This design comes from an exercise in tuning for small area on the open sky130 flow, not from production work. RTL that was checked went through simulation tests only; none was proved equivalent to the original. Not every run is shown, and edits may drop behaviour that the tests do not exercise. The RTL of runs 2 to 4 was laid out without a check of its function.

$ cat design/flow/run.sh
#!/bin/bash
# synth_recipe.tcl (not shown) runs the flow's synth.tcl, then flattens the netlist and writes it again
# the make line also repeats each setting of config.mk as NAME=value (left out here)
make -C /OpenROAD-flow-scripts/flow DESIGN_CONFIG=/design/flow/config.mk WORK_HOME=/design/flow/orfs CLKGATE_MAP_FILE= SYNTH_SCRIPT=/design/flow/synth_recipe.tcl finish
$ cat design/flow/config.mk
export PLATFORM = sky130hd
export DESIGN_NAME = smart_pill_box
export DESIGN_NICKNAME = smart_pill_box
export VERILOG_FILES = /design/flow/design.v
export SDC_FILE = /design/flow/constraint.sdc
export NUM_CORES = 4
export LEC_CHECK = 0
export CAP_MARGIN = 20
export CORE_MARGIN = 2
export CORE_UTILIZATION = 30
export SLEW_MARGIN = 20
$ cat design/flow/constraint.sdc
create_clock -name core_clock -period 12.0 [get_ports {clk}]
set_input_delay 2.4000 -clock core_clock [delete_from_list [all_inputs] [get_ports {clk}]]
set_output_delay 2.4000 -clock core_clock [all_outputs]
set_load 0.01 [all_outputs]
$ cat design/flow/design.v
module scankeyboard_debounce(clk,rst_n,r,c,keyvalue,keyfinish);
input              clk;
input              rst_n; 
input        [4:1] c;                   
output  reg  [4:1] r;                   
output  reg  [4:0] keyvalue;            
output             keyfinish;           
reg		    [25:0]	time_cnt;			 
reg		    [25:0]	time_cnt_n;			 
reg          [ 1:0]  q;                 
reg          [ 1:0]  q_n;               
reg          [ 4:1]  r_n;               
reg          [ 4:1]  c1;                
reg          [ 4:1]  c2;                
reg          [ 4:1]  c3;                
reg          [ 4:1]  c4;                
reg          [ 4:1]  c1_n;              
reg          [ 4:1]  c2_n;              
reg          [ 4:1]  c3_n;              
reg          [ 4:1]  c4_n;              
wire         [ 4:1]  c1_tmp;            
wire         [ 4:1]  c2_tmp;            
wire         [ 4:1]  c3_tmp;            
wire         [ 4:1]  c4_tmp;            
reg          [ 3:0]  keyflag;           
reg          [ 3:0]  keyflag_n;         
reg          [ 4:0]  keyvalue_n;        
parameter SET_TIME = 26'd4;  
always @ (posedge clk or negedge rst_n)  
begin
	if(!rst_n)									 
		time_cnt <= 26'h0;					 
	else
		time_cnt <= time_cnt_n;				 
end
always @ (*)  
begin
	if(time_cnt == SET_TIME-1)			    
		time_cnt_n = 26'h0;					 
	else
		time_cnt_n = time_cnt + 26'h1;	 
end
always @ (posedge clk or negedge rst_n)  
begin
	if(!rst_n)								    
		q <= 2'b0;					          
	else
		q <= q_n;				             
end
always @ (*)  
begin
	if(time_cnt == SET_TIME-1)           
		q_n = q+1'b1;                     
	else
	   q_n = q;                          
end
always @ (posedge clk or negedge rst_n)  
begin
	if(!rst_n)								    
		r <= 4'b1110;					       
	else
		r <= r_n;				             
end
always @ (*)  
begin
	case(q)
	  0:r_n=4'b1110;
	  1:r_n=4'b1101;
	  2:r_n=4'b1011;
	  3:r_n=4'b0111;
	endcase                        
end
always @ (posedge clk or negedge rst_n)
begin
	if(!rst_n) begin
		c1 <= 4'b1111; c1_n <= 4'b1111;
		c2 <= 4'b1111; c2_n <= 4'b1111;
		c3 <= 4'b1111; c3_n <= 4'b1111;
		c4 <= 4'b1111; c4_n <= 4'b1111;
	end
	else begin
		if(r_n[1] & ~r[1]) begin c1 <= c; c1_n <= c1; end
		if(r_n[2] & ~r[2]) begin c2 <= c; c2_n <= c2; end
		if(r_n[3] & ~r[3]) begin c3 <= c; c3_n <= c3; end
		if(r_n[4] & ~r[4]) begin c4 <= c; c4_n <= c4; end
	end
end
assign c1_tmp=c1|c1_n;
assign c2_tmp=c2|c2_n;
assign c3_tmp=c3|c3_n;
assign c4_tmp=c4|c4_n;
always @ (posedge clk or negedge rst_n)  
begin
	if(!rst_n)								    
		keyflag <= 4'b1111;					 
	else
		keyflag <= keyflag_n;				 
end
always @ (*)  
begin
	case(r)
	  4'b1110:if (c1_tmp==4'b1111)
					keyflag_n={keyflag[3:1],1'b1};
				 else
					keyflag_n={keyflag[3:1],1'b0};	 
	  4'b1101:if (c2_tmp==4'b1111)
					keyflag_n={keyflag[3:2],1'b1,keyflag[0]};
				 else
					keyflag_n={keyflag[3:2],1'b0,keyflag[0]};
	  4'b1011:if (c3_tmp==4'b1111)
					keyflag_n={keyflag[3],1'b1,keyflag[1:0]};
				 else
					keyflag_n={keyflag[3],1'b0,keyflag[1:0]}; 
	  4'b0111:if (c4_tmp==4'b1111)
					keyflag_n={1'b1,keyflag[2:0]}; 
				 else
					keyflag_n={1'b0,keyflag[2:0]}; 	 
	  default: keyflag_n=keyflag;	
	endcase                         
end
always @ (posedge clk or negedge rst_n)  
begin
	if(!rst_n)								    
		keyvalue <= 5'b10000;				 
	else
		keyvalue <= keyvalue_n;				 
end
always @ (*)  
begin	
   case(keyflag)
	4'b1110:
	  case(c1_tmp)
		  4'b1110:keyvalue_n= 5'b00000;
		  4'b1101:keyvalue_n= 5'b00001;
		  4'b1011:keyvalue_n= 5'b00010;
		  4'b0111:keyvalue_n= 5'b00011;
		  default:keyvalue_n= keyvalue;
	  endcase
	4'b1101:
	  case(c2_tmp)
		  4'b1110:keyvalue_n= 5'b00100;
		  4'b1101:keyvalue_n= 5'b00101;
		  4'b1011:keyvalue_n= 5'b00110;
		  4'b0111:keyvalue_n= 5'b00111;
		  default:keyvalue_n= keyvalue;
	  endcase	
	4'b1011:
	  case(c3_tmp)
		  4'b1110:keyvalue_n= 5'b01000;
		  4'b1101:keyvalue_n= 5'b01001;
		  4'b1011:keyvalue_n= 5'b01010;
		  4'b0111:keyvalue_n= 5'b01011;
		  default:keyvalue_n= keyvalue;
	  endcase
	4'b0111:
	  case(c4_tmp)
		  4'b1110:keyvalue_n= 5'b01100;
		  4'b1101:keyvalue_n= 5'b01101;
		  4'b1011:keyvalue_n= 5'b01110;
		  4'b0111:keyvalue_n= 5'b01111;
		  default:keyvalue_n= keyvalue;
	  endcase
	4'b1111: keyvalue_n= 5'b10000;
	default: keyvalue_n= keyvalue;
	endcase
end
assign keyfinish=&keyflag;      
endmodule
module smart_pill_box_ctl(
    input                   clk    ,         
    input                   rst_n  ,         
	input        [4:0]      keyvalue,        
	input                   keyfinish,       
	output	reg  [23:0]     time_din,        
	output  reg  [27:0]     pill_box_din,    
    output	reg  [63:0] 	r_dis  ,         
    output	reg  [63:0]     g_dis,           
	output	wire            beep,             
	output  wire [3:0]      mode_out,
	output  wire [3:0]      index_out         
    );
reg  [15:0] key,key_n1,key_n2;
wire [15:0] key_fin;
reg  [31:0] time1s_cnt;
reg  clk_1hz;
reg  [31:0] time500ms_cnt;
reg  clk_2hz;
reg  [31:0] time250ms_cnt;
reg  clk_4hz;
reg [7:0] hour; 
reg [7:0] min; 
reg [7:0] sec; 
wire [3:0] hour_bcd0;
wire [3:0] hour_bcd1;
wire [3:0] min_bcd0;
wire [3:0] min_bcd1;
wire [3:0] sec_bcd0;
wire [3:0] sec_bcd1;
reg [7:0] pill_box1_hour[2:0]; 
reg [7:0] pill_box1_min[2:0]; 
reg [7:0] pill_box1_sec[2:0]; 
reg pill_box1_on_flag[2:0]; 
reg pill_box1_alarm_flag[2:0]; 
wire [3:0] pill_box1_hour_bcd0[2:0];
wire [3:0] pill_box1_hour_bcd1[2:0];
wire [3:0] pill_box1_min_bcd0[2:0];
wire [3:0] pill_box1_min_bcd1[2:0];
wire [3:0] pill_box1_sec_bcd0[2:0];
wire [3:0] pill_box1_sec_bcd1[2:0];
reg [7:0] pill_box2_hour[2:0]; 
reg [7:0] pill_box2_min[2:0]; 
reg [7:0] pill_box2_sec[2:0]; 
reg pill_box2_on_flag[2:0]; 
reg pill_box2_alarm_flag[2:0]; 
wire [3:0] pill_box2_hour_bcd0[2:0];
wire [3:0] pill_box2_hour_bcd1[2:0];
wire [3:0] pill_box2_min_bcd0[2:0];
wire [3:0] pill_box2_min_bcd1[2:0];
wire [3:0] pill_box2_sec_bcd0[2:0];
wire [3:0] pill_box2_sec_bcd1[2:0];
reg [7:0] pill_box3_hour[2:0]; 
reg [7:0] pill_box3_min[2:0]; 
reg [7:0] pill_box3_sec[2:0]; 
reg pill_box3_on_flag[2:0]; 
reg pill_box3_alarm_flag[2:0]; 
wire [3:0] pill_box3_hour_bcd0[2:0];
wire [3:0] pill_box3_hour_bcd1[2:0];
wire [3:0] pill_box3_min_bcd0[2:0];
wire [3:0] pill_box3_min_bcd1[2:0];
wire [3:0] pill_box3_sec_bcd0[2:0];
wire [3:0] pill_box3_sec_bcd1[2:0];
reg  [7:0] recent_hour;
reg  [7:0] recent_min;
reg  [7:0] recent_sec;
wire [3:0] recent_hour_bcd0;
wire [3:0] recent_hour_bcd1;
wire [3:0] recent_min_bcd0;
wire [3:0] recent_min_bcd1;
wire [3:0] recent_sec_bcd0;
wire [3:0] recent_sec_bcd1;
reg  [2:0] box_flag_abc; 
reg [3:0] mode; 
reg [3:0] change; 
reg [3:0] index; 
reg beep_ctl; 
reg [31:0] beep_cnt; 
wire alarm_ctl;
parameter  FRE = 32'd16;  
parameter SET_TIME_1MS = 16'd50_000;
parameter SET_TIME_1S = 32'd1000;  
parameter SET_TIME_500MS = 32'd500;  
parameter SET_TIME_250MS = 32'd250;  
parameter TIME = 4'd0; 
parameter PILL_BOX1 = 4'd1;
parameter PILL_BOX2 = 4'd2;
parameter PILL_BOX3 = 4'd3;
assign mode_out=mode;
assign index_out=index;
always @ (posedge clk or negedge rst_n)  
begin
	if(!rst_n) begin						
		beep_ctl<=1'b0;
		beep_cnt<=0;
	end
	else begin
		if(beep_cnt>FRE) begin
			beep_ctl<=~ beep_ctl;
			beep_cnt<=0;
		end
		else begin
			beep_cnt<=beep_cnt+1'b1;
		end
	end	
end
assign   beep =~ (beep_ctl & alarm_ctl);
always @ (posedge clk or negedge rst_n)  
begin
	if(!rst_n) begin						
		pill_box1_alarm_flag[0]<=1'b0;
		pill_box1_alarm_flag[1]<=1'b0;
		pill_box1_alarm_flag[2]<=1'b0;
		pill_box2_alarm_flag[0]<=1'b0;
		pill_box2_alarm_flag[1]<=1'b0;
		pill_box2_alarm_flag[2]<=1'b0;
		pill_box3_alarm_flag[0]<=1'b0;
		pill_box3_alarm_flag[1]<=1'b0;
		pill_box3_alarm_flag[2]<=1'b0;
	end
	else begin
		if(pill_box1_alarm_flag[0]==1'b1) begin 
			if(key_fin[5]) begin
				pill_box1_alarm_flag[0]<=1'b0;
			end
		end
		else begin
			if(mode==PILL_BOX1 && index==4'd0 && change!=4'd0) begin 
				pill_box1_alarm_flag[0]<=1'b0;
			end
			else begin 
				if(pill_box1_on_flag[0]) begin 
					if(pill_box1_hour[0]==hour && pill_box1_min[0]==min && pill_box1_sec[0]==sec && time1s_cnt==0) begin
						pill_box1_alarm_flag[0]<=1'b1;
					end
					else begin
						pill_box1_alarm_flag[0]<=1'b0;
					end
				end
				else begin 
					pill_box1_alarm_flag[0]<=1'b0;
				end
			end
		end
		if(pill_box1_alarm_flag[1]==1'b1) begin 
			if(key_fin[5]) begin
				pill_box1_alarm_flag[1]<=1'b0;
			end
		end
		else begin
			if(mode==PILL_BOX1 && index==4'd1 && change!=4'd0) begin 
				pill_box1_alarm_flag[1]<=1'b0;
			end
			else begin 
				if(pill_box1_on_flag[1]) begin 
					if(pill_box1_hour[1]==hour && pill_box1_min[1]==min && pill_box1_sec[1]==sec && time1s_cnt==0) begin
						pill_box1_alarm_flag[1]<=1'b1;
					end
					else begin
						pill_box1_alarm_flag[1]<=1'b0;
					end
				end
				else begin 
					pill_box1_alarm_flag[1]<=1'b0;
				end
			end
		end
		if(pill_box1_alarm_flag[2]==1'b1) begin 
			if(key_fin[5]) begin
				pill_box1_alarm_flag[2]<=1'b0;
			end
		end
		else begin
			if(mode==PILL_BOX1 && index==4'd2 && change!=4'd0) begin 
				pill_box1_alarm_flag[2]<=1'b0;
			end
			else begin 
				if(pill_box1_on_flag[2]) begin 
					if(pill_box1_hour[2]==hour && pill_box1_min[2]==min && pill_box1_sec[2]==sec && time1s_cnt==0) begin
						pill_box1_alarm_flag[2]<=1'b1;
					end
					else begin
						pill_box1_alarm_flag[2]<=1'b0;
					end
				end
				else begin 
					pill_box1_alarm_flag[2]<=1'b0;
				end
			end
		end
		if(pill_box2_alarm_flag[0]==1'b1) begin 
			if(key_fin[5]) begin
				pill_box2_alarm_flag[0]<=1'b0;
			end
		end
		else begin
			if(mode==PILL_BOX2 && index==4'd0 && change!=4'd0) begin 
				pill_box2_alarm_flag[0]<=1'b0;
			end
			else begin 
				if(pill_box2_on_flag[0]) begin 
					if(pill_box2_hour[0]==hour && pill_box2_min[0]==min && pill_box2_sec[0]==sec && time1s_cnt==0) begin
						pill_box2_alarm_flag[0]<=1'b1;
					end
					else begin
						pill_box2_alarm_flag[0]<=1'b0;
					end
				end
				else begin 
					pill_box2_alarm_flag[0]<=1'b0;
				end
			end
		end
		if(pill_box2_alarm_flag[1]==1'b1) begin 
			if(key_fin[5]) begin
				pill_box2_alarm_flag[1]<=1'b0;
			end
		end
		else begin
			if(mode==PILL_BOX2 && index==4'd1 && change!=4'd0) begin 
				pill_box2_alarm_flag[1]<=1'b0;
			end
			else begin 
				if(pill_box2_on_flag[1]) begin 
					if(pill_box2_hour[1]==hour && pill_box2_min[1]==min && pill_box2_sec[1]==sec && time1s_cnt==0) begin
						pill_box2_alarm_flag[1]<=1'b1;
					end
					else begin
						pill_box2_alarm_flag[1]<=1'b0;
					end
				end
				else begin 
					pill_box2_alarm_flag[1]<=1'b0;
				end
			end
		end
		if(pill_box2_alarm_flag[2]==1'b1) begin 
			if(key_fin[5]) begin
				pill_box2_alarm_flag[2]<=1'b0;
			end
		end
		else begin
			if(mode==PILL_BOX2 && index==4'd2 && change!=4'd0) begin 
				pill_box2_alarm_flag[2]<=1'b0;
			end
			else begin 
				if(pill_box2_on_flag[2]) begin 
					if(pill_box2_hour[2]==hour && pill_box2_min[2]==min && pill_box2_sec[2]==sec && time1s_cnt==0) begin
						pill_box2_alarm_flag[2]<=1'b1;
					end
					else begin
						pill_box2_alarm_flag[2]<=1'b0;
					end
				end
				else begin 
					pill_box2_alarm_flag[2]<=1'b0;
				end
			end
		end
		if(pill_box3_alarm_flag[0]==1'b1) begin 
			if(key_fin[5]) begin
				pill_box3_alarm_flag[0]<=1'b0;
			end
		end
		else begin
			if(mode==PILL_BOX3 && index==4'd0 && change!=4'd0) begin 
				pill_box3_alarm_flag[0]<=1'b0;
			end
			else begin 
				if(pill_box3_on_flag[0]) begin 
					if(pill_box3_hour[0]==hour && pill_box3_min[0]==min && pill_box3_sec[0]==sec && time1s_cnt==0) begin
						pill_box3_alarm_flag[0]<=1'b1;
					end
					else begin
						pill_box3_alarm_flag[0]<=1'b0;
					end
				end
				else begin 
					pill_box3_alarm_flag[0]<=1'b0;
				end
			end
		end
		if(pill_box3_alarm_flag[1]==1'b1) begin 
			if(key_fin[5]) begin
				pill_box3_alarm_flag[1]<=1'b0;
			end
		end
		else begin
			if(mode==PILL_BOX3 && index==4'd1 && change!=4'd0) begin 
				pill_box3_alarm_flag[1]<=1'b0;
			end
			else begin 
				if(pill_box3_on_flag[1]) begin 
					if(pill_box3_hour[1]==hour && pill_box3_min[1]==min && pill_box3_sec[1]==sec && time1s_cnt==0) begin
						pill_box3_alarm_flag[1]<=1'b1;
					end
					else begin
						pill_box3_alarm_flag[1]<=1'b0;
					end
				end
				else begin 
					pill_box3_alarm_flag[1]<=1'b0;
				end
			end
		end
		if(pill_box3_alarm_flag[2]==1'b1) begin 
			if(key_fin[5]) begin
				pill_box3_alarm_flag[2]<=1'b0;
			end
		end
		else begin
			if(mode==PILL_BOX3 && index==4'd2 && change!=4'd0) begin 
				pill_box3_alarm_flag[2]<=1'b0;
			end
			else begin 
				if(pill_box3_on_flag[2]) begin 
					if(pill_box3_hour[2]==hour && pill_box3_min[2]==min && pill_box3_sec[2]==sec && time1s_cnt==0) begin
						pill_box3_alarm_flag[2]<=1'b1;
					end
					else begin
						pill_box3_alarm_flag[2]<=1'b0;
					end
				end
				else begin 
					pill_box3_alarm_flag[2]<=1'b0;
				end
			end
		end
	end	
end
assign alarm_ctl=pill_box1_alarm_flag[0]|pill_box1_alarm_flag[1]|pill_box1_alarm_flag[2]|
		pill_box2_alarm_flag[0]|pill_box2_alarm_flag[1]|pill_box2_alarm_flag[2]|
		pill_box3_alarm_flag[0]|pill_box3_alarm_flag[1]|pill_box3_alarm_flag[2];
always @ (posedge clk or negedge rst_n)  
begin
	if(!rst_n) begin						
		r_dis<=64'h00000000000000000;
		g_dis<=64'h00000000000000000;
	end
	else begin
		if(box_flag_abc[0]==1'b1) begin
			r_dis<=64'h0042427e42241800;
		end
		else if(box_flag_abc[1]==1'b1) begin
			r_dis<=64'h1C24241C24241C00;
		end
		else if(box_flag_abc[2]==1'b1) begin
			r_dis<=64'h001C220202221C00;
		end
		else if(mode==PILL_BOX1 && change!=4'd0) begin
			g_dis<=64'h00000000000000000; 
			if(clk_2hz) begin
				if(r_dis==64'h00000000000000000) begin
					r_dis<=64'h003c3c3c24183C00;
				end
				else begin
					r_dis<=64'h00000000000000000;	
				end
			end	
		end
		else if(mode==PILL_BOX2 && change!=4'd0) begin
			r_dis<=64'h00000000000000000; 
			if(clk_2hz) begin
				if(g_dis==64'h00000000000000000) begin
					g_dis<=64'h003c3c3c24183C00;
				end
				else begin
					g_dis<=64'h00000000000000000;	
				end
			end	
		end
		else if(mode==PILL_BOX3 && change!=4'd0) begin
			if(clk_2hz) begin
				if(g_dis==64'h00000000000000000) begin
					g_dis<=64'h003c3c3c24183C00;
					r_dis<=64'h003c3c3c24183C00;
				end
				else begin
					g_dis<=64'h00000000000000000;	
					r_dis<=64'h00000000000000000;
				end
			end	
		end
		else if(change==4'd0) begin 
			if(pill_box1_alarm_flag[0]|pill_box1_alarm_flag[1]|pill_box1_alarm_flag[2]) begin
				g_dis<=64'h00000000000000000; 
				if(clk_4hz) begin
					if(r_dis==64'h00000000000000000) begin
						r_dis<=64'h003c3c3c24183C00;
					end
					else begin
						r_dis<=64'h00000000000000000;	
					end
				end
			end
			else if(pill_box2_alarm_flag[0]|pill_box2_alarm_flag[1]|pill_box2_alarm_flag[2]) begin
				r_dis<=64'h00000000000000000; 
				if(clk_4hz) begin
					if(g_dis==64'h00000000000000000) begin
						g_dis<=64'h003c3c3c24183C00;
					end
					else begin
						g_dis<=64'h00000000000000000;	
					end
				end
			end
			else if(pill_box3_alarm_flag[0]|pill_box3_alarm_flag[1]|pill_box3_alarm_flag[2]) begin
				if(clk_4hz) begin
					if(g_dis==64'h00000000000000000) begin
						g_dis<=64'h003c3c3c24183C00;
						r_dis<=64'h003c3c3c24183C00;
					end
					else begin
						g_dis<=64'h00000000000000000;	
						r_dis<=64'h00000000000000000;
					end
				end
			end
			else begin
				r_dis<=64'h00000000000000000;
				g_dis<=64'h00000000000000000;
			end
		end
		else begin
			r_dis<=64'h00000000000000000;
			g_dis<=64'h00000000000000000;
		end
	end	
end
always @ (posedge clk or negedge rst_n)  
begin
	if(!rst_n) begin						
		key <= 16'b0000000000000000;
	end
	else begin
		case(keyvalue)
			5'b00000:key<=16'b0000000000000001;	 
			5'b00001:key<=16'b0000000000000010;		
			5'b00010:key<=16'b0000000000000100;	
			5'b00011:key<=16'b0000000000001000;		
			5'b00100:key<=16'b0000000000010000;	
			5'b00101:key<=16'b0000000000100000;		
			5'b00110:key<=16'b0000000001000000;		
			5'b00111:key<=16'b0000000010000000;	
			5'b01000:key<=16'b0000000100000000;		
			5'b01001:key<=16'b0000001000000000;		
			5'b01010:key<=16'b0000010000000000;		
			5'b01011:key<=16'b0000100000000000;		
			5'b01100:key<=16'b0001000000000000;		
			5'b01101:key<=16'b0010000000000000;		
			5'b01110:key<=16'b0100000000000000;	
			5'b01111:key<=16'b1000000000000000;	
			5'b10000:key<=16'b0000000000000000;
			default:key<=16'b0000000000000000;	 
		endcase         	 		 
	end	
end
always @ (posedge clk or negedge rst_n)  
begin
	if(!rst_n) begin						
		key_n1<=16'b0000000000000000;
		key_n2<=16'b0000000000000000;
	end
	else begin
		key_n1<=key;
		key_n2<=key_n1;
	end	
end
assign key_fin=key_n1 & (~ key_n2);  
always @ (posedge clk or negedge rst_n)  
begin
	if(!rst_n) begin						
		time1s_cnt<=0;
        clk_1hz<=1'b0;
	end
	else begin
		if((mode==TIME && change==4'd0) || mode==PILL_BOX1 || mode==PILL_BOX2 || mode==PILL_BOX3) begin
			if(time1s_cnt == SET_TIME_1S-1'b1) begin
				time1s_cnt<=0;
				clk_1hz<=1'b1;
			end
			else begin
				time1s_cnt<=time1s_cnt+1;
				clk_1hz<=1'b0;
			end
		end
		else begin
			time1s_cnt<=0;
			clk_1hz<=1'b0;
		end 
	end	
end
always @ (posedge clk or negedge rst_n)  
begin
	if(!rst_n) begin						
		time500ms_cnt<=0;
        clk_2hz<=1'b0;
	end
	else begin
		if(change!=4'd0) begin
			if(time500ms_cnt == SET_TIME_500MS-1'b1) begin
				time500ms_cnt<=0;
				clk_2hz<=1'b1;
			end
			else begin
				time500ms_cnt<=time500ms_cnt+1;
				clk_2hz<=1'b0;
			end
		end
		else begin
			time500ms_cnt<=0;
			clk_2hz<=1'b0;
		end 
	end	
end
always @ (posedge clk or negedge rst_n)  
begin
	if(!rst_n) begin						
		time250ms_cnt<=0;
        clk_4hz<=1'b0;
	end
	else begin
		if(mode==TIME && alarm_ctl==1'b1) begin
			if(time250ms_cnt == SET_TIME_250MS-1'b1) begin
				time250ms_cnt<=0;
				clk_4hz<=1'b1;
			end
			else begin
				time250ms_cnt<=time250ms_cnt+1;
				clk_4hz<=1'b0;
			end
		end
		else begin
			time250ms_cnt<=0;
			clk_4hz<=1'b0;
		end 
	end	
end
assign hour_bcd1 = hour/4'd10%4'd10; 
assign hour_bcd0 = hour%4'd10;
assign min_bcd1  = min/4'd10%4'd10;
assign min_bcd0  = min%4'd10;  
assign sec_bcd1  = sec/4'd10%4'd10;
assign sec_bcd0  = sec%4'd10;   
assign pill_box1_hour_bcd1[0] = pill_box1_hour[0]/4'd10%4'd10; 
assign pill_box1_hour_bcd0[0] = pill_box1_hour[0]%4'd10;
assign pill_box1_min_bcd1[0]  = pill_box1_min[0]/4'd10%4'd10;
assign pill_box1_min_bcd0[0]  = pill_box1_min[0]%4'd10;  
assign pill_box1_sec_bcd1[0]  = pill_box1_sec[0]/4'd10%4'd10;
assign pill_box1_sec_bcd0[0]  = pill_box1_sec[0]%4'd10;   
assign pill_box1_hour_bcd1[1] = pill_box1_hour[1]/4'd10%4'd10; 
assign pill_box1_hour_bcd0[1] = pill_box1_hour[1]%4'd10;
assign pill_box1_min_bcd1[1]  = pill_box1_min[1]/4'd10%4'd10;
assign pill_box1_min_bcd0[1]  = pill_box1_min[1]%4'd10;  
assign pill_box1_sec_bcd1[1]  = pill_box1_sec[1]/4'd10%4'd10;
assign pill_box1_sec_bcd0[1]  = pill_box1_sec[1]%4'd10;   
assign pill_box1_hour_bcd1[2] = pill_box1_hour[2]/4'd10%4'd10; 
assign pill_box1_hour_bcd0[2] = pill_box1_hour[2]%4'd10;
assign pill_box1_min_bcd1[2]  = pill_box1_min[2]/4'd10%4'd10;
assign pill_box1_min_bcd0[2]  = pill_box1_min[2]%4'd10;  
assign pill_box1_sec_bcd1[2]  = pill_box1_sec[2]/4'd10%4'd10;
assign pill_box1_sec_bcd0[2]  = pill_box1_sec[2]%4'd10;   
assign pill_box2_hour_bcd1[0] = pill_box2_hour[0]/4'd10%4'd10; 
assign pill_box2_hour_bcd0[0] = pill_box2_hour[0]%4'd10;
assign pill_box2_min_bcd1[0]  = pill_box2_min[0]/4'd10%4'd10;
assign pill_box2_min_bcd0[0]  = pill_box2_min[0]%4'd10;  
assign pill_box2_sec_bcd1[0]  = pill_box2_sec[0]/4'd10%4'd10;
assign pill_box2_sec_bcd0[0]  = pill_box2_sec[0]%4'd10;   
assign pill_box2_hour_bcd1[1] = pill_box2_hour[1]/4'd10%4'd10; 
assign pill_box2_hour_bcd0[1] = pill_box2_hour[1]%4'd10;
assign pill_box2_min_bcd1[1]  = pill_box2_min[1]/4'd10%4'd10;
assign pill_box2_min_bcd0[1]  = pill_box2_min[1]%4'd10;  
assign pill_box2_sec_bcd1[1]  = pill_box2_sec[1]/4'd10%4'd10;
assign pill_box2_sec_bcd0[1]  = pill_box2_sec[1]%4'd10;   
assign pill_box2_hour_bcd1[2] = pill_box2_hour[2]/4'd10%4'd10; 
assign pill_box2_hour_bcd0[2] = pill_box2_hour[2]%4'd10;
assign pill_box2_min_bcd1[2]  = pill_box2_min[2]/4'd10%4'd10;
assign pill_box2_min_bcd0[2]  = pill_box2_min[2]%4'd10;  
assign pill_box2_sec_bcd1[2]  = pill_box2_sec[2]/4'd10%4'd10;
assign pill_box2_sec_bcd0[2]  = pill_box2_sec[2]%4'd10;
assign pill_box3_hour_bcd1[0] = pill_box3_hour[0]/4'd10%4'd10; 
assign pill_box3_hour_bcd0[0] = pill_box3_hour[0]%4'd10;
assign pill_box3_min_bcd1[0]  = pill_box3_min[0]/4'd10%4'd10;
assign pill_box3_min_bcd0[0]  = pill_box3_min[0]%4'd10;  
assign pill_box3_sec_bcd1[0]  = pill_box3_sec[0]/4'd10%4'd10;
assign pill_box3_sec_bcd0[0]  = pill_box3_sec[0]%4'd10;   
assign pill_box3_hour_bcd1[1] = pill_box3_hour[1]/4'd10%4'd10; 
assign pill_box3_hour_bcd0[1] = pill_box3_hour[1]%4'd10;
assign pill_box3_min_bcd1[1]  = pill_box3_min[1]/4'd10%4'd10;
assign pill_box3_min_bcd0[1]  = pill_box3_min[1]%4'd10;  
assign pill_box3_sec_bcd1[1]  = pill_box3_sec[1]/4'd10%4'd10;
assign pill_box3_sec_bcd0[1]  = pill_box3_sec[1]%4'd10;   
assign pill_box3_hour_bcd1[2] = pill_box3_hour[2]/4'd10%4'd10; 
assign pill_box3_hour_bcd0[2] = pill_box3_hour[2]%4'd10;
assign pill_box3_min_bcd1[2]  = pill_box3_min[2]/4'd10%4'd10;
assign pill_box3_min_bcd0[2]  = pill_box3_min[2]%4'd10;  
assign pill_box3_sec_bcd1[2]  = pill_box3_sec[2]/4'd10%4'd10;
assign pill_box3_sec_bcd0[2]  = pill_box3_sec[2]%4'd10;
assign recent_hour_bcd1 = recent_hour/4'd10%4'd10; 
assign recent_hour_bcd0 = recent_hour%4'd10;
assign recent_min_bcd1  = recent_min/4'd10%4'd10;
assign recent_min_bcd0  = recent_min%4'd10;  
assign recent_sec_bcd1  = recent_sec/4'd10%4'd10;
assign recent_sec_bcd0  = recent_sec%4'd10;
always @ (posedge clk or negedge rst_n)  
begin
	if(!rst_n) begin						
		hour<=8'd0;
		min<=8'd0;
		sec<=8'd0;
		mode<=TIME; 
		change<=4'd0; 
		index<=4'd0; 
		pill_box1_hour[0]<=8'd0;
		pill_box1_min[0]<=8'd0;
		pill_box1_sec[0]<=8'd0;
		pill_box1_hour[1]<=8'd0;
		pill_box1_min[1]<=8'd0;
		pill_box1_sec[1]<=8'd0;
		pill_box1_hour[2]<=8'd0;
		pill_box1_min[2]<=8'd0;
		pill_box1_sec[2]<=8'd0;
		pill_box2_hour[0]<=8'd0;
		pill_box2_min[0]<=8'd0;
		pill_box2_sec[0]<=8'd0;
		pill_box2_hour[1]<=8'd0;
		pill_box2_min[1]<=8'd0;
		pill_box2_sec[1]<=8'd0;
		pill_box2_hour[2]<=8'd0;
		pill_box2_min[2]<=8'd0;
		pill_box2_sec[2]<=8'd0;
		pill_box3_hour[0]<=8'd0;
		pill_box3_min[0]<=8'd0;
		pill_box3_sec[0]<=8'd0;
		pill_box3_hour[1]<=8'd0;
		pill_box3_min[1]<=8'd0;
		pill_box3_sec[1]<=8'd0;
		pill_box3_hour[2]<=8'd0;
		pill_box3_min[2]<=8'd0;
		pill_box3_sec[2]<=8'd0;
		pill_box1_on_flag[0]<=1'b0;
		pill_box1_on_flag[1]<=1'b0;
		pill_box1_on_flag[2]<=1'b0;
		pill_box2_on_flag[0]<=1'b0;
		pill_box2_on_flag[1]<=1'b0;
		pill_box2_on_flag[2]<=1'b0;
		pill_box3_on_flag[0]<=1'b0;
		pill_box3_on_flag[1]<=1'b0;
		pill_box3_on_flag[2]<=1'b0;
	end
	else begin
		if(mode==TIME) begin 
			index<=4'd0;
			if(key_fin[0]==1'b1) begin
				if(change==4'd3) begin
					change<=4'd0;
				end
				else begin
					change<=change+1'b1;
				end
			end
			else if(key_fin[1]==1'b1) begin
				if(change==4'd1) begin
					if(hour==8'd23) hour<=8'd0;
					else hour<=hour+1'd1;
				end
				else if(change==4'd2) begin
					if(min==8'd59) min<=8'd0;
					else min<=min+1'd1;
				end
				else if(change==4'd3) begin
					if(sec==8'd59) sec<=8'd0;
					else sec<=sec+1'd1;
				end
			end
			else if(key_fin[2]==1'b1) begin
				if(change==4'd1) begin
					if(hour==8'd0) hour<=8'd23;
					else hour<=hour-1'd1;
				end
				else if(change==4'd2) begin
					if(min==8'd0) min<=8'd59;
					else min<=min-1'd1;
				end
				else if(change==4'd3) begin
					if(sec==8'd0) sec<=8'd59;
					else sec<=sec-1'd1;
				end
			end
			else if(key_fin[3]==1'b1) begin
				if(change==4'd0) begin
					mode<=PILL_BOX1;
				end
			end
		end
		else if(mode==PILL_BOX1) begin
			if(key_fin[0]==1'b1) begin
				if(change==4'd4) begin
					change<=4'd0;
				end
				else begin
					change<=change+1'b1;
				end
			end
			else if(key_fin[1]==1'b1) begin
				if(change==4'd1) begin
					if(pill_box1_hour[index]==8'd23) pill_box1_hour[index]<=8'd0;
					else pill_box1_hour[index]<=pill_box1_hour[index]+1'd1;
				end
				else if(change==4'd2) begin
					if(pill_box1_min[index]==8'd59) pill_box1_min[index]<=8'd0;
					else pill_box1_min[index]<=pill_box1_min[index]+1'd1;
				end
				else if(change==4'd3) begin
					if(pill_box1_sec[index]==8'd59) pill_box1_sec[index]<=8'd0;
					else pill_box1_sec[index]<=pill_box1_sec[index]+1'd1;
				end
				else if(change==4'd4) begin
					pill_box1_on_flag[index]<=~pill_box1_on_flag[index];
				end
			end
			else if(key_fin[2]==1'b1) begin
				if(change==4'd1) begin
					if(pill_box1_hour[index]==8'd0) pill_box1_hour[index]<=8'd23;
					else pill_box1_hour[index]<=pill_box1_hour[index]-1'd1;
				end
				else if(change==4'd2) begin
					if(pill_box1_min[index]==8'd0) pill_box1_min[index]<=8'd59;
					else pill_box1_min[index]<=pill_box1_min[index]-1'd1;
				end
				else if(change==4'd3) begin
					if(pill_box1_sec[index]==8'd0) pill_box1_sec[index]<=8'd59;
					else pill_box1_sec[index]<=pill_box1_sec[index]-1'd1;
				end
				else if(change==4'd4) begin
					pill_box1_on_flag[index]<=~pill_box1_on_flag[index];
				end
			end
			else if(key_fin[3]==1'b1) begin
				if(change==4'd0) begin
					mode<=PILL_BOX2;
					index<=4'd0;
				end
			end
			else if(key_fin[4]==1'b1) begin 
				if(change==4'd0) begin
					if(index==4'd2) begin
						index<=4'd0;
					end
					else begin
						index<=index+1'b1;
					end
				end
			end
		end
		else if(mode==PILL_BOX2) begin
			if(key_fin[0]==1'b1) begin
				if(change==4'd4) begin
					change<=4'd0;
				end
				else begin
					change<=change+1'b1;
				end
			end
			else if(key_fin[1]==1'b1) begin
				if(change==4'd1) begin
					if(pill_box2_hour[index]==8'd23) pill_box2_hour[index]<=8'd0;
					else pill_box2_hour[index]<=pill_box2_hour[index]+1'd1;
				end
				else if(change==4'd2) begin
					if(pill_box2_min[index]==8'd59) pill_box2_min[index]<=8'd0;
					else pill_box2_min[index]<=pill_box2_min[index]+1'd1;
				end
				else if(change==4'd3) begin
					if(pill_box2_sec[index]==8'd59) pill_box2_sec[index]<=8'd0;
					else pill_box2_sec[index]<=pill_box2_sec[index]+1'd1;
				end
				else if(change==4'd4) begin
					pill_box2_on_flag[index]<=~pill_box2_on_flag[index];
				end
			end
			else if(key_fin[2]==1'b1) begin
				if(change==4'd1) begin
					if(pill_box2_hour[index]==8'd0) pill_box2_hour[index]<=8'd23;
					else pill_box2_hour[index]<=pill_box2_hour[index]-1'd1;
				end
				else if(change==4'd2) begin
					if(pill_box2_min[index]==8'd0) pill_box2_min[index]<=8'd59;
					else pill_box2_min[index]<=pill_box2_min[index]-1'd1;
				end
				else if(change==4'd3) begin
					if(pill_box2_sec[index]==8'd0) pill_box2_sec[index]<=8'd59;
					else pill_box2_sec[index]<=pill_box2_sec[index]-1'd1;
				end
				else if(change==4'd4) begin
					pill_box2_on_flag[index]<=~pill_box2_on_flag[index];
				end
			end
			else if(key_fin[3]==1'b1) begin
				if(change==4'd0) begin
					mode<=PILL_BOX3;
					index<=4'd0;
				end
			end
			else if(key_fin[4]==1'b1) begin 
				if(change==4'd0) begin
					if(index==4'd2) begin
						index<=4'd0;
					end
					else begin
						index<=index+1'b1;
					end
				end
			end
		end
		else if(mode==PILL_BOX3) begin
			if(key_fin[0]==1'b1) begin
				if(change==4'd4) begin
					change<=4'd0;
				end
				else begin
					change<=change+1'b1;
				end
			end
			else if(key_fin[1]==1'b1) begin
				if(change==4'd1) begin
					if(pill_box3_hour[index]==8'd23) pill_box3_hour[index]<=8'd0;
					else pill_box3_hour[index]<=pill_box3_hour[index]+1'd1;
				end
				else if(change==4'd2) begin
					if(pill_box3_min[index]==8'd59) pill_box3_min[index]<=8'd0;
					else pill_box3_min[index]<=pill_box3_min[index]+1'd1;
				end
				else if(change==4'd3) begin
					if(pill_box3_sec[index]==8'd59) pill_box3_sec[index]<=8'd0;
					else pill_box3_sec[index]<=pill_box3_sec[index]+1'd1;
				end
				else if(change==4'd4) begin
					pill_box3_on_flag[index]<=~pill_box3_on_flag[index];
				end
			end
			else if(key_fin[2]==1'b1) begin
				if(change==4'd1) begin
					if(pill_box3_hour[index]==8'd0) pill_box3_hour[index]<=8'd23;
					else pill_box3_hour[index]<=pill_box3_hour[index]-1'd1;
				end
				else if(change==4'd2) begin
					if(pill_box3_min[index]==8'd0) pill_box3_min[index]<=8'd59;
					else pill_box3_min[index]<=pill_box3_min[index]-1'd1;
				end
				else if(change==4'd3) begin
					if(pill_box3_sec[index]==8'd0) pill_box3_sec[index]<=8'd59;
					else pill_box3_sec[index]<=pill_box3_sec[index]-1'd1;
				end
				else if(change==4'd4) begin
					pill_box3_on_flag[index]<=~pill_box3_on_flag[index];
				end
			end
			else if(key_fin[3]==1'b1) begin
				if(change==4'd0) begin
					mode<=TIME;
					index<=4'd0;
				end
			end
			else if(key_fin[4]==1'b1) begin 
				if(change==4'd0) begin
					if(index==4'd2) begin
						index<=4'd0;
					end
					else begin
						index<=index+1'b1;
					end
				end
			end		
		end
		if(((change==4'd0&&mode==TIME))||mode==PILL_BOX1||mode==PILL_BOX2||mode==PILL_BOX3) begin
			if(clk_1hz==1'b1) begin
				if(sec==8'd59) begin
					sec<=8'd0;
					if(min==8'd59)begin
						min<=8'd0;
						if (hour==8'd23) begin
							hour<=8'd0;
						end
						else begin
							hour<=hour+1'b1;
						end 
					end
					else begin
						min<=min+1'b1;
					end 
				end	
				else begin
					sec<=sec+1'b1;
				end
			end	
		end
	end	
end
always @ (posedge clk or negedge rst_n)  
begin
	if(!rst_n) begin						
		time_din<=24'h000000;
	end
	else begin
		if(mode==TIME) begin
			if(change==4'd0) begin
				time_din<={hour_bcd1,hour_bcd0,min_bcd1,min_bcd0,sec_bcd1,sec_bcd0};
			end
			else if(change==4'd1) begin
				time_din[7:0]<={sec_bcd1,sec_bcd0};
				time_din[15:8]<={min_bcd1,min_bcd0};
				if(clk_2hz==1'b1) begin
					if(time_din[23:16]==8'hff) begin
						time_din[23:16]<={hour_bcd1,hour_bcd0};
					end
					else begin
						time_din[23:16]<=8'hff;
					end
				end
			end
			else if(change==4'd2) begin
				time_din[7:0]<={sec_bcd1,sec_bcd0};
				time_din[23:16]<={hour_bcd1,hour_bcd0};
				if(clk_2hz==1'b1) begin
					if(time_din[15:8]==8'hff) begin
						time_din[15:8]<={min_bcd1,min_bcd0};
					end
					else begin
						time_din[15:8]<=8'hff;
					end
				end
			end
			else if(change==4'd3) begin
				time_din[15:8]<={min_bcd1,min_bcd0};
				time_din[23:16]<={hour_bcd1,hour_bcd0};
				if(clk_2hz==1'b1) begin
					if(time_din[7:0]==8'hff) begin
						time_din[7:0]<={sec_bcd1,sec_bcd0};
					end
					else begin
						time_din[7:0]<=8'hff;
					end
				end
			end
		end 
		else begin
			time_din<={hour_bcd1,hour_bcd0,min_bcd1,min_bcd0,sec_bcd1,sec_bcd0};
		end
	end	
end
always @ (posedge clk or negedge rst_n)  
begin
	if(!rst_n) begin						 
		box_flag_abc<=3'b000;
	end
	else begin
		if(box_flag_abc==3'b000) begin
			if(key_fin[6]==1'b1) begin
				box_flag_abc<=3'b001;
			end
			else if(key_fin[7]==1'b1) begin
				box_flag_abc<=3'b010;
			end
			else if(key_fin[8]==1'b1) begin
				box_flag_abc<=3'b100;
			end
		end
		else if(box_flag_abc==3'b001) begin
			if(key_fin[6]==1'b1) begin
				box_flag_abc<=3'b000;
			end
			else if(key_fin[7]==1'b1) begin
				box_flag_abc<=3'b010;
			end
			else if(key_fin[8]==1'b1) begin
				box_flag_abc<=3'b100;
			end
		end
		else if(box_flag_abc==3'b010) begin
			if(key_fin[6]==1'b1) begin
				box_flag_abc<=3'b001;
			end
			else if(key_fin[7]==1'b1) begin
				box_flag_abc<=3'b000;
			end
			else if(key_fin[8]==1'b1) begin
				box_flag_abc<=3'b100;
			end
		end
		else if(box_flag_abc==3'b100) begin
			if(key_fin[6]==1'b1) begin
				box_flag_abc<=3'b001;
			end
			else if(key_fin[7]==1'b1) begin
				box_flag_abc<=3'b010;
			end
			else if(key_fin[8]==1'b1) begin
				box_flag_abc<=3'b000;
			end
		end
	end	
end
always @ (posedge clk or negedge rst_n)  
begin
	if(!rst_n) begin						
		pill_box_din<=28'h0000000;
	end
	else begin
		if(mode==TIME) begin 
			pill_box_din<=28'hFFFFFF;
		end
		else if(mode==PILL_BOX1) begin
			if(change==4'd0) begin
				pill_box_din[27:4]<={pill_box1_hour_bcd1[index],pill_box1_hour_bcd0[index],pill_box1_min_bcd1[index],pill_box1_min_bcd0[index],pill_box1_sec_bcd1[index],pill_box1_sec_bcd0[index]};
				pill_box_din[3:0]<={3'b000,pill_box1_on_flag[index]};
			end
			else if(change==4'd1) begin
				pill_box_din[19:4]<={pill_box1_min_bcd1[index],pill_box1_min_bcd0[index],pill_box1_sec_bcd1[index],pill_box1_sec_bcd0[index]};
				pill_box_din[3:0]<={3'b000,pill_box1_on_flag[index]};
				if(clk_2hz==1'b1) begin
					if(pill_box_din[27:20]==8'hff) begin
						pill_box_din[27:20]<={pill_box1_hour_bcd1[index],pill_box1_hour_bcd0[index]};
					end
					else begin
						pill_box_din[27:20]<=8'hff;
					end
				end
			end
			else if(change==4'd2) begin
				pill_box_din[27:20]<={pill_box1_hour_bcd1[index],pill_box1_hour_bcd0[index]};
				pill_box_din[11:4]<={pill_box1_sec_bcd1[index],pill_box1_sec_bcd0[index]};
				pill_box_din[3:0]<={3'b000,pill_box1_on_flag[index]};
				if(clk_2hz==1'b1) begin
					if(pill_box_din[19:12]==8'hff) begin
						pill_box_din[19:12]<={pill_box1_min_bcd1[index],pill_box1_min_bcd0[index]};
					end
					else begin
						pill_box_din[19:12]<=8'hff;
					end
				end
			end
			else if(change==4'd3) begin
				pill_box_din[27:12]<={pill_box1_hour_bcd1[index],pill_box1_hour_bcd0[index],pill_box1_min_bcd1[index],pill_box1_min_bcd0[index]};
				pill_box_din[3:0]<={3'b000,pill_box1_on_flag[index]};
				if(clk_2hz==1'b1) begin
					if(pill_box_din[11:4]==8'hff) begin
						pill_box_din[11:4]<={pill_box1_sec_bcd1[index],pill_box1_sec_bcd0[index]};
					end
					else begin
						pill_box_din[11:4]<=8'hff;
					end
				end
			end
			else if(change==4'd4) begin
				pill_box_din[27:4]<={pill_box1_hour_bcd1[index],pill_box1_hour_bcd0[index],pill_box1_min_bcd1[index],pill_box1_min_bcd0[index],pill_box1_sec_bcd1[index],pill_box1_sec_bcd0[index]};
				if(clk_2hz==1'b1) begin
					if(pill_box_din[3:0]==4'hf) begin
						pill_box_din[3:0]<={3'b000,pill_box1_on_flag[index]};
					end
					else begin
						pill_box_din[3:0]<=4'hf;
					end
				end		
			end
		end
		else if(mode==PILL_BOX2) begin
			if(change==4'd0) begin
				pill_box_din[27:4]<={pill_box2_hour_bcd1[index],pill_box2_hour_bcd0[index],pill_box2_min_bcd1[index],pill_box2_min_bcd0[index],pill_box2_sec_bcd1[index],pill_box2_sec_bcd0[index]};
				pill_box_din[3:0]<={3'b000,pill_box2_on_flag[index]};
			end
			else if(change==4'd1) begin
				pill_box_din[19:4]<={pill_box2_min_bcd1[index],pill_box2_min_bcd0[index],pill_box2_sec_bcd1[index],pill_box2_sec_bcd0[index]};
				pill_box_din[3:0]<={3'b000,pill_box2_on_flag[index]};
				if(clk_2hz==1'b1) begin
					if(pill_box_din[27:20]==8'hff) begin
						pill_box_din[27:20]<={pill_box2_hour_bcd1[index],pill_box2_hour_bcd0[index]};
					end
					else begin
						pill_box_din[27:20]<=8'hff;
					end
				end
			end
			else if(change==4'd2) begin
				pill_box_din[27:20]<={pill_box2_hour_bcd1[index],pill_box2_hour_bcd0[index]};
				pill_box_din[11:4]<={pill_box2_sec_bcd1[index],pill_box2_sec_bcd0[index]};
				pill_box_din[3:0]<={3'b000,pill_box2_on_flag[index]};
				if(clk_2hz==1'b1) begin
					if(pill_box_din[19:12]==8'hff) begin
						pill_box_din[19:12]<={pill_box2_min_bcd1[index],pill_box2_min_bcd0[index]};
					end
					else begin
						pill_box_din[19:12]<=8'hff;
					end
				end
			end
			else if(change==4'd3) begin
				pill_box_din[27:12]<={pill_box2_hour_bcd1[index],pill_box2_hour_bcd0[index],pill_box2_min_bcd1[index],pill_box2_min_bcd0[index]};
				pill_box_din[3:0]<={3'b000,pill_box2_on_flag[index]};
				if(clk_2hz==1'b1) begin
					if(pill_box_din[11:4]==8'hff) begin
						pill_box_din[11:4]<={pill_box2_sec_bcd1[index],pill_box2_sec_bcd0[index]};
					end
					else begin
						pill_box_din[11:4]<=8'hff;
					end
				end
			end
			else if(change==4'd4) begin
				pill_box_din[27:4]<={pill_box2_hour_bcd1[index],pill_box2_hour_bcd0[index],pill_box2_min_bcd1[index],pill_box2_min_bcd0[index],pill_box2_sec_bcd1[index],pill_box2_sec_bcd0[index]};
				if(clk_2hz==1'b1) begin
					if(pill_box_din[3:0]==4'hf) begin
						pill_box_din[3:0]<={3'b000,pill_box2_on_flag[index]};
					end
					else begin
						pill_box_din[3:0]<=4'hf;
					end
				end		
			end
		end
		else if(mode==PILL_BOX3) begin
			if(change==4'd0) begin
				pill_box_din[27:4]<={pill_box3_hour_bcd1[index],pill_box3_hour_bcd0[index],pill_box3_min_bcd1[index],pill_box3_min_bcd0[index],pill_box3_sec_bcd1[index],pill_box3_sec_bcd0[index]};
				pill_box_din[3:0]<={3'b000,pill_box3_on_flag[index]};
			end
			else if(change==4'd1) begin
				pill_box_din[19:4]<={pill_box3_min_bcd1[index],pill_box3_min_bcd0[index],pill_box3_sec_bcd1[index],pill_box3_sec_bcd0[index]};
				pill_box_din[3:0]<={3'b000,pill_box3_on_flag[index]};
				if(clk_2hz==1'b1) begin
					if(pill_box_din[27:20]==8'hff) begin
						pill_box_din[27:20]<={pill_box3_hour_bcd1[index],pill_box3_hour_bcd0[index]};
					end
					else begin
						pill_box_din[27:20]<=8'hff;
					end
				end
			end
			else if(change==4'd2) begin
				pill_box_din[27:20]<={pill_box3_hour_bcd1[index],pill_box3_hour_bcd0[index]};
				pill_box_din[11:4]<={pill_box3_sec_bcd1[index],pill_box3_sec_bcd0[index]};
				pill_box_din[3:0]<={3'b000,pill_box3_on_flag[index]};
				if(clk_2hz==1'b1) begin
					if(pill_box_din[19:12]==8'hff) begin
						pill_box_din[19:12]<={pill_box3_min_bcd1[index],pill_box3_min_bcd0[index]};
					end
					else begin
						pill_box_din[19:12]<=8'hff;
					end
				end
			end
			else if(change==4'd3) begin
				pill_box_din[27:12]<={pill_box3_hour_bcd1[index],pill_box3_hour_bcd0[index],pill_box3_min_bcd1[index],pill_box3_min_bcd0[index]};
				pill_box_din[3:0]<={3'b000,pill_box3_on_flag[index]};
				if(clk_2hz==1'b1) begin
					if(pill_box_din[11:4]==8'hff) begin
						pill_box_din[11:4]<={pill_box3_sec_bcd1[index],pill_box3_sec_bcd0[index]};
					end
					else begin
						pill_box_din[11:4]<=8'hff;
					end
				end
			end
			else if(change==4'd4) begin
				pill_box_din[27:4]<={pill_box3_hour_bcd1[index],pill_box3_hour_bcd0[index],pill_box3_min_bcd1[index],pill_box3_min_bcd0[index],pill_box3_sec_bcd1[index],pill_box3_sec_bcd0[index]};
				if(clk_2hz==1'b1) begin
					if(pill_box_din[3:0]==4'hf) begin
						pill_box_din[3:0]<={3'b000,pill_box3_on_flag[index]};
					end
					else begin
						pill_box_din[3:0]<=4'hf;
					end
				end		
			end
		end
	end	
end
endmodule               
module lattic(
    input                   clk    ,         
    input                   rst_n  ,         
    input        [63:0] 	r_dis  ,         
    input        [63:0]     g_dis  ,         
    output	reg  [ 7:0]     row    ,         
    output  reg	 [ 7:0]     r_col  ,       
    output  reg	 [ 7:0]     g_col
    );
parameter SET_TIME_1MS = 16'd8;  
reg			[15:0]	time_cnt;			 
reg			[2:0]	cnt;			 
always @ (posedge clk or negedge rst_n)  
begin
	if(!rst_n) begin						 
		time_cnt <= 16'd0;					 
		cnt <= 3'd0;
	end
	else begin
		if(time_cnt==SET_TIME_1MS) begin
			time_cnt<=16'd0;
			if(cnt==3'd7) cnt<=3'd0;
			else cnt<=cnt+1'b1;
		end
		else time_cnt<=time_cnt+1'b1;
	end	
end
always @ (*)
begin
	case (cnt)  
		3'b000 : r_col = ~r_dis[ 7:0 ];  
		3'b001 : r_col = ~r_dis[15:8 ];  
		3'b010 : r_col = ~r_dis[23:16];  
		3'b011 : r_col = ~r_dis[31:24];  
		3'b100 : r_col = ~r_dis[39:32];  
		3'b101 : r_col = ~r_dis[47:40];  
		3'b110 : r_col = ~r_dis[55:48];  
		3'b111 : r_col = ~r_dis[63:56];  		
		default: r_col = ~r_dis[ 7:0 ]; 	
	endcase 	
end
always @ (*)
begin
	case (cnt)  
		3'b000 : g_col = ~g_dis[ 7:0 ];  
		3'b001 : g_col = ~g_dis[15:8 ];  
		3'b010 : g_col = ~g_dis[23:16];  
		3'b011 : g_col = ~g_dis[31:24];  
		3'b100 : g_col = ~g_dis[39:32];  
		3'b101 : g_col = ~g_dis[47:40];  
		3'b110 : g_col = ~g_dis[55:48];  
		3'b111 : g_col = ~g_dis[63:56];  		
		default: g_col = ~g_dis[ 7:0 ];  	
	endcase 	
end
always @ (*)
begin
	case (cnt)  
		3'b000 : row = ~8'b11111110; 
		3'b001 : row = ~8'b11111101; 
		3'b010 : row = ~8'b11111011; 
		3'b011 : row = ~8'b11110111; 
		3'b100 : row = ~8'b11101111; 
		3'b101 : row = ~8'b11011111; 
		3'b110 : row = ~8'b10111111; 
		3'b111 : row = ~8'b01111111; 		
		default: row = ~8'b11111110;   
	endcase 	       
end                    
endmodule               
module lcd1602_driver(
	input				clk			, 
	input				rst_n		, 
	input	[255:0]		dis_data    , 
	output	reg			lcd_rs		, 
	output	wire		lcd_rw		, 
	output	reg			lcd_en		, 
	output	reg	[7:0]	lcd_data	  
	);
parameter SET_TIME_1MS = 32'd50_000; 
parameter SET_TIME_5MS = 32'd250_000; 
parameter INIT_CMD_NUM = 4'd5; 
reg	[31:0]	cnt				; 
reg	[3:0]	state_f			; 
reg	[3:0]	state_s		    ; 
reg	[3:0]	init_cnt		; 
reg [7:0]   init_cmd[4:0]  	; 
reg [7:0]   pos_cmd[31:0]  	; 
reg [255:0] dis_cache	   	; 
reg	[4:0]	refresh_pos		; 
reg	[7:0]	refresh_date    ; 
reg	[4:0]	local_pos           ; 
localparam
INIT			= 4'd0	, 
CHECK 			= 4'd1	, 
REFRESH		    = 4'd2	;
localparam
S0			= 4'd0	, 
S1 			= 4'd1	,
S2		    = 4'd2	,
S3		    = 4'd3	, 
S4		    = 4'd4	, 
S5		    = 4'd5	; 
localparam
S0_TIME			    = 10	, 
S1_TIME	 			= 24	, 
S2_TIME			    = 10	,
S3_TIME			    = 10	,
S4_TIME			    = 24	, 
S5_TIME			    = 10	;
assign lcd_rw = 1'b0; 
always @ (posedge clk)   
begin
	init_cmd[0]<=8'h38; 
	init_cmd[1]<=8'h0c;
	init_cmd[2]<=8'h06;
	init_cmd[3]<=8'h01;
	init_cmd[4]<=8'h80;
	pos_cmd[ 0]<=8'h80+8'h00;
	pos_cmd[ 1]<=8'h80+8'h01;
	pos_cmd[ 2]<=8'h80+8'h02;
	pos_cmd[ 3]<=8'h80+8'h03;
	pos_cmd[ 4]<=8'h80+8'h04;
	pos_cmd[ 5]<=8'h80+8'h05;
	pos_cmd[ 6]<=8'h80+8'h06;
	pos_cmd[ 7]<=8'h80+8'h07;
	pos_cmd[ 8]<=8'h80+8'h08;
	pos_cmd[ 9]<=8'h80+8'h09;
	pos_cmd[10]<=8'h80+8'h0A;
	pos_cmd[11]<=8'h80+8'h0B;
	pos_cmd[12]<=8'h80+8'h0C;
	pos_cmd[13]<=8'h80+8'h0D;
	pos_cmd[14]<=8'h80+8'h0E;
	pos_cmd[15]<=8'h80+8'h0F;
	pos_cmd[16]<=8'h80+8'h40+8'h00;
	pos_cmd[17]<=8'h80+8'h40+8'h01;
	pos_cmd[18]<=8'h80+8'h40+8'h02;
	pos_cmd[19]<=8'h80+8'h40+8'h03;	
	pos_cmd[20]<=8'h80+8'h40+8'h04;
	pos_cmd[21]<=8'h80+8'h40+8'h05;
	pos_cmd[22]<=8'h80+8'h40+8'h06;
	pos_cmd[23]<=8'h80+8'h40+8'h07;
	pos_cmd[24]<=8'h80+8'h40+8'h08;
	pos_cmd[25]<=8'h80+8'h40+8'h09;
	pos_cmd[26]<=8'h80+8'h40+8'h0A;
	pos_cmd[27]<=8'h80+8'h40+8'h0B;
	pos_cmd[28]<=8'h80+8'h40+8'h0C;
	pos_cmd[29]<=8'h80+8'h40+8'h0D;
	pos_cmd[30]<=8'h80+8'h40+8'h0E;
	pos_cmd[31]<=8'h80+8'h40+8'h0F;	
end
always @ (posedge clk or negedge rst_n)  
begin
	if(!rst_n) begin	
		state_f <= INIT; 
		state_s <= S0; 
		cnt <= 0;	
		refresh_pos<=5'd0; 
		init_cnt <= 4'd0; 
		lcd_rs <= 1'b0;
		lcd_en <= 1'b0;
		lcd_data <= 8'd0;
		refresh_date<=" ";
		local_pos<=5'd0; 
		dis_cache <= "                                ";
	end
	else begin
		if(state_f==INIT) begin
			if(init_cnt<INIT_CMD_NUM) begin
				if(state_s==S0) begin
					if(cnt==S0_TIME) begin
						cnt<=0;
						state_s<=S1;
					end
					else begin  
						cnt<=cnt+1;
						lcd_rs<=1'b0;
						lcd_en <= 1'b0;
						lcd_data<=init_cmd[init_cnt];
					end
				end
				else if(state_s==S1)begin
					if(cnt==S1_TIME) begin
						cnt<=0;
						state_s<=S2;
					end
					else begin  
						cnt<=cnt+1;
						lcd_en <= 1'b1;
					end
				end
				else if(state_s==S2)begin
					if(cnt==S2_TIME) begin
						cnt<=0;
						state_s<=S0;
						init_cnt<=init_cnt+4'd1;
					end
					else begin  
						cnt<=cnt+1;
						lcd_en <= 1'b0;
					end
				end
			end
			else begin
				state_f<=CHECK;
			end
		end
		else if(state_f==CHECK) begin
			if(dis_cache[7:0]!=dis_data[7:0]) begin 
				refresh_pos<=5'd0;
				refresh_date<=dis_data[7:0];
				state_f <= REFRESH; 
				if(local_pos==5'd0) state_s <= S3;
				else state_s <= S0; 
				dis_cache[7:0]<=dis_data[7:0];
			end
			else if(dis_cache[15:8]!=dis_data[15:8]) begin
				refresh_pos<=5'd1;
				refresh_date<=dis_data[15:8];
				state_f <= REFRESH; 
				if(local_pos==5'd1) state_s <= S3;
				else state_s <= S0; 
				dis_cache[15:8]<=dis_data[15:8];
			end
			else if(dis_cache[23:16]!=dis_data[23:16]) begin
				refresh_pos<=5'd2;
				refresh_date<=dis_data[23:16];
				state_f <= REFRESH; 
				if(local_pos==5'd2) state_s <= S3;
				else state_s <= S0; 
				dis_cache[23:16]<=dis_data[23:16];
			end
			else if(dis_cache[31:24]!=dis_data[31:24]) begin
				refresh_pos<=5'd3;
				refresh_date<=dis_data[31:24];
				state_f <= REFRESH; 
				if(local_pos==5'd3) state_s <= S3;
				else state_s <= S0; 
				dis_cache[31:24]<=dis_data[31:24];
			end
			else if(dis_cache[39:32]!=dis_data[39:32]) begin
				refresh_pos<=5'd4;
				refresh_date<=dis_data[39:32];
				state_f <= REFRESH; 
				if(local_pos==5'd4) state_s <= S3;
				else state_s <= S0; 
				dis_cache[39:32]<=dis_data[39:32];
			end
			else if(dis_cache[47:40]!=dis_data[47:40]) begin
				refresh_pos<=5'd5;
				refresh_date<=dis_data[47:40];
				state_f <= REFRESH; 
				if(local_pos==5'd5) state_s <= S3;
				else state_s <= S0; 
				dis_cache[47:40]<=dis_data[47:40];
			end
			else if(dis_cache[55:48]!=dis_data[55:48]) begin
				refresh_pos<=5'd6;
				refresh_date<=dis_data[55:48];
				state_f <= REFRESH; 
				if(local_pos==5'd6) state_s <= S3;
				else state_s <= S0; 
				dis_cache[55:48]<=dis_data[55:48];
			end
			else if(dis_cache[63:56]!=dis_data[63:56]) begin
				refresh_pos<=5'd7;
				refresh_date<=dis_data[63:56];
				state_f <= REFRESH; 
				if(local_pos==5'd7) state_s <= S3;
				else state_s <= S0; 
				dis_cache[63:56]<=dis_data[63:56];
			end
			else if(dis_cache[71:64]!=dis_data[71:64]) begin
				refresh_pos<=5'd8;
				refresh_date<=dis_data[71:64];
				state_f <= REFRESH; 
				if(local_pos==5'd8) state_s <= S3;
				else state_s <= S0; 
				dis_cache[71:64]<=dis_data[71:64];
			end
			else if(dis_cache[79:72]!=dis_data[79:72]) begin
				refresh_pos<=5'd9;
				refresh_date<=dis_data[79:72];
				state_f <= REFRESH; 
				if(local_pos==5'd9) state_s <= S3;
				else state_s <= S0; 
				dis_cache[79:72]<=dis_data[79:72];
			end
			else if(dis_cache[87:80]!=dis_data[87:80]) begin
				refresh_pos<=5'd10;
				refresh_date<=dis_data[87:80];
				state_f <= REFRESH; 
				if(local_pos==5'd10) state_s <= S3;
				else state_s <= S0; 
				dis_cache[87:80]<=dis_data[87:80];
			end
			else if(dis_cache[95:88]!=dis_data[95:88]) begin
				refresh_pos<=5'd11;
				refresh_date<=dis_data[95:88];
				state_f <= REFRESH; 
				if(local_pos==5'd11) state_s <= S3;
				else state_s <= S0; 
				dis_cache[95:88]<=dis_data[95:88];
			end
			else if(dis_cache[103:96]!=dis_data[103:96]) begin
				refresh_pos<=5'd12;
				refresh_date<=dis_data[103:96];
				state_f <= REFRESH; 
				if(local_pos==5'd12) state_s <= S3;
				else state_s <= S0; 
				dis_cache[103:96]<=dis_data[103:96];
			end
			else if(dis_cache[111:104]!=dis_data[111:104]) begin
				refresh_pos<=5'd13;
				refresh_date<=dis_data[111:104];
				state_f <= REFRESH; 
				if(local_pos==5'd13) state_s <= S3;
				else state_s <= S0; 
				dis_cache[111:104]<=dis_data[111:104];
			end
			else if(dis_cache[119:112]!=dis_data[119:112]) begin
				refresh_pos<=5'd14;
				refresh_date<=dis_data[119:112];
				state_f <= REFRESH; 
				if(local_pos==5'd14) state_s <= S3;
				else state_s <= S0; 
				dis_cache[119:112]<=dis_data[119:112];
			end
			else if(dis_cache[127:120]!=dis_data[127:120]) begin
				refresh_pos<=5'd15;
				refresh_date<=dis_data[127:120];
				state_f <= REFRESH; 
				if(local_pos==5'd15) state_s <= S3;
				else state_s <= S0; 
				dis_cache[127:120]<=dis_data[127:120];
			end
			else if(dis_cache[135:128]!=dis_data[135:128]) begin
				refresh_pos<=5'd16;
				refresh_date<=dis_data[135:128];
				state_f <= REFRESH; 
				if(local_pos==5'd16) state_s <= S3;
				else state_s <= S0; 
				dis_cache[135:128]<=dis_data[135:128];
			end
			else if(dis_cache[143:136]!=dis_data[143:136]) begin
				refresh_pos<=5'd17;
				refresh_date<=dis_data[143:136];
				state_f <= REFRESH; 
				if(local_pos==5'd17) state_s <= S3;
				else state_s <= S0; 
				dis_cache[143:136]<=dis_data[143:136];
			end
			else if(dis_cache[151:144]!=dis_data[151:144]) begin
				refresh_pos<=5'd18;
				refresh_date<=dis_data[151:144];
				state_f <= REFRESH; 
				if(local_pos==5'd18) state_s <= S3;
				else state_s <= S0; 
				dis_cache[151:144]<=dis_data[151:144];
			end
			else if(dis_cache[159:152]!=dis_data[159:152]) begin
				refresh_pos<=5'd19;
				refresh_date<=dis_data[159:152];
				state_f <= REFRESH; 
				if(local_pos==5'd19) state_s <= S3;
				else state_s <= S0; 
				dis_cache[159:152]<=dis_data[159:152];
			end
			else if(dis_cache[167:160]!=dis_data[167:160]) begin
				refresh_pos<=5'd20;
				refresh_date<=dis_data[167:160];
				state_f <= REFRESH; 
				if(local_pos==5'd20) state_s <= S3;
				else state_s <= S0; 
				dis_cache[167:160]<=dis_data[167:160];
			end
			else if(dis_cache[175:168]!=dis_data[175:168]) begin
				refresh_pos<=5'd21;
				refresh_date<=dis_data[175:168];
				state_f <= REFRESH; 
				if(local_pos==5'd21) state_s <= S3;
				else state_s <= S0; 
				dis_cache[175:168]<=dis_data[175:168];
			end
			else if(dis_cache[183:176]!=dis_data[183:176]) begin
				refresh_pos<=5'd22;
				refresh_date<=dis_data[183:176];
				state_f <= REFRESH; 
				if(local_pos==5'd22) state_s <= S3;
				else state_s <= S0; 
				dis_cache[183:176]<=dis_data[183:176];
			end
			else if(dis_cache[191:184]!=dis_data[191:184]) begin
				refresh_pos<=5'd23;
				refresh_date<=dis_data[191:184];
				state_f <= REFRESH; 
				if(local_pos==5'd23) state_s <= S3;
				else state_s <= S0; 
				dis_cache[191:184]<=dis_data[191:184];
			end
			else if(dis_cache[199:192]!=dis_data[199:192]) begin
				refresh_pos<=5'd24;
				refresh_date<=dis_data[199:192];
				state_f <= REFRESH; 
				if(local_pos==5'd24) state_s <= S3;
				else state_s <= S0; 
				dis_cache[199:192]<=dis_data[199:192];
			end
			else if(dis_cache[207:200]!=dis_data[207:200]) begin
				refresh_pos<=5'd25;
				refresh_date<=dis_data[207:200];
				state_f <= REFRESH; 
				if(local_pos==5'd25) state_s <= S3;
				else state_s <= S0; 
				dis_cache[207:200]<=dis_data[207:200];
			end
			else if(dis_cache[215:208]!=dis_data[215:208]) begin
				refresh_pos<=5'd26;
				refresh_date<=dis_data[215:208];
				state_f <= REFRESH; 
				if(local_pos==5'd26) state_s <= S3;
				else state_s <= S0; 
				dis_cache[215:208]<=dis_data[215:208];
			end
			else if(dis_cache[223:216]!=dis_data[223:216]) begin
				refresh_pos<=5'd27;
				refresh_date<=dis_data[223:216];
				state_f <= REFRESH; 
				if(local_pos==5'd27) state_s <= S3;
				else state_s <= S0; 
				dis_cache[223:216]<=dis_data[223:216];
			end
			else if(dis_cache[231:224]!=dis_data[231:224]) begin
				refresh_pos<=5'd28;
				refresh_date<=dis_data[231:224];
				state_f <= REFRESH; 
				if(local_pos==5'd28) state_s <= S3;
				else state_s <= S0; 
				dis_cache[231:224]<=dis_data[231:224];
			end
			else if(dis_cache[239:232]!=dis_data[239:232]) begin
				refresh_pos<=5'd29;
				refresh_date<=dis_data[239:232];
				state_f <= REFRESH; 
				if(local_pos==5'd29) state_s <= S3;
				else state_s <= S0; 
				dis_cache[239:232]<=dis_data[239:232];
			end
			else if(dis_cache[247:240]!=dis_data[247:240]) begin
				refresh_pos<=5'd30;
				refresh_date<=dis_data[247:240];
				state_f <= REFRESH; 
				if(local_pos==5'd30) state_s <= S3;
				else state_s <= S0; 
				dis_cache[247:240]<=dis_data[247:240];
			end
			else if(dis_cache[255:248]!=dis_data[255:248]) begin
				refresh_pos<=5'd31;
				refresh_date<=dis_data[255:248];
				state_f <= REFRESH; 
				if(local_pos==5'd31) state_s <= S3;
				else state_s <= S0; 
				dis_cache[255:248]<=dis_data[255:248];
			end
			else begin
				state_f<=CHECK;
			end
		end
		else if(state_f==REFRESH) begin
			if(state_s==S0) begin
				if(cnt==S0_TIME) begin
					cnt<=0;
					state_s<=S1;
				end
				else begin  
					cnt<=cnt+1;
					lcd_rs<=1'b0;
					lcd_en <= 1'b0;
					lcd_data<=pos_cmd[refresh_pos];
				end	
			end
			else if(state_s==S1)begin
				if(cnt==S1_TIME) begin
					cnt<=0;
					state_s<=S2;
				end
				else begin  
					cnt<=cnt+1;
					lcd_en <= 1'b1;
				end
			end
			else if(state_s==S2)begin
				if(cnt==S2_TIME) begin
					cnt<=0;
					state_s<=S3;
				end
				else begin  
					cnt<=cnt+1;
					lcd_en <= 1'b0;
				end
			end
			else if(state_s==S3) begin
				if(cnt==S3_TIME) begin
					cnt<=0;
					state_s<=S4;
				end
				else begin  
					cnt<=cnt+1;
					lcd_rs<=1'b1;
					lcd_en <= 1'b0;
					lcd_data<=refresh_date;
				end	
			end
			else if(state_s==S4)begin
				if(cnt==S4_TIME) begin
					cnt<=0;
					state_s<=S5;
				end
				else begin  
					cnt<=cnt+1;
					lcd_en <= 1'b1;
				end
			end
			else if(state_s==S5)begin
				if(cnt==S5_TIME) begin
					cnt<=0;
					state_s<=S0;
					state_f<=CHECK;
					local_pos<=refresh_pos+1'b1;
				end
				else begin  
					cnt<=cnt+1;
					lcd_en <= 1'b0;
				end
			end
		end
	end	
end
endmodule
module lcd1602_display(
	input				clk			, 
	input				rst_n		, 
	input   [3:0]       mode_out    , 
	input   [3:0]       index_out    , 
    input	[23:0]      time_din,        
	input   [27:0]      pill_box_din,    
	output	reg [255:0]		dis_data    
	); 
parameter TIME = 4'd0; 
parameter PILL_BOX1 = 4'd1;
parameter PILL_BOX2 = 4'd2;
parameter PILL_BOX3 = 4'd3;
always @ (posedge clk or negedge rst_n)  
begin
	if(!rst_n) begin						
		dis_data <= "                                ";					
	end
	else begin
		if(mode_out==TIME) begin
			dis_data[ 7: 0]<=" "; 
			dis_data[15: 8]<="s";
			dis_data[23:16]<="m";
			dis_data[31:24]<="a";
			dis_data[39:32]<="r";
			dis_data[47:40]<="t";
			dis_data[55:48]<=" ";
			dis_data[63:56]<="p";
			dis_data[71:64]<="i";
			dis_data[79:72]<="l";
			dis_data[87:80]<="l";
			dis_data[95:88]<=" ";
			dis_data[103:96]<="b";
			dis_data[111:104]<="o";
			dis_data[119:112]<="x";
			dis_data[127:120]<=" ";
			dis_data[135:128]<=" "; 
			dis_data[143:136]<=" ";
			dis_data[151:144]<=" ";
			dis_data[159:152]<=" ";
			dis_data[167:160]<=to_char(time_din[23:20]);
			dis_data[175:168]<=to_char(time_din[19:16]);
			dis_data[183:176]<=":";
			dis_data[192:184]<=to_char(time_din[15:12]);
			dis_data[199:192]<=to_char(time_din[11: 8]);
			dis_data[207:200]<=":";
			dis_data[215:208]<=to_char(time_din[ 7: 4]);
			dis_data[223:216]<=to_char(time_din[ 3: 0]);	
			dis_data[231:224]<=" ";
			dis_data[239:232]<=" ";
			dis_data[247:240]<=" ";
			dis_data[255:248]<=" ";
		end
		else if(mode_out==PILL_BOX1||mode_out==PILL_BOX2||mode_out==PILL_BOX3) begin
			dis_data[ 7: 0]<=" "; 
			dis_data[15: 8]<=" ";
			dis_data[23:16]<=" ";
			dis_data[31:24]<=" ";
			dis_data[39:32]<=" ";
			dis_data[47:40]<="b";
			dis_data[55:48]<="o";
			dis_data[63:56]<="x";
			dis_data[71:64]<=to_char(mode_out);
			dis_data[79:72]<=":";
			dis_data[87:80]<=to_char(index_out)+"1"-"0";
			dis_data[95:88]<=" ";
			dis_data[103:96]<=" ";
			dis_data[111:104]<=" ";
			dis_data[119:112]<=" ";
			dis_data[127:120]<=" ";
			dis_data[135:128]<=" ";
			dis_data[143:136]<=" ";
			dis_data[151:144]<=" ";
			dis_data[159:152]<=" ";
			dis_data[167:160]<=to_char(pill_box_din[27:24]);
			dis_data[175:168]<=to_char(pill_box_din[23:20]);
			dis_data[183:176]<=":";
			dis_data[192:184]<=to_char(pill_box_din[19:16]);
			dis_data[199:192]<=to_char(pill_box_din[15: 12]);
			dis_data[207:200]<=":";
			dis_data[215:208]<=to_char(pill_box_din[ 11: 8]);
			dis_data[223:216]<=to_char(pill_box_din[ 7: 4]);
			dis_data[231:224]<=" ";
			if(pill_box_din[3:0]==4'd1) begin
				dis_data[239:232]<="o";
				dis_data[247:240]<="n";
				dis_data[255:248]<=" ";
			end
			else if(pill_box_din[3:0]==4'd0) begin
				dis_data[239:232]<="o";
				dis_data[247:240]<="f";
				dis_data[255:248]<="f";
			end
			else begin
				dis_data[239:232]<=" ";
				dis_data[247:240]<=" ";
				dis_data[255:248]<=" ";
			end
		end
	end	
end	
function [7:0] to_char; 
    input [3:0] char;
		begin
			case (char)  
				4'b0000 : to_char = "0";	
				4'b0001 : to_char = "1";
				4'b0010 : to_char = "2";	
				4'b0011 : to_char = "3";	
				4'b0100 : to_char = "4";	
				4'b0101 : to_char = "5";		
				4'b0110 : to_char = "6";	
				4'b0111 : to_char = "7";	
				4'b1000 : to_char = "8";	
				4'b1001 : to_char = "9";	
			default:  to_char =" "; 
			endcase	
		end
	endfunction
endmodule
module smart_pill_box(
    input                   clk    ,         
    input                   rst_n  ,         
	input        [4:1] 		c,                   
	output       [4:1] 		r,                   
	output				    lcd_rs		, 
	output			        lcd_rw		, 
	output				    lcd_en		, 
	output		  [7:0]	    lcd_data,	  
	output                  beep,
	output	     [ 7:0]     row    ,         
    output   	 [ 7:0]     r_col  ,       
    output   	 [ 7:0]     g_col
    );
wire      	[4:0]       keyvalue;           
wire             		keyfinish;          
wire        [63:0] 	    r_dis;         
wire        [63:0]      g_dis;         
wire        [3:0]       mode_out;
wire  		[23:0]      time_din;       
wire  		[27:0]      pill_box_din;    
wire	    [255:0]		dis_data    ; 
wire        [3:0]       index_out;         
scankeyboard_debounce scankeyboard_debounce_inst(
	.clk(clk),
	.rst_n(rst_n),
	.r(r),
	.c(c),
	.keyvalue(keyvalue),
	.keyfinish(keyfinish)
	);	
smart_pill_box_ctl smart_pill_box_ctl_inst(
    .clk(clk)    ,         
    .rst_n(rst_n)  ,         
	.keyvalue(keyvalue),        
	.keyfinish(keyfinish),       
	.time_din(time_din),        
	.pill_box_din(pill_box_din),    
    .r_dis(r_dis)  ,         
    .g_dis(g_dis),           
	.beep(beep),             
	.mode_out(mode_out),
	.index_out(index_out)
    );	
lattic lattic_inst(
    .clk(clk)    ,         
    .rst_n(rst_n)  ,         
    .r_dis(r_dis)  ,         
    .g_dis(g_dis)  ,         
    .row(row)    ,         
    .r_col(r_col)  ,       
    .g_col(g_col)
    );
lcd1602_driver lcd1602_driver_inst(
	.clk(clk)			, 
	.rst_n(rst_n)		, 
	.dis_data(dis_data)    , 
	.lcd_rs(lcd_rs)		, 
	.lcd_rw(lcd_rw)		, 
	.lcd_en(lcd_en)		, 
	.lcd_data(lcd_data)	  
	);
lcd1602_display lcd1602_display_inst(
	.clk(clk)			, 
	.rst_n(rst_n)		, 
	.mode_out(mode_out)    , 
	.index_out(index_out)    , 
    .time_din(time_din),        
	.pill_box_din(pill_box_din),    
	.dis_data(dis_data)     
	); 
endmodule
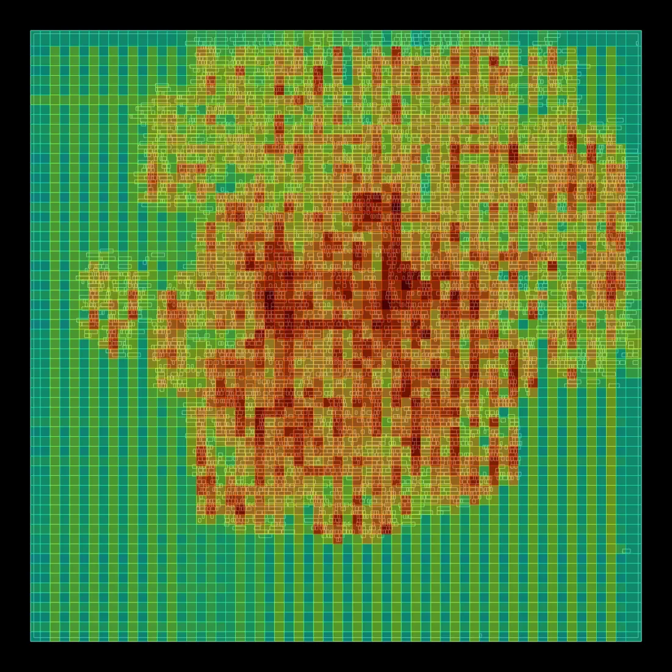
*Congestion heat map, run 1*
final core occ: 33.4%
routing usage on met3: 3.15%

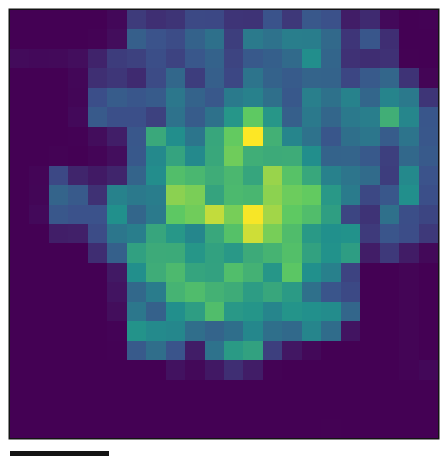
*Wire density map, run 1*
Scale bar: 100 um. 22 x 22 tiles, from dark purple (low) to yellow (high), scaled to the fullest tile. Values are wire area over tile area, all layers added.
mean over tiles: 0.15
fullest tile: 0.64
emptiest ninth of the die: bottom left
densest ninth of the die: middle

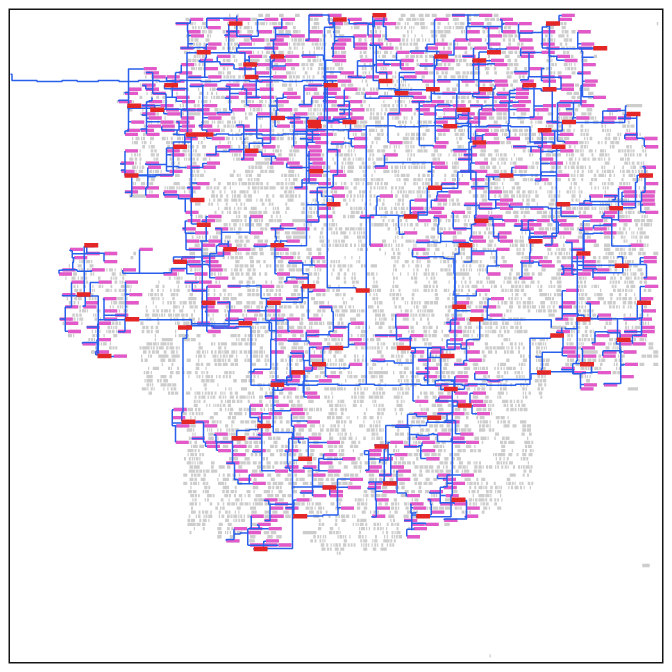
*Clock network drawn from the DEF, run 1*
legend:
  magenta:
    item: flip-flops
    count: 826
  red:
    item: cells driving clock nets
    count: 94
  blue:
    item: clock wires
    length: 11900 um
routed clock nets: 95

==> notes.md, run 1 <==
- Nets@finish: 6331
- Final wirelength: 173 mm
- CTS buffer count: between 90 and 100
- Worst slew pin tran: approximately 1.1 ns
- Via count: 48627
- Final Hold Viols: 0
- Status: timing/DRC/antenna clean
- Critical path type: reg -> reg
- Netlist cell types: between 100 and 150
- Max_cap viols: 0
- Die height: 432 um
- Iteration-0 DRC Markers: 4911
- WP data arrival: roughly 6.7 ns
- # IOs: 46
- Final setup violating endpoints: 0
- Max-slew violations: 0
- Post-route setup slack: 5.97 ns
- Initial core utilization: 30.1%
- TNS Setup: 0 ns
- TritonRoute pass-1 iters: 8
- Hold Path Class: reg -> reg
- Tmin final: 6.03 ns
- Root buffer selected by CTS: clkbuf_16
- Rel. slew slack: 26.4%
- Initial antenna violation count: 0
- Post-route cell area: 60900 um2
- RePlAce Congestion: 0.971
- First-pass GRT wire length: 271 mm
- Pin count of the biggest net entering global routing: 178
- Layout cells sized above 1: 10.6%
- Yosys reg bits: roughly 830
- Mapped Cells: 6269
- GRT Total Usage: ~18%
- Synth-to-Final Area Change: 10.8%
- Port-buffer cells: 42
- # hold bufs at CTS: 0
- DP Area: between 50000 and 60000 um2
- GR Overflow Total: 0
- Largest fanout on the critical path: 37
- Vias/cell: between 5 and 6
- Sequential area share after synthesis: 37.7%
- Cts repair resizes: 0
- Post CTS Setup Buffer Count: 0
- Setup WS pre-CTS: 6.11 ns
- Post-synth EDFFs: 0
- Non-Filler Instances: approximately 8600
- Yosys warning count: 22
- Mean Syn Cell Area: between 8 and 9 um2
- ANT nets after route: 0
- Die area: 187000 um2
- Post-synth ARST share: 100%
- Core Rows: ~160
- Final period util: 50.3%
- Clk buf depth: 3
- CTS tree: done
- Max frequency: 166 MHz
- DP Cell Count: 8470
- Synth Flop Type: dfrtp_1
- Worst path required time: 12.63 ns
- Number of global-route vias before repair: 46035
- HPWL Detailed: between 100 and 150 mm
- Clock sinks: 826
- RSZ-0062 raised after global routing: false
- DR WL/cell: roughly 20 um
- Core Area: 182000 um2
- Insertion delay to the later sink of the worst-skew pair: between 0.7 and 0.8 ns
- Worst Clk Skew: around 0.033 ns
- Clock-pin slew on the worst setup and hold paths: 0.06 ns
- DRC viols: 0
- Final hold slack: 0.349 ns
- Worst setup EP type: flop
- Startpoint types: flop
- Mapped cell area: 54900 um2
- Die Wd: between 400 and 500 um
- H-tree Lvls: 3
run 1: cells in the final DEF (no fill, tap or decap), types with 138 or more instances in the layout:
master / instances
dfrtp_1: 781
nand3_1: 217
nor3_1: 169
inv_1: 162
ha_1: 138
xnor2_1: 318
nor2_1: 719
a21oi_1: 367
xor2_1: 229
nand2_1: 561
o21ai_0: 336
mux2_2: 242
run 1: cell families after synthesis:
group	after synthesis	share of synthesized area [%]
muxes	311	6.22
and+or+nand+nor	2287	19.7
adders and majority gates	157	3.52
other	2	0.0137
AOI/OAI and AO/OA	1627	20.0
buffers and inverters	512	4.12
xor gates and xnor gates	547	8.72
DFF	826	37.7
run 1: cell usage after synthesis, drive strengths merged (23+ instances only):
cell    count  area share, %
dfrtp     783             36
nor2      724            5.0
nand2     563            3.9
a21oi     402            4.0
o21ai     362            3.3
xnor2     318            5.1
mux2      244            5.0
xor2      229            3.7
nand3     218            2.0
nor3      172            1.6
buf       170            1.8
clkbuf    168            1.1
inv       167            1.1
ha        144            3.3
nor4      119            1.4
nand4     117            1.3
a21o      106            1.5
a22oi      98            1.5
o22ai      82           0.93
and2       81           0.92
a31oi      78           0.89
and3       67           0.76
mux2i      67            1.2
a211oi     49           0.70
nor2b      46           0.52
o31ai      44           0.61
dfstp      43            2.1
o211ai     43           0.61
or3        41           0.47
nand2b     39           0.44
o22a       35           0.56
a221oi     34           0.63
a32oi      23           0.37
run 1: routing by layer:
layer	global-route usage, %	wire [um]	up-vias
met5	0	0	-
met4	7.82	8170	0
met3	3.15	12100	362
met2	27.9	77200	1892
met1	24.6	75900	23845
li1	-	-	22528
run 1: path summary, 6_finish.rpt:
check                                                      endpoint  slack, ns                             start  cells after the start
max in group asynchronous    smart_pill_box_ctl_inst.time1s_cnt[20]       7.95                             rst_n                      3
max reg2reg                smart_pill_box_ctl_inst.pill_box_din[10]       5.97  smart_pill_box_ctl_inst.index[0]                     19
min                               smart_pill_box_ctl_inst.key_n1[0]       0.35    smart_pill_box_ctl_inst.key[0]                      0
max                        smart_pill_box_ctl_inst.pill_box_din[10]       5.97  smart_pill_box_ctl_inst.index[0]                     19
min in group asynchronous               lcd1602_driver_inst.cnt[31]       1.66                             rst_n                      1
min reg2reg                       smart_pill_box_ctl_inst.key_n1[0]       0.35    smart_pill_box_ctl_inst.key[0]                      0
run 1: sequential cells by signal, indices dropped and copies added (netlist names), 32 cells and up:
name and count:
smart_pill_box_ctl_inst.g_dis 64, lcd1602_driver_inst.dis_cache 63, lcd1602_display_inst.dis_data 45, lcd1602_driver_inst.cnt 32, smart_pill_box_ctl_inst.beep_cnt 32, smart_pill_box_ctl_inst.time1s_cnt 32
smart_pill_box_ctl_inst.time250ms_cnt 32, smart_pill_box_ctl_inst.time500ms_cnt 32
run 1: critical path, stage by stage (launching register included):
cell and delay [ns]:
dfrtp_1 0.48, inv_1 0.23, ha_4 0.34, buf_4 0.46, buf_4 0.53, a22oi_1 0.22, a21oi_2 0.63, nand2_1 0.24
nor3b_1 0.22, a211oi_2 0.29, ha_1 0.25, nand2_1 0.07, a311oi_1 0.20, o221ai_1 0.20, o21ai_1 0.26, xnor2_1 0.18
ha_1 0.27, or3_1 0.38, a31o_1 0.27, a31oi_1 0.18
run 1: area by class of cell:
class	count	area, um2
fillers	18732	122000
multi-input cells	4959	32200
flip-flops and latches	826	20700
well taps	2385	2980
clock buffers	133	2730
repair buffers	126	1090
inverters	174	653
clock inverters	37	528
diodes	1	2.50
### Clock routing, run 1

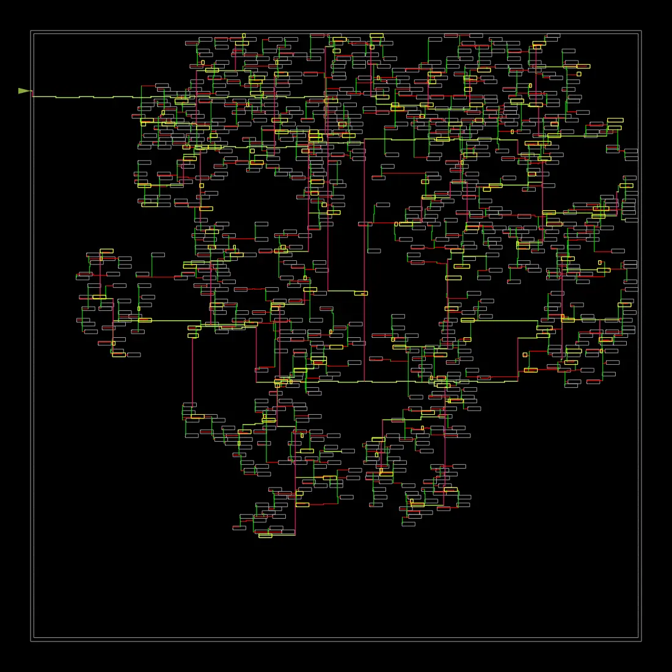

## Run 2: files that changed since run 1, shown whole
==> design/flow/design.v <==
module scankeyboard_debounce(
	input              clk,
	input              rst_n,
	output reg  [4:1]  r,
	input       [4:1]  c,
	output reg  [3:0]  kcode,
	output             kev
	);
reg  [3:0] cnt;           
reg  [4:1] c1, c2, c3, c4;
reg  [4:1] c1_n, c2_n, c3_n, c4_n;
reg  [3:0] keyflag;
reg  [2:0] ch;            
wire [4:1] r_n = ~(4'b0001 << cnt[3:2]);
wire [4:1] c1_tmp = c1 | c1_n;
wire [4:1] c2_tmp = c2 | c2_n;
wire [4:1] c3_tmp = c3 | c3_n;
wire [4:1] c4_tmp = c4 | c4_n;
always @(posedge clk or negedge rst_n)
	if (!rst_n) begin
		cnt <= 4'd0;
		r <= 4'b1110;
	end else begin
		cnt <= cnt + 4'd1;
		r <= r_n;
	end
always @(posedge clk or negedge rst_n)
	if (!rst_n) begin
		c1 <= 4'b1111; c1_n <= 4'b1111;
		c2 <= 4'b1111; c2_n <= 4'b1111;
		c3 <= 4'b1111; c3_n <= 4'b1111;
		c4 <= 4'b1111; c4_n <= 4'b1111;
	end else begin
		if (r_n[1] & ~r[1]) begin c1 <= c; c1_n <= c1; end
		if (r_n[2] & ~r[2]) begin c2 <= c; c2_n <= c2; end
		if (r_n[3] & ~r[3]) begin c3 <= c; c3_n <= c3; end
		if (r_n[4] & ~r[4]) begin c4 <= c; c4_n <= c4; end
	end
always @(posedge clk or negedge rst_n)
	if (!rst_n)
		keyflag <= 4'b1111;
	else begin
		if (~r[1]) keyflag[0] <= &c1_tmp;
		if (~r[2]) keyflag[1] <= &c2_tmp;
		if (~r[3]) keyflag[2] <= &c3_tmp;
		if (~r[4]) keyflag[3] <= &c4_tmp;
	end
reg [3:0] kcode_n;
reg       hold;
always @(*) begin
	hold = 1'b0;
	kcode_n = 4'd15;
	case (keyflag)
	4'b1110:
		case (c1_tmp)
		4'b1110: kcode_n = 4'd0;
		4'b1101: kcode_n = 4'd1;
		4'b1011: kcode_n = 4'd2;
		4'b0111: kcode_n = 4'd3;
		default: hold = 1'b1;
		endcase
	4'b1101:
		case (c2_tmp)
		4'b1110: kcode_n = 4'd4;
		4'b1101: kcode_n = 4'd5;
		4'b1011: kcode_n = 4'd6;
		4'b0111: kcode_n = 4'd7;
		default: hold = 1'b1;
		endcase
	4'b1011:
		case (c3_tmp)
		4'b1110: kcode_n = 4'd8;
		4'b1101, 4'b1011, 4'b0111: kcode_n = 4'd15;
		default: hold = 1'b1;
		endcase
	4'b0111:
		case (c4_tmp)
		4'b1110, 4'b1101, 4'b1011, 4'b0111: kcode_n = 4'd15;
		default: hold = 1'b1;
		endcase
	4'b1111: kcode_n = 4'd15;
	default: hold = 1'b1;
	endcase
end
always @(posedge clk or negedge rst_n)
	if (!rst_n) begin
		kcode <= 4'd15;
		ch <= 3'b000;
	end else begin
		if (!hold) kcode <= kcode_n;
		ch <= {ch[1:0], ~hold & (kcode_n != kcode)};
	end
assign kev = ch[2];
endmodule
module smart_pill_box_ctl(
	input              clk,
	input              rst_n,
	input      [3:0]   kcode,
	input              kev,
	output reg [1:0]   mode,
	output reg [1:0]   index,
	output reg [19:0]  xd,        
	output reg         xd_bl,
	output reg         xd_on,
	output reg [2:0]   rstate,    
	output reg         gstate,    
	output             alarm_ctl
	);
localparam [19:0] BLANK_H = {2'd3, 4'd15};
localparam [19:0] BLANK_M = {3'd7, 4'd15};
wire [8:0] kf = {9{kev}} & (9'd1 << kcode);    
reg  [2:0] change;
reg  [4:0] hour;
reg  [5:0] min, sec;
reg  [4:0] ah [0:8];
reg  [5:0] am [0:8];
reg  [5:0] as [0:8];
reg  [8:0] on, af;
reg  [1:0] abc;
reg  [9:0] t1s;  reg clk_1hz;
reg  [8:0] t500; reg clk_2hz;
reg  [7:0] t250; reg clk_4hz;
assign alarm_ctl = |af;
wire [3:0] aidx = {2'b00, index} + (mode == 2'd2 ? 4'd3 : mode == 2'd3 ? 4'd6 : 4'd0);
wire [4:0] sel_h  = ah[aidx];
wire [5:0] sel_m  = am[aidx];
wire [5:0] sel_s  = as[aidx];
wire       sel_on = on[aidx];
wire [8:0] asel = (mode == 2'd0) ? 9'd0 : (9'd1 << aidx);
wire time_mode = (mode == 2'd0);
wire chg0 = (change == 3'd0);
wire [1:0] mode_n = (kf[3] & chg0) ? mode + 2'd1 : mode;
wire to_time = (mode_n == 2'd0);
wire [4:0] src_h = to_time ? hour : sel_h;
wire [5:0] src_m = to_time ? min  : sel_m;
wire [5:0] src_s = to_time ? sec  : sel_s;
wire [5:0] fv   = (change == 3'd1) ? {1'b0, src_h} : (change == 3'd2) ? src_m : src_s;
wire [5:0] fmax = (change == 3'd1) ? 6'd23 : 6'd59;
wire [5:0] fnew = kf[1] ? ((fv == fmax) ? 6'd0 : fv + 6'd1)
                        : ((fv == 6'd0) ? fmax : fv - 6'd1);
wire kud = kf[1] | kf[2];
wire run1s = ~time_mode | chg0;
wire tick  = run1s & clk_1hz;
integer a;
always @(posedge clk or negedge rst_n)
	if (!rst_n) begin
		mode <= 2'd0; change <= 3'd0; index <= 2'd0;
		hour <= 5'd0; min <= 6'd0; sec <= 6'd0;
		on <= 9'd0;
		for (a = 0; a < 9; a = a + 1) begin
			ah[a] <= 5'd0; am[a] <= 6'd0; as[a] <= 6'd0;
		end
	end else begin
		mode <= mode_n;
		if (kf[0])
			change <= (change == (time_mode ? 3'd3 : 3'd4)) ? 3'd0 : change + 3'd1;
		if (time_mode | (kf[3] & chg0))
			index <= 2'd0;
		else if (kf[4] & chg0)
			index <= (index == 2'd2) ? 2'd0 : index + 2'd1;
		if (time_mode & kud) begin
			if (change == 3'd1) hour <= fnew[4:0];
			if (change == 3'd2) min  <= fnew;
			if (change == 3'd3) sec  <= fnew;
		end
		if (tick) begin
			if (sec == 6'd59) begin
				sec <= 6'd0;
				if (min == 6'd59) begin
					min <= 6'd0;
					hour <= (hour == 5'd23) ? 5'd0 : hour + 5'd1;
				end else
					min <= min + 6'd1;
			end else
				sec <= sec + 6'd1;
		end
		for (a = 0; a < 9; a = a + 1)
			if (asel[a] & kud) begin
				if (change == 3'd1) ah[a] <= fnew[4:0];
				if (change == 3'd2) am[a] <= fnew;
				if (change == 3'd3) as[a] <= fnew;
				if (change == 3'd4) on[a] <= ~on[a];
			end
	end
reg [8:0] match;
always @(*)
	for (a = 0; a < 9; a = a + 1)
		match[a] = (ah[a] == hour) & (am[a] == min) & (as[a] == sec);
wire t1s0 = (t1s == 10'd0);
wire [8:0] editing = asel & {9{~chg0}};
always @(posedge clk or negedge rst_n)
	if (!rst_n)
		af <= 9'd0;
	else
		af <= (af & ~{9{kf[5]}}) | (~af & ~editing & on & match & {9{t1s0}});
always @(posedge clk or negedge rst_n)
	if (!rst_n) begin
		t1s <= 10'd0; clk_1hz <= 1'b0;
		t500 <= 9'd0; clk_2hz <= 1'b0;
		t250 <= 8'd0; clk_4hz <= 1'b0;
	end else begin
		if (run1s) begin
			clk_1hz <= (t1s == 10'd999);
			t1s <= (t1s == 10'd999) ? 10'd0 : t1s + 10'd1;
		end else begin
			clk_1hz <= 1'b0; t1s <= 10'd0;
		end
		if (!chg0) begin
			clk_2hz <= (t500 == 9'd499);
			t500 <= (t500 == 9'd499) ? 9'd0 : t500 + 9'd1;
		end else begin
			clk_2hz <= 1'b0; t500 <= 9'd0;
		end
		if (time_mode & alarm_ctl) begin
			clk_4hz <= (t250 == 8'd249);
			t250 <= (t250 == 8'd249) ? 8'd0 : t250 + 8'd1;
		end else begin
			clk_4hz <= 1'b0; t250 <= 8'd0;
		end
	end
always @(posedge clk or negedge rst_n)
	if (!rst_n)
		abc <= 2'd0;
	else if (kf[6])
		abc <= (abc == 2'd1) ? 2'd0 : 2'd1;
	else if (kf[7])
		abc <= (abc == 2'd2) ? 2'd0 : 2'd2;
	else if (kf[8])
		abc <= (abc == 2'd3) ? 2'd0 : 2'd3;
wire [2:0] r_tog = (rstate == 3'd0) ? 3'd4 : 3'd0;
always @(posedge clk or negedge rst_n)
	if (!rst_n) begin
		rstate <= 3'd0; gstate <= 1'b0;
	end else if (abc != 2'd0)
		rstate <= {1'b0, abc};
	else if (!chg0) begin
		case (mode)
		2'd1: begin gstate <= 1'b0; if (clk_2hz) rstate <= r_tog; end
		2'd2: begin rstate <= 3'd0; if (clk_2hz) gstate <= ~gstate; end
		2'd3: if (clk_2hz) begin gstate <= ~gstate; rstate <= gstate ? 3'd0 : 3'd4; end
		default: begin rstate <= 3'd0; gstate <= 1'b0; end
		endcase
	end else if (|af[2:0]) begin
		gstate <= 1'b0; if (clk_4hz) rstate <= r_tog;
	end else if (|af[5:3]) begin
		rstate <= 3'd0; if (clk_4hz) gstate <= ~gstate;
	end else if (|af[8:6]) begin
		if (clk_4hz) begin gstate <= ~gstate; rstate <= gstate ? 3'd0 : 3'd4; end
	end else begin
		rstate <= 3'd0; gstate <= 1'b0;
	end
function [5:0] bcd_h;   
	input [4:0] v;
	begin
		if (v >= 5'd20)      bcd_h = {2'd2, v[3:0] - 4'd4};
		else if (v >= 5'd10) bcd_h = {2'd1, v[3:0] - 4'd10};
		else                 bcd_h = {2'd0, v[3:0]};
	end
endfunction
function [6:0] bcd_ms;  
	input [5:0] v;
	begin
		if (v >= 6'd50)      bcd_ms = {3'd5, v[3:0] - 4'd2};
		else if (v >= 6'd40) bcd_ms = {3'd4, v[3:0] - 4'd8};
		else if (v >= 6'd30) bcd_ms = {3'd3, v[3:0] - 4'd14};
		else if (v >= 6'd20) bcd_ms = {3'd2, v[3:0] - 4'd4};
		else if (v >= 6'd10) bcd_ms = {3'd1, v[3:0] - 4'd10};
		else                 bcd_ms = {3'd0, v[3:0]};
	end
endfunction
wire [5:0] bh = bcd_h(src_h);
wire [6:0] bm = bcd_ms(src_m);
wire [6:0] bs = bcd_ms(src_s);
wire [5:0] xh = xd[19:14];
wire [6:0] xm = xd[13:7];
wire [6:0] xs = xd[6:0];
wire hbl = (xh == BLANK_H[5:0]);
wire mbl = (xm == BLANK_M[6:0]);
wire sbl = (xs == BLANK_M[6:0]);
always @(posedge clk or negedge rst_n)
	if (!rst_n) begin
		xd <= 20'd0; xd_bl <= 1'b0; xd_on <= 1'b0;
	end else if (time_mode & ~to_time) begin
		xd <= {2'd0, 4'd15, BLANK_M[6:0], BLANK_M[6:0]};
		xd_bl <= 1'b1;
	end else begin
		case (change)
		3'd0: begin xd <= {bh, bm, bs}; xd_bl <= 1'b0; xd_on <= sel_on; end
		3'd1: begin
			xd[13:0] <= {bm, bs}; xd_bl <= 1'b0; xd_on <= sel_on;
			if (clk_2hz) xd[19:14] <= hbl ? bh : BLANK_H[5:0];
		end
		3'd2: begin
			xd[19:14] <= bh; xd[6:0] <= bs; xd_bl <= 1'b0; xd_on <= sel_on;
			if (clk_2hz) xd[13:7] <= mbl ? bm : BLANK_M[6:0];
		end
		3'd3: begin
			xd[19:7] <= {bh, bm}; xd_bl <= 1'b0; xd_on <= sel_on;
			if (clk_2hz) xd[6:0] <= sbl ? bs : BLANK_M[6:0];
		end
		3'd4: begin
			xd <= {bh, bm, bs};
			if (clk_2hz) begin
				xd_bl <= ~xd_bl; xd_on <= sel_on;
			end
		end
		default: ;
		endcase
	end
endmodule
module lattic(
	input              clk,
	input              rst_n,
	input      [2:0]   rstate,
	input              gstate,
	input              alarm_ctl,
	output     [7:0]   row,
	output reg [7:0]   r_col,
	output     [7:0]   g_col,
	output             beep
	);
reg [3:0] tc;
reg [2:0] cnt;
always @(posedge clk or negedge rst_n)
	if (!rst_n) begin
		tc <= 4'd0; cnt <= 3'd0;
	end else if (tc == 4'd8) begin
		tc <= 4'd0; cnt <= cnt + 3'd1;
	end else
		tc <= tc + 4'd1;
assign beep = ~(cnt[1] & alarm_ctl);
assign row = 8'd1 << cnt;
reg [7:0] heart;
always @(*)
	case (cnt)
	3'd1: heart = 8'h3c;
	3'd2: heart = 8'h18;
	3'd3: heart = 8'h24;
	3'd4, 3'd5, 3'd6: heart = 8'h3c;
	default: heart = 8'h00;
	endcase
assign g_col = ~(gstate ? heart : 8'h00);
always @(*)
	case (rstate)
	3'd1:
		case (cnt)
		3'd1: r_col = ~8'h18;
		3'd2: r_col = ~8'h24;
		3'd3, 3'd5, 3'd6: r_col = ~8'h42;
		3'd4: r_col = ~8'h7e;
		default: r_col = ~8'h00;
		endcase
	3'd2:
		case (cnt)
		3'd0: r_col = ~8'h00;
		3'd1, 3'd4, 3'd7: r_col = ~8'h1c;
		default: r_col = ~8'h24;
		endcase
	3'd3:
		case (cnt)
		3'd1, 3'd6: r_col = ~8'h1c;
		3'd2, 3'd5: r_col = ~8'h22;
		3'd3, 3'd4: r_col = ~8'h02;
		default: r_col = ~8'h00;
		endcase
	3'd4: r_col = ~heart;
	default: r_col = ~8'h00;
	endcase
endmodule
module lcd1602_driver(
	input              clk,
	input              rst_n,
	input      [127:0] codes,
	output reg         lcd_rs,
	output             lcd_rw,
	output reg         lcd_en,
	output reg [7:0]   lcd_data
	);
assign lcd_rw = 1'b0;
localparam INIT = 2'd0, CHECK = 2'd1, REFRESH = 2'd2;
localparam S0 = 3'd0, S1 = 3'd1, S2 = 3'd2, S3 = 3'd3, S4 = 3'd4, S5 = 3'd5;
localparam [127:0] SP = {4'd0, 4'd0, 4'd0, 4'd0, 4'd15, 4'd7, 4'd0, 4'd15,
                         4'd7, 4'd0, 4'd15, 4'd3, 4'd0, 4'd0, 4'd0, 4'd0,
                         4'd0, 4'd0, 4'd0, 4'd0, 4'd0, 4'd3, 4'd0, 4'd0,
                         4'd0, 4'd0, 4'd0, 4'd0, 4'd0, 4'd0, 4'd0, 4'd0};
function [7:0] digit;
	input [3:0] v;
	digit = (v >= 4'd10) ? " " : "0" + {4'd0, v};
endfunction
function [7:0] to_char;
	input [4:0] pos;
	input [3:0] c;
	case (pos)
	5'd1:  to_char = c[0] ? "s" : " ";
	5'd2:  to_char = c[0] ? "m" : " ";
	5'd3:  to_char = c[0] ? "a" : " ";
	5'd4:  to_char = c[0] ? "r" : " ";
	5'd5:  to_char = c[1] ? "t" : c[0] ? "b" : " ";
	5'd6:  to_char = c[0] ? "o" : " ";
	5'd7:  to_char = c[1] ? "p" : c[0] ? "x" : " ";
	5'd8:  to_char = c[2] ? "i" : (c[1:0] == 2'd0) ? " " : "0" + {6'd0, c[1:0]};
	5'd9:  to_char = c[1] ? "l" : c[0] ? ":" : " ";
	5'd10: to_char = c[2] ? "l" : (c[1:0] == 2'd3) ? " " : "1" + {6'd0, c[1:0]};
	5'd12: to_char = c[0] ? "b" : " ";
	5'd13: to_char = c[0] ? "o" : " ";
	5'd14: to_char = c[0] ? "x" : " ";
	5'd20: to_char = (c[1:0] == 2'd3) ? " " : "0" + {6'd0, c[1:0]};
	5'd21, 5'd24, 5'd27: to_char = digit(c);
	5'd23, 5'd26: to_char = (c[2:0] >= 3'd6) ? " " : "0" + {5'd0, c[2:0]};
	5'd22, 5'd25: to_char = c[0] ? ":" : " ";
	5'd29: to_char = c[0] ? "o" : " ";
	5'd30: to_char = c[1] ? "n" : c[0] ? "f" : " ";
	5'd31: to_char = c[0] ? "f" : " ";
	default: to_char = " ";
	endcase
endfunction
reg [1:0]   state_f;
reg [2:0]   state_s;
reg [4:0]   cnt;
reg [4:0]   refresh_pos;    
reg [4:0]   local_pos;
reg [127:0] cache;
wire [127:0] ncx = codes ^ SP;
reg [31:0] diff, first;
reg        found;
reg [4:0]  fpos;
integer p;
always @(*) begin
	fpos = 5'd0;
	found = 1'b0;
	for (p = 0; p < 32; p = p + 1) begin
		diff[p] = (cache[p*4 +: 4] != ncx[p*4 +: 4]);
		first[p] = diff[p] & ~found;
		found = found | diff[p];
		if (first[p]) fpos = fpos | p[4:0];
	end
end
reg [7:0] init_cmd;
always @(*)
	case (refresh_pos[2:0])
	3'd0: init_cmd = 8'h38;
	3'd1: init_cmd = 8'h0c;
	3'd2: init_cmd = 8'h06;
	3'd3: init_cmd = 8'h01;
	default: init_cmd = 8'h80;
	endcase
wire [3:0] rcode = cache[refresh_pos*4 +: 4] ^ SP[refresh_pos*4 +: 4];
wire [4:0] tlim = (state_s == S1 || state_s == S4) ? 5'd24 : 5'd10;
wire tdone = (cnt == tlim);
wire win = (cnt != 5'd0);           
wire init_run = (state_f == INIT) & (refresh_pos[2:0] < 3'd5);
wire busy = init_run | (state_f == REFRESH);
always @(posedge clk or negedge rst_n)
	if (!rst_n) begin
		lcd_rs <= 1'b0;
		lcd_en <= 1'b0;
		lcd_data <= 8'd0;
	end else if (busy & win) begin
		case (state_s)
		S0: begin
			lcd_rs <= 1'b0; lcd_en <= 1'b0;
			lcd_data <= init_run ? init_cmd
			                     : {1'b1, refresh_pos[4], 2'b00, refresh_pos[3:0]};
		end
		S1, S4: lcd_en <= 1'b1;
		S3: begin
			lcd_rs <= 1'b1; lcd_en <= 1'b0;
			lcd_data <= to_char(refresh_pos, rcode);
		end
		default: lcd_en <= 1'b0;
		endcase
	end
always @(posedge clk or negedge rst_n)
	if (!rst_n) begin
		state_f <= INIT;
		state_s <= S0;
		cnt <= 5'd1;
		refresh_pos <= 5'd0;
		local_pos <= 5'd0;
		cache <= 128'd0;
	end else begin
		case (state_f)
		INIT:
			if (init_run) begin
				cnt <= tdone ? 5'd0 : cnt + 5'd1;
				if (tdone)
					case (state_s)
					S0: state_s <= S1;
					S1: state_s <= S2;
					default: begin state_s <= S0; refresh_pos <= refresh_pos + 5'd1; end
					endcase
			end else
				state_f <= CHECK;
		CHECK:
			if (found) begin
				refresh_pos <= fpos;
				state_f <= REFRESH;
				state_s <= (local_pos == fpos) ? S3 : S0;
				for (p = 0; p < 32; p = p + 1)
					if (first[p]) cache[p*4 +: 4] <= ncx[p*4 +: 4];
			end
		default: begin
			cnt <= tdone ? 5'd0 : cnt + 5'd1;
			if (tdone) begin
				if (state_s == S5) begin
					state_s <= S0; state_f <= CHECK;
					local_pos <= refresh_pos + 5'd1;
				end else
					state_s <= state_s + 3'd1;
			end
		end
		endcase
	end
endmodule
module lcd1602_display(
	input      [1:0]   mode,
	input      [1:0]   index,
	input      [19:0]  xd,
	input              xd_bl,
	input              xd_on,
	output reg [127:0] codes     
	);
wire T = (mode == 2'd0);
wire onf = ~T & ~xd_bl;
always @(*) begin
	codes = 128'd0;
	codes[1*4 +: 4] = {3'd0, T};
	codes[2*4 +: 4] = {3'd0, T};
	codes[3*4 +: 4] = {3'd0, T};
	codes[4*4 +: 4] = {3'd0, T};
	codes[5*4 +: 4] = {2'd0, T, ~T};
	codes[6*4 +: 4] = {3'd0, ~T};
	codes[7*4 +: 4] = {2'd0, T, ~T};
	codes[8*4 +: 4] = {1'b0, T, mode};
	codes[9*4 +: 4] = {2'd0, T, ~T};
	codes[10*4 +: 4] = {1'b0, T, index};
	codes[12*4 +: 4] = {3'd0, T};
	codes[13*4 +: 4] = {3'd0, T};
	codes[14*4 +: 4] = {3'd0, T};
	codes[20*4 +: 4] = {2'd0, xd[19:18]};
	codes[21*4 +: 4] = xd[17:14];
	codes[22*4 +: 4] = 4'd1;
	codes[23*4 +: 4] = {1'b0, xd[13:11]};
	codes[24*4 +: 4] = xd[10:7];
	codes[25*4 +: 4] = 4'd1;
	codes[26*4 +: 4] = {1'b0, xd[6:4]};
	codes[27*4 +: 4] = xd[3:0];
	codes[29*4 +: 4] = {3'd0, onf};
	codes[30*4 +: 4] = {2'd0, onf & xd_on, onf & ~xd_on};
	codes[31*4 +: 4] = {3'd0, onf & ~xd_on};
end
endmodule
module smart_pill_box(
	input              clk,
	input              rst_n,
	input      [4:1]   c,
	output     [4:1]   r,
	output             lcd_rs,
	output             lcd_rw,
	output             lcd_en,
	output     [7:0]   lcd_data,
	output             beep,
	output     [7:0]   row,
	output     [7:0]   r_col,
	output     [7:0]   g_col
	);
wire [3:0]  kcode;
wire        kev;
wire [1:0]  mode, index;
wire [19:0] xd;
wire        xd_bl, xd_on;
wire [2:0]  rstate;
wire        gstate;
wire        alarm_ctl;
wire [127:0] codes;
scankeyboard_debounce scankeyboard_debounce_inst(
	.clk(clk), .rst_n(rst_n), .r(r), .c(c), .kcode(kcode), .kev(kev));
smart_pill_box_ctl smart_pill_box_ctl_inst(
	.clk(clk), .rst_n(rst_n), .kcode(kcode), .kev(kev),
	.mode(mode), .index(index), .xd(xd), .xd_bl(xd_bl), .xd_on(xd_on),
	.rstate(rstate), .gstate(gstate), .alarm_ctl(alarm_ctl));
lattic lattic_inst(
	.clk(clk), .rst_n(rst_n), .rstate(rstate), .gstate(gstate),
	.alarm_ctl(alarm_ctl), .row(row), .r_col(r_col), .g_col(g_col), .beep(beep));
lcd1602_display lcd1602_display_inst(
	.mode(mode), .index(index), .xd(xd), .xd_bl(xd_bl), .xd_on(xd_on),
	.codes(codes));
lcd1602_driver lcd1602_driver_inst(
	.clk(clk), .rst_n(rst_n), .codes(codes), .lcd_rs(lcd_rs), .lcd_rw(lcd_rw), .lcd_en(lcd_en),
	.lcd_data(lcd_data));
endmodule
==> design/flow/config.mk <==
export PLATFORM = sky130hd
export DESIGN_NAME = smart_pill_box
export DESIGN_NICKNAME = smart_pill_box
export VERILOG_FILES = /design/flow/design.v
export SDC_FILE = /design/flow/constraint.sdc
export NUM_CORES = 4
export LEC_CHECK = 0
export ABC_AREA = 1
export CAP_MARGIN = 20
export CORE_MARGIN = 2
export CORE_UTILIZATION = 30
export SLEW_MARGIN = 20
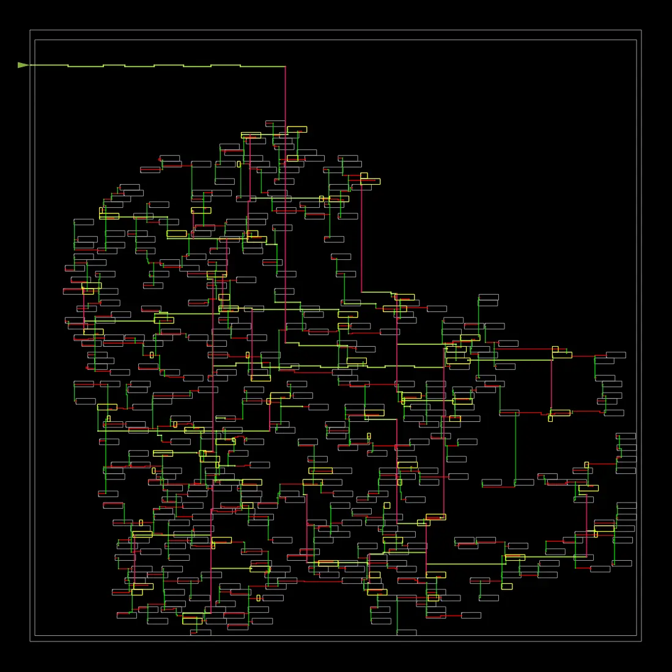
*Clock routing, run 2*
Worst Clk Skew: 0.0511 ns
CLK BUF: 71
insertion delay to the later sink of the worst-skew pair: 0.62 ns

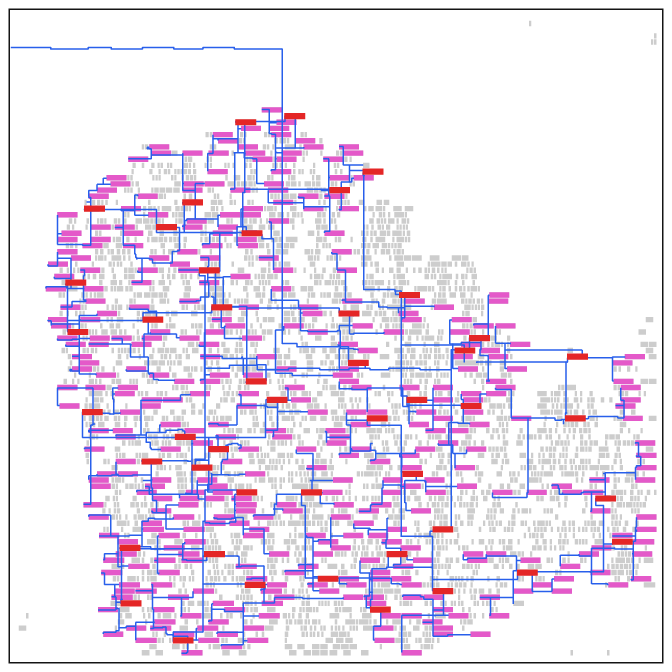
*Clock network drawn from the DEF, run 2*
legend:
  red:
    item: cells driving clock nets
    count: 46
  blue:
    item: clock wires
    length: 6010 um
  magenta:
    item: flip-flops
    count: 387
flops lie: widely spread
routed clock nets: 47

==> run 2 against run 1 <==
Net effect: still clean; flip-flop and latch count is 439 lower; utilization up 0.76 points; critical path type unchanged; first-iteration DRC count down 55%; largest cell class unchanged; area after synthesis decreased by 56%; critical endpoint is now smart_pill_box_ctl_inst.min[5].
==> notes.md, run 2 <==
- Initial antenna violation count: 1 (+1)
- # IOs: 46 (unchanged)
- GRT Total Usage: 17.9% (-0.20 points)
- Clock-pin slew on the worst setup and hold paths: 0.06 ns (about the same)
- Nets@finish: 3301 (-48%)
- Layout cells sized above 1: 7.85% (-2.8 points)
- Root buffer selected by CTS: clkbuf_16
- N_diodes: 0 (-1)
- Core Area: 79300 um2 (-57%)
- Mean Syn Cell Area: 7.52 um2 (-14%)
- Synth-to-Final Area Change: 12.2%
- Top cells by area, synth: dfrtp_1 36%, nand2_1 11%, inv_1 6.3%
- Max frequency: 174 MHz (+4.8%)
- Port-buffer cells: 38 (-9.5%)
- RePlAce Congestion: 0.940 (-3.2%)
- Final Hold Viols: 0 (unchanged)
- Clk buf depth: 3 (unchanged)
- WP data arrival: 6.30 ns (-0.36 ns)
- Rel. slew slack: 27.2% (+0.81 points)
- Final period util: 48.0% (-2.3 points)
- ANT nets after route: 0 (unchanged)
- DRC viols: 0 (unchanged)
- Mapped Cells: 3206 (-49%)
- Largest stage delay, worst path: 0.79 ns (+0.16 ns)
- Mapped cell area: 24100 um2 (-56%)
- RSZ-0062 raised after global routing: false
- Core Rows: 103 (-34%)
- Commonest non-fill, non-tap cell in the layout: nand2_1
- Worst setup EP type: flop
- Status: timing/DRC/antenna clean
- Largest fanout on the critical path: 22 (-41%)
- Critical path type: reg -> reg
- Worst path bufs/invs: 5 (+2)
- CTS buffer count: 46 (-51%)
- Max-slew violations: 0 (unchanged)
- Top-count cell post-synth: nand2_1
- Most used cell, CP: nand2_1
- Die height: 287 um (-33%)
- GR Overflow Total: 0 (unchanged)
- CP top delay family: simple AND/OR/NAND/NOR gates
- Cts repair resizes: 0 (unchanged)
- Die area: 82700 um2 (-56%)
- Hold Path Class: reg -> reg
- Worst slew pin tran: 1.09 ns (-0.0148 ns)
- Non-Filler Instances: 4313 (-50%)
- TNS Setup: 0 ns (unchanged)
- Clock sinks: 387 (-53%)
- Fillers: 8367 (-55%)
- Die Wd: 287 um (-33%)
- CTS tree: done
- DP Cell Count: 4229 (-50%)
- Iteration-0 DRC Markers: 2193 (-55%)
- HPWL Detailed: 53.5 mm (-57%)
- Biggest registers after layout: smart_pill_box_ctl_inst.am: 54 flops, smart_pill_box_ctl_inst.as: 54 flops, lcd1602_driver_inst.cache: 46 flops
- Final wirelength: 73.9 mm (-57%)
- Worst R2R Setup Slack: 6.25 ns (+0.28 ns)
- Synth top area share: 35.6% (-0.064 points)
- Slowest stage cell on the critical path: nand2_1
- Sequential area share after synthesis: 40.4% (+2.7 points)
- Post-synth ARST share: 100% (unchanged)
- Post CTS Setup Buffer Count: 0 (unchanged)
## run 2: changes by cell type after synthesis, moves of 105 or more
cell,change
xor2_1,-140
nand2_1,+168
nand3_1,-111
a21oi_1,-243
inv_1,+241
mux2_2,-224
a21o_1,-105
clkbuf_1,-121
xnor2_1,-273
nor3_1,-112
dfrtp_1,-440
nor2_1,-404
## run 2: metrics by stage
stage               area (um2)  worst slack (ns)  util, %  hold slack (ns)
finish                   27000              6.25     34.1            0.354
global route             27000              5.84     34.1            0.359
CTS                      27000              6.36     34.1            0.360
detailed placement       25500              6.38     32.2            0.342
global placement         25500              6.48     32.2            0.333
floorplan                24100              7.77        -            0.331
## run 2: path summary, 6_finish.rpt
path	from	end	cells after the start
setup / recovery	smart_pill_box_ctl_inst.mode[0]	smart_pill_box_ctl_inst.min[5]	28
hold / removal	scankeyboard_debounce_inst.ch[1]	scankeyboard_debounce_inst.ch[2]	0
setup reg to reg	smart_pill_box_ctl_inst.mode[0]	smart_pill_box_ctl_inst.min[5]	28
hold reg to reg	scankeyboard_debounce_inst.ch[1]	scankeyboard_debounce_inst.ch[2]	0
max in group asynchronous	rst_n	smart_pill_box_ctl_inst.ah[7][4]	2
min in group asynchronous	rst_n	lcd1602_driver_inst.cnt[4]	1
## run 2: metal layers
metal  part of all wire, %  vias to the layer above  wire length (um)  GRT usage, %
met2                    44                      804             32600          27.6
met5                     0                        -                 0             0
met4                   4.1                        0              3010          7.32
met3                   7.3                      153              5390          3.19
li1                      -                    10677                 -             -
met1                    44                    10445             32900          24.5
## run 2: kinds of logic (layout without fill, tap and decap cells)
logic type	after synthesis	count (layout)	share of synthesized area, %
other	2	7	0.0311
and+or+nand+nor	1364	1364	24.2
adders and majority gates	68	68	3.56
AOI/OAI and AO/OA	697	697	17.1
xor gates and xnor gates	134	134	4.87
muxes	19	19	0.882
buffers and inverters	535	587	8.94
DFF	387	387	40.4
## run 2: cell type report
type / instances / area [um2] / area share (%)
Multi-Input combinational cell: 2289 / 12200 / 45.3
Clock buffer: 71 / 1360 / 5.01
Tap cell: 1050 / 1310 / 4.86
Timing Repair Buffer: 66 / 596 / 2.20
Sequential cell: 387 / 9740 / 36.0
Clock inverter: 13 / 164 / 0.606
Inverter: 437 / 1640 / 6.07
### Metal layers overlaid, run 2

Two of the layers only.
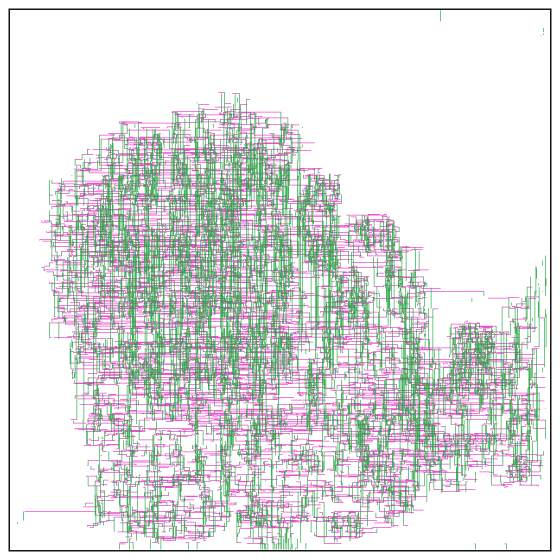

## Run 3: what changed since run 2
--- a/design/flow/design.v
+++ b/design/flow/design.v
@@ -5,3 +5,3 @@
 	input       [4:1]  c,
-	output reg  [3:0]  kcode,
+	output      [3:0]  kcode,
 	output             kev
@@ -9,11 +9,10 @@
 reg  [3:0] cnt;           
-reg  [4:1] c1, c2, c3, c4;
-reg  [4:1] c1_n, c2_n, c3_n, c4_n;
-reg  [3:0] keyflag;
+reg  [4:1] n1, n2, n3, n4;    
+reg  [2:0] cls1, cls2;    
+reg  [1:0] cls3;          
+reg  [1:0] cls4;          
+reg  [3:0] kf;            
+reg  [3:0] kx;            
 reg  [2:0] ch;            
 wire [4:1] r_n = ~(4'b0001 << cnt[3:2]);
-wire [4:1] c1_tmp = c1 | c1_n;
-wire [4:1] c2_tmp = c2 | c2_n;
-wire [4:1] c3_tmp = c3 | c3_n;
-wire [4:1] c4_tmp = c4 | c4_n;
 always @(posedge clk or negedge rst_n)
@@ -26,13 +25,32 @@
 	end
+function [2:0] classify;
+	input [4:1] p;    
+	case (p)
+	4'b0000: classify = 3'b000;
+	4'b0001: classify = 3'b100;
+	4'b0010: classify = 3'b101;
+	4'b0100: classify = 3'b110;
+	4'b1000: classify = 3'b111;
+	default: classify = 3'b001;
+	endcase
+endfunction
+wire [2:0] k1 = classify(~c & n1);
+wire [2:0] k2 = classify(~c & n2);
+wire [2:0] k3 = classify(~c & n3);
+wire [2:0] k4 = classify(~c & n4);
 always @(posedge clk or negedge rst_n)
 	if (!rst_n) begin
-		c1 <= 4'b1111; c1_n <= 4'b1111;
-		c2 <= 4'b1111; c2_n <= 4'b1111;
-		c3 <= 4'b1111; c3_n <= 4'b1111;
-		c4 <= 4'b1111; c4_n <= 4'b1111;
+		n1 <= 4'd0; n2 <= 4'd0; n3 <= 4'd0; n4 <= 4'd0;
+		cls1 <= 3'd0; cls2 <= 3'd0; cls3 <= 2'd0; cls4 <= 2'd0;
 	end else begin
-		if (r_n[1] & ~r[1]) begin c1 <= c; c1_n <= c1; end
-		if (r_n[2] & ~r[2]) begin c2 <= c; c2_n <= c2; end
-		if (r_n[3] & ~r[3]) begin c3 <= c; c3_n <= c3; end
-		if (r_n[4] & ~r[4]) begin c4 <= c; c4_n <= c4; end
+		if (r_n[1] & ~r[1]) begin n1 <= ~c; cls1 <= k1; end
+		if (r_n[2] & ~r[2]) begin n2 <= ~c; cls2 <= k2; end
+		if (r_n[3] & ~r[3]) begin
+			n3 <= ~c;
+			cls3 <= k3[2] ? ((k3[1:0] == 2'd0) ? 2'd1 : 2'd2) : {k3[0], k3[0]};
+		end
+		if (r_n[4] & ~r[4]) begin
+			n4 <= ~c;
+			cls4 <= k4[2] ? 2'd1 : {k4[0], k4[0]};
+		end
 	end
@@ -40,8 +58,8 @@
 	if (!rst_n)
-		keyflag <= 4'b1111;
+		kf <= 4'b0000;
 	else begin
-		if (~r[1]) keyflag[0] <= &c1_tmp;
-		if (~r[2]) keyflag[1] <= &c2_tmp;
-		if (~r[3]) keyflag[2] <= &c3_tmp;
-		if (~r[4]) keyflag[3] <= &c4_tmp;
+		if (~r[1]) kf[0] <= (cls1 != 3'd0);
+		if (~r[2]) kf[1] <= (cls2 != 3'd0);
+		if (~r[3]) kf[2] <= (cls3 != 2'd0);
+		if (~r[4]) kf[3] <= (cls4 != 2'd0);
 	end
@@ -52,31 +70,8 @@
 	kcode_n = 4'd15;
-	case (keyflag)
-	4'b1110:
-		case (c1_tmp)
-		4'b1110: kcode_n = 4'd0;
-		4'b1101: kcode_n = 4'd1;
-		4'b1011: kcode_n = 4'd2;
-		4'b0111: kcode_n = 4'd3;
-		default: hold = 1'b1;
-		endcase
-	4'b1101:
-		case (c2_tmp)
-		4'b1110: kcode_n = 4'd4;
-		4'b1101: kcode_n = 4'd5;
-		4'b1011: kcode_n = 4'd6;
-		4'b0111: kcode_n = 4'd7;
-		default: hold = 1'b1;
-		endcase
-	4'b1011:
-		case (c3_tmp)
-		4'b1110: kcode_n = 4'd8;
-		4'b1101, 4'b1011, 4'b0111: kcode_n = 4'd15;
-		default: hold = 1'b1;
-		endcase
-	4'b0111:
-		case (c4_tmp)
-		4'b1110, 4'b1101, 4'b1011, 4'b0111: kcode_n = 4'd15;
-		default: hold = 1'b1;
-		endcase
-	4'b1111: kcode_n = 4'd15;
+	case (kf)
+	4'b0001: if (cls1[2]) kcode_n = {2'b00, cls1[1:0]}; else hold = 1'b1;
+	4'b0010: if (cls2[2]) kcode_n = {2'b01, cls2[1:0]}; else hold = 1'b1;
+	4'b0100: if (cls3 == 2'd1) kcode_n = 4'd8; else if (cls3 != 2'd2) hold = 1'b1;
+	4'b1000: if (cls4 != 2'd1) hold = 1'b1;
+	4'b0000: ;
 	default: hold = 1'b1;
@@ -86,8 +81,9 @@
 	if (!rst_n) begin
-		kcode <= 4'd15;
+		kx <= 4'd0;
 		ch <= 3'b000;
 	end else begin
-		if (!hold) kcode <= kcode_n;
-		ch <= {ch[1:0], ~hold & (kcode_n != kcode)};
+		if (!hold) kx <= ~kcode_n;
+		ch <= {ch[1:0], ~hold & (~kcode_n != kx)};
 	end
+assign kcode = ~kx;
 assign kev = ch[2];
@@ -119,5 +115,8 @@
 reg  [1:0] abc;
-reg  [9:0] t1s;  reg clk_1hz;
-reg  [8:0] t500; reg clk_2hz;
-reg  [7:0] t250; reg clk_4hz;
+reg  [9:0] t1s;
+reg  [8:0] t500;
+reg  [7:0] t250;
+wire clk_1hz = (t1s == 10'd1000);
+wire clk_2hz = (t500 == 9'd500);
+wire clk_4hz = (t250 == 8'd250);
 assign alarm_ctl = |af;
@@ -188,3 +187,3 @@
 		match[a] = (ah[a] == hour) & (am[a] == min) & (as[a] == sec);
-wire t1s0 = (t1s == 10'd0);
+wire t1s0 = (t1s == 10'd0) | clk_1hz;
 wire [8:0] editing = asel & {9{~chg0}};
@@ -197,24 +196,7 @@
 	if (!rst_n) begin
-		t1s <= 10'd0; clk_1hz <= 1'b0;
-		t500 <= 9'd0; clk_2hz <= 1'b0;
-		t250 <= 8'd0; clk_4hz <= 1'b0;
+		t1s <= 10'd0; t500 <= 9'd0; t250 <= 8'd0;
 	end else begin
-		if (run1s) begin
-			clk_1hz <= (t1s == 10'd999);
-			t1s <= (t1s == 10'd999) ? 10'd0 : t1s + 10'd1;
-		end else begin
-			clk_1hz <= 1'b0; t1s <= 10'd0;
-		end
-		if (!chg0) begin
-			clk_2hz <= (t500 == 9'd499);
-			t500 <= (t500 == 9'd499) ? 9'd0 : t500 + 9'd1;
-		end else begin
-			clk_2hz <= 1'b0; t500 <= 9'd0;
-		end
-		if (time_mode & alarm_ctl) begin
-			clk_4hz <= (t250 == 8'd249);
-			t250 <= (t250 == 8'd249) ? 8'd0 : t250 + 8'd1;
-		end else begin
-			clk_4hz <= 1'b0; t250 <= 8'd0;
-		end
+		t1s  <= ~run1s ? 10'd0 : clk_1hz ? 10'd1 : t1s + 10'd1;
+		t500 <= chg0 ? 9'd0 : clk_2hz ? 9'd1 : t500 + 9'd1;
+		t250 <= ~(time_mode & alarm_ctl) ? 8'd0 : clk_4hz ? 8'd1 : t250 + 8'd1;
 	end
--- a/design/flow/config.mk
+++ b/design/flow/config.mk
@@ -10,3 +10,6 @@
 export CORE_MARGIN = 2
-export CORE_UTILIZATION = 30
+export CORE_UTILIZATION = 50
+export CTS_BUF_LIST = sky130_fd_sc_hd__clkbuf_16
+export CTS_CLUSTER_DIAMETER = 100
+export CTS_CLUSTER_SIZE = 30
 export SLEW_MARGIN = 20
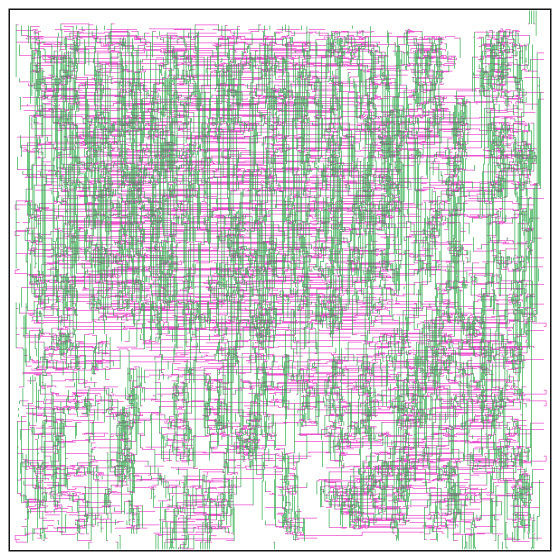
*Metal layers overlaid, run 3*
Two of the layers only.
legend:
  magenta:
    layer: met1
    wire_length: 34.8 mm
  green:
    layer: met2
    wire_length: 36.4 mm

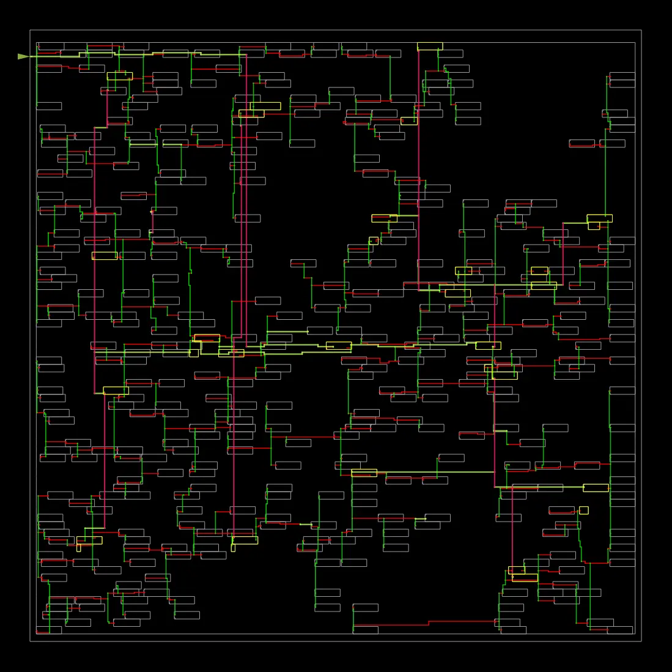
*Clock routing, run 3*
FFs & Latches: 378
Worst Clk Skew: 0.0303 ns
insertion delay to the later sink of the worst-skew pair: 0.58 ns
CTS buffer count: 19

==> run 3 against run 2 <==
Net effect: still clean; synthesized cell count is 0.34% lower; cell count is 12% lower; utilization is 20 points higher; worst setup slack worse by 0.22 ns; sequential share of layout area is 1.5 points higher; flip-flop and latch count is 9 lower; area after synthesis is 1.3% lower; design area is 6.7% lower.
==> notes.md, run 3 <==
- Port-buffer cells: 38 (unchanged)
- Most frequent cells in the layout: 682 x nand2_1, 442 x inv_1, 374 x dfrtp_1
- CTS tree: done
- Final Hold Viols: 0 (unchanged)
- Yosys reg bits: 378
- Vias/cell: between 5 and 6
- Max_cap viols: 0
- Post CTS Setup Buffer Count: 0 (unchanged)
- Hold Path Class: reg -> reg
- Mapped Cells: 3195 (-0.34%)
- Worst path required time: about 12 ns
- Rel. slew slack: 31.5% (+4.3 points)
- Mean Syn Cell Area: 7.45 um2 (-0.97%)
- Number of global-route vias before repair: approximately 21000
- Top cells by area, synth: dfrtp_1 39%, nand2_1 11%, inv_1 7.0%
- Clock sinks: 378 (-2.3%)
- Pin count of the biggest net entering global routing: 169
- Layout cells sized above 1: 4.71% (-3.1 points)
- Met2 Usage GRT: 52.1% (+24 points)
- Post-synth EDFFs: 0
- Worst setup EP type: flop
- H-tree Lvls: 1
- Status: timing/DRC/antenna clean
- TNS Setup: 0 ns (unchanged)
- Final period util: 49.8% (+1.8 points)
- Top-count cell post-synth: nand2_1
- Final wirelength: 81.4 mm (+10%)
- Clk buf depth: 3 (unchanged)
- Biggest registers after layout: smart_pill_box_ctl_inst.am: 54 flops, smart_pill_box_ctl_inst.as: 54 flops, lcd1602_driver_inst.cache: 46 flops
- Met1 Track Usage GR: 44.9% (+20 points)
- DRC viols: 0 (unchanged)
- Worst slew pin tran: 1.03 ns (-0.0630 ns)
- Routing usage on met3: 5.51% (+2.3 points)
- Post-synth top area cell: dfrtp_1
- Commonest cells post-synth: 683 x nand2_1, 442 x inv_1, 374 x dfrtp_1, 323 x o21ai_0, 276 x nor2_1
- Max frequency: 167 MHz (-3.7%)
- Gr busiest metal: met2
- TritonRoute pass-1 iters: 6
- WP data arrival: 6.41 ns (+0.11 ns)
- Core Rows: 79 (-23%)
- Synth-to-Final Area Change: 6.12%
- Via count: 22370
- Max-slew violations: 0 (unchanged)
- Netlist cell types: 73
- Core Area: 46800 um2 (-41%)
- Final setup violating endpoints: 0
- # hold bufs at CTS: 0
- Initial core utilization: 50.9%
- Cts repair resizes: 0 (unchanged)
- First-pass GRT wire length: between 100 and 150 mm
- Reg2reg path depth: 26 (-7.1%)
- HPWL Detailed: 59.9 mm (+12%)
- Synth top area share: 39.3% (+3.7 points)
- GR Overflow Total: 0 (unchanged)
- Clock-pin slew on the worst setup and hold paths: 0.12 ns (+0.06 ns)
- Post-synth ARST share: 100% (unchanged)
- Startpoint types: flop
- Initial antenna violation count: 1 (unchanged)
- Sequential area share after synthesis: 39.8% (-0.62 points)
- Iteration-0 DRC Markers: 2407 (+9.8%)
- Hold Path Cell Cnt: 0 (unchanged)
- ANT nets after route: 0 (unchanged)
- RSZ-0062 raised after global routing: false
- Final core occ: 54.0% (+20 points)
- Die Wd: 222 um (-23%)
- Commonest non-fill, non-tap cell in the layout: nand2_1
- Yosys warning count: 8
- Tmin final: 5.98 ns
- # IOs: 46 (unchanged)
- Largest fanout on the critical path: 30 (+36%)
- RePlAce Congestion: 1.02 (+8.1%)
- Nets@finish: 3255 (-1.4%)
- Die height: 222 um (-23%)
- Synth Flop Type: dfrtp_1
- GRT Total Usage: 32.7% (+15 points)
- DR WL/cell: 21.4 um
- Critical path type: reg -> reg
- Mapped cell area: 23800 um2 (-1.3%)
- Root buffer selected by CTS: clkbuf_16
- Die area: 49400 um2 (-40%)
[run 3: critical path: stages (launching register included)]
cell      delay, ns
dfrtp_1        0.49
inv_1          0.11
ha_1           0.23
ha_1           0.21
fa_1           0.52
nor2_1         0.28
nand2_1        0.40
inv_1          0.36
nand2_1        0.08
o21ai_1        0.08
nor2_1         0.07
nand2_1        0.11
o211ai_2       0.09
nand2_2        0.22
nand2_1        0.07
nand3_1        0.09
nand2_2        0.13
inv_1          0.08
ha_1           0.17
inv_1          0.05
a31oi_1        0.14
nand4_1        0.15
nand2_1        0.14
inv_1          0.07
nand2_1        0.07
nand3_2        0.77
mux2_2         0.63
[run 3: routing by layer]
layer	share of wire [%]	up-vias	wire length (um)
met3	8.3	178	6760
met1	43	10720	34800
li1	-	10530	-
met4	4.1	2	3360
met5	0.016	-	13
met2	45	940	36400
[run 3: logic make-up after synthesis]
logic type / Yosys count / share of synthesized area, %
simple gates: 1299 / 23.7
compound gates: 749 / 18.3
buf+inv: 569 / 9.61
flops: 378 / 39.8
xor+xnor: 116 / 4.27
fa+ha+maj: 71 / 3.76
mux: 11 / 0.505
other cells: 2 / 0.0316
[run 3: cell type report]
cell class                      instances  area, um2
Fill cell                            4532      21500
Multi-Input combinational cell       2253      12100
Sequential cell                       378       9460
Inverter                              462       1740
Tap cell                              607        759
Timing Repair Buffer                   64        593
Clock buffer                           19        475
Clock inverter                         12        148
Antenna cell                            1       2.50
[run 3: path summary, 6_finish.rpt]
check	slack, ns	end	from
worst max-delay path	6.02	smart_pill_box_ctl_inst.ah[0][4]	smart_pill_box_ctl_inst.mode[0]
worst min-delay path	0.37	scankeyboard_debounce_inst.ch[1]	scankeyboard_debounce_inst.ch[0]
worst max register to register	6.02	smart_pill_box_ctl_inst.ah[0][4]	smart_pill_box_ctl_inst.mode[0]
worst min register to register	0.37	scankeyboard_debounce_inst.ch[1]	scankeyboard_debounce_inst.ch[0]
max in group asynchronous	7.97	smart_pill_box_ctl_inst.hour[0]	rst_n
min in group asynchronous	1.79	lcd1602_driver_inst.cnt[1]	rst_n
[run 3: metrics by stage]
stage                     instances  hold slack [ns]  setup slack [ns]  cell area (um2)
after CTS                      3795            0.369              6.16            25200
final                          3796            0.365              6.02            25300
after floorplan                3200            0.331              7.85            23800
after global routing           3795            0.385              5.71            25200
after global placement         3764            0.338              6.33            24600
after detailed placement       3764            0.342              6.22            24600
### Sizing map, run 3

Scale bar: 50 um.
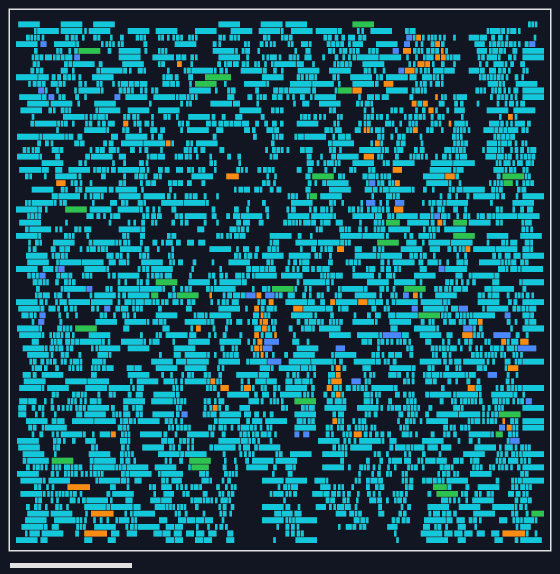

## Run 4: what changed since run 3
==> design/flow/flow/run.sh (new file) <==
#!/bin/bash
# Layout flow: the standard synthesis, then the combinational logic of
# that netlist is mapped again with a stronger ABC script (the registers,
# their names and cell types are kept as they are), then the standard
# layout from floorplan to finish on the new netlist.
set -euo pipefail
W=$(pwd)
F=$W/flow
R=$W/orfs/results/$FLOW_PLATFORM/smart_pill_box/base
LIB=$FLOW_HOME/platforms/sky130hd/lib/sky130_fd_sc_hd__tt_025C_1v80.lib

bash standard.sh synth > $W/synth.log 2>&1

cp $R/1_2_yosys.v $W/std_synth.v
# register cell types of the standard synthesis, kept as black boxes
FLOPS=$(grep -o 'sky130_fd_sc_hd__[a-z0-9_]*' $W/std_synth.v | sort -u | grep -E '__(df|sdf|edf|dl)' | tr '\n' ' ')
DONT_USE=$(sed -n '/DONT_USE_CELLS/,/^$/p' $FLOW_HOME/platforms/sky130hd/config.mk | tr -d '\\' | tr ' \t' '\n\n' | grep '^sky130' | sed 's/^/-dont_use /' | tr '\n' ' ')
cat > $W/remap.ys <<EOT
read_liberty -ignore_miss_func $LIB
read_verilog $W/std_synth.v
hierarchy -top $FLOW_TOP
setattr -mod -set keep_hierarchy 1 $FLOPS
flatten
opt_clean
tee -o $W/remap_before.txt stat -liberty $LIB
abc -liberty $LIB $DONT_USE -script $F/remap.abc
opt_clean -purge
splitnets
opt_clean -purge
hilomap -singleton -hicell sky130_fd_sc_hd__conb_1 HI -locell sky130_fd_sc_hd__conb_1 LO
insbuf -buf sky130_fd_sc_hd__buf_4 A X
select $FLOW_TOP
tee -o $W/remap_after.txt stat -liberty $LIB
write_verilog -noattr -nohex -nodec -selected $W/remapped.v
EOT
yosys -s $W/remap.ys > $W/remap.log 2>&1

cp $W/remapped.v $R/1_2_yosys.v
rm -f $R/1_synth.odb $R/1_synth.sdc
bash standard.sh finish > $W/finish.log 2>&1
==> design/flow/flow/remap.abc (new file) <==
strash
&get -n
&fraig -x
&put
scorr
dc2
strash
&get -n
&dch -f
&nf -a -R 1000
&put
strash
&get -n
&dch -f
&nf -a -R 1000
&put
==> design/flow/standard.sh (new file) <==
#!/bin/bash
# synth_recipe.tcl (not shown) runs the flow's synth.tcl, then flattens the netlist and writes it again
# the make line also repeats each setting of config.mk as NAME=value (left out here)
make -C /OpenROAD-flow-scripts/flow DESIGN_CONFIG=/design/flow/config.mk WORK_HOME=/design/flow/orfs CLKGATE_MAP_FILE= SYNTH_SCRIPT=/design/flow/synth_recipe.tcl "${@:-finish}"
--- a/design/flow/config.mk
+++ b/design/flow/config.mk
@@ -11,5 +11,5 @@
 export CORE_UTILIZATION = 50
-export CTS_BUF_LIST = sky130_fd_sc_hd__clkbuf_16
-export CTS_CLUSTER_DIAMETER = 100
-export CTS_CLUSTER_SIZE = 30
+export CTS_BUF_LIST = sky130_fd_sc_hd__clkbuf_8
+export CTS_CLUSTER_DIAMETER = 60
+export CTS_CLUSTER_SIZE = 16
 export SLEW_MARGIN = 20
removed: design/flow/run.sh
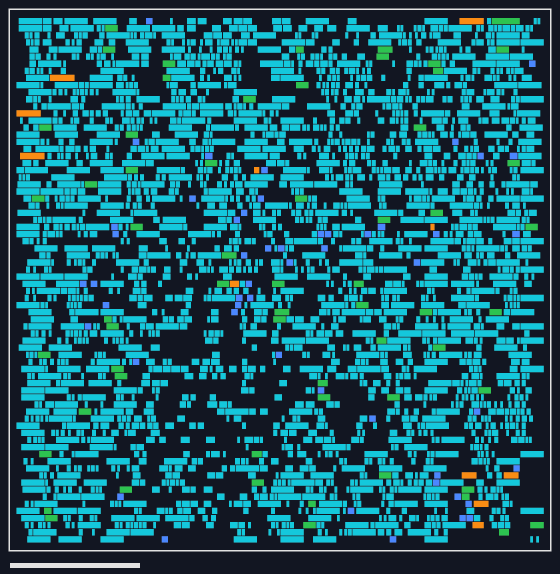
*Sizing map, run 4*
Scale bar: 50 um.
legend:
  green:
    size: drive 6 and up
    cells: 60
    share: 2.4%
    most_used: clkbuf_8
  orange:
    size: drive 2
    cells: 11
    share: 0.44%
    most_used: dfstp_2
  blue:
    size: drive 3 to 4
    cells: 51
    share: 2.1%
    most_used: buf_4
  cyan:
    size: drive 1 or less
    cells: 2355
    share: 95%
    most_used: dfrtp_1

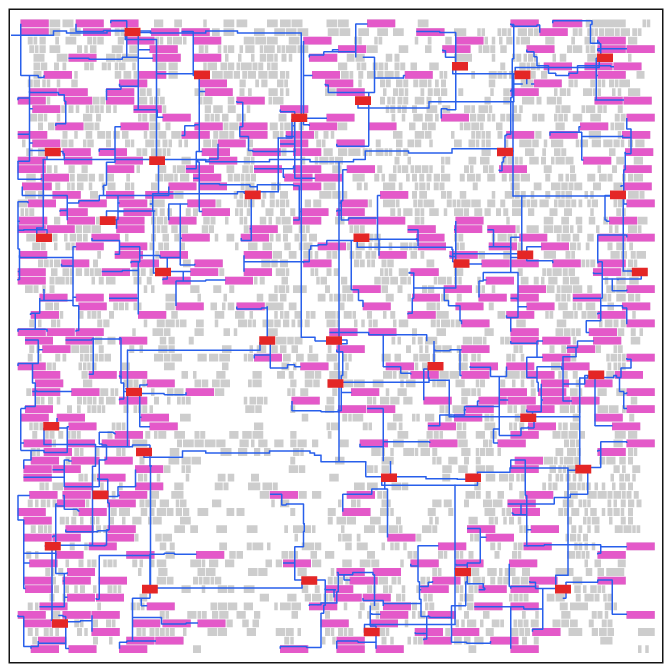
*Clock network drawn from the DEF, run 4*
legend:
  blue:
    item: clock wires
    length: 5290 um
  magenta:
    item: flip-flops
    count: 378
  red:
    item: cells driving clock nets
    count: 39
routed clock nets: 40
flops lie: widely spread

==> run 4 against run 3 <==
Net effect: cell count fell by 21%; register-to-register slack barely moved; fmax rose by 0.18%; clock skew rose by 0.032 ns; wire length fell by 5.4%; die area fell by 13%; first-iteration DRC count rose by 16%; global-route usage rose by 3.5 points; synthesized cell count fell by 27%; critical endpoint is now smart_pill_box_ctl_inst.min[2].
==> notes.md, run 4 <==
- Final wirelength: 77.0 mm (-5.4%)
- # IOs: 46 (unchanged)
- WP data arrival: 6.50 ns (+0.09 ns)
- Biggest registers after layout: smart_pill_box_ctl_inst.am: 54 flops, smart_pill_box_ctl_inst.as: 54 flops, lcd1602_driver_inst.cache: 46 flops
- DRC viols: 0 (unchanged)
- RePlAce Congestion: 1.02 (+0.35%)
- Worst Hold End: scankeyboard_debounce_inst.ch[1]
- Core Rows: 74 (-6.3%)
- Worst slew pin tran: 1.06 ns (+0.0304 ns)
- TNS Setup: 0 ns (unchanged)
- GR Overflow Total: 0 (unchanged)
- Hold Path Cell Cnt: 0 (unchanged)
- Clk buf depth: 3 (unchanged)
- Reg2Reg Launch Point: smart_pill_box_ctl_inst.change[2]
- Layout cells sized above 1: 4.93% (+0.22 points)
- Final hold slack: 0.364 ns (-0.00178 ns)
- Die height: 207 um (-6.9%)
- Final core occ: 55.8% (+1.8 points)
- Post CTS Setup Buffer Count: 0 (unchanged)
- Largest fanout on the critical path: 30 (unchanged)
- Via count: 19679 (-12%)
- Root buffer selected by CTS: clkbuf_8
- H-tree Lvls: 2 (+1)
- Hold Path Class: reg -> reg
- Worst hold start: scankeyboard_debounce_inst.ch[0]
- First-pass GRT wire length: 116 mm (-8.2%)
- GRT Total Usage: 36.2% (+3.5 points)
- Mapped cell area: 20600 um2 (-13%)
- Worst setup EP type: flop
- Status: timing/DRC/antenna clean
- Port-buffer cells: 38 (unchanged)
- Fillers: 3798 (-16%)
- Die area: 42800 um2 (-13%)
- Max-slew violations: 0 (unchanged)
- Iteration-0 DRC Markers: 2798 (+16%)
- Final Hold Viols: 0 (unchanged)
- Max frequency: 168 MHz (+0.18%)
- Cts repair resizes: 0 (unchanged)
- RSZ-0062 raised after global routing: false
- Mapped Cells: 2340 (-27%)
- ANT nets after route: 0 (unchanged)
- Clock-pin slew on the worst setup and hold paths: 0.10 ns (-0.02 ns)
- DR WL/cell: 25.6 um (+19%)
- Yosys warning count: 8 (unchanged)
- TritonRoute pass-1 iters: 14 (+8)
- CTS tree: done
- Final period util: 49.7% (-0.089 points)
- Pin count of the biggest net entering global routing: 83 (-51%)
- Initial core utilization: 50.5% (-0.36 points)
- Worst R2R Setup Slack: 6.04 ns (about the same)
- Die Wd: 207 um (-6.9%)
- Worst Clk Skew: 0.0619 ns (+0.0316 ns)
- Max_cap viols: 0 (unchanged)
- Initial antenna violation count: 0 (-1)
- Mean Syn Cell Area: 8.80 um2 (+18%)
- Reg2reg end: smart_pill_box_ctl_inst.min[2]
- Worst path required time: 12.53 ns (+0.09 ns)
- Insertion delay to the later sink of the worst-skew pair: 0.67 ns (+0.09 ns)
- Tmin final: 5.96 ns (-0.0107 ns)
- CTS buffer count: 39 (+20)
- DP Cell Count: 2940 (-22%)
- Rel. slew slack: 29.3% (-2.2 points)
- Critical path type: reg -> reg
- Most frequent cells in the layout: 374 x dfrtp_1, 312 x nand2_1, 278 x nor2_1
- Clock sinks: 378 (unchanged)
- N_diodes: 0 (-1)
- Synth-to-Final Area Change: 10.4%
- Commonest non-fill, non-tap cell in the layout: dfrtp_1
- Reg2reg path depth: 19 (-27%)
- Non-Filler Instances: 3009 (-21%)
- Final setup violating endpoints: 0 (unchanged)
- Number of global-route vias before repair: 18513 (-13%)
- HPWL Detailed: 55.6 mm (-7.3%)
- Core Area: 40700 um2 (-13%)
- Startpoint types: flop
- # hold bufs at CTS: 0 (unchanged)
- Nets@finish: 2455 (-25%)
- Vias/cell: 6.54 (+11%)
## run 4: critical path, cell delays in order, from the launching register on
cell and delay [ns]:
dfrtp_1 0.59, or3_1 0.69, nor3_1 0.54, nand2_1 0.13
xor2_1 0.20, clkinv_1 0.11, nor2_1 0.11, buf_4 0.31
a21oi_1 0.15, a21oi_1 0.70, o21ai_0 0.28, o21ai_0 0.29
nand4_1 0.23, nor3_1 0.34, a21oi_1 0.10, a32oi_2 0.16
buf_4 0.44, nor2_1 0.10, a211oi_1 0.23, a211oi_1 0.08
## run 4: layout make-up
cell class | instances | area, um2 | share of cell area [%]
clock buffer | 43 | 592 | 2.60
clock inverter | 26 | 250 | 1.10
inverter | 77 | 289 | 1.27
multi-input combinational | 1868 | 10700 | 47.2
sequential | 378 | 9460 | 41.6
tap | 532 | 666 | 2.93
timing repair buffer | 85 | 746 | 3.28
## run 4: worst max-delay path by stage
| stage | from | endpoint | cells past startpoint | slack (ns) |
|---|---|---|---|---|
| finish | smart_pill_box_ctl_inst.change[2] | smart_pill_box_ctl_inst.min[2] | 19 | 6.04 |
| global placement | smart_pill_box_ctl_inst.change[2] | smart_pill_box_ctl_inst.min[4] | 19 | 6.34 |
| floorplan | smart_pill_box_ctl_inst.mode[1] | smart_pill_box_ctl_inst.min[4] | 18 | 5.38 |
| CTS | smart_pill_box_ctl_inst.change[2] | smart_pill_box_ctl_inst.min[4] | 19 | 6.20 |
| global route | smart_pill_box_ctl_inst.change[2] | smart_pill_box_ctl_inst.min[2] | 19 | 5.51 |
| detailed placement | smart_pill_box_ctl_inst.change[2] | smart_pill_box_ctl_inst.min[4] | 19 | 6.25 |
## run 4: through the flow
stage	area, um2	setup slack (ns)
floorplan	20600	5.38
global placement	21900	6.34
detailed placement	21900	6.25
CTS	22700	6.20
global route	22700	5.51
finish	22700	6.04
## run 4: metal layers
layer  global-route usage (%)  vias to the layer above  part of all wire, %
li1                         -                     8826                    -
met1                     51.8                     9544                   43
met2                     51.7                     1091                   42
met3                     9.81                      218                   11
met4                     14.9                        0                  4.5
met5                        0                        -                    0
### Register map, names as in the netlist, run 4

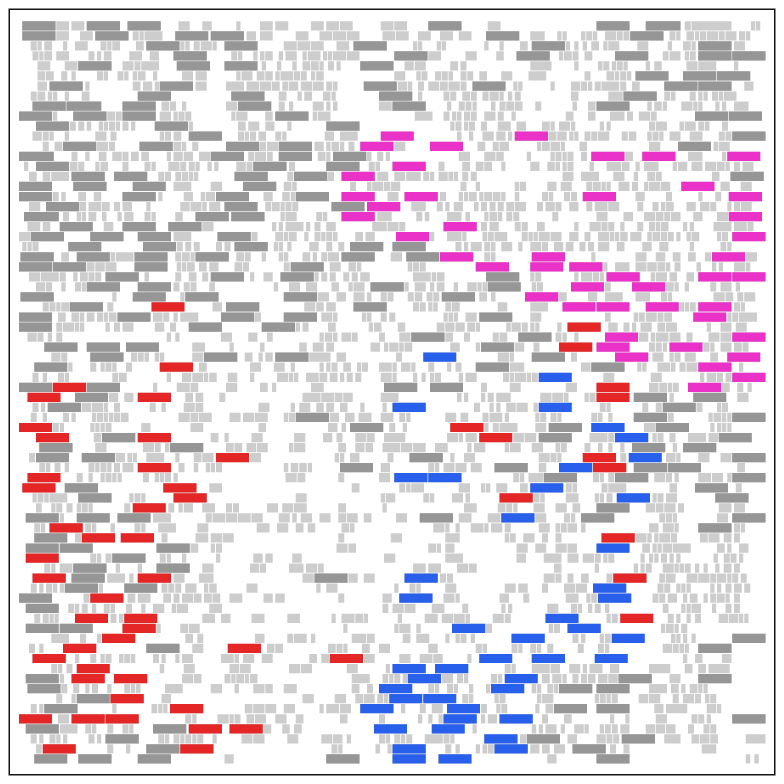

## Run 5: what changed since run 4
--- a/design/flow/design.v
+++ b/design/flow/design.v
@@ -115,2 +115,5 @@
 reg  [1:0] abc;
+localparam [9:0] T1_END = 10'h081;
+localparam [8:0] T2_END = 9'h087;
+localparam [7:0] T4_END = 8'ha8;
 reg  [9:0] t1s;
@@ -118,5 +121,8 @@
 reg  [7:0] t250;
-wire clk_1hz = (t1s == 10'd1000);
-wire clk_2hz = (t500 == 9'd500);
-wire clk_4hz = (t250 == 8'd250);
+wire clk_1hz = (t1s == T1_END);
+wire clk_2hz = (t500 == T2_END);
+wire clk_4hz = (t250 == T4_END);
+wire [9:0] t1s_nx  = {t1s[8:0], ~(t1s[2] ^ t1s[9])};
+wire [8:0] t500_nx = {t500[7:0], ~(t500[3] ^ t500[8])};
+wire [7:0] t250_nx = {t250[6:0], ~(t250[0] ^ t250[1] ^ t250[6] ^ t250[7])};
 assign alarm_ctl = |af;
@@ -198,5 +204,5 @@
 	end else begin
-		t1s  <= ~run1s ? 10'd0 : clk_1hz ? 10'd1 : t1s + 10'd1;
-		t500 <= chg0 ? 9'd0 : clk_2hz ? 9'd1 : t500 + 9'd1;
-		t250 <= ~(time_mode & alarm_ctl) ? 8'd0 : clk_4hz ? 8'd1 : t250 + 8'd1;
+		t1s  <= ~run1s ? 10'd0 : clk_1hz ? 10'd1 : t1s_nx;
+		t500 <= chg0 ? 9'd0 : clk_2hz ? 9'd1 : t500_nx;
+		t250 <= ~(time_mode & alarm_ctl) ? 8'd0 : clk_4hz ? 8'd1 : t250_nx;
 	end
@@ -308,6 +314,6 @@
 		tc <= 4'd0; cnt <= 3'd0;
-	end else if (tc == 4'd8) begin
+	end else if (tc == 4'd6) begin        
 		tc <= 4'd0; cnt <= cnt + 3'd1;
 	end else
-		tc <= tc + 4'd1;
+		tc <= {tc[2:0], ~(tc[0] ^ tc[3])};
 assign beep = ~(cnt[1] & alarm_ctl);
@@ -401,4 +407,4 @@
 reg [4:0]   cnt;
-reg [4:0]   refresh_pos;    
-reg [4:0]   local_pos;
+reg [4:0]   refresh_pos;
+wire [4:0]  local_pos = refresh_pos + 5'd1;
 reg [127:0] cache;
@@ -422,6 +428,6 @@
 	case (refresh_pos[2:0])
-	3'd0: init_cmd = 8'h38;
-	3'd1: init_cmd = 8'h0c;
-	3'd2: init_cmd = 8'h06;
-	3'd3: init_cmd = 8'h01;
+	3'd2: init_cmd = 8'h38;    
+	3'd3: init_cmd = 8'h0c;
+	3'd4: init_cmd = 8'h06;
+	3'd5: init_cmd = 8'h01;
 	default: init_cmd = 8'h80;
@@ -429,6 +435,8 @@
 wire [3:0] rcode = cache[refresh_pos*4 +: 4] ^ SP[refresh_pos*4 +: 4];
-wire [4:0] tlim = (state_s == S1 || state_s == S4) ? 5'd24 : 5'd10;
+localparam [4:0] T10 = 5'd13, T24 = 5'd9;
+wire [4:0] cnt_nx = {cnt[3:0], ~(cnt[1] ^ cnt[4])};
+wire [4:0] tlim = (state_s == S1 || state_s == S4) ? T24 : T10;
 wire tdone = (cnt == tlim);
 wire win = (cnt != 5'd0);           
-wire init_run = (state_f == INIT) & (refresh_pos[2:0] < 3'd5);
+wire init_run = (state_f == INIT) & (refresh_pos != 5'd31);
 wire busy = init_run | (state_f == REFRESH);
@@ -459,4 +467,3 @@
 		cnt <= 5'd1;
-		refresh_pos <= 5'd0;
-		local_pos <= 5'd0;
+		refresh_pos <= 5'd26;
 		cache <= 128'd0;
@@ -466,3 +473,3 @@
 			if (init_run) begin
-				cnt <= tdone ? 5'd0 : cnt + 5'd1;
+				cnt <= tdone ? 5'd0 : cnt_nx;
 				if (tdone)
@@ -484,3 +491,3 @@
 		default: begin
-			cnt <= tdone ? 5'd0 : cnt + 5'd1;
+			cnt <= tdone ? 5'd0 : cnt_nx;
 			if (tdone) begin
@@ -488,3 +495,2 @@
 					state_s <= S0; state_f <= CHECK;
-					local_pos <= refresh_pos + 5'd1;
 				end else
==> design/flow/flow/remap.abc (replaced) <==
strash
&get -n
&fraig -x
&deepsyn -T 60
&put
strash
&get -n
&dch -f
&nf -a -R 1000
&put
strash
&get -n
&dch -f
&nf -a -R 1000
&put
--- a/design/flow/config.mk
+++ b/design/flow/config.mk
@@ -14,2 +14,3 @@
 export CTS_CLUSTER_SIZE = 16
+export GPL_TIMING_DRIVEN = 0
 export SLEW_MARGIN = 20
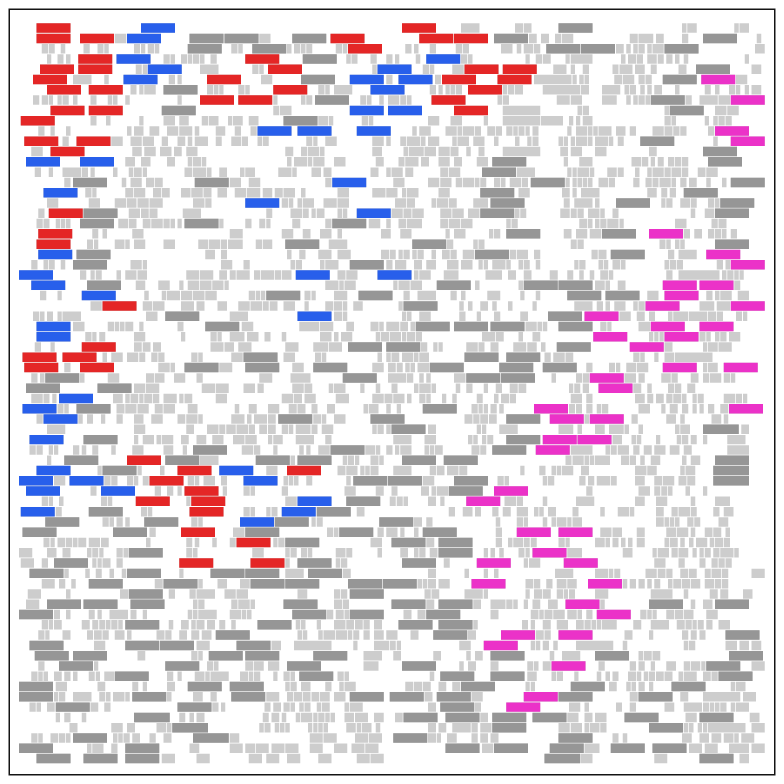
*Register map, names as in the netlist, run 5*
legend:
  red:
    signal: `smart_pill_box_ctl_inst.am`
    placed_flops: 54
  blue:
    signal: `smart_pill_box_ctl_inst.ah`
    placed_flops: 45
  magenta:
    signal: `lcd1602_driver_inst.cache`
    placed_flops: 46

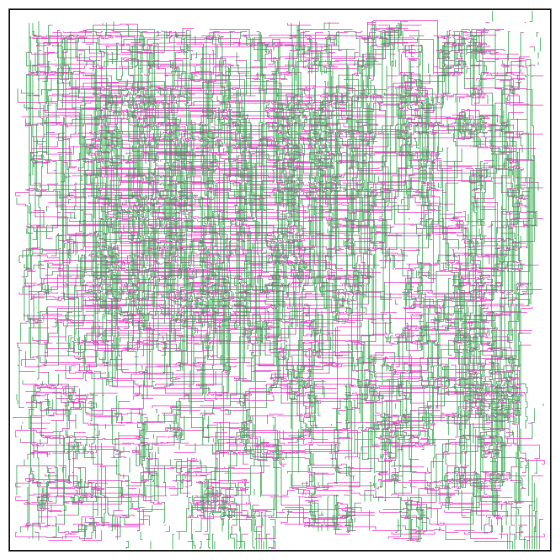
*Metal layers overlaid, run 5*
Two of the layers only.
legend:
  magenta:
    layer: met1
    wire_length: 27.1 mm
  green:
    layer: met2
    wire_length: 29.4 mm

==> run 5 against run 4 <==
Net effect: area after synthesis decreased by 4.8%; flip-flop and latch count decreased by 5; worst hold slack got worse by 0.0051 ns; sequential share of layout area increased by 0.99 points; global-route usage decreased by 3.2 points; still clean; wire length decreased by 13%; cell count decreased by 5.8%; first-iteration DRC count decreased by 14%; highest routed layer is now met5.
==> notes.md, run 5 <==
- Status: timing/DRC/antenna clean
- DR WL/cell: 23.7 um (-7.4%)
- Biggest registers after layout: smart_pill_box_ctl_inst.am: 54 flops, smart_pill_box_ctl_inst.as: 54 flops, lcd1602_driver_inst.cache: 46 flops
- FF+latch area: 9340 um2 (-1.3%)
- Core Rows: 72 (-2.7%)
- Initial core utilization: 50.7% (+0.18 points)
- Insertion delay to the later sink of the worst-skew pair: 0.64 ns (-0.03 ns)
- Vias/cell: 6.48 (-0.86%)
- Die Wd: 202 um (-2.4%)
- ANT nets after route: 0 (unchanged)
- Commonest non-fill, non-tap cell in the layout: dfrtp_1
- Worst path required time: 12.50 ns (-0.03 ns)
- Number of global-route vias before repair: 17526 (-5.3%)
- Worst R2R Setup Slack: 5.06 ns (-0.97 ns)
- TNS Setup: 0 ns (unchanged)
- Port-buffer cells: 38 (unchanged)
- Mean Syn Cell Area: 8.96 um2 (+1.9%)
- Final Hold Viols: 0 (unchanged)
- Initial antenna violation count: 1 (+1)
- Clk buf depth: 3 (unchanged)
- Nets@finish: 2295 (-6.5%)
- RSZ-0062 raised after global routing: false
- Worst Clk Skew: 0.0303 ns (-0.0315 ns)
- Most frequent cells in the layout: 366 x dfrtp_1, 274 x nand2_1, 242 x nor2_1
- Core Area: 38600 um2 (-5.1%)
- N_diodes: 0 (unchanged)
- Hold Path Class: reg -> reg
- H-tree Lvls: 2 (unchanged)
- Multi-input logic area: 9910 um2 (-7.6%)
- Synth-to-Final Area Change: 11.8%
- Critical path type: reg -> reg
- Mapped Cells: 2187 (-6.5%)
- HPWL Detailed: 47.9 mm (-14%)
- Largest fanout on the critical path: 23 (-23%)
- WP data arrival: 7.43 ns (+0.93 ns)
- Clock-pin slew on the worst setup and hold paths: 0.10 ns (about the same)
- Max_cap viols: 0 (unchanged)
- Tmin final: 6.94 ns (+0.971 ns)
- First-pass GRT wire length: 104 mm (-10%)
- Clock sinks: 373 (-1.3%)
- Startpoint types: flop
- Max frequency: 144 MHz (-14%)
- Max-slew violations: 0 (unchanged)
- Cts repair resizes: 0 (unchanged)
- Iteration-0 DRC Markers: 2408 (-14%)
- Layout cells sized above 1: 5.75% (+0.82 points)
- Final wirelength: 67.1 mm (-13%)
- Rel. slew slack: 24.0% (-5.3 points)
- TritonRoute pass-1 iters: 10 (-4)
- Yosys warning count: 8 (unchanged)
- Final period util: 57.8% (+8.1 points)
- Mapped cell area: 19600 um2 (-4.8%)
- Worst slew pin tran: 1.13 ns (+0.0728 ns)
- Via count: 18369 (-6.7%)
- GR Overflow Total: 0 (unchanged)
- # hold bufs at CTS: 0 (unchanged)
- CTS buffer count: 37 (-5.1%)
- Die area: 40800 um2 (-4.7%)
- Root buffer selected by CTS: clkbuf_8
- DRC viols: 0 (unchanged)
- GRT Total Usage: 33.0% (-3.2 points)
- # IOs: 46 (unchanged)
- CTS tree: done
- Pin count of the biggest net entering global routing: 97 (+17%)
- Fillers: 3485 (-8.2%)
- Die height: 202 um (-2.4%)
- Final setup violating endpoints: 0 (unchanged)
- Final core occ: 56.7% (+0.92 points)
- RePlAce Congestion: 1.00 (-1.5%)
- Worst setup EP type: flop
- Post CTS Setup Buffer Count: 0 (unchanged)
==> run 5: critical path, cell delays in order (launching register included) <==
cell      delay (ns)
dfrtp_1         0.58
or3_1           0.92
nor4_1          1.05
nand2_1         0.11
a22o_1          0.28
or2_1           0.53
buf_6           0.29
o21ai_0         0.66
clkinv_1        0.28
o221ai_1        0.42
nand2_1         0.17
nor2_1          0.22
or2_0           0.14
a21oi_1         0.10
a21oi_4         0.57
buf_16          0.24
o22a_1          0.16
o31ai_1         0.06
==> run 5: metrics by stage <==
step,setup slack (ns),hold slack (ns),instances,cell area (um2)
after global placement,-7.85,0.334,2748,20600
final,5.06,0.358,2833,21900
after detailed placement,5.32,0.338,2768,21100
after global routing,4.77,0.367,2833,21900
after CTS,5.28,0.361,2833,21900
after floorplan,6.09,0.331,2192,19600
==> run 5: area by class of cell <==
| cell class | count | area share, % |
|---|---|---|
| multi-input combinational | 1709 | 45.2 |
| sequential | 373 | 42.6 |
| timing repair buffer | 58 | 3.43 |
| tap | 518 | 2.96 |
| clock buffer | 40 | 2.51 |
| inverter | 88 | 1.51 |
| clock inverter | 25 | 1.02 |
| buffer | 22 | 0.754 |
==> run 5: final timing paths <==
kind                       depth (start not counted)                                to                               from
setup / recovery                                  17   smart_pill_box_ctl_inst.hour[4]  smart_pill_box_ctl_inst.change[1]
hold / removal                                     0  scankeyboard_debounce_inst.ch[2]   scankeyboard_debounce_inst.ch[1]
setup reg to reg                                  17   smart_pill_box_ctl_inst.hour[4]  smart_pill_box_ctl_inst.change[1]
hold reg to reg                                    0  scankeyboard_debounce_inst.ch[2]   scankeyboard_debounce_inst.ch[1]
max in group asynchronous                          3  smart_pill_box_ctl_inst.ah[1][3]                              rst_n
min in group asynchronous                          1    lcd1602_driver_inst.state_s[0]                              rst_n
==> run 5: metal layers <==
layer | global-route usage [%] | wire [um] | vias up
met5 | 0.119 | 13 | -
li1 | - | - | 8277
met2 | 50.7 | 29400 | 1023
met1 | 43.5 | 27100 | 8781
met3 | 8.40 | 6820 | 286
met4 | 16.5 | 3780 | 2
### Sizing map, run 5

Scale bar: 50 um.
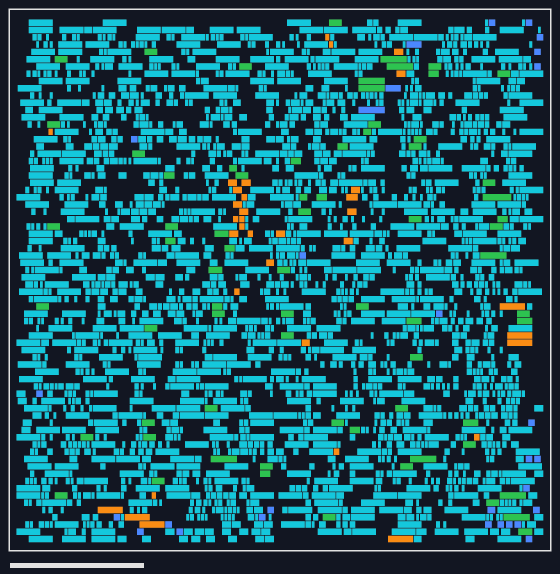

## Run 6: what changed since run 5
==> design/flow/flow/remap.abc (replaced) <==
strash
&get -n
&fraig -x
&put
scorr
dc2
strash
&get -n
&dch -f
&nf -a -R 1000
&put
strash
&get -n
&dch -f
&nf -a -R 1000
&put
--- a/design/flow/config.mk
+++ b/design/flow/config.mk
@@ -14,3 +14,2 @@
 export CTS_CLUSTER_SIZE = 16
-export GPL_TIMING_DRIVEN = 0
 export SLEW_MARGIN = 20
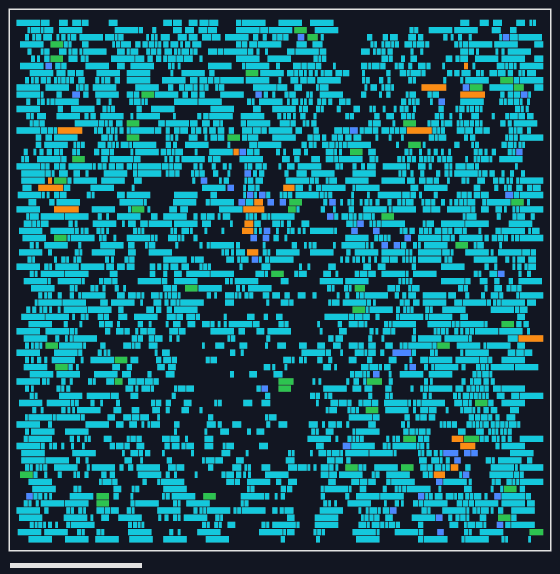
*Sizing map, run 6*
Scale bar: 50 um.
legend:
  green:
    size: drive 6 and up
    cells: 50
    share: 2.1%
    most_used: clkbuf_8
  orange:
    size: drive 2
    cells: 20
    share: 0.83%
    most_used: dfstp_2
  blue:
    size: drive 3 to 4
    cells: 51
    share: 2.1%
    most_used: buf_4
  cyan:
    size: drive 1 or less
    cells: 2291
    share: 95%
    most_used: dfrtp_1

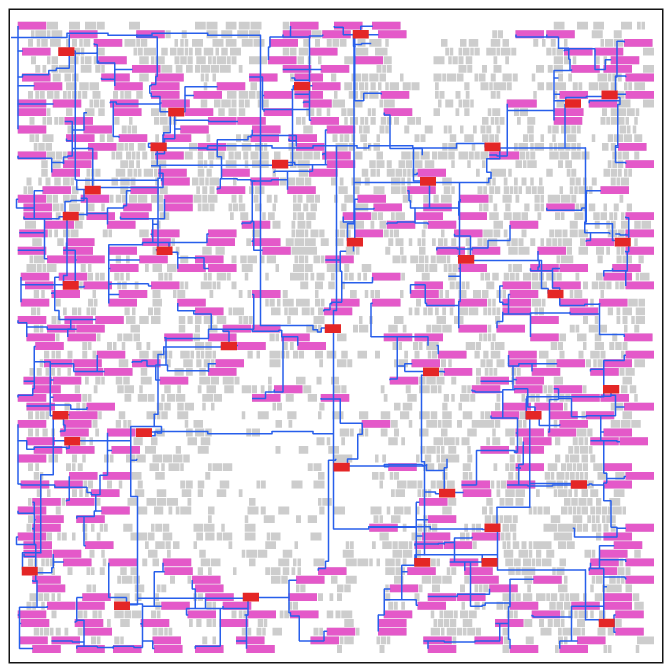
*Clock network drawn from the DEF, run 6*
legend:
  blue:
    item: clock wires
    length: 4940 um
  red:
    item: cells driving clock nets
    count: 36
  magenta:
    item: flip-flops
    count: 373
flops lie: widely spread

==> run 6 against run 5 <==
Net effect: critical endpoint is now smart_pill_box_ctl_inst.sec[3]; cell count grew 3.7%; critical path type unchanged; sequential share of layout area fell by 0.56 points; highest routed layer unchanged; worst hold slack got worse by 0.0038 ns.
==> notes.md, run 6 <==
- Number of global-route vias before repair: 18212 (+3.9%)
- Pin count of the biggest net entering global routing: 107 (+10%)
- CTS tree: done
- Worst setup EP type: flop
- Iteration-0 DRC Markers: 2737 (+14%)
- N_diodes: 0 (unchanged)
- Biggest registers after layout: smart_pill_box_ctl_inst.am: 54 flops, smart_pill_box_ctl_inst.as: 54 flops, lcd1602_driver_inst.cache: 46 flops
- Clk buf depth: 3 (unchanged)
- Max_cap viols: 0 (unchanged)
- Worst slew pin tran: 1.14 ns (+0.0122 ns)
- FF+latch area: 9340 um2 (unchanged)
- Reg2reg end: smart_pill_box_ctl_inst.sec[3]
- HPWL Detailed: 55.1 mm (+15%)
- Clock sinks: 373 (unchanged)
- Hold Path Cell Cnt: 0 (unchanged)
- DP Cell Count: 2874 (+3.8%)
- Die Wd: 205 um (+1.4%)
- Core Area: 39700 um2 (+2.8%)
- Most used cell, CP: nand2_1
- Commonest non-fill, non-tap cell in the layout: dfrtp_1
- Reg2reg path depth: 23 (+6)
- Mapped Cells: 2284 (+4.4%)
- Yosys warning count: 8 (unchanged)
- Layout cells sized above 1: 5.02% (-0.73 points)
- Port-buffer cells: 38 (unchanged)
- Synth-to-Final Area Change: 10.1%
- Final Hold Viols: 0 (unchanged)
- Worst R2R Setup Slack: 6.60 ns (+1.54 ns)
- GR Overflow Total: 0 (unchanged)
- Rel. slew slack: 23.7% (-0.31 points)
- RSZ-0062 raised after global routing: false
- Worst hold start: scankeyboard_debounce_inst.ch[1]
- DRC viols: 0 (unchanged)
- Initial antenna violation count: 1 (unchanged)
- Root buffer selected by CTS: clkbuf_8
- # hold bufs at CTS: 0 (unchanged)
- TritonRoute pass-1 iters: 7 (-3)
- Worst Clk Skew: 0.0465 ns (+0.0162 ns)
- Nets@finish: 2393 (+4.3%)
- TNS Setup: 0 ns (unchanged)
- Initial core utilization: 50.8% (about the same)
- Vias/cell: 6.50 (+0.31%)
- Cts repair resizes: 0 (unchanged)
- Slowest stage cell on the critical path: dfrtp_1
- Core Rows: 73 (+1.4%)
- Final setup violating endpoints: 0 (unchanged)
- Reg2Reg Launch Point: smart_pill_box_ctl_inst.mode[1]
- WP data arrival: 5.93 ns (-1.50 ns)
- Largest fanout on the critical path: 30 (+30%)
- Tmin final: 5.40 ns (-1.54 ns)
- Startpoint types: flop
- Largest stage delay, worst path: 0.60 ns (-0.45 ns)
- Critical path type: reg -> reg
- Multi-input logic area: 10500 um2 (+5.7%)
- CTS buffer count: 36 (-2.7%)
- ANT nets after route: 0 (unchanged)
- Status: timing/DRC/antenna clean
- Non-Filler Instances: 2937 (+3.7%)
- Most frequent cells in the layout: 366 x dfrtp_1, 316 x nor2_1, 277 x nand2_1
- Worst Hold End: scankeyboard_debounce_inst.ch[2]
- Via count: 19103 (+4.0%)
- Mapped cell area: 20200 um2 (+2.9%)
- DR WL/cell: 25.5 um (+7.7%)
- Final wirelength: 75.0 mm (+12%)
- Clock-pin slew on the worst setup and hold paths: 0.11 ns (about the same)
- Max frequency: 185 MHz (+29%)
- Insertion delay to the later sink of the worst-skew pair: 0.67 ns (+0.03 ns)
- Die height: 205 um (+1.4%)
- GRT Total Usage: 36.4% (+3.4 points)
- Final core occ: 55.9% (-0.81 points)
- # IOs: 46 (unchanged)
- First-pass GRT wire length: 115 mm (+10%)
- Worst path required time: 12.53 ns (+0.03 ns)
- Max-slew violations: 0 (unchanged)
- Hold Path Class: reg -> reg
- Final period util: 45.0% (-13 points)
- Cells along the critical path: nor2b_1, nand2_1, nand2_1, xor2_1, nor3_2, buf_4, a222oi_1, nand2_1, a21oi_1, a22oi_1, nor2_1, a211oi_4, a31oi_1, nand2_1, nor2_1, and2_0, nand2_1, o21ai_0, nand2_1, a21oi_2, buf_4, o32a_1, a21oi_1
- Die area: 42000 um2 (+2.8%)
- Final hold slack: 0.355 ns (-0.00377 ns)
- RePlAce Congestion: 1.05 (+4.4%)
- Post CTS Setup Buffer Count: 0 (unchanged)
- Fillers: 3639 (+4.4%)
- Mean Syn Cell Area: 8.83 um2 (-1.5%)
- H-tree Lvls: 2 (unchanged)
run 6: how the worst max path moves through the flow:
| stage | cells past startpoint | slack, ns | from | to |
|---|---|---|---|---|
| after floorplan | 16 | 5.01 | smart_pill_box_ctl_inst.change[0] | smart_pill_box_ctl_inst.sec[4] |
| after global routing | 20 | 6.05 | smart_pill_box_ctl_inst.mode[1] | smart_pill_box_ctl_inst.sec[2] |
| after detailed placement | 17 | 6.44 | smart_pill_box_ctl_inst.mode[1] | smart_pill_box_ctl_inst.am[2][5] |
| after global placement | 21 | 6.67 | smart_pill_box_ctl_inst.mode[1] | smart_pill_box_ctl_inst.am[1][5] |
| final | 23 | 6.60 | smart_pill_box_ctl_inst.mode[1] | smart_pill_box_ctl_inst.sec[3] |
| after CTS | 17 | 6.41 | smart_pill_box_ctl_inst.mode[1] | smart_pill_box_ctl_inst.am[2][5] |
run 6: worst max-delay path, delay by kind of cell, from the launching register on:
kind,cells,cell delay (ns)
buf+inv,2,0.69
simple gates,11,1.63
xor+xnor,1,0.60
compound gates,9,1.76
flops,1,0.60
run 6: area by class of cell:
class                   count  share of cell area, %
repair buffers             82                   3.22
multi-input cells        1819                   47.1
inverters                  75                   1.27
clock buffers              41                   2.54
flip-flops and latches    373                   42.1
well taps                 525                   2.96
clock inverters            22                  0.806
run 6: per-stage QoR:
step | area [um2] | setup WS (ns)
finish | 22200 | 6.60
global route | 22200 | 6.05
CTS | 22200 | 6.41
detailed placement | 21500 | 6.44
global placement | 21500 | 6.67
floorplan | 20200 | 5.01
run 6: layer usage:
metal,vias up,routed length (um),GRT usage [%]
li1,8594,-,-
met1,9359,32000,51.7
met2,949,32200,54.0
met3,199,7510,8.38
met4,2,3260,13.8
met5,-,11,0
### Clock routing, run 6

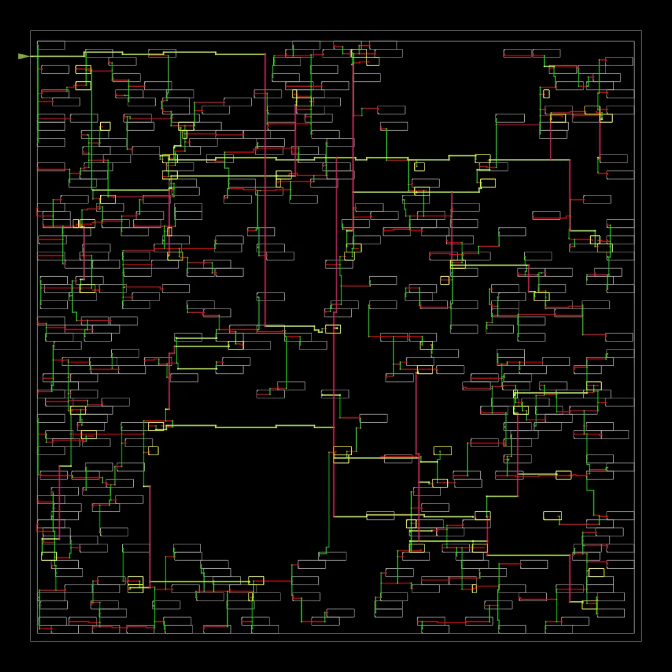

## Run 7: what changed since run 6
==> design/flow/flow/remap.abc (replaced) <==
strash
&get -n
&fraig -x
&deepsyn -T 60
&put
strash
&get -n
&dch -f
&nf -a -R 1000
&put
strash
&get -n
&dch -f
&nf -a -R 1000
&put
--- a/design/flow/config.mk
+++ b/design/flow/config.mk
@@ -11,5 +11,5 @@
 export CORE_UTILIZATION = 50
-export CTS_BUF_LIST = sky130_fd_sc_hd__clkbuf_8
-export CTS_CLUSTER_DIAMETER = 60
-export CTS_CLUSTER_SIZE = 16
+export CTS_BUF_LIST = sky130_fd_sc_hd__clkbuf_16
+export CTS_CLUSTER_DIAMETER = 80
+export CTS_CLUSTER_SIZE = 24
 export SLEW_MARGIN = 20
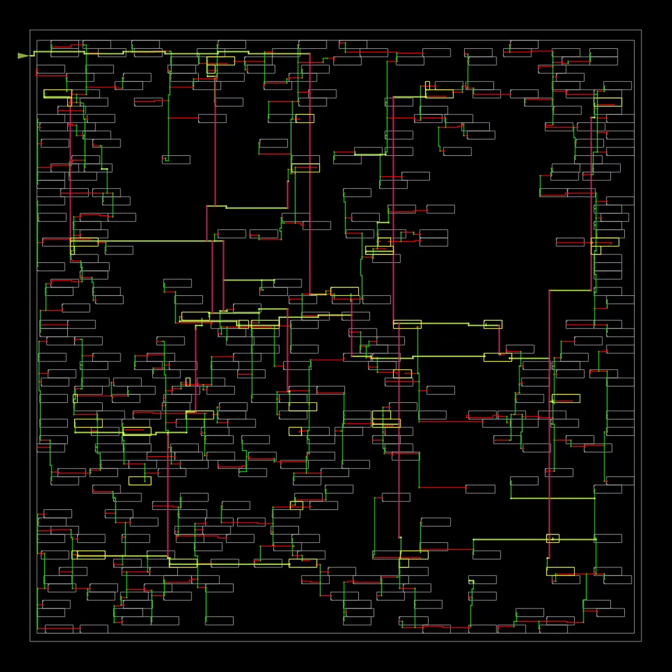
*Clock routing, run 7*
CTS buffer count: 24

==> run 7 against run 6 <==
Net effect: still clean; sequential share of layout area is 1.2 points higher; global-route usage shrank 2.4 points; non-clock buffer count fell by 8; die area decreased by 2.7%; cell count decreased by 4.5%; register-to-register slack got worse by 0.48 ns; critical path type unchanged; critical endpoint is now smart_pill_box_ctl_inst.am[2][4]; largest cell class unchanged.
==> notes.md, run 7 <==
- Status: timing/DRC/antenna clean
- Final setup violating endpoints: 0 (unchanged)
- Post-route cell area: 21600 um2 (-2.7%)
- Pin count of the biggest net entering global routing: 119 (+11%)
- HPWL Detailed: 49.8 mm (-9.7%)
- # hold bufs at CTS: 0 (unchanged)
- Synth-to-Final Area Change: 10.3%
- DRC viols: 0 (unchanged)
- First-pass GRT wire length: 106 mm (-7.2%)
- Max_cap viols: 0 (unchanged)
- Critical path type: reg -> reg
- Fillers: 3543 (-2.6%)
- RSZ-0062 raised after global routing: false
- Core Area: 38600 um2 (-2.7%)
- Tmin final: 5.87 ns (+0.477 ns)
- Max-slew violations: 0 (unchanged)
- Final wirelength: 69.7 mm (-7.1%)
- Largest fanout on the critical path: 38 (+27%)
- Worst Clk Skew: 0.0405 ns (-0.00598 ns)
- # IOs: 46 (unchanged)
- H-tree Lvls: 1 (-1)
- Initial antenna violation count: 2 (+1)
- Clk buf depth: 3 (unchanged)
- RePlAce Congestion: 1.07 (+1.9%)
- Startpoint types: flop
- Final period util: 49.0% (+4.0 points)
- Nets@finish: 2276 (-4.9%)
- Mean Syn Cell Area: 8.96 um2 (+1.5%)
- Initial core utilization: 50.7% (about the same)
- Hold Path Class: reg -> reg
- Die Wd: 202 um (-1.4%)
- GRT Total Usage: 33.9% (-2.4 points)
- Max frequency: 170 MHz (-8.1%)
- Insertion delay to the later sink of the worst-skew pair: 0.60 ns (-0.07 ns)
- Core Rows: 72 (-1.4%)
- Commonest non-fill, non-tap cell in the layout: dfrtp_1
- Mapped cell area: 19600 um2 (-2.8%)
- WP data arrival: 6.35 ns (+0.42 ns)
- Number of global-route vias before repair: 17028 (-6.5%)
- DR WL/cell: 24.8 um (-2.7%)
- Yosys warning count: 8 (unchanged)
- DP Area: 20800 um2 (-3.0%)
- CTS tree: done
- Root buffer selected by CTS: clkbuf_16
- Post CTS Setup Buffer Count: 0 (unchanged)
- Rel. slew slack: 29.9% (+6.2 points)
- Clock-pin slew on the worst setup and hold paths: 0.09 ns (-0.02 ns)
- Worst path required time: 12.48 ns (-0.05 ns)
- Port-buffer cells: 38 (unchanged)
- GR Overflow Total: 0 (unchanged)
- Via count: 18380 (-3.8%)
- Die area: 40800 um2 (-2.7%)
- Iteration-0 DRC Markers: 2375 (-13%)
- N_diodes: 0 (unchanged)
- Mapped Cells: 2187 (-4.2%)
- Clock sinks: 373 (unchanged)
- Biggest registers after layout: smart_pill_box_ctl_inst.am: 54 flops, smart_pill_box_ctl_inst.as: 54 flops, lcd1602_driver_inst.cache: 46 flops
- Die height: 202 um (-1.4%)
- Layout cells sized above 1: 4.20% (-0.82 points)
- TNS Setup: 0 ns (unchanged)
- Worst slew pin tran: 1.04 ns (-0.101 ns)
- Vias/cell: 6.55 (+0.74%)
- Cts repair resizes: 0 (unchanged)
- Final Hold Viols: 0 (unchanged)
- ANT nets after route: 0 (unchanged)
- Most frequent cells in the layout: 366 x dfrtp_1, 274 x nand2_1, 248 x nor2_1
- Worst setup EP type: flop
- TritonRoute pass-1 iters: 9 (+2)
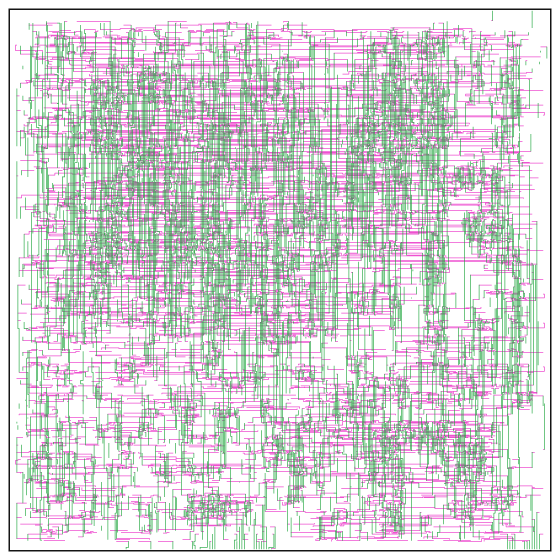
*Metal layers overlaid, run 7*
Two of the layers only.
legend:
  magenta:
    layer: met1
    wire_length: 29.5 mm
  green:
    layer: met2
    wire_length: 29.3 mm

-- run 7: per-stage QoR --
| stage | setup slack (ns) | std cells | util [%] | hold slack, ns |
|---|---|---|---|---|
| finish | 6.13 | 2805 | 55.9 | 0.329 |
| global route | 5.75 | 2805 | 55.9 | 0.336 |
| CTS | 5.96 | 2805 | 55.9 | 0.331 |
| detailed placement | 5.95 | 2762 | 53.9 | 0.336 |
| global placement | 6.04 | 2762 | 53.8 | 0.334 |
| floorplan | 6.09 | 2192 | - | 0.331 |
-- run 7: cell type report --
type,instances,area [um2],area share [%]
Multi-Input combinational cell,1709,9850,45.6
Timing Repair Buffer,74,656,3.03
Sequential cell,373,9340,43.2
Clock inverter,19,188,0.868
Tap cell,518,648,3.00
Inverter,88,330,1.53
Clock buffer,24,601,2.78
-- run 7: worst max-delay path: stages, from the launching register on --
cell     delay, ns
dfrtp_1       0.55
or3_1         0.48
nor4_1        0.68
nand2_1       0.12
a22o_1        0.27
or2_2         0.55
a21oi_1       0.55
nor2_1        0.07
a221o_1       0.39
o41ai_1       0.72
nor2_1        0.12
a21oi_2       0.67
buf_4         0.43
o21ai_0       0.14
-- run 7: per-layer routing --
metal | global-route usage, % | part of all wire, % | vias up
met4 | 13.4 | 4.9 | 2
met2 | 50.3 | 42 | 1038
li1 | - | - | 8230
met3 | 6.37 | 11 | 270
met5 | 0 | 0.017 | -
met1 | 49.3 | 42 | 8840
-- run 7: final timing paths --
path / startpoint / end / slack (ns) / cells after the start
max: smart_pill_box_ctl_inst.change[1] / smart_pill_box_ctl_inst.am[2][4] / 6.13 / 13
min in group asynchronous: rst_n / lcd1602_driver_inst.lcd_rs / 1.89 / 1
max reg2reg: smart_pill_box_ctl_inst.change[1] / smart_pill_box_ctl_inst.am[2][4] / 6.13 / 13
min: scankeyboard_debounce_inst.ch[1] / scankeyboard_debounce_inst.ch[2] / 0.33 / 0
min reg2reg: scankeyboard_debounce_inst.ch[1] / scankeyboard_debounce_inst.ch[2] / 0.33 / 0
max in group asynchronous: rst_n / smart_pill_box_ctl_inst.am[5][0] / 7.95 / 3
### Register map, names as in the netlist, run 7

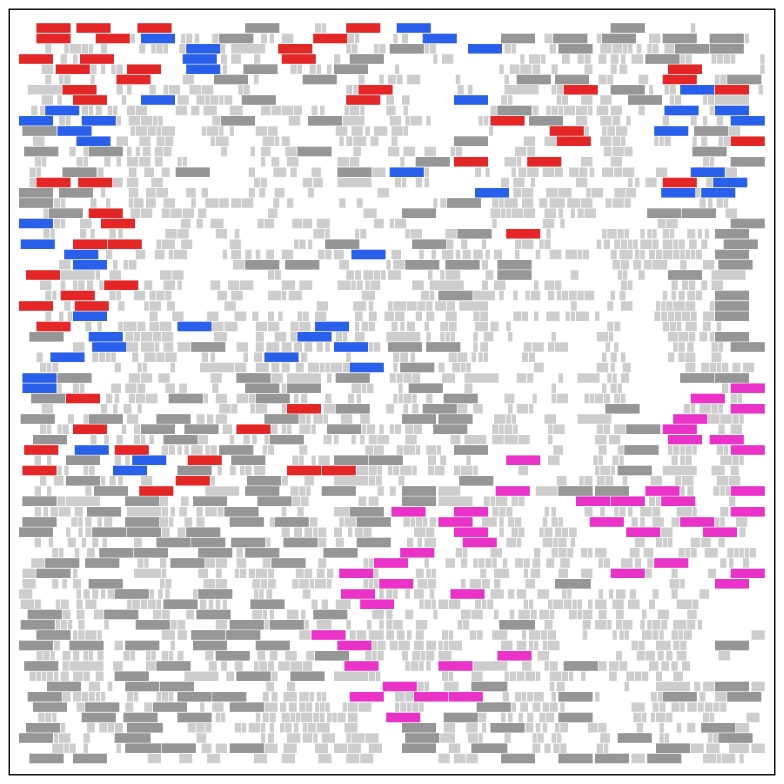

## Run 8: what changed since run 7
--- a/design/flow/config.mk
+++ b/design/flow/config.mk
@@ -10,3 +10,3 @@
 export CORE_MARGIN = 2
-export CORE_UTILIZATION = 50
+export CORE_UTILIZATION = 60
 export CTS_BUF_LIST = sky130_fd_sc_hd__clkbuf_16
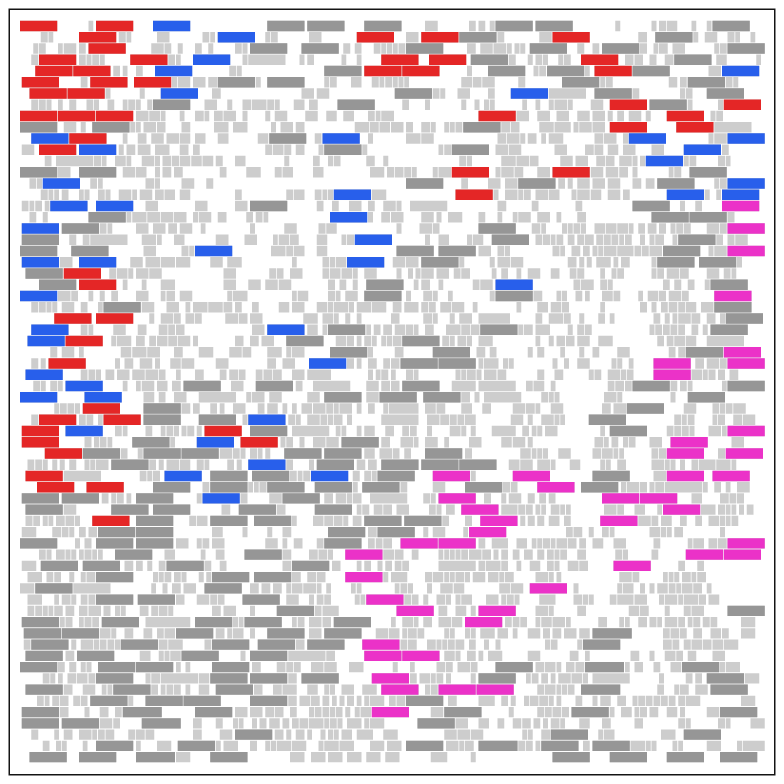
*Register map, names as in the netlist, run 8*
legend:
  blue:
    signal: `smart_pill_box_ctl_inst.ah`
    placed_flops: 45
  red:
    signal: `smart_pill_box_ctl_inst.am`
    placed_flops: 54
  magenta:
    signal: `lcd1602_driver_inst.cache`
    placed_flops: 46

==> run 8 against run 7 <==
Net effect: area after synthesis unchanged; clock skew shrank 0.0089 ns; critical path type unchanged; sequential share of layout area up 0.62 points; largest cell class unchanged; utilization rose by 9.9 points; register-to-register slack improved by 0.11 ns; via count rose by 2.0%; critical endpoint is now smart_pill_box_ctl_inst.am[1][5].
==> notes.md, run 8 <==
- Post CTS Setup Buffer Count: 0 (unchanged)
- Worst path required time: 12.40 ns (-0.08 ns)
- Port-buffer cells: 38 (unchanged)
- Multi-input logic area: 9830 um2 (-0.23%)
- ANT nets after route: 0 (unchanged)
- WP data arrival: 6.16 ns (-0.19 ns)
- Biggest registers after layout: smart_pill_box_ctl_inst.am: 54 flops, smart_pill_box_ctl_inst.as: 54 flops, lcd1602_driver_inst.cache: 46 flops
- Number of global-route vias before repair: 17308 (+1.6%)
- Commonest non-fill, non-tap cell in the layout: dfrtp_1
- Via count: 18749 (+2.0%)
- DRC viols: 0 (unchanged)
- Worst path bufs/invs: 0 (-1)
- Final core occ: 65.8% (+9.9 points)
- Synth-to-Final Area Change: 8.75%
- Hold Path Class: reg -> reg
- TritonRoute pass-1 iters: 10 (+1)
- DR WL/cell: 24.6 um (-1.1%)
- # hold bufs at CTS: 0 (unchanged)
- RePlAce Congestion: 1.10 (+2.7%)
- FF+latch area: 9340 um2 (unchanged)
- Status: timing/DRC/antenna clean
- Clock-pin slew on the worst setup and hold paths: 0.09 ns (about the same)
- Yosys warning count: 8 (unchanged)
- Mapped cell area: 19600 um2 (unchanged)
- N_diodes: 0 (unchanged)
- RSZ-0062 raised after global routing: false
- Initial core utilization: 60.5% (+9.8 points)
- Initial antenna violation count: 4 (+2)
- Final wirelength: 66.6 mm (-4.4%)
- Die area: 34100 um2 (-16%)
- Root buffer selected by CTS: clkbuf_16
- Mapped Cells: 2187 (unchanged)
- Layout cells sized above 1: 3.31% (-0.89 points)
- Pin count of the biggest net entering global routing: 186 (+56%)
- First-pass GRT wire length: 102 mm (-4.1%)
- Die Wd: 185 um (-8.5%)
- Slowest stage cell on the critical path: o22a_1
- Worst setup EP type: flop
- Most frequent cells in the layout: 366 x dfrtp_1, 274 x nand2_1, 250 x nor2_1
- Tmin final: 5.76 ns (-0.113 ns)
- GR Overflow Total: 0 (unchanged)
- Startpoint types: flop
- CP top delay family: compound AO/OA/AOI/OAI gates
- Max-slew violations: 0 (unchanged)
- TNS Setup: 0 ns (unchanged)
- Vias/cell: 6.92 (+5.5%)
- Critical path type: reg -> reg
- Max frequency: 174 MHz (+2.0%)
- Cts repair resizes: 0 (unchanged)
- Iteration-0 DRC Markers: 2928 (+23%)
- GRT Total Usage: 39.3% (+5.3 points)
- Final setup violating endpoints: 0 (unchanged)
- Fillers: 2701 (-24%)
- Worst slew pin tran: 1.26 ns (+0.224 ns)
- Rel. slew slack: 15.3% (-15 points)
- Largest fanout on the critical path: 38 (unchanged)
- Mean Syn Cell Area: 8.96 um2 (unchanged)
- Final Hold Viols: 0 (unchanged)
- H-tree Lvls: 1 (unchanged)
- Final period util: 48.0% (-0.94 points)
- # IOs: 46 (unchanged)
- Clk buf depth: 3 (unchanged)
- Max_cap viols: 0 (unchanged)
- Largest stage delay, worst path: 0.98 ns (+0.26 ns)
- HPWL Detailed: 47.1 mm (-5.3%)
- CTS tree: done
- Cells along the critical path: or3_1, nor4_1, nand2_1, a22o_1, or2_2, nand2_1, o21ai_0, a221o_1, o41ai_1, o22a_1, o21ai_0
- Nets@finish: 2266 (-0.44%)
- Core Rows: 66 (-8.3%)
- Die height: 185 um (-8.5%)
- Core Area: 32400 um2 (-16%)
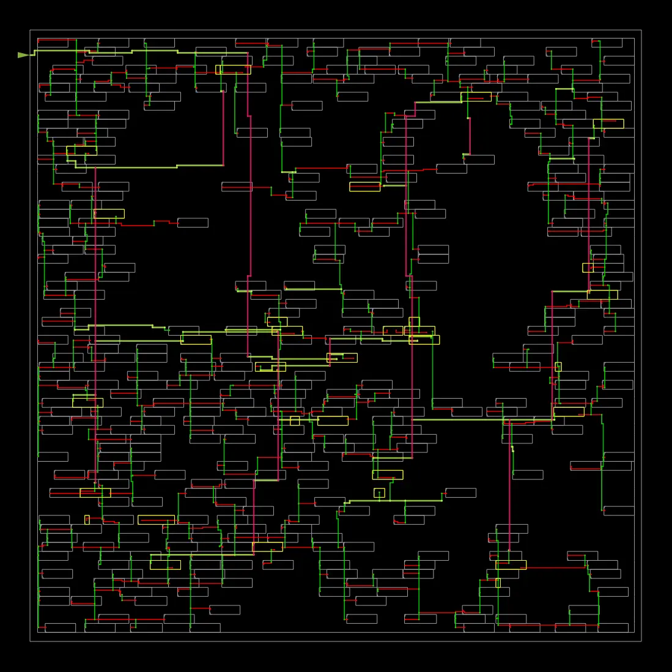
*Clock routing, run 8*
Worst Clk Skew: 0.0316 ns
insertion delay to the later sink of the worst-skew pair: 0.57 ns
CTS buffer count: 21
CLK BUF: 21
clock sinks: 373

==> run 8: per-layer routing <==
layer,routed length [um],vias up,track usage [%],part of all wire (%)
met4,3560,6,15.7,5.3
met3,8420,324,11.0,13
li1,-,8202,-,-
met1,26500,8988,55.1,40
met5,44,-,0,0.066
met2,28100,1229,57.7,42
==> run 8: metrics by stage <==
stage / hold slack [ns] / worst slack (ns) / area [um2] / instances
finish: 0.358 / 6.24 / 21300 / 2711
global route: 0.368 / 5.91 / 21300 / 2711
CTS: 0.369 / 6.19 / 21300 / 2711
detailed placement: 0.350 / 6.21 / 20700 / 2679
global placement: 0.334 / 6.43 / 20700 / 2679
floorplan: 0.331 / 6.09 / 19600 / 2192
==> run 8: worst register-to-register path, stage by stage (launching register included) <==
cell	delay, ns
dfrtp_1	0.55
or3_1	0.45
nor4_1	0.71
nand2_1	0.12
a22o_1	0.28
or2_2	0.53
nand2_1	0.13
o21ai_0	0.31
a221o_1	0.57
o41ai_1	0.74
o22a_1	0.98
o21ai_0	0.25
==> run 8: final timing paths <==
| path | from | end | slack, ns | depth (start not counted) |
|---|---|---|---|---|
| setup / recovery | smart_pill_box_ctl_inst.change[0] | smart_pill_box_ctl_inst.am[1][5] | 6.24 | 11 |
| hold / removal | scankeyboard_debounce_inst.ch[0] | scankeyboard_debounce_inst.ch[1] | 0.36 | 0 |
| setup reg to reg | smart_pill_box_ctl_inst.change[0] | smart_pill_box_ctl_inst.am[1][5] | 6.24 | 11 |
| hold reg to reg | scankeyboard_debounce_inst.ch[0] | scankeyboard_debounce_inst.ch[1] | 0.36 | 0 |
| max in group asynchronous | rst_n | smart_pill_box_ctl_inst.sec[3] | 8.52 | 2 |
| min in group asynchronous | rst_n | lcd1602_driver_inst.lcd_data[7] | 1.90 | 1 |
==> run 8: cell type report <==
type	count	share of cell area, %
well taps	442	2.59
inverters	88	1.55
flip-flops and latches	373	43.8
repair buffers	67	2.91
clock inverters	11	0.528
multi-input cells	1709	46.1
clock buffers	21	2.47
### Metal layers overlaid, run 8

Two of the layers only.
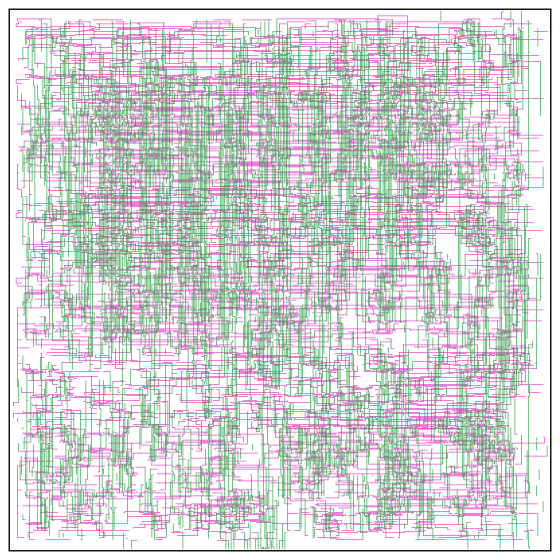

## Run 9: what changed since run 8
--- a/design/flow/flow/run.sh
+++ b/design/flow/flow/run.sh
@@ -4,3 +4,4 @@
 # their names and cell types are kept as they are), then the standard
-# layout from floorplan to finish on the new netlist.
+# layout from floorplan to finish on the new netlist. Clock tree synthesis
+# takes its options from flow/cts_args (ORFS's CTS_ARGS) when that exists.
 set -euo pipefail
@@ -39,2 +40,5 @@
 rm -f $R/1_synth.odb $R/1_synth.sdc
+if [[ -f $F/cts_args ]]; then
+  export CTS_ARGS="$(cat $F/cts_args)"
+fi
 bash standard.sh finish > $W/finish.log 2>&1
==> design/flow/flow/cts_args (new file) <==
-sink_clustering_enable -repair_clock_nets -sink_clustering_size 24 -sink_clustering_max_diameter 80 -buf_list sky130_fd_sc_hd__clkbuf_16 -tree_buf sky130_fd_sc_hd__clkbuf_8 -dont_use_dummy_load
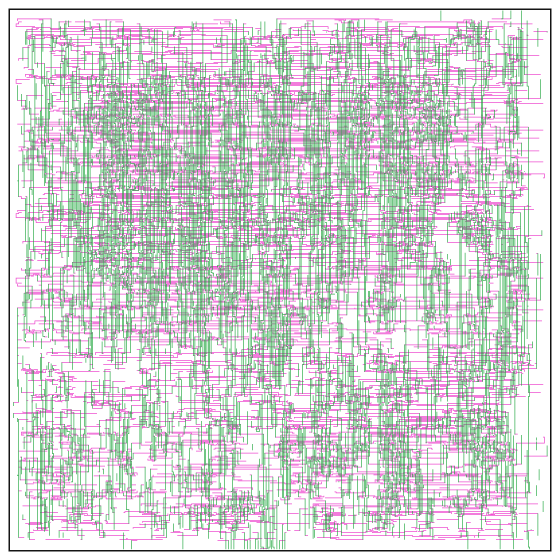
*Metal layers overlaid, run 9*
Two of the layers only.
legend:
  green:
    layer: met2
    wire_length: 27.9 mm
  magenta:
    layer: met1
    wire_length: 26.5 mm

==> run 9 against run 8 <==
Net effect: via count is essentially flat; clock-buffer cell count is the same; critical path depth grew 3; critical path type unchanged; design area shrank 0.53%; area after synthesis is the same; worst setup slack gained 0.081 ns; flip-flop and latch count is the same; wire length shrank 0.12%; critical endpoint unchanged.
==> notes.md, run 9 <==
- CP Capture Point: smart_pill_box_ctl_inst.am[1][5]
- TritonRoute pass-1 iters: 9 (-1)
- Commonest non-fill, non-tap cell in the layout: dfrtp_1
- Max frequency: 176 MHz (+1.4%)
- Mean Syn Cell Area: 8.96 um2 (unchanged)
- CTS tree: done
- Final Hold Viols: 0 (unchanged)
- Layout cells sized above 1: 2.97% (-0.34 points)
- Synth-to-Final Area Change: 8.17%
- Yosys warning count: 8 (unchanged)
- CTS buffer count: 21 (unchanged)
- Iteration-0 DRC Markers: 2935 (+0.24%)
- Rel. slew slack: 14.4% (-0.88 points)
- WP data arrival: 6.08 ns (-0.08 ns)
- Fillers: 2715 (+0.52%)
- DR WL/cell: 24.6 um (+0.29%)
- Setup crit start: smart_pill_box_ctl_inst.change[0]
- Max-slew violations: 0 (unchanged)
- Largest fanout on the critical path: 38 (unchanged)
- Die height: 185 um (unchanged)
- Reg2reg end: smart_pill_box_ctl_inst.am[1][5]
- Worst Clk Skew: 0.0512 ns (+0.0196 ns)
- Core Area: 32400 um2 (unchanged)
- Worst R2R Setup Slack: 6.32 ns (+0.08 ns)
- Final core occ: 65.5% (-0.35 points)
- Max_cap viols: 0 (unchanged)
- Tmin final: 5.68 ns (-0.0807 ns)
- Reg2Reg Launch Point: smart_pill_box_ctl_inst.change[0]
- Post CTS Setup Buffer Count: 0 (unchanged)
- Core Rows: 66 (unchanged)
- HPWL Detailed: 47.1 mm (unchanged)
- Worst path required time: 12.40 ns (about the same)
- TNS Setup: 0 ns (unchanged)
- Worst slew pin tran: 1.28 ns (+0.0132 ns)
- Die area: 34100 um2 (unchanged)
- Status: timing/DRC/antenna clean
- Startpoint types: flop
- N_diodes: 0 (unchanged)
- GR Overflow Total: 0 (unchanged)
- Vias/cell: 6.94 (+0.36%)
- Die Wd: 185 um (unchanged)
- Hold Path Class: reg -> reg
- Number of global-route vias before repair: 17293 (-0.087%)
- Insertion delay to the later sink of the worst-skew pair: 0.56 ns (about the same)
- GRT Total Usage: 39.2% (about the same)
- Final period util: 47.3% (-0.67 points)
- Most frequent cells in the layout: 366 x dfrtp_1, 274 x nand2_1, 250 x nor2_1
- Initial core utilization: 60.5% (unchanged)
- Final wirelength: 66.5 mm (-0.12%)
- Root buffer selected by CTS: clkbuf_16
- Critical path type: reg -> reg
- Worst setup EP type: flop
- H-tree Lvls: 1 (unchanged)
- # IOs: 46 (unchanged)
- RePlAce Congestion: 1.10 (unchanged)
- First-pass GRT wire length: 102 mm (-0.13%)
- Post-route cell area: 21200 um2 (-0.53%)
- Final setup violating endpoints: 0 (unchanged)
- Cts repair resizes: 0 (unchanged)
- Initial antenna violation count: 1 (-3)
- Pin count of the biggest net entering global routing: 186 (unchanged)
- RSZ-0062 raised after global routing: false
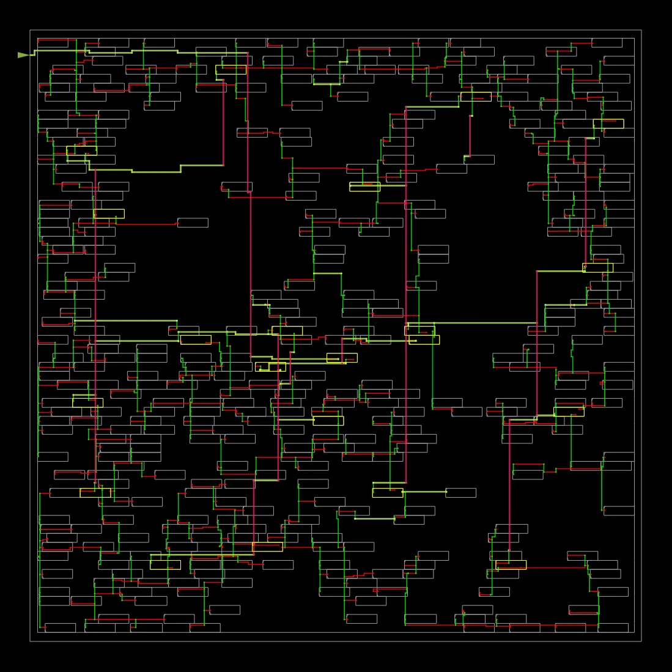
*Clock routing, run 9*
FFs & Latches: 373

## run 9: critical path: stages (launching register included)
cell and delay (ns):
dfrtp_1 0.55, or3_1 0.45, nor4_1 0.68, nand2_1 0.12
a22o_1 0.28, or2_2 0.53, o21ai_0 0.66, nand2_1 0.22
a31oi_1 0.36, nand2_1 0.15, nor2_1 0.18, nand2_1 0.11
xor2_1 0.15, o22a_1 0.89, o21ai_0 0.23
## run 9: cell type report
class                   count  area, um2  share of cell area, %
clock buffers              21        526                   2.48
well taps                 442        553                   2.61
repair buffers             67        619                   2.92
inverters                  88        330                   1.56
multi-input cells        1709       9830                   46.4
flip-flops and latches    373       9340                   44.1
## run 9: through the flow
step           cells  hold WS, ns  setup slack, ns
5_1_grt         2700        0.364             5.93
3_5_place_dp    2679        0.350             6.21
4_1_cts         2700        0.365             6.23
2_1_floorplan   2192        0.331             6.09
3_3_place_gp    2679        0.334             6.43
6_report        2700        0.356             6.32
## run 9: layer usage
metal,routed length [um],track usage (%),vias to the layer above
met5,13,0,-
met4,3790,16.2,2
met3,8320,9.58,341
met2,27900,57.9,1274
met1,26500,55.6,8932
li1,-,-,8191
## run 9: worst min-delay path by stage
stage | from | to | slack [ns] | cells past startpoint
finish | scankeyboard_debounce_inst.ch[0] | scankeyboard_debounce_inst.ch[1] | 0.36 | 0
global route | scankeyboard_debounce_inst.ch[0] | scankeyboard_debounce_inst.ch[1] | 0.36 | 0
CTS | scankeyboard_debounce_inst.ch[0] | scankeyboard_debounce_inst.ch[1] | 0.37 | 0
detailed placement | scankeyboard_debounce_inst.ch[1] | scankeyboard_debounce_inst.ch[2] | 0.35 | 0
global placement | scankeyboard_debounce_inst.ch[1] | scankeyboard_debounce_inst.ch[2] | 0.33 | 0
floorplan | scankeyboard_debounce_inst.ch[0] | scankeyboard_debounce_inst.ch[1] | 0.33 | 0
## Run 10: what changed since run 9
==> design/flow/flow/cts_args (replaced) <==
-sink_clustering_enable -repair_clock_nets -sink_clustering_size 24 -sink_clustering_max_diameter 80 -buf_list sky130_fd_sc_hd__clkbuf_16 -dont_use_dummy_load
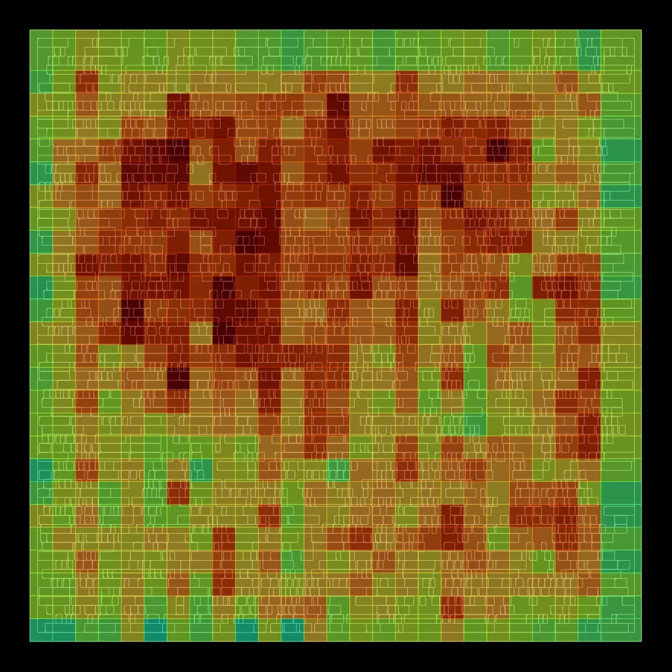
*Congestion heat map, run 10*
final core occ: 65.5%
gr busiest metal: met2

==> run 10 against run 9 <==
Net effect: wire length unchanged; global-route usage unchanged; via count unchanged; area after synthesis unchanged; synthesized cell count unchanged; worst hold slack unchanged; register-to-register slack about the same; utilization unchanged; critical endpoint unchanged.
==> notes.md, run 10 <==
- Mapped cell area: between 15000 and 20000 um2
- # hold bufs at CTS: 0
- Synth-to-Final Area Change: 8.17% (unchanged)
- Worst path required time: 12.40 ns (about the same)
- Initial antenna violation count: 1 (unchanged)
- Final period util: 47.3% (unchanged)
- Die Wd: 185 um (unchanged)
- N_diodes: 0 (unchanged)
- Final wirelength: 66.5 mm (unchanged)
- DR WL/cell: 24.6 um (unchanged)
- H-tree Lvls: 1 (unchanged)
- Max frequency: 176 MHz (unchanged)
- Yosys warning count: 8 (unchanged)
- Largest fanout on the critical path: 38 (unchanged)
- Startpoint types: flop
- Worst setup EP type: flop
- Core Rows: 66 (unchanged)
- Post CTS Setup Buffer Count: 0 (unchanged)
- Rel. slew slack: 14.4% (unchanged)
- CTS tree: done
- Number of global-route vias before repair: 17293 (unchanged)
- Tmin final: 5.68 ns (unchanged)
- DP Area: 20700 um2
- DRC viols: 0
- Cts repair resizes: 0 (unchanged)
- Worst Clk Skew: 0.0512 ns (unchanged)
- Root buffer selected by CTS: clkbuf_16
- Final Hold Viols: 0 (unchanged)
- Mean Syn Cell Area: 8.96 um2 (unchanged)
- Clk buf depth: 3
- Die height: 185 um (unchanged)
- Max_cap viols: 0 (unchanged)
- CTS buffer count: 21 (unchanged)
- Nets@finish: 2266
- Port-buffer cells: 38
- Post-route cell area: 21200 um2 (unchanged)
- First-pass GRT wire length: 102 mm (unchanged)
- Hold Path Class: reg -> reg
- Pin count of the biggest net entering global routing: 186 (unchanged)
- # IOs: 46 (unchanged)
- Clock-pin slew on the worst setup and hold paths: roughly 0.1 ns
- Vias/cell: 6.94 (unchanged)
- Critical path type: reg -> reg
- Via count: between 15000 and 20000
- Mapped Cells: 2187
- Die area: 34100 um2 (unchanged)
- RePlAce Congestion: 1.10 (unchanged)
- Max-slew violations: 0 (unchanged)
- Iteration-0 DRC Markers: 2935 (unchanged)
- Layout cells sized above 1: 2.97% (unchanged)
- HPWL Detailed: 47.1 mm (unchanged)
- ANT nets after route: 0
- Final setup violating endpoints: 0 (unchanged)
- RSZ-0062 raised after global routing: false
- Most frequent cells in the layout: 366 x dfrtp_1, 274 x nand2_1, 250 x nor2_1
- TritonRoute pass-1 iters: 9 (unchanged)
- Biggest registers after layout: smart_pill_box_ctl_inst.am: 54 flops, smart_pill_box_ctl_inst.as: 54 flops, lcd1602_driver_inst.cache: 46 flops
- Status: timing/DRC/antenna clean
- Core Area: 32400 um2 (unchanged)
- Insertion delay to the later sink of the worst-skew pair: 0.56 ns (about the same)
- Clock sinks: 373
- Commonest non-fill, non-tap cell in the layout: dfrtp_1
- Initial core utilization: 60.5% (unchanged)
- Worst slew pin tran: 1.28 ns (unchanged)
- TNS Setup: 0 ns (unchanged)
- GR Overflow Total: 0 (unchanged)
- WP data arrival: 6.08 ns (about the same)
- GRT Total Usage: 39.2% (unchanged)
- Final hold slack: 0.356 ns (unchanged)
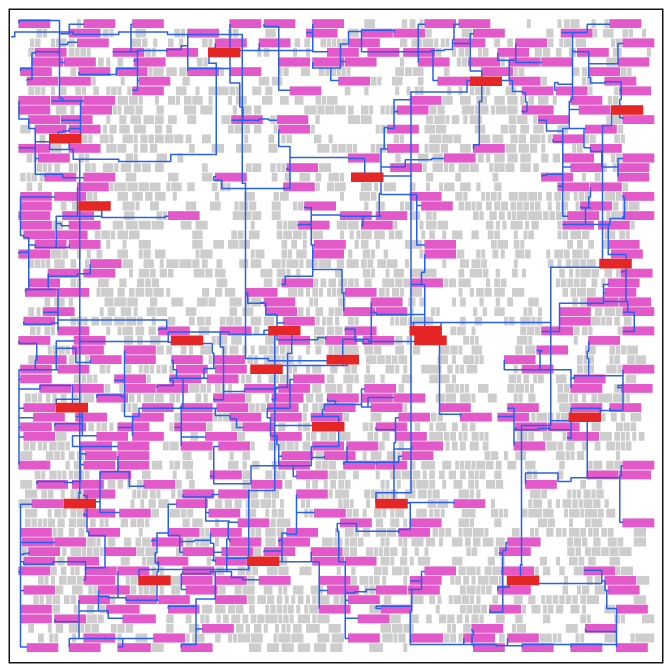
*Clock network drawn from the DEF, run 10*
legend:
  red:
    item: cells driving clock nets
    count: 21
  magenta:
    item: flip-flops
    count: 373
  blue:
    item: clock wires
    length: 4150 um
flops lie: widely spread
routed clock nets: 22

[run 10: cell counts in the layout (fill, tap and decap cells not counted)]
Identical to the previous run, type by type.
[run 10: worst paths after layout]
path,start,endpoint,slack (ns),cells after the start
setup / recovery,smart_pill_box_ctl_inst.change[0],smart_pill_box_ctl_inst.am[1][5],6.32,14
min in group asynchronous,rst_n,lcd1602_driver_inst.lcd_data[4],1.91,1
hold reg to reg,scankeyboard_debounce_inst.ch[0],scankeyboard_debounce_inst.ch[1],0.36,0
setup reg to reg,smart_pill_box_ctl_inst.change[0],smart_pill_box_ctl_inst.am[1][5],6.32,14
max in group asynchronous,rst_n,smart_pill_box_ctl_inst.as[2][1],8.55,2
hold / removal,scankeyboard_debounce_inst.ch[0],scankeyboard_debounce_inst.ch[1],0.36,0
[run 10: stage by stage]
step | util [%] | instances | setup slack [ns]
global placement | 63.8 | 2679 | 6.43
floorplan | - | 2192 | 6.09
finish | 65.5 | 2700 | 6.32
CTS | 65.5 | 2700 | 6.23
detailed placement | 63.8 | 2679 | 6.21
global route | 65.5 | 2700 | 5.93
[run 10: layout make-up]
class                   instances  area [um2]
clock buffers                  21         526
fillers                      2715       11200
inverters                      88         330
multi-input cells            1709        9830
flip-flops and latches        373        9340
well taps                     442         553
repair buffers                 67         619
[run 10: worst max-delay path: stages, from the launching register on]
cell and delay, ns:
dfrtp_1 0.55, or3_1 0.45, nor4_1 0.68, nand2_1 0.12, a22o_1 0.28, or2_2 0.53, o21ai_0 0.66, nand2_1 0.22
a31oi_1 0.36, nand2_1 0.15, nor2_1 0.18, nand2_1 0.11, xor2_1 0.15, o22a_1 0.89, o21ai_0 0.23
[run 10: layer usage]
layer / global-route usage [%] / vias up / part of all wire (%)
met5: 0 / - / 0.020
met2: 57.9 / 1274 / 42
met1: 55.6 / 8932 / 40
met4: 16.2 / 2 / 5.7
li1: - / 8191 / -
met3: 9.58 / 341 / 13
### Register map, names as in the netlist, run 10

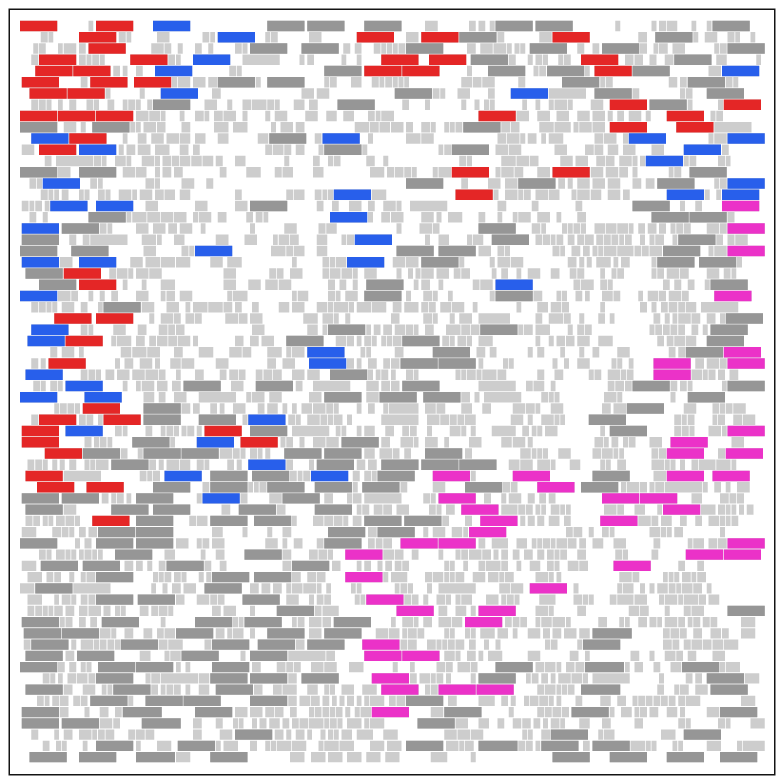

## Run 11: what changed since run 10
--- a/design/flow/flow/run.sh
+++ b/design/flow/flow/run.sh
@@ -5,3 +5,4 @@
 # layout from floorplan to finish on the new netlist. Clock tree synthesis
-# takes its options from flow/cts_args (ORFS's CTS_ARGS) when that exists.
+# takes its options from flow/cts_args (ORFS's CTS_ARGS) and port buffering
+# from flow/buffer_ports_args (ORFS's BUFFER_PORTS_ARGS) when they exist.
 set -euo pipefail
@@ -43,2 +44,5 @@
 fi
+if [[ -f $F/buffer_ports_args ]]; then
+  export BUFFER_PORTS_ARGS="$(cat $F/buffer_ports_args)"
+fi
 bash standard.sh finish > $W/finish.log 2>&1
==> design/flow/flow/buffer_ports_args (new file) <==
-buffer_cell sky130_fd_sc_hd__buf_1
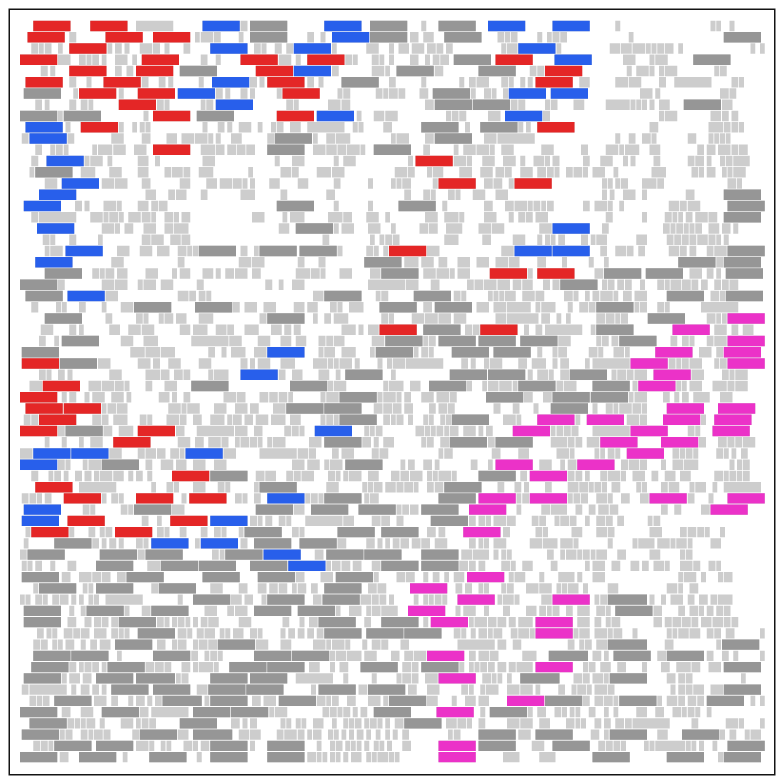
*Register map, names as in the netlist, run 11*
legend:
  blue:
    signal: `smart_pill_box_ctl_inst.ah`
    placed_flops: 45
    where: widely spread
  magenta:
    signal: `lcd1602_driver_inst.cache`
    placed_flops: 46
  red:
    signal: `smart_pill_box_ctl_inst.am`
    placed_flops: 54
not coloured: 228

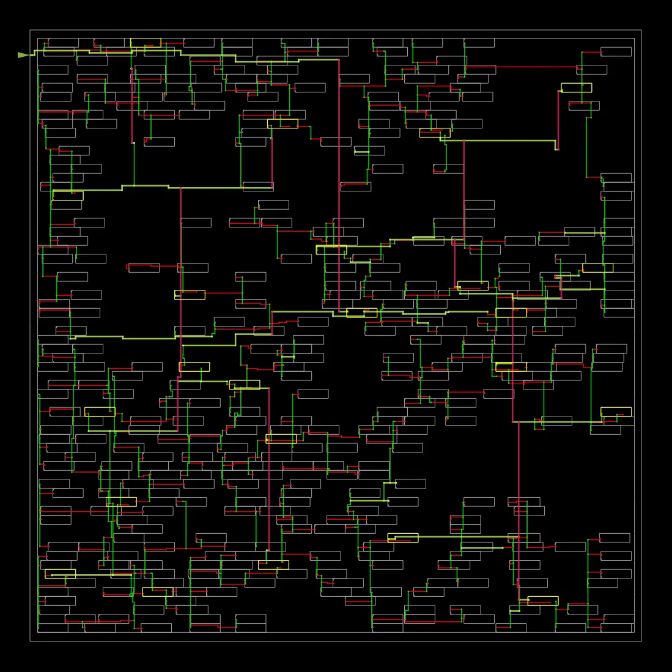
*Clock routing, run 11*
insertion delay to the later sink of the worst-skew pair: 0.58 ns
CLK BUF: 23
Worst Clk Skew: 0.0570 ns
CTS buffer count: 23

==> run 11 against run 10 <==
Net effect: register-to-register slack worse by 0.49 ns; critical path type unchanged; design area is 0.72% lower; cell count is 0.19% higher; critical path depth is 1 higher; non-clock buffer count is 2 higher.
==> notes.md, run 11 <==
- ANT nets after route: 0 (unchanged)
- GRT Total Usage: 39.1% (-0.12 points)
- Layout cells sized above 1: 3.27% (+0.30 points)
- Mapped cell area: 19600 um2 (unchanged)
- Clock-pin slew on the worst setup and hold paths: 0.09 ns (about the same)
- RSZ-0062 raised after global routing: false
- Nets@finish: 2270 (+0.18%)
- Status: timing/DRC/antenna clean
- TNS Setup: 0 ns (unchanged)
- Final wirelength: 66.6 mm (+0.14%)
- First-pass GRT wire length: 102 mm (about the same)
- GR Overflow Total: 0 (unchanged)
- Vias/cell: 6.90 (-0.56%)
- Final core occ: 65.0% (-0.47 points)
- Iteration-0 DRC Markers: 2597 (-12%)
- Worst setup EP type: flop
- FF+latch area: 9340 um2 (unchanged)
- Die Wd: 185 um (unchanged)
- Yosys warning count: 8 (unchanged)
- Die area: 34100 um2 (unchanged)
- Final Hold Viols: 0 (unchanged)
- Final setup violating endpoints: 0 (unchanged)
- DRC viols: 0 (unchanged)
- Clk buf depth: 3 (unchanged)
- Die height: 185 um (unchanged)
- Worst path required time: 12.40 ns (about the same)
- Fillers: 2752 (+1.4%)
- Worst slew pin tran: 1.15 ns (-0.130 ns)
- Cts repair resizes: 0 (unchanged)
- Port-buffer cells: 38 (unchanged)
- WP data arrival: 6.57 ns (+0.49 ns)
- Via count: 18670 (-0.37%)
- Hold Path Class: reg -> reg
- HPWL Detailed: 47.3 mm (+0.23%)
- H-tree Lvls: 1 (unchanged)
- Mapped Cells: 2187 (unchanged)
- Max-slew violations: 0 (unchanged)
- DP Area: 20400 um2 (-1.1%)
- Biggest registers after layout: smart_pill_box_ctl_inst.am: 54 flops, smart_pill_box_ctl_inst.as: 54 flops, lcd1602_driver_inst.cache: 46 flops
- TritonRoute pass-1 iters: 10 (+1)
- Initial core utilization: 60.5% (unchanged)
- Mean Syn Cell Area: 8.96 um2 (unchanged)
- Core Area: 32400 um2 (unchanged)
- Critical path type: reg -> reg
- Max frequency: 162 MHz (-7.9%)
- Rel. slew slack: 23.5% (+9.1 points)
- Core Rows: 66 (unchanged)
- Clock sinks: 373 (unchanged)
- Final period util: 51.4% (+4.1 points)
- Number of global-route vias before repair: 17610 (+1.8%)
- Post-route cell area: 21000 um2 (-0.72%)
- Most frequent cells in the layout: 366 x dfrtp_1, 274 x nand2_1, 249 x nor2_1
- # IOs: 46 (unchanged)
- Commonest non-fill, non-tap cell in the layout: dfrtp_1
- # hold bufs at CTS: 0 (unchanged)
- Tmin final: 6.17 ns (+0.490 ns)
- Initial antenna violation count: 4 (+3)
- Post CTS Setup Buffer Count: 0 (unchanged)
- DR WL/cell: 24.6 um (about the same)
- Root buffer selected by CTS: clkbuf_16
- Multi-input logic area: 9850 um2 (+0.19%)
- Final hold slack: 0.355 ns (-0.00114 ns)
- Pin count of the biggest net entering global routing: 168 (-9.7%)
- Max_cap viols: 0 (unchanged)
- CTS tree: done
- RePlAce Congestion: 1.03 (-6.0%)
- Synth-to-Final Area Change: 7.39%
- Largest fanout on the critical path: 38 (unchanged)
- Startpoint types: flop
-- run 11: changes by cell type in the layout (fill, tap and decap cells not counted), sizes merged --
cell	change
buf	+38
clkdlybuf4s50	-37
clkbuf	+3
diode	+1
-- run 11: metrics by stage --
stage / cells / setup WS [ns]
floorplan: 2192 / 6.09
global placement: 2681 / 6.07
detailed placement: 2681 / 5.89
CTS: 2704 / 5.83
global route: 2704 / 5.51
finish: 2705 / 5.83
-- run 11: final timing paths --
kind / endpoint / startpoint / slack (ns) / cells past startpoint
worst max-delay path: smart_pill_box_ctl_inst.am[5][5] / smart_pill_box_ctl_inst.change[1] / 5.83 / 15
worst min-delay path: scankeyboard_debounce_inst.ch[1] / scankeyboard_debounce_inst.ch[0] / 0.35 / 0
worst max register to register: smart_pill_box_ctl_inst.am[5][5] / smart_pill_box_ctl_inst.change[1] / 5.83 / 15
worst min register to register: scankeyboard_debounce_inst.ch[1] / scankeyboard_debounce_inst.ch[0] / 0.35 / 0
max in group asynchronous: scankeyboard_debounce_inst.n3[4] / rst_n / 8.24 / 3
min in group asynchronous: lcd1602_driver_inst.lcd_data[1] / rst_n / 1.92 / 1
-- run 11: layout make-up --
| class | instances | area share [%] |
|---|---|---|
| Antenna cell | 1 | 0.0119 |
| Tap cell | 442 | 2.63 |
| Clock buffer | 23 | 2.73 |
| Timing Repair Buffer | 69 | 1.88 |
| Sequential cell | 373 | 44.4 |
| Inverter | 88 | 1.57 |
| Multi-Input combinational cell | 1709 | 46.8 |
-- run 11: metal layers --
layer,vias up,global-route usage [%],wire length [um]
li1,8205,-,-
met1,8997,51.1,25900
met2,1160,62.5,30200
met3,304,9.96,7240
met4,4,15.8,3260
met5,-,0,35
-- run 11: critical path, stage by stage (launching register included) --
cell      delay (ns)
dfrtp_1         0.56
or3_1           0.46
buf_4           0.25
nor4_1          0.78
nand2_1         0.12
a22o_1          0.27
or2_2           0.54
o21ai_0         0.56
clkinv_1        0.23
o221ai_1        0.44
nand2_1         0.17
nor2_1          0.18
nand2_1         0.11
xor2_1          0.16
o22a_1          0.93
o21ai_0         0.24
### Sizing map, run 11

Scale bar: 50 um.
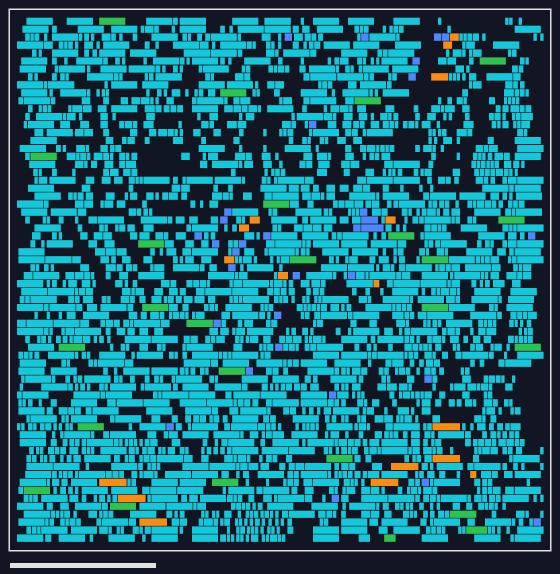

## Run 12: what changed since run 11
removed: design/flow/flow/buffer_ports_args
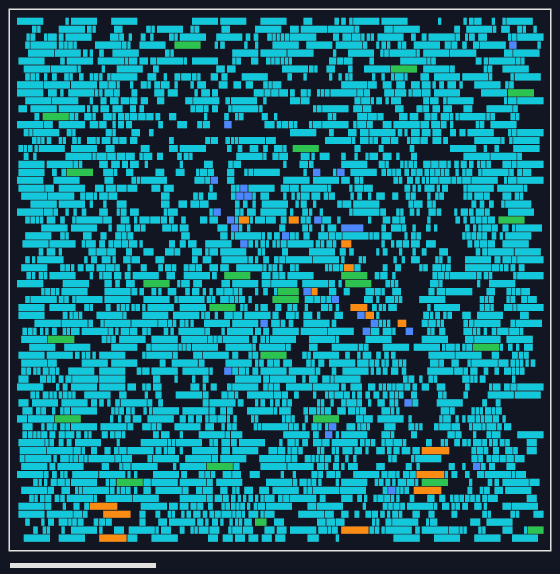
*Sizing map, run 12*
Scale bar: 50 um.
legend:
  green:
    size: drive 6 and up
    cells: 24
    share: 1.1%
    most_used: clkbuf_16
  orange:
    size: drive 2
    cells: 15
    share: 0.66%
    most_used: dfstp_2
  cyan:
    size: drive 1 or less
    cells: 2191
    share: 97%
    most_used: dfrtp_1
  blue:
    size: drive 3 to 4
    cells: 28
    share: 1.2%
    most_used: buf_4

==> run 12 against run 11 <==
Net effect: largest cell class unchanged; clock-buffer cell count shrank 2; die area is the same; via count grew 0.37%; worst setup slack gained 0.49 ns; still clean.
==> notes.md, run 12 <==
- Status: timing/DRC/antenna clean
- DRC viols: 0 (unchanged)
- Most frequent cells in the layout: 366 x dfrtp_1, 274 x nand2_1, 250 x nor2_1
- Iteration-0 DRC Markers: 2935 (+13%)
- Clk buf depth: 3 (unchanged)
- Root buffer selected by CTS: clkbuf_16
- Clock-pin slew on the worst setup and hold paths: 0.10 ns (about the same)
- RSZ-0062 raised after global routing: false
- N_diodes: 0 (-1)
- Critical path type: reg -> reg
- Post CTS Setup Buffer Count: 0 (unchanged)
- Tmin final: 5.68 ns (-0.490 ns)
- CTS buffer count: 21 (-8.7%)
- Yosys warning count: 8 (unchanged)
- Max frequency: 176 MHz (+8.6%)
- Biggest registers after layout: smart_pill_box_ctl_inst.am: 54 flops, smart_pill_box_ctl_inst.as: 54 flops, lcd1602_driver_inst.cache: 46 flops
- Met1 Track Usage GR: 55.6% (+4.5 points)
- Initial core utilization: 60.5% (unchanged)
- Initial antenna violation count: 1 (-3)
- Final setup violating endpoints: 0 (unchanged)
- Fillers: 2715 (-1.3%)
- Nets@finish: 2266 (-0.18%)
- H-tree Lvls: 1 (unchanged)
- Startpoint types: flop
- Number of global-route vias before repair: 17293 (-1.8%)
- Die area: 34100 um2 (unchanged)
- First-pass GRT wire length: 102 mm (about the same)
- Layout cells sized above 1: 2.97% (-0.30 points)
- Clock sinks: 373 (unchanged)
- Port-buffer cells: 38 (unchanged)
- Max-slew violations: 0 (unchanged)
- DR WL/cell: 24.6 um (about the same)
- DP Area: 20700 um2 (+1.1%)
- Core Area: 32400 um2 (unchanged)
- Worst path required time: 12.40 ns (about the same)
- Core Rows: 66 (unchanged)
- TNS Setup: 0 ns (unchanged)
- Synth-to-Final Area Change: 8.17%
- WP data arrival: 6.08 ns (-0.49 ns)
- CTS tree: done
- Max_cap viols: 0 (unchanged)
- Insertion delay to the later sink of the worst-skew pair: 0.56 ns (-0.02 ns)
- Worst slew pin tran: 1.28 ns (+0.130 ns)
- # IOs: 46 (unchanged)
- Rel. slew slack: 14.4% (-9.1 points)
- Final wirelength: 66.5 mm (-0.14%)
- RePlAce Congestion: 1.10 (+6.4%)
- Post-route cell area: 21200 um2 (+0.73%)
- Final core occ: 65.5% (+0.47 points)
- Hold Path Class: reg -> reg
- Final Hold Viols: 0 (unchanged)
- Worst Clk Skew: 0.0512 ns (-0.00587 ns)
- Cts repair resizes: 0 (unchanged)
- Routing usage on met3: 9.58% (-0.38 points)
- Final period util: 47.3% (-4.1 points)
- Die Wd: 185 um (unchanged)
- HPWL Detailed: 47.1 mm (-0.23%)
- Vias/cell: 6.94 (+0.56%)
- ANT nets after route: 0 (unchanged)
- Commonest non-fill, non-tap cell in the layout: dfrtp_1
- Via count: 18740 (+0.37%)
- TritonRoute pass-1 iters: 9 (-1)
- GRT Total Usage: 39.2% (+0.12 points)
run 12: metal layers:
layer,up-vias,share of wire [%]
met3,341,13
met1,8932,40
met4,2,5.7
met5,-,0.020
met2,1274,42
li1,8191,-
run 12: final cells by class:
cell class / instances / area, um2 / area share, %
Sequential cell: 373 / 9340 / 44.1
Timing Repair Buffer: 67 / 619 / 2.92
Clock buffer: 21 / 526 / 2.48
Multi-Input combinational cell: 1709 / 9830 / 46.4
Inverter: 88 / 330 / 1.56
Tap cell: 442 / 553 / 2.61
run 12: worst paths after layout:
path | from | endpoint | slack [ns] | cells past startpoint
worst max-delay path | smart_pill_box_ctl_inst.change[0] | smart_pill_box_ctl_inst.am[1][5] | 6.32 | 14
worst min-delay path | scankeyboard_debounce_inst.ch[0] | scankeyboard_debounce_inst.ch[1] | 0.36 | 0
worst max register to register | smart_pill_box_ctl_inst.change[0] | smart_pill_box_ctl_inst.am[1][5] | 6.32 | 14
min in group asynchronous | rst_n | lcd1602_driver_inst.lcd_data[4] | 1.91 | 1
worst min register to register | scankeyboard_debounce_inst.ch[0] | scankeyboard_debounce_inst.ch[1] | 0.36 | 0
max in group asynchronous | rst_n | smart_pill_box_ctl_inst.as[2][1] | 8.55 | 2
run 12: stage by stage:
step / worst slack (ns) / hold WS [ns] / instances
after global routing: 5.93 / 0.364 / 2700
after floorplan: 6.09 / 0.331 / 2192
after CTS: 6.23 / 0.365 / 2700
after detailed placement: 6.21 / 0.350 / 2679
final: 6.32 / 0.356 / 2700
after global placement: 6.43 / 0.334 / 2679
run 12: worst max-delay path: stages, from the launching register on:
cell     delay [ns]
dfrtp_1        0.55
or3_1          0.45
nor4_1         0.68
nand2_1        0.12
a22o_1         0.28
or2_2          0.53
o21ai_0        0.66
nand2_1        0.22
a31oi_1        0.36
nand2_1        0.15
nor2_1         0.18
nand2_1        0.11
xor2_1         0.15
o22a_1         0.89
o21ai_0        0.23
## Run 13: what changed since run 12
--- a/design/flow/design.v
+++ b/design/flow/design.v
@@ -36,6 +36,5 @@
 endfunction
-wire [2:0] k1 = classify(~c & n1);
-wire [2:0] k2 = classify(~c & n2);
-wire [2:0] k3 = classify(~c & n3);
-wire [2:0] k4 = classify(~c & n4);
+wire [4:1] smp = r_n & ~r;
+wire [4:1] nsel = ({4{smp[1]}} & n1) | ({4{smp[2]}} & n2) | ({4{smp[3]}} & n3) | ({4{smp[4]}} & n4);
+wire [2:0] k = classify(~c & nsel);
 always @(posedge clk or negedge rst_n)
@@ -45,11 +44,11 @@
 	end else begin
-		if (r_n[1] & ~r[1]) begin n1 <= ~c; cls1 <= k1; end
-		if (r_n[2] & ~r[2]) begin n2 <= ~c; cls2 <= k2; end
-		if (r_n[3] & ~r[3]) begin
+		if (smp[1]) begin n1 <= ~c; cls1 <= k; end
+		if (smp[2]) begin n2 <= ~c; cls2 <= k; end
+		if (smp[3]) begin
 			n3 <= ~c;
-			cls3 <= k3[2] ? ((k3[1:0] == 2'd0) ? 2'd1 : 2'd2) : {k3[0], k3[0]};
+			cls3 <= k[2] ? ((k[1:0] == 2'd0) ? 2'd1 : 2'd2) : {k[0], k[0]};
 		end
-		if (r_n[4] & ~r[4]) begin
+		if (smp[4]) begin
 			n4 <= ~c;
-			cls4 <= k4[2] ? 2'd1 : {k4[0], k4[0]};
+			cls4 <= k[2] ? 2'd1 : {k[0], k[0]};
 		end
@@ -128,8 +127,17 @@
 assign alarm_ctl = |af;
-wire [3:0] aidx = {2'b00, index} + (mode == 2'd2 ? 4'd3 : mode == 2'd3 ? 4'd6 : 4'd0);
-wire [4:0] sel_h  = ah[aidx];
-wire [5:0] sel_m  = am[aidx];
-wire [5:0] sel_s  = as[aidx];
-wire       sel_on = on[aidx];
-wire [8:0] asel = (mode == 2'd0) ? 9'd0 : (9'd1 << aidx);
+wire [17:0] bx [0:2];
+genvar gb;
+generate for (gb = 0; gb < 3; gb = gb + 1) begin : rd
+	assign bx[gb] = (index == 2'd0) ? {on[3*gb],   ah[3*gb],   am[3*gb],   as[3*gb]} :
+	                (index == 2'd1) ? {on[3*gb+1], ah[3*gb+1], am[3*gb+1], as[3*gb+1]} :
+	                                  {on[3*gb+2], ah[3*gb+2], am[3*gb+2], as[3*gb+2]};
+end endgenerate
+wire [17:0] selv = (mode == 2'd2) ? bx[1] : (mode == 2'd3) ? bx[2] : bx[0];
+wire [4:0] sel_h  = selv[16:12];
+wire [5:0] sel_m  = selv[11:6];
+wire [5:0] sel_s  = selv[5:0];
+wire       sel_on = selv[17];
+wire [2:0] mdec = {mode == 2'd3, mode == 2'd2, mode == 2'd1};
+wire [2:0] idec = {index == 2'd2, index == 2'd1, index == 2'd0};
+wire [8:0] asel = {{3{mdec[2]}} & idec, {3{mdec[1]}} & idec, {3{mdec[0]}} & idec};
 wire time_mode = (mode == 2'd0);
==> design/flow/flow/buffer_ports_args (new file) <==
-buffer_cell sky130_fd_sc_hd__buf_1
--- a/design/flow/config.mk
+++ b/design/flow/config.mk
@@ -10,3 +10,3 @@
 export CORE_MARGIN = 2
-export CORE_UTILIZATION = 60
+export CORE_UTILIZATION = 70
 export CTS_BUF_LIST = sky130_fd_sc_hd__clkbuf_16
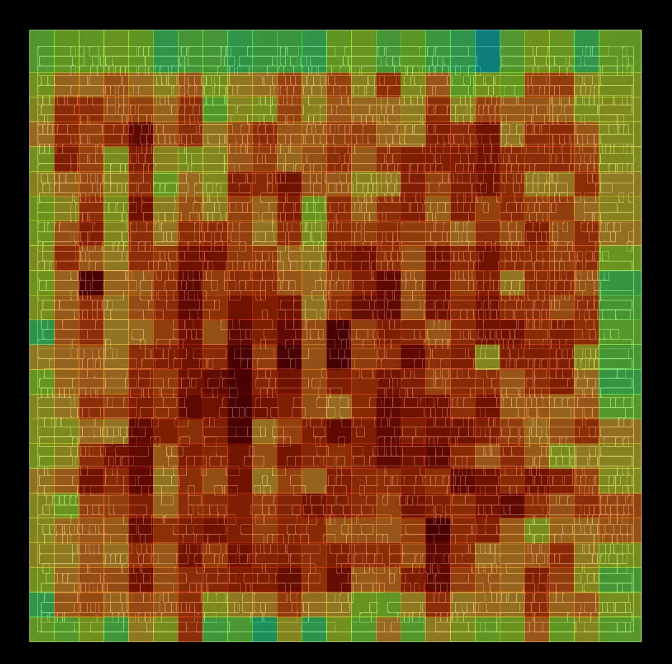
*Congestion heat map, run 13*
final core occ: 76.4%
met2 Usage GRT: 71.7%
met1 Track Usage GR: 61.6%
routing usage on met3: 14.2%

==> run 13 against run 12 <==
Net effect: clock-buffer cell count down 1; utilization increased by 11 points; wire length rose by 3.0%; cell count is 4.3% lower; critical path depth is 3 higher; largest cell class unchanged; highest routed layer is now met4.
==> notes.md, run 13 <==
- Max frequency: 152 MHz (-14%)
- Hold Path Class: reg -> reg
- Number of global-route vias before repair: 18101 (+4.7%)
- Reg2reg path depth: 17 (+3)
- Worst path required time: 12.41 ns (about the same)
- Core Area: 27100 um2 (-16%)
- First-pass GRT wire length: 105 mm (+3.1%)
- Largest fanout on the critical path: 25
- Rel. slew slack: 22.5% (+8.1 points)
- Root buffer selected by CTS: clkbuf_16
- Biggest registers after layout: smart_pill_box_ctl_inst.am: 54 flops, smart_pill_box_ctl_inst.as: 54 flops, lcd1602_driver_inst.cache: 46 flops
- Insertion delay to the later sink of the worst-skew pair: 0.55 ns (about the same)
- Final period util: 54.8% (+7.4 points)
- Pin count of the biggest net entering global routing: approximately 170
- Die height: 170 um
- N_diodes: 0 (unchanged)
- Critical path type: reg -> reg
- GRT Total Usage: 47.5% (+8.2 points)
- Mapped cell area: just under 20000 um2
- Nets@finish: 2221 (-2.0%)
- RSZ-0062 raised after global routing: false
- Final setup violating endpoints: 0 (unchanged)
- Worst R2R Setup Slack: 5.43 ns (-0.89 ns)
- Clk buf depth: 3 (unchanged)
- Via count: 19310 (+3.0%)
- Vias/cell: 7.47 (+7.6%)
- GR Overflow Total: 0
- Mapped Cells: 2143
- # hold bufs at CTS: 0
- Die Wd: 170 um (-7.7%)
- Synth-to-Final Area Change: 6.77%
- Final wirelength: 68.5 mm (+3.0%)
- Worst slew pin tran: 1.15 ns (-0.127 ns)
- Slowest stage cell on the critical path: a31oi_2
- CP Capture Point: smart_pill_box_ctl_inst.ah[0][2]
- TNS Setup: 0 ns (unchanged)
- Status: timing/DRC/antenna clean
- DR WL/cell: 26.5 um (+7.6%)
- Max-slew violations: 0 (unchanged)
- Core Rows: 60 (-9.1%)
- Port-buffer cells: 38 (unchanged)
- Cells along the critical path: nor2_1, nand2_1, nor3_1, nand2_1, xnor2_1, nand2_1, buf_8, o21ai_0, o22ai_1, o21ai_0, nand2b_1, a31oi_1, a21oi_1, nor2_1, a31oi_2, buf_4, o21ai_0
- DRC viols: 0 (unchanged)
- Iteration-0 DRC Markers: 3654 (+24%)
- Yosys warning count: 8 (unchanged)
- HPWL Detailed: 48.4 mm (+2.7%)
- Clock-pin slew on the worst setup and hold paths: 0.09 ns (about the same)
- Mean Syn Cell Area: 9.05 um2
- Reg2Reg Launch Point: smart_pill_box_ctl_inst.change[1]
- Cts repair resizes: 0 (unchanged)
- Worst setup EP type: flop
- CTS tree: done
- Most frequent cells in the layout: 366 x dfrtp_1, 332 x nand2_1, 251 x o21ai_0
- Non-Filler Instances: 2585 (-4.3%)
- ANT nets after route: 0 (unchanged)
- Largest stage delay, worst path: 0.81 ns (-0.08 ns)
- Reg2reg end: smart_pill_box_ctl_inst.ah[0][2]
- Layout cells sized above 1: 3.12% (+0.15 points)
- Max_cap viols: 0 (unchanged)
- CTS buffer count: 20 (-4.8%)
- RePlAce Congestion: 1.14 (+4.0%)
- DP Cell Count: 2562 (-4.4%)
- Startpoint types: flop
- Setup WS pre-CTS: 5.51 ns (-0.697 ns)
- H-tree Lvls: 1 (unchanged)
- Setup crit start: smart_pill_box_ctl_inst.change[1]
- Worst Clk Skew: 0.0246 ns (-0.0266 ns)
- Tmin final: 6.57 ns (+0.889 ns)
- WP data arrival: 6.98 ns (+0.90 ns)
- Commonest non-fill, non-tap cell in the layout: dfrtp_1
- Initial core utilization: 71.6% (+11 points)
- TritonRoute pass-1 iters: 9 (unchanged)
- Clock sinks: 373 (unchanged)
- Final Hold Viols: 0 (unchanged)
- Die area: 29100 um2 (-15%)
- Post-route setup slack: 5.43 ns (-0.889 ns)
- Post CTS Setup Buffer Count: 0 (unchanged)
- # IOs: 46 (unchanged)
- Initial antenna violation count: 1 (unchanged)
- Final hold slack: 0.359 ns (+0.00271 ns)
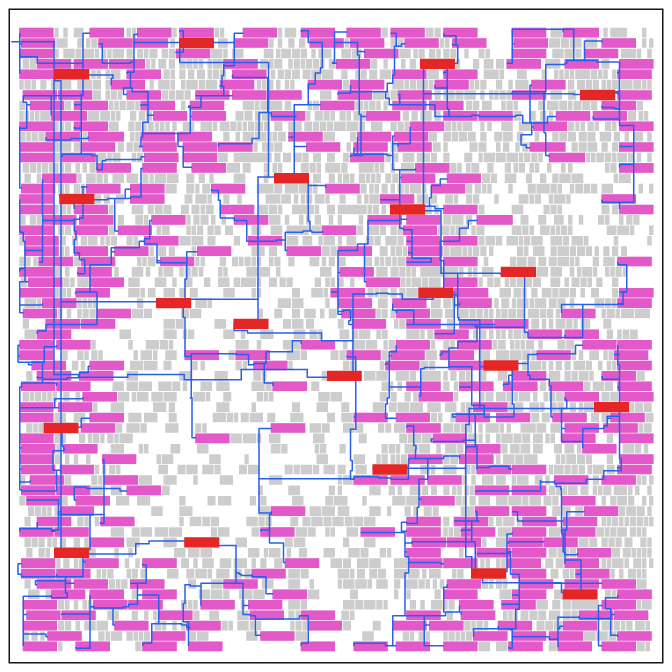
*Clock network drawn from the DEF, run 13*
legend:
  blue:
    item: clock wires
    length: 3950 um
  red:
    item: cells driving clock nets
    count: 20
  magenta:
    item: flip-flops
    count: 373
routed clock nets: 21
flops lie: widely spread

## run 13: cell types whose count changed in the layout (fill, tap and decap cells not counted), sizes merged, moves of 13 or more
cell	change
a22oi	-20
nand2	+58
and3	-13
buf	+35
a222oi	+28
o21ai	+56
clkdlybuf4s50	-37
a2111oi	-15
a21oi	-63
xnor2	+23
nor2	-69
## run 13: worst min-delay path by stage
stage | cells past startpoint | slack (ns) | to | start
after detailed placement | 0 | 0.34 | scankeyboard_debounce_inst.ch[2] | scankeyboard_debounce_inst.ch[1]
after CTS | 0 | 0.36 | scankeyboard_debounce_inst.ch[2] | scankeyboard_debounce_inst.ch[1]
after global routing | 0 | 0.37 | scankeyboard_debounce_inst.ch[2] | scankeyboard_debounce_inst.ch[1]
after floorplan | 0 | 0.33 | scankeyboard_debounce_inst.ch[1] | scankeyboard_debounce_inst.ch[0]
after global placement | 0 | 0.33 | scankeyboard_debounce_inst.ch[1] | scankeyboard_debounce_inst.ch[0]
final | 0 | 0.36 | scankeyboard_debounce_inst.ch[2] | scankeyboard_debounce_inst.ch[1]
## run 13: metal layers
metal | vias to the layer above | GRT usage, % | share of wire, %
li1 | 8068 | - | -
met1 | 9132 | 61.6 | 35
met2 | 1705 | 71.7 | 43
met3 | 405 | 14.2 | 14
met4 | 0 | 26.5 | 7.2
met5 | - | 0 | 0
## run 13: per-stage QoR
step | utilization (%) | instance area, um2
3_3_place_gp | 74.3 | 20100
6_report | 76.4 | 20700
4_1_cts | 76.2 | 20600
3_5_place_dp | 74.3 | 20100
2_1_floorplan | - | 19400
5_1_grt | 76.4 | 20700
## run 13: worst max-delay path, delay by kind of cell (launching register included)
family          cells  cell delay (ns)
simple gates        7             2.53
compound gates      7             2.35
buf+inv             2             0.68
flops               1             0.57
xor+xnor            1             0.27
## run 13: area by class of cell
type / count / area, um2
Clock buffer: 20 / 500
Fill cell: 1807 / 6390
Inverter: 84 / 315
Multi-Input combinational cell: 1669 / 9690
Sequential cell: 373 / 9340
Tap cell: 372 / 465
Timing Repair Buffer: 67 / 404
### Clock routing, run 13

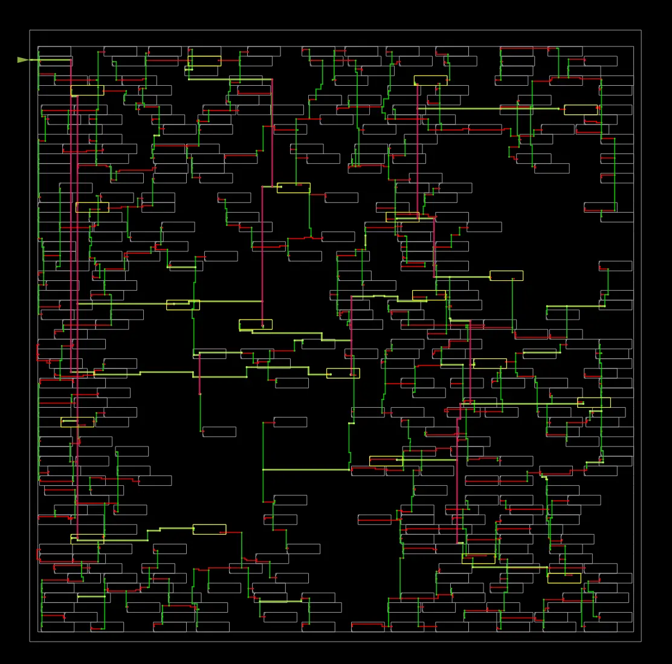

## Run 14: what changed since run 13
--- a/design/flow/config.mk
+++ b/design/flow/config.mk
@@ -10,3 +10,3 @@
 export CORE_MARGIN = 2
-export CORE_UTILIZATION = 70
+export CORE_UTILIZATION = 60
 export CTS_BUF_LIST = sky130_fd_sc_hd__clkbuf_16
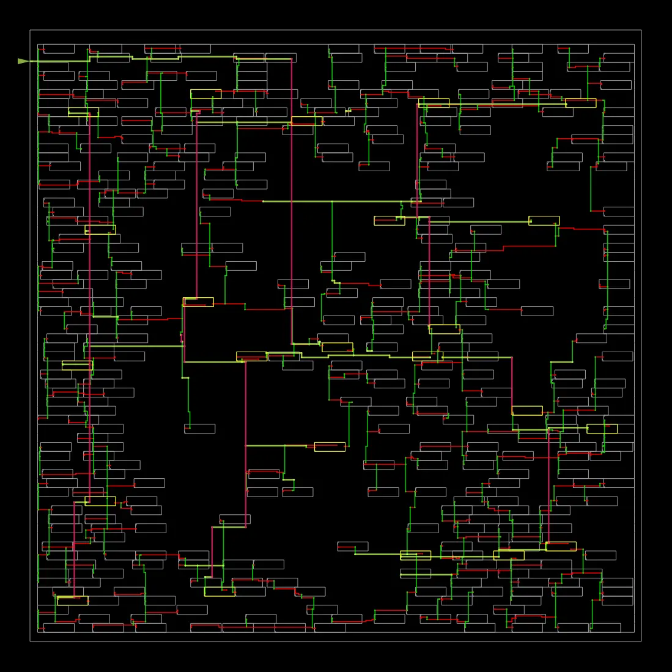
*Clock routing, run 14*
insertion delay to the later sink of the worst-skew pair: 0.57 ns
Worst Clk Skew: 0.0579 ns

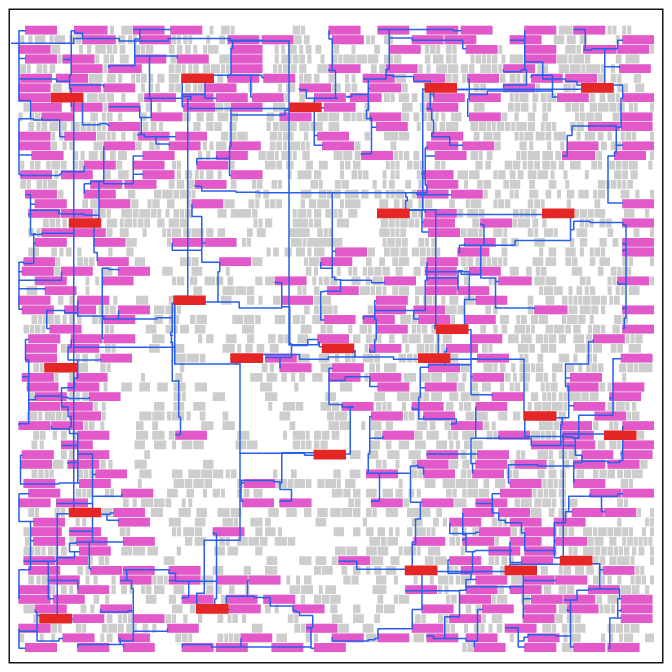
*Clock network drawn from the DEF, run 14*
legend:
  magenta:
    item: flip-flops
    count: 373
  red:
    item: cells driving clock nets
    count: 23
  blue:
    item: clock wires
    length: 4200 um
routed clock nets: 24

==> run 14 against run 13 <==
Net effect: design area up 0.29%; flip-flop and latch count unchanged; register-to-register slack got worse by 0.05 ns; critical path type unchanged; cell count up 1.3%; first-iteration DRC count fell by 16%; largest cell class unchanged; wire length decreased by 1.4%.
==> notes.md, run 14 <==
- Status: timing/DRC/antenna clean
- Mapped Cells: 2143 (unchanged)
- Die height: 184 um (+7.8%)
- Commonest non-fill, non-tap cell in the layout: dfrtp_1
- Final wirelength: 67.6 mm (-1.4%)
- Number of global-route vias before repair: 17411 (-3.8%)
- Root buffer selected by CTS: clkbuf_16
- H-tree Lvls: 1 (unchanged)
- Most frequent cells in the layout: 366 x dfrtp_1, 332 x nand2_1, 251 x o21ai_0
- Reg2Reg Launch Point: smart_pill_box_ctl_inst.change[1]
- Mean Syn Cell Area: 9.05 um2 (unchanged)
- Via count: 18415 (-4.6%)
- ANT nets after route: 0 (unchanged)
- Worst path bufs/invs: 0 (-2)
- Layout cells sized above 1: 3.25% (+0.13 points)
- Worst slew pin tran: 1.15 ns (-0.00191 ns)
- Max_cap viols: 0 (unchanged)
- Clock-pin slew on the worst setup and hold paths: 0.09 ns (about the same)
- GRT Total Usage: 40.3% (-7.2 points)
- DRC viols: 0 (unchanged)
- Max frequency: 151 MHz (-0.76%)
- CTS tree: done
- TNS Setup: 0 ns (unchanged)
- Core Rows: 65 (+8.3%)
- Pin count of the biggest net entering global routing: 79 (-53%)
- RSZ-0062 raised after global routing: false
- Iteration-0 DRC Markers: 3085 (-16%)
- Max-slew violations: 0 (unchanged)
- Startpoint types: flop
- Cells along the critical path: nor2_1, nand2_1, nor3_1, nand2_1, xnor2_1, nand2_1, a21oi_1, o22ai_1, a21oi_1, or3_1, o41a_1, o21a_1, nor2_1, xor2_4, o21ai_0
- Mapped cell area: 19400 um2 (unchanged)
- TritonRoute pass-1 iters: 13 (+4)
- HPWL Detailed: 48.7 mm (+0.54%)
- Nets@finish: 2224 (+0.14%)
- Worst setup EP type: flop
- Synth-to-Final Area Change: 7.08%
- Final core occ: 65.5% (-11 points)
- Biggest registers after layout: smart_pill_box_ctl_inst.am: 54 flops, smart_pill_box_ctl_inst.as: 54 flops, lcd1602_driver_inst.cache: 46 flops
- Core Area: 31700 um2 (+17%)
- Die Wd: 184 um (+7.8%)
- Initial antenna violation count: 0 (-1)
- Port-buffer cells: 38 (unchanged)
- Hold Path Class: reg -> reg
- Vias/cell: 7.03 (-5.8%)
- Largest fanout on the critical path: 34 (+36%)
- CP top delay family: simple AND/OR/NAND/NOR gates
- Rel. slew slack: 23.3% (+0.77 points)
- Worst hold start: scankeyboard_debounce_inst.ch[0]
- Die area: 33800 um2 (+16%)
- # hold bufs at CTS: 0 (unchanged)
- RePlAce Congestion: 1.07 (-5.8%)
- Tmin final: 6.62 ns (+0.0505 ns)
- Post CTS Setup Buffer Count: 0 (unchanged)
- DR WL/cell: 25.8 um (-2.7%)
- Worst path required time: 12.35 ns (-0.06 ns)
- Final setup violating endpoints: 0 (unchanged)
- CTS buffer count: 23 (+15%)
- Yosys warning count: 8 (unchanged)
- Final period util: 55.2% (+0.42 points)
- Critical path type: reg -> reg
- Initial core utilization: 61.2% (-10 points)
- Largest stage delay, worst path: 0.84 ns (+0.03 ns)
- Clock sinks: 373 (unchanged)
- Most used cell, CP: nand2_1
- Cts repair resizes: 0 (unchanged)
- GR Overflow Total: 0 (unchanged)
- First-pass GRT wire length: 104 mm (-0.76%)
- Slowest stage cell on the critical path: xor2_4
- Clk buf depth: 3 (unchanged)
- N_diodes: 0 (unchanged)
- WP data arrival: 6.97 ns (about the same)
- # IOs: 46 (unchanged)
- Setup crit start: smart_pill_box_ctl_inst.change[1]
- Final Hold Viols: 0 (unchanged)
## run 14: routing by layer
layer,vias up,global-route usage (%),routed length [um]
met3,252,8.85,7350
met4,0,18.5,3850
met2,1229,61.3,29200
met1,8876,55.5,27200
li1,8058,-,-
met5,-,0,0
## run 14: final timing paths
| path | endpoint | slack, ns | cells after the start |
|---|---|---|---|
| worst max-delay path | smart_pill_box_ctl_inst.as[7][4] | 5.38 | 15 |
| worst max register to register | smart_pill_box_ctl_inst.as[7][4] | 5.38 | 15 |
| min in group asynchronous | lattic_inst.tc[1] | 1.91 | 1 |
| worst min register to register | scankeyboard_debounce_inst.ch[1] | 0.36 | 0 |
| max in group asynchronous | smart_pill_box_ctl_inst.sec[1] | 7.84 | 3 |
| worst min-delay path | scankeyboard_debounce_inst.ch[1] | 0.36 | 0 |
## run 14: worst register-to-register path, cell delays in order, from the launching register on
cell	delay, ns
dfrtp_1	0.53
nor2_1	0.32
nand2_1	0.57
nor3_1	0.64
nand2_1	0.14
xnor2_1	0.19
nand2_1	0.77
a21oi_1	0.48
o22ai_1	0.28
a21oi_1	0.07
or3_1	0.44
o41a_1	0.43
o21a_1	0.16
nor2_1	0.30
xor2_4	0.85
o21ai_0	0.24
## run 14: final cells by class
| class | instances | area [um2] |
|---|---|---|
| inverters | 84 | 315 |
| well taps | 402 | 503 |
| multi-input cells | 1669 | 9670 |
| fillers | 2657 | 10900 |
| repair buffers | 67 | 364 |
| flip-flops and latches | 373 | 9340 |
| clock buffers | 23 | 576 |
## run 14: stage by stage
stage / hold slack [ns] / setup slack, ns / area [um2] / cells
6_report: 0.355 / 5.38 / 20800 / 2618
3_3_place_gp: 0.332 / 5.92 / 20200 / 2595
2_1_floorplan: 0.331 / 5.87 / 19400 / 2148
5_1_grt: 0.361 / 5.04 / 20800 / 2618
4_1_cts: 0.357 / 5.63 / 20800 / 2618
3_5_place_dp: 0.336 / 5.66 / 20200 / 2595

==> gallery <==
Register map, names as in the netlist.
Plate I
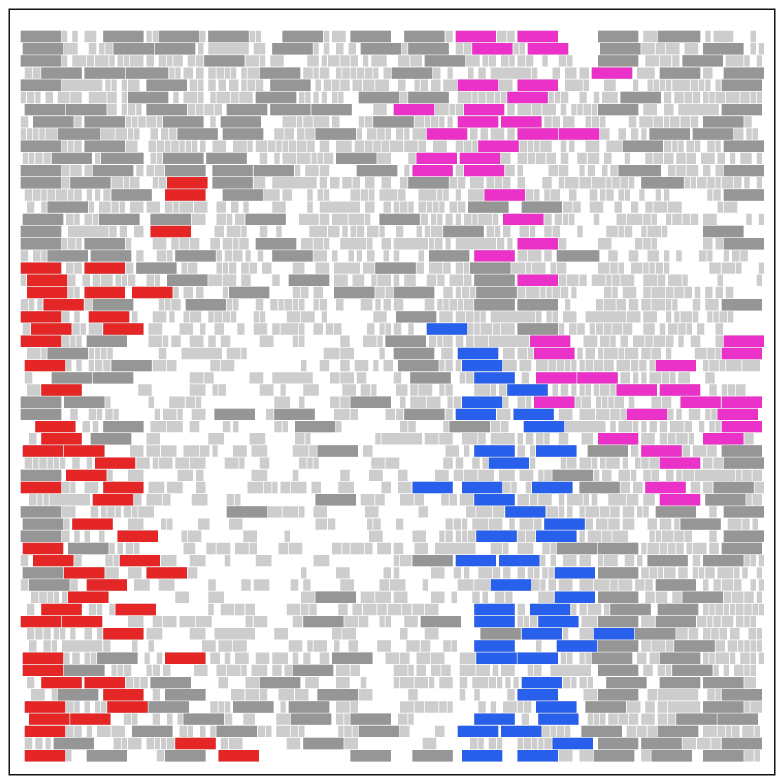
Plate II
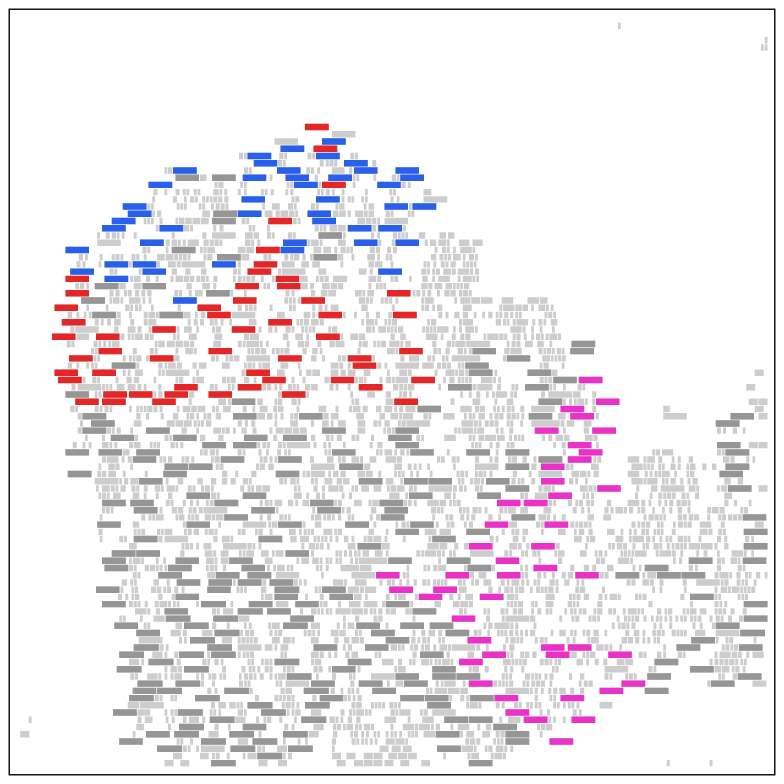
Plate III
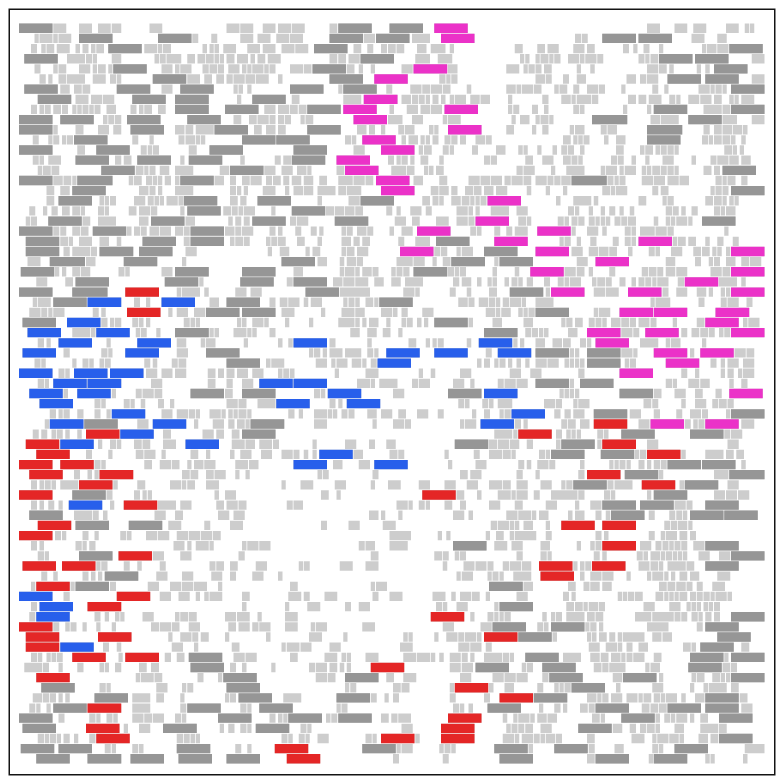
Plate IV
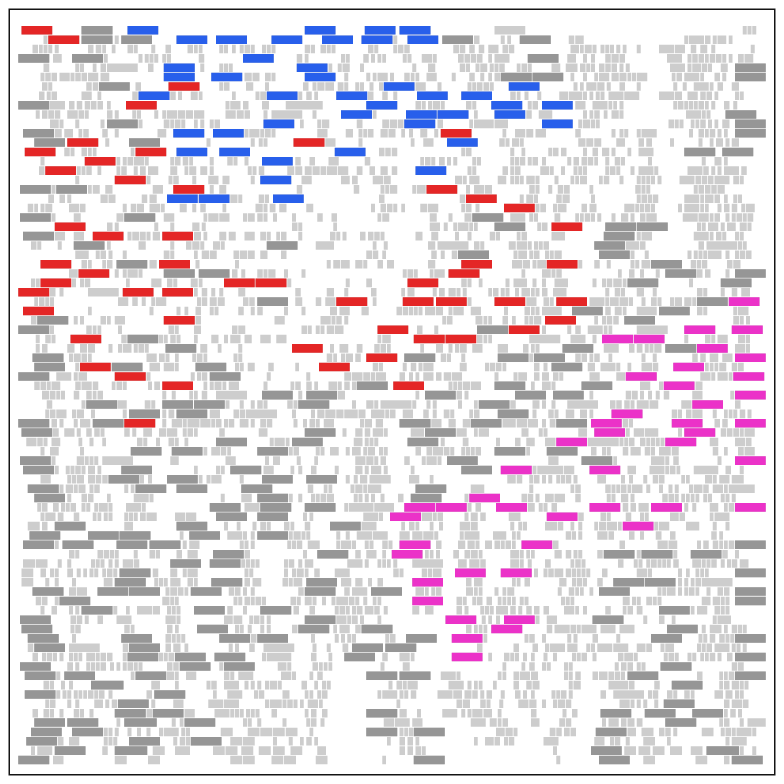
| picture | from |
|---|---|
| Plate IV | run 3 |
| Plate II | run 2 |
| Plate I | run 13 |
| Plate III | run 6 |

Key to Plate I:
legend:
  red:
    signal: `smart_pill_box_ctl_inst.am`
    placed_flops: 54
  magenta:
    signal: `lcd1602_driver_inst.cache`
    placed_flops: 46
  blue:
    signal: `smart_pill_box_ctl_inst.ah`
    placed_flops: 45
not coloured: 228


==> gallery <==
Clock network drawn from the DEF.
panel A
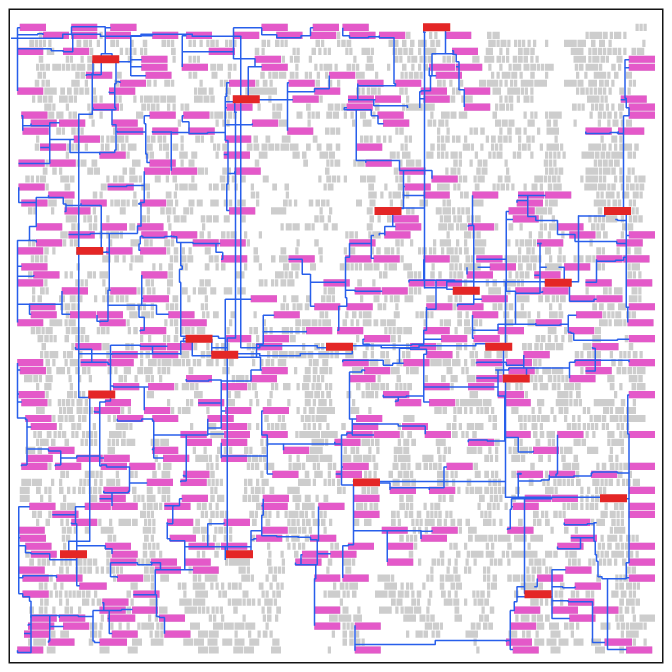
panel B
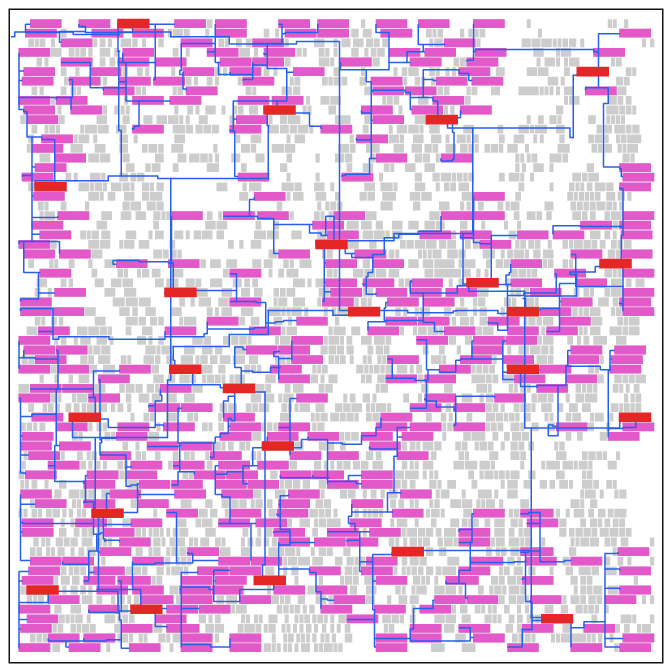
panel C
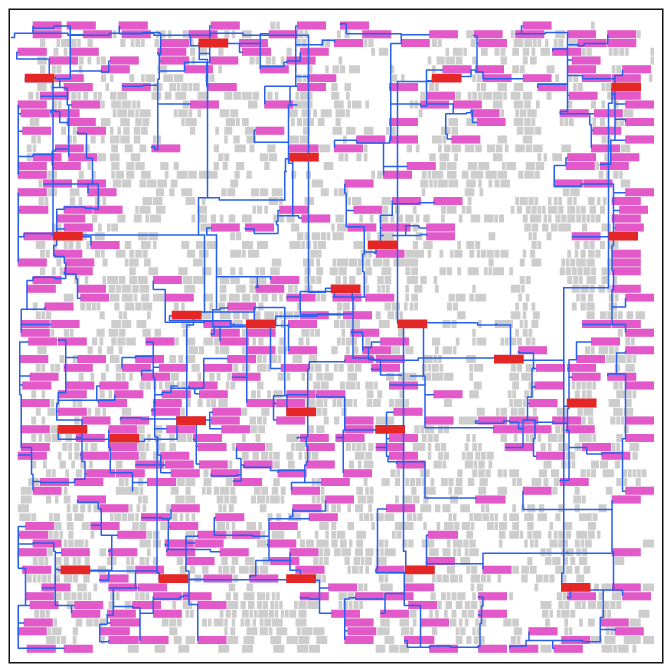
For run 3, see panel A.
For run 7, see panel C.
For run 11, see panel B.

## port drivers added, routing unchanged
Ports are ideal in the flow. The routed layouts listed here were re-timed in OpenROAD.
Step 1, drivers: a clkbuf_16 drives clk and a buf_2 each remaining input, both assumed.
Step 2 times the ports against the registers' clock, not the clock port: input delays grow and output delays shrink by t, the midpoint of the rising clock arrivals with the driver on.
Three values: ideal, step 1, step 2; two values: the first two.
run	t (ns)	slack for setup (ns)	latest minus earliest clock arrival (ns)	worst slew at a driven data input, ns
run 1	0.789	5.969 / 5.969 / 5.969	0.034 / 0.034	0.05
run 2	0.661	6.246 / 6.246 / 6.246	0.051 / 0.051	0.05
run 3	0.623	6.025 / 6.025 / 6.025	0.030 / 0.030	0.05
run 4	0.695	6.035 / 6.035 / 6.035	0.063 / 0.062	0.05
run 5	0.681	5.064 / 5.064 / 5.064	0.036 / 0.036	0.05
run 6	0.696	6.603 / 6.603 / 6.603	0.046 / 0.046	0.05
run 7	0.639	6.126 / 6.126 / 6.126	0.041 / 0.041	0.05
run 8	0.609	6.238 / 6.238 / 6.238	0.032 / 0.032	0.05
run 9	0.591	6.319 / 6.319 / 6.319	0.052 / 0.052	0.05
run 10	0.591	6.319 / 6.319 / 6.319	0.052 / 0.052	0.05
run 11	0.601	5.829 / 5.829 / 5.829	0.076 / 0.076	0.03
run 12	0.591	6.319 / 6.319 / 6.319	0.052 / 0.052	0.05
run 13	0.595	5.429 / 5.429 / 5.429	0.024 / 0.024	0.04
run 14	0.597	5.379 / 5.379 / 5.379	0.059 / 0.059	0.03
After both steps setup and hold are still met in every run listed.
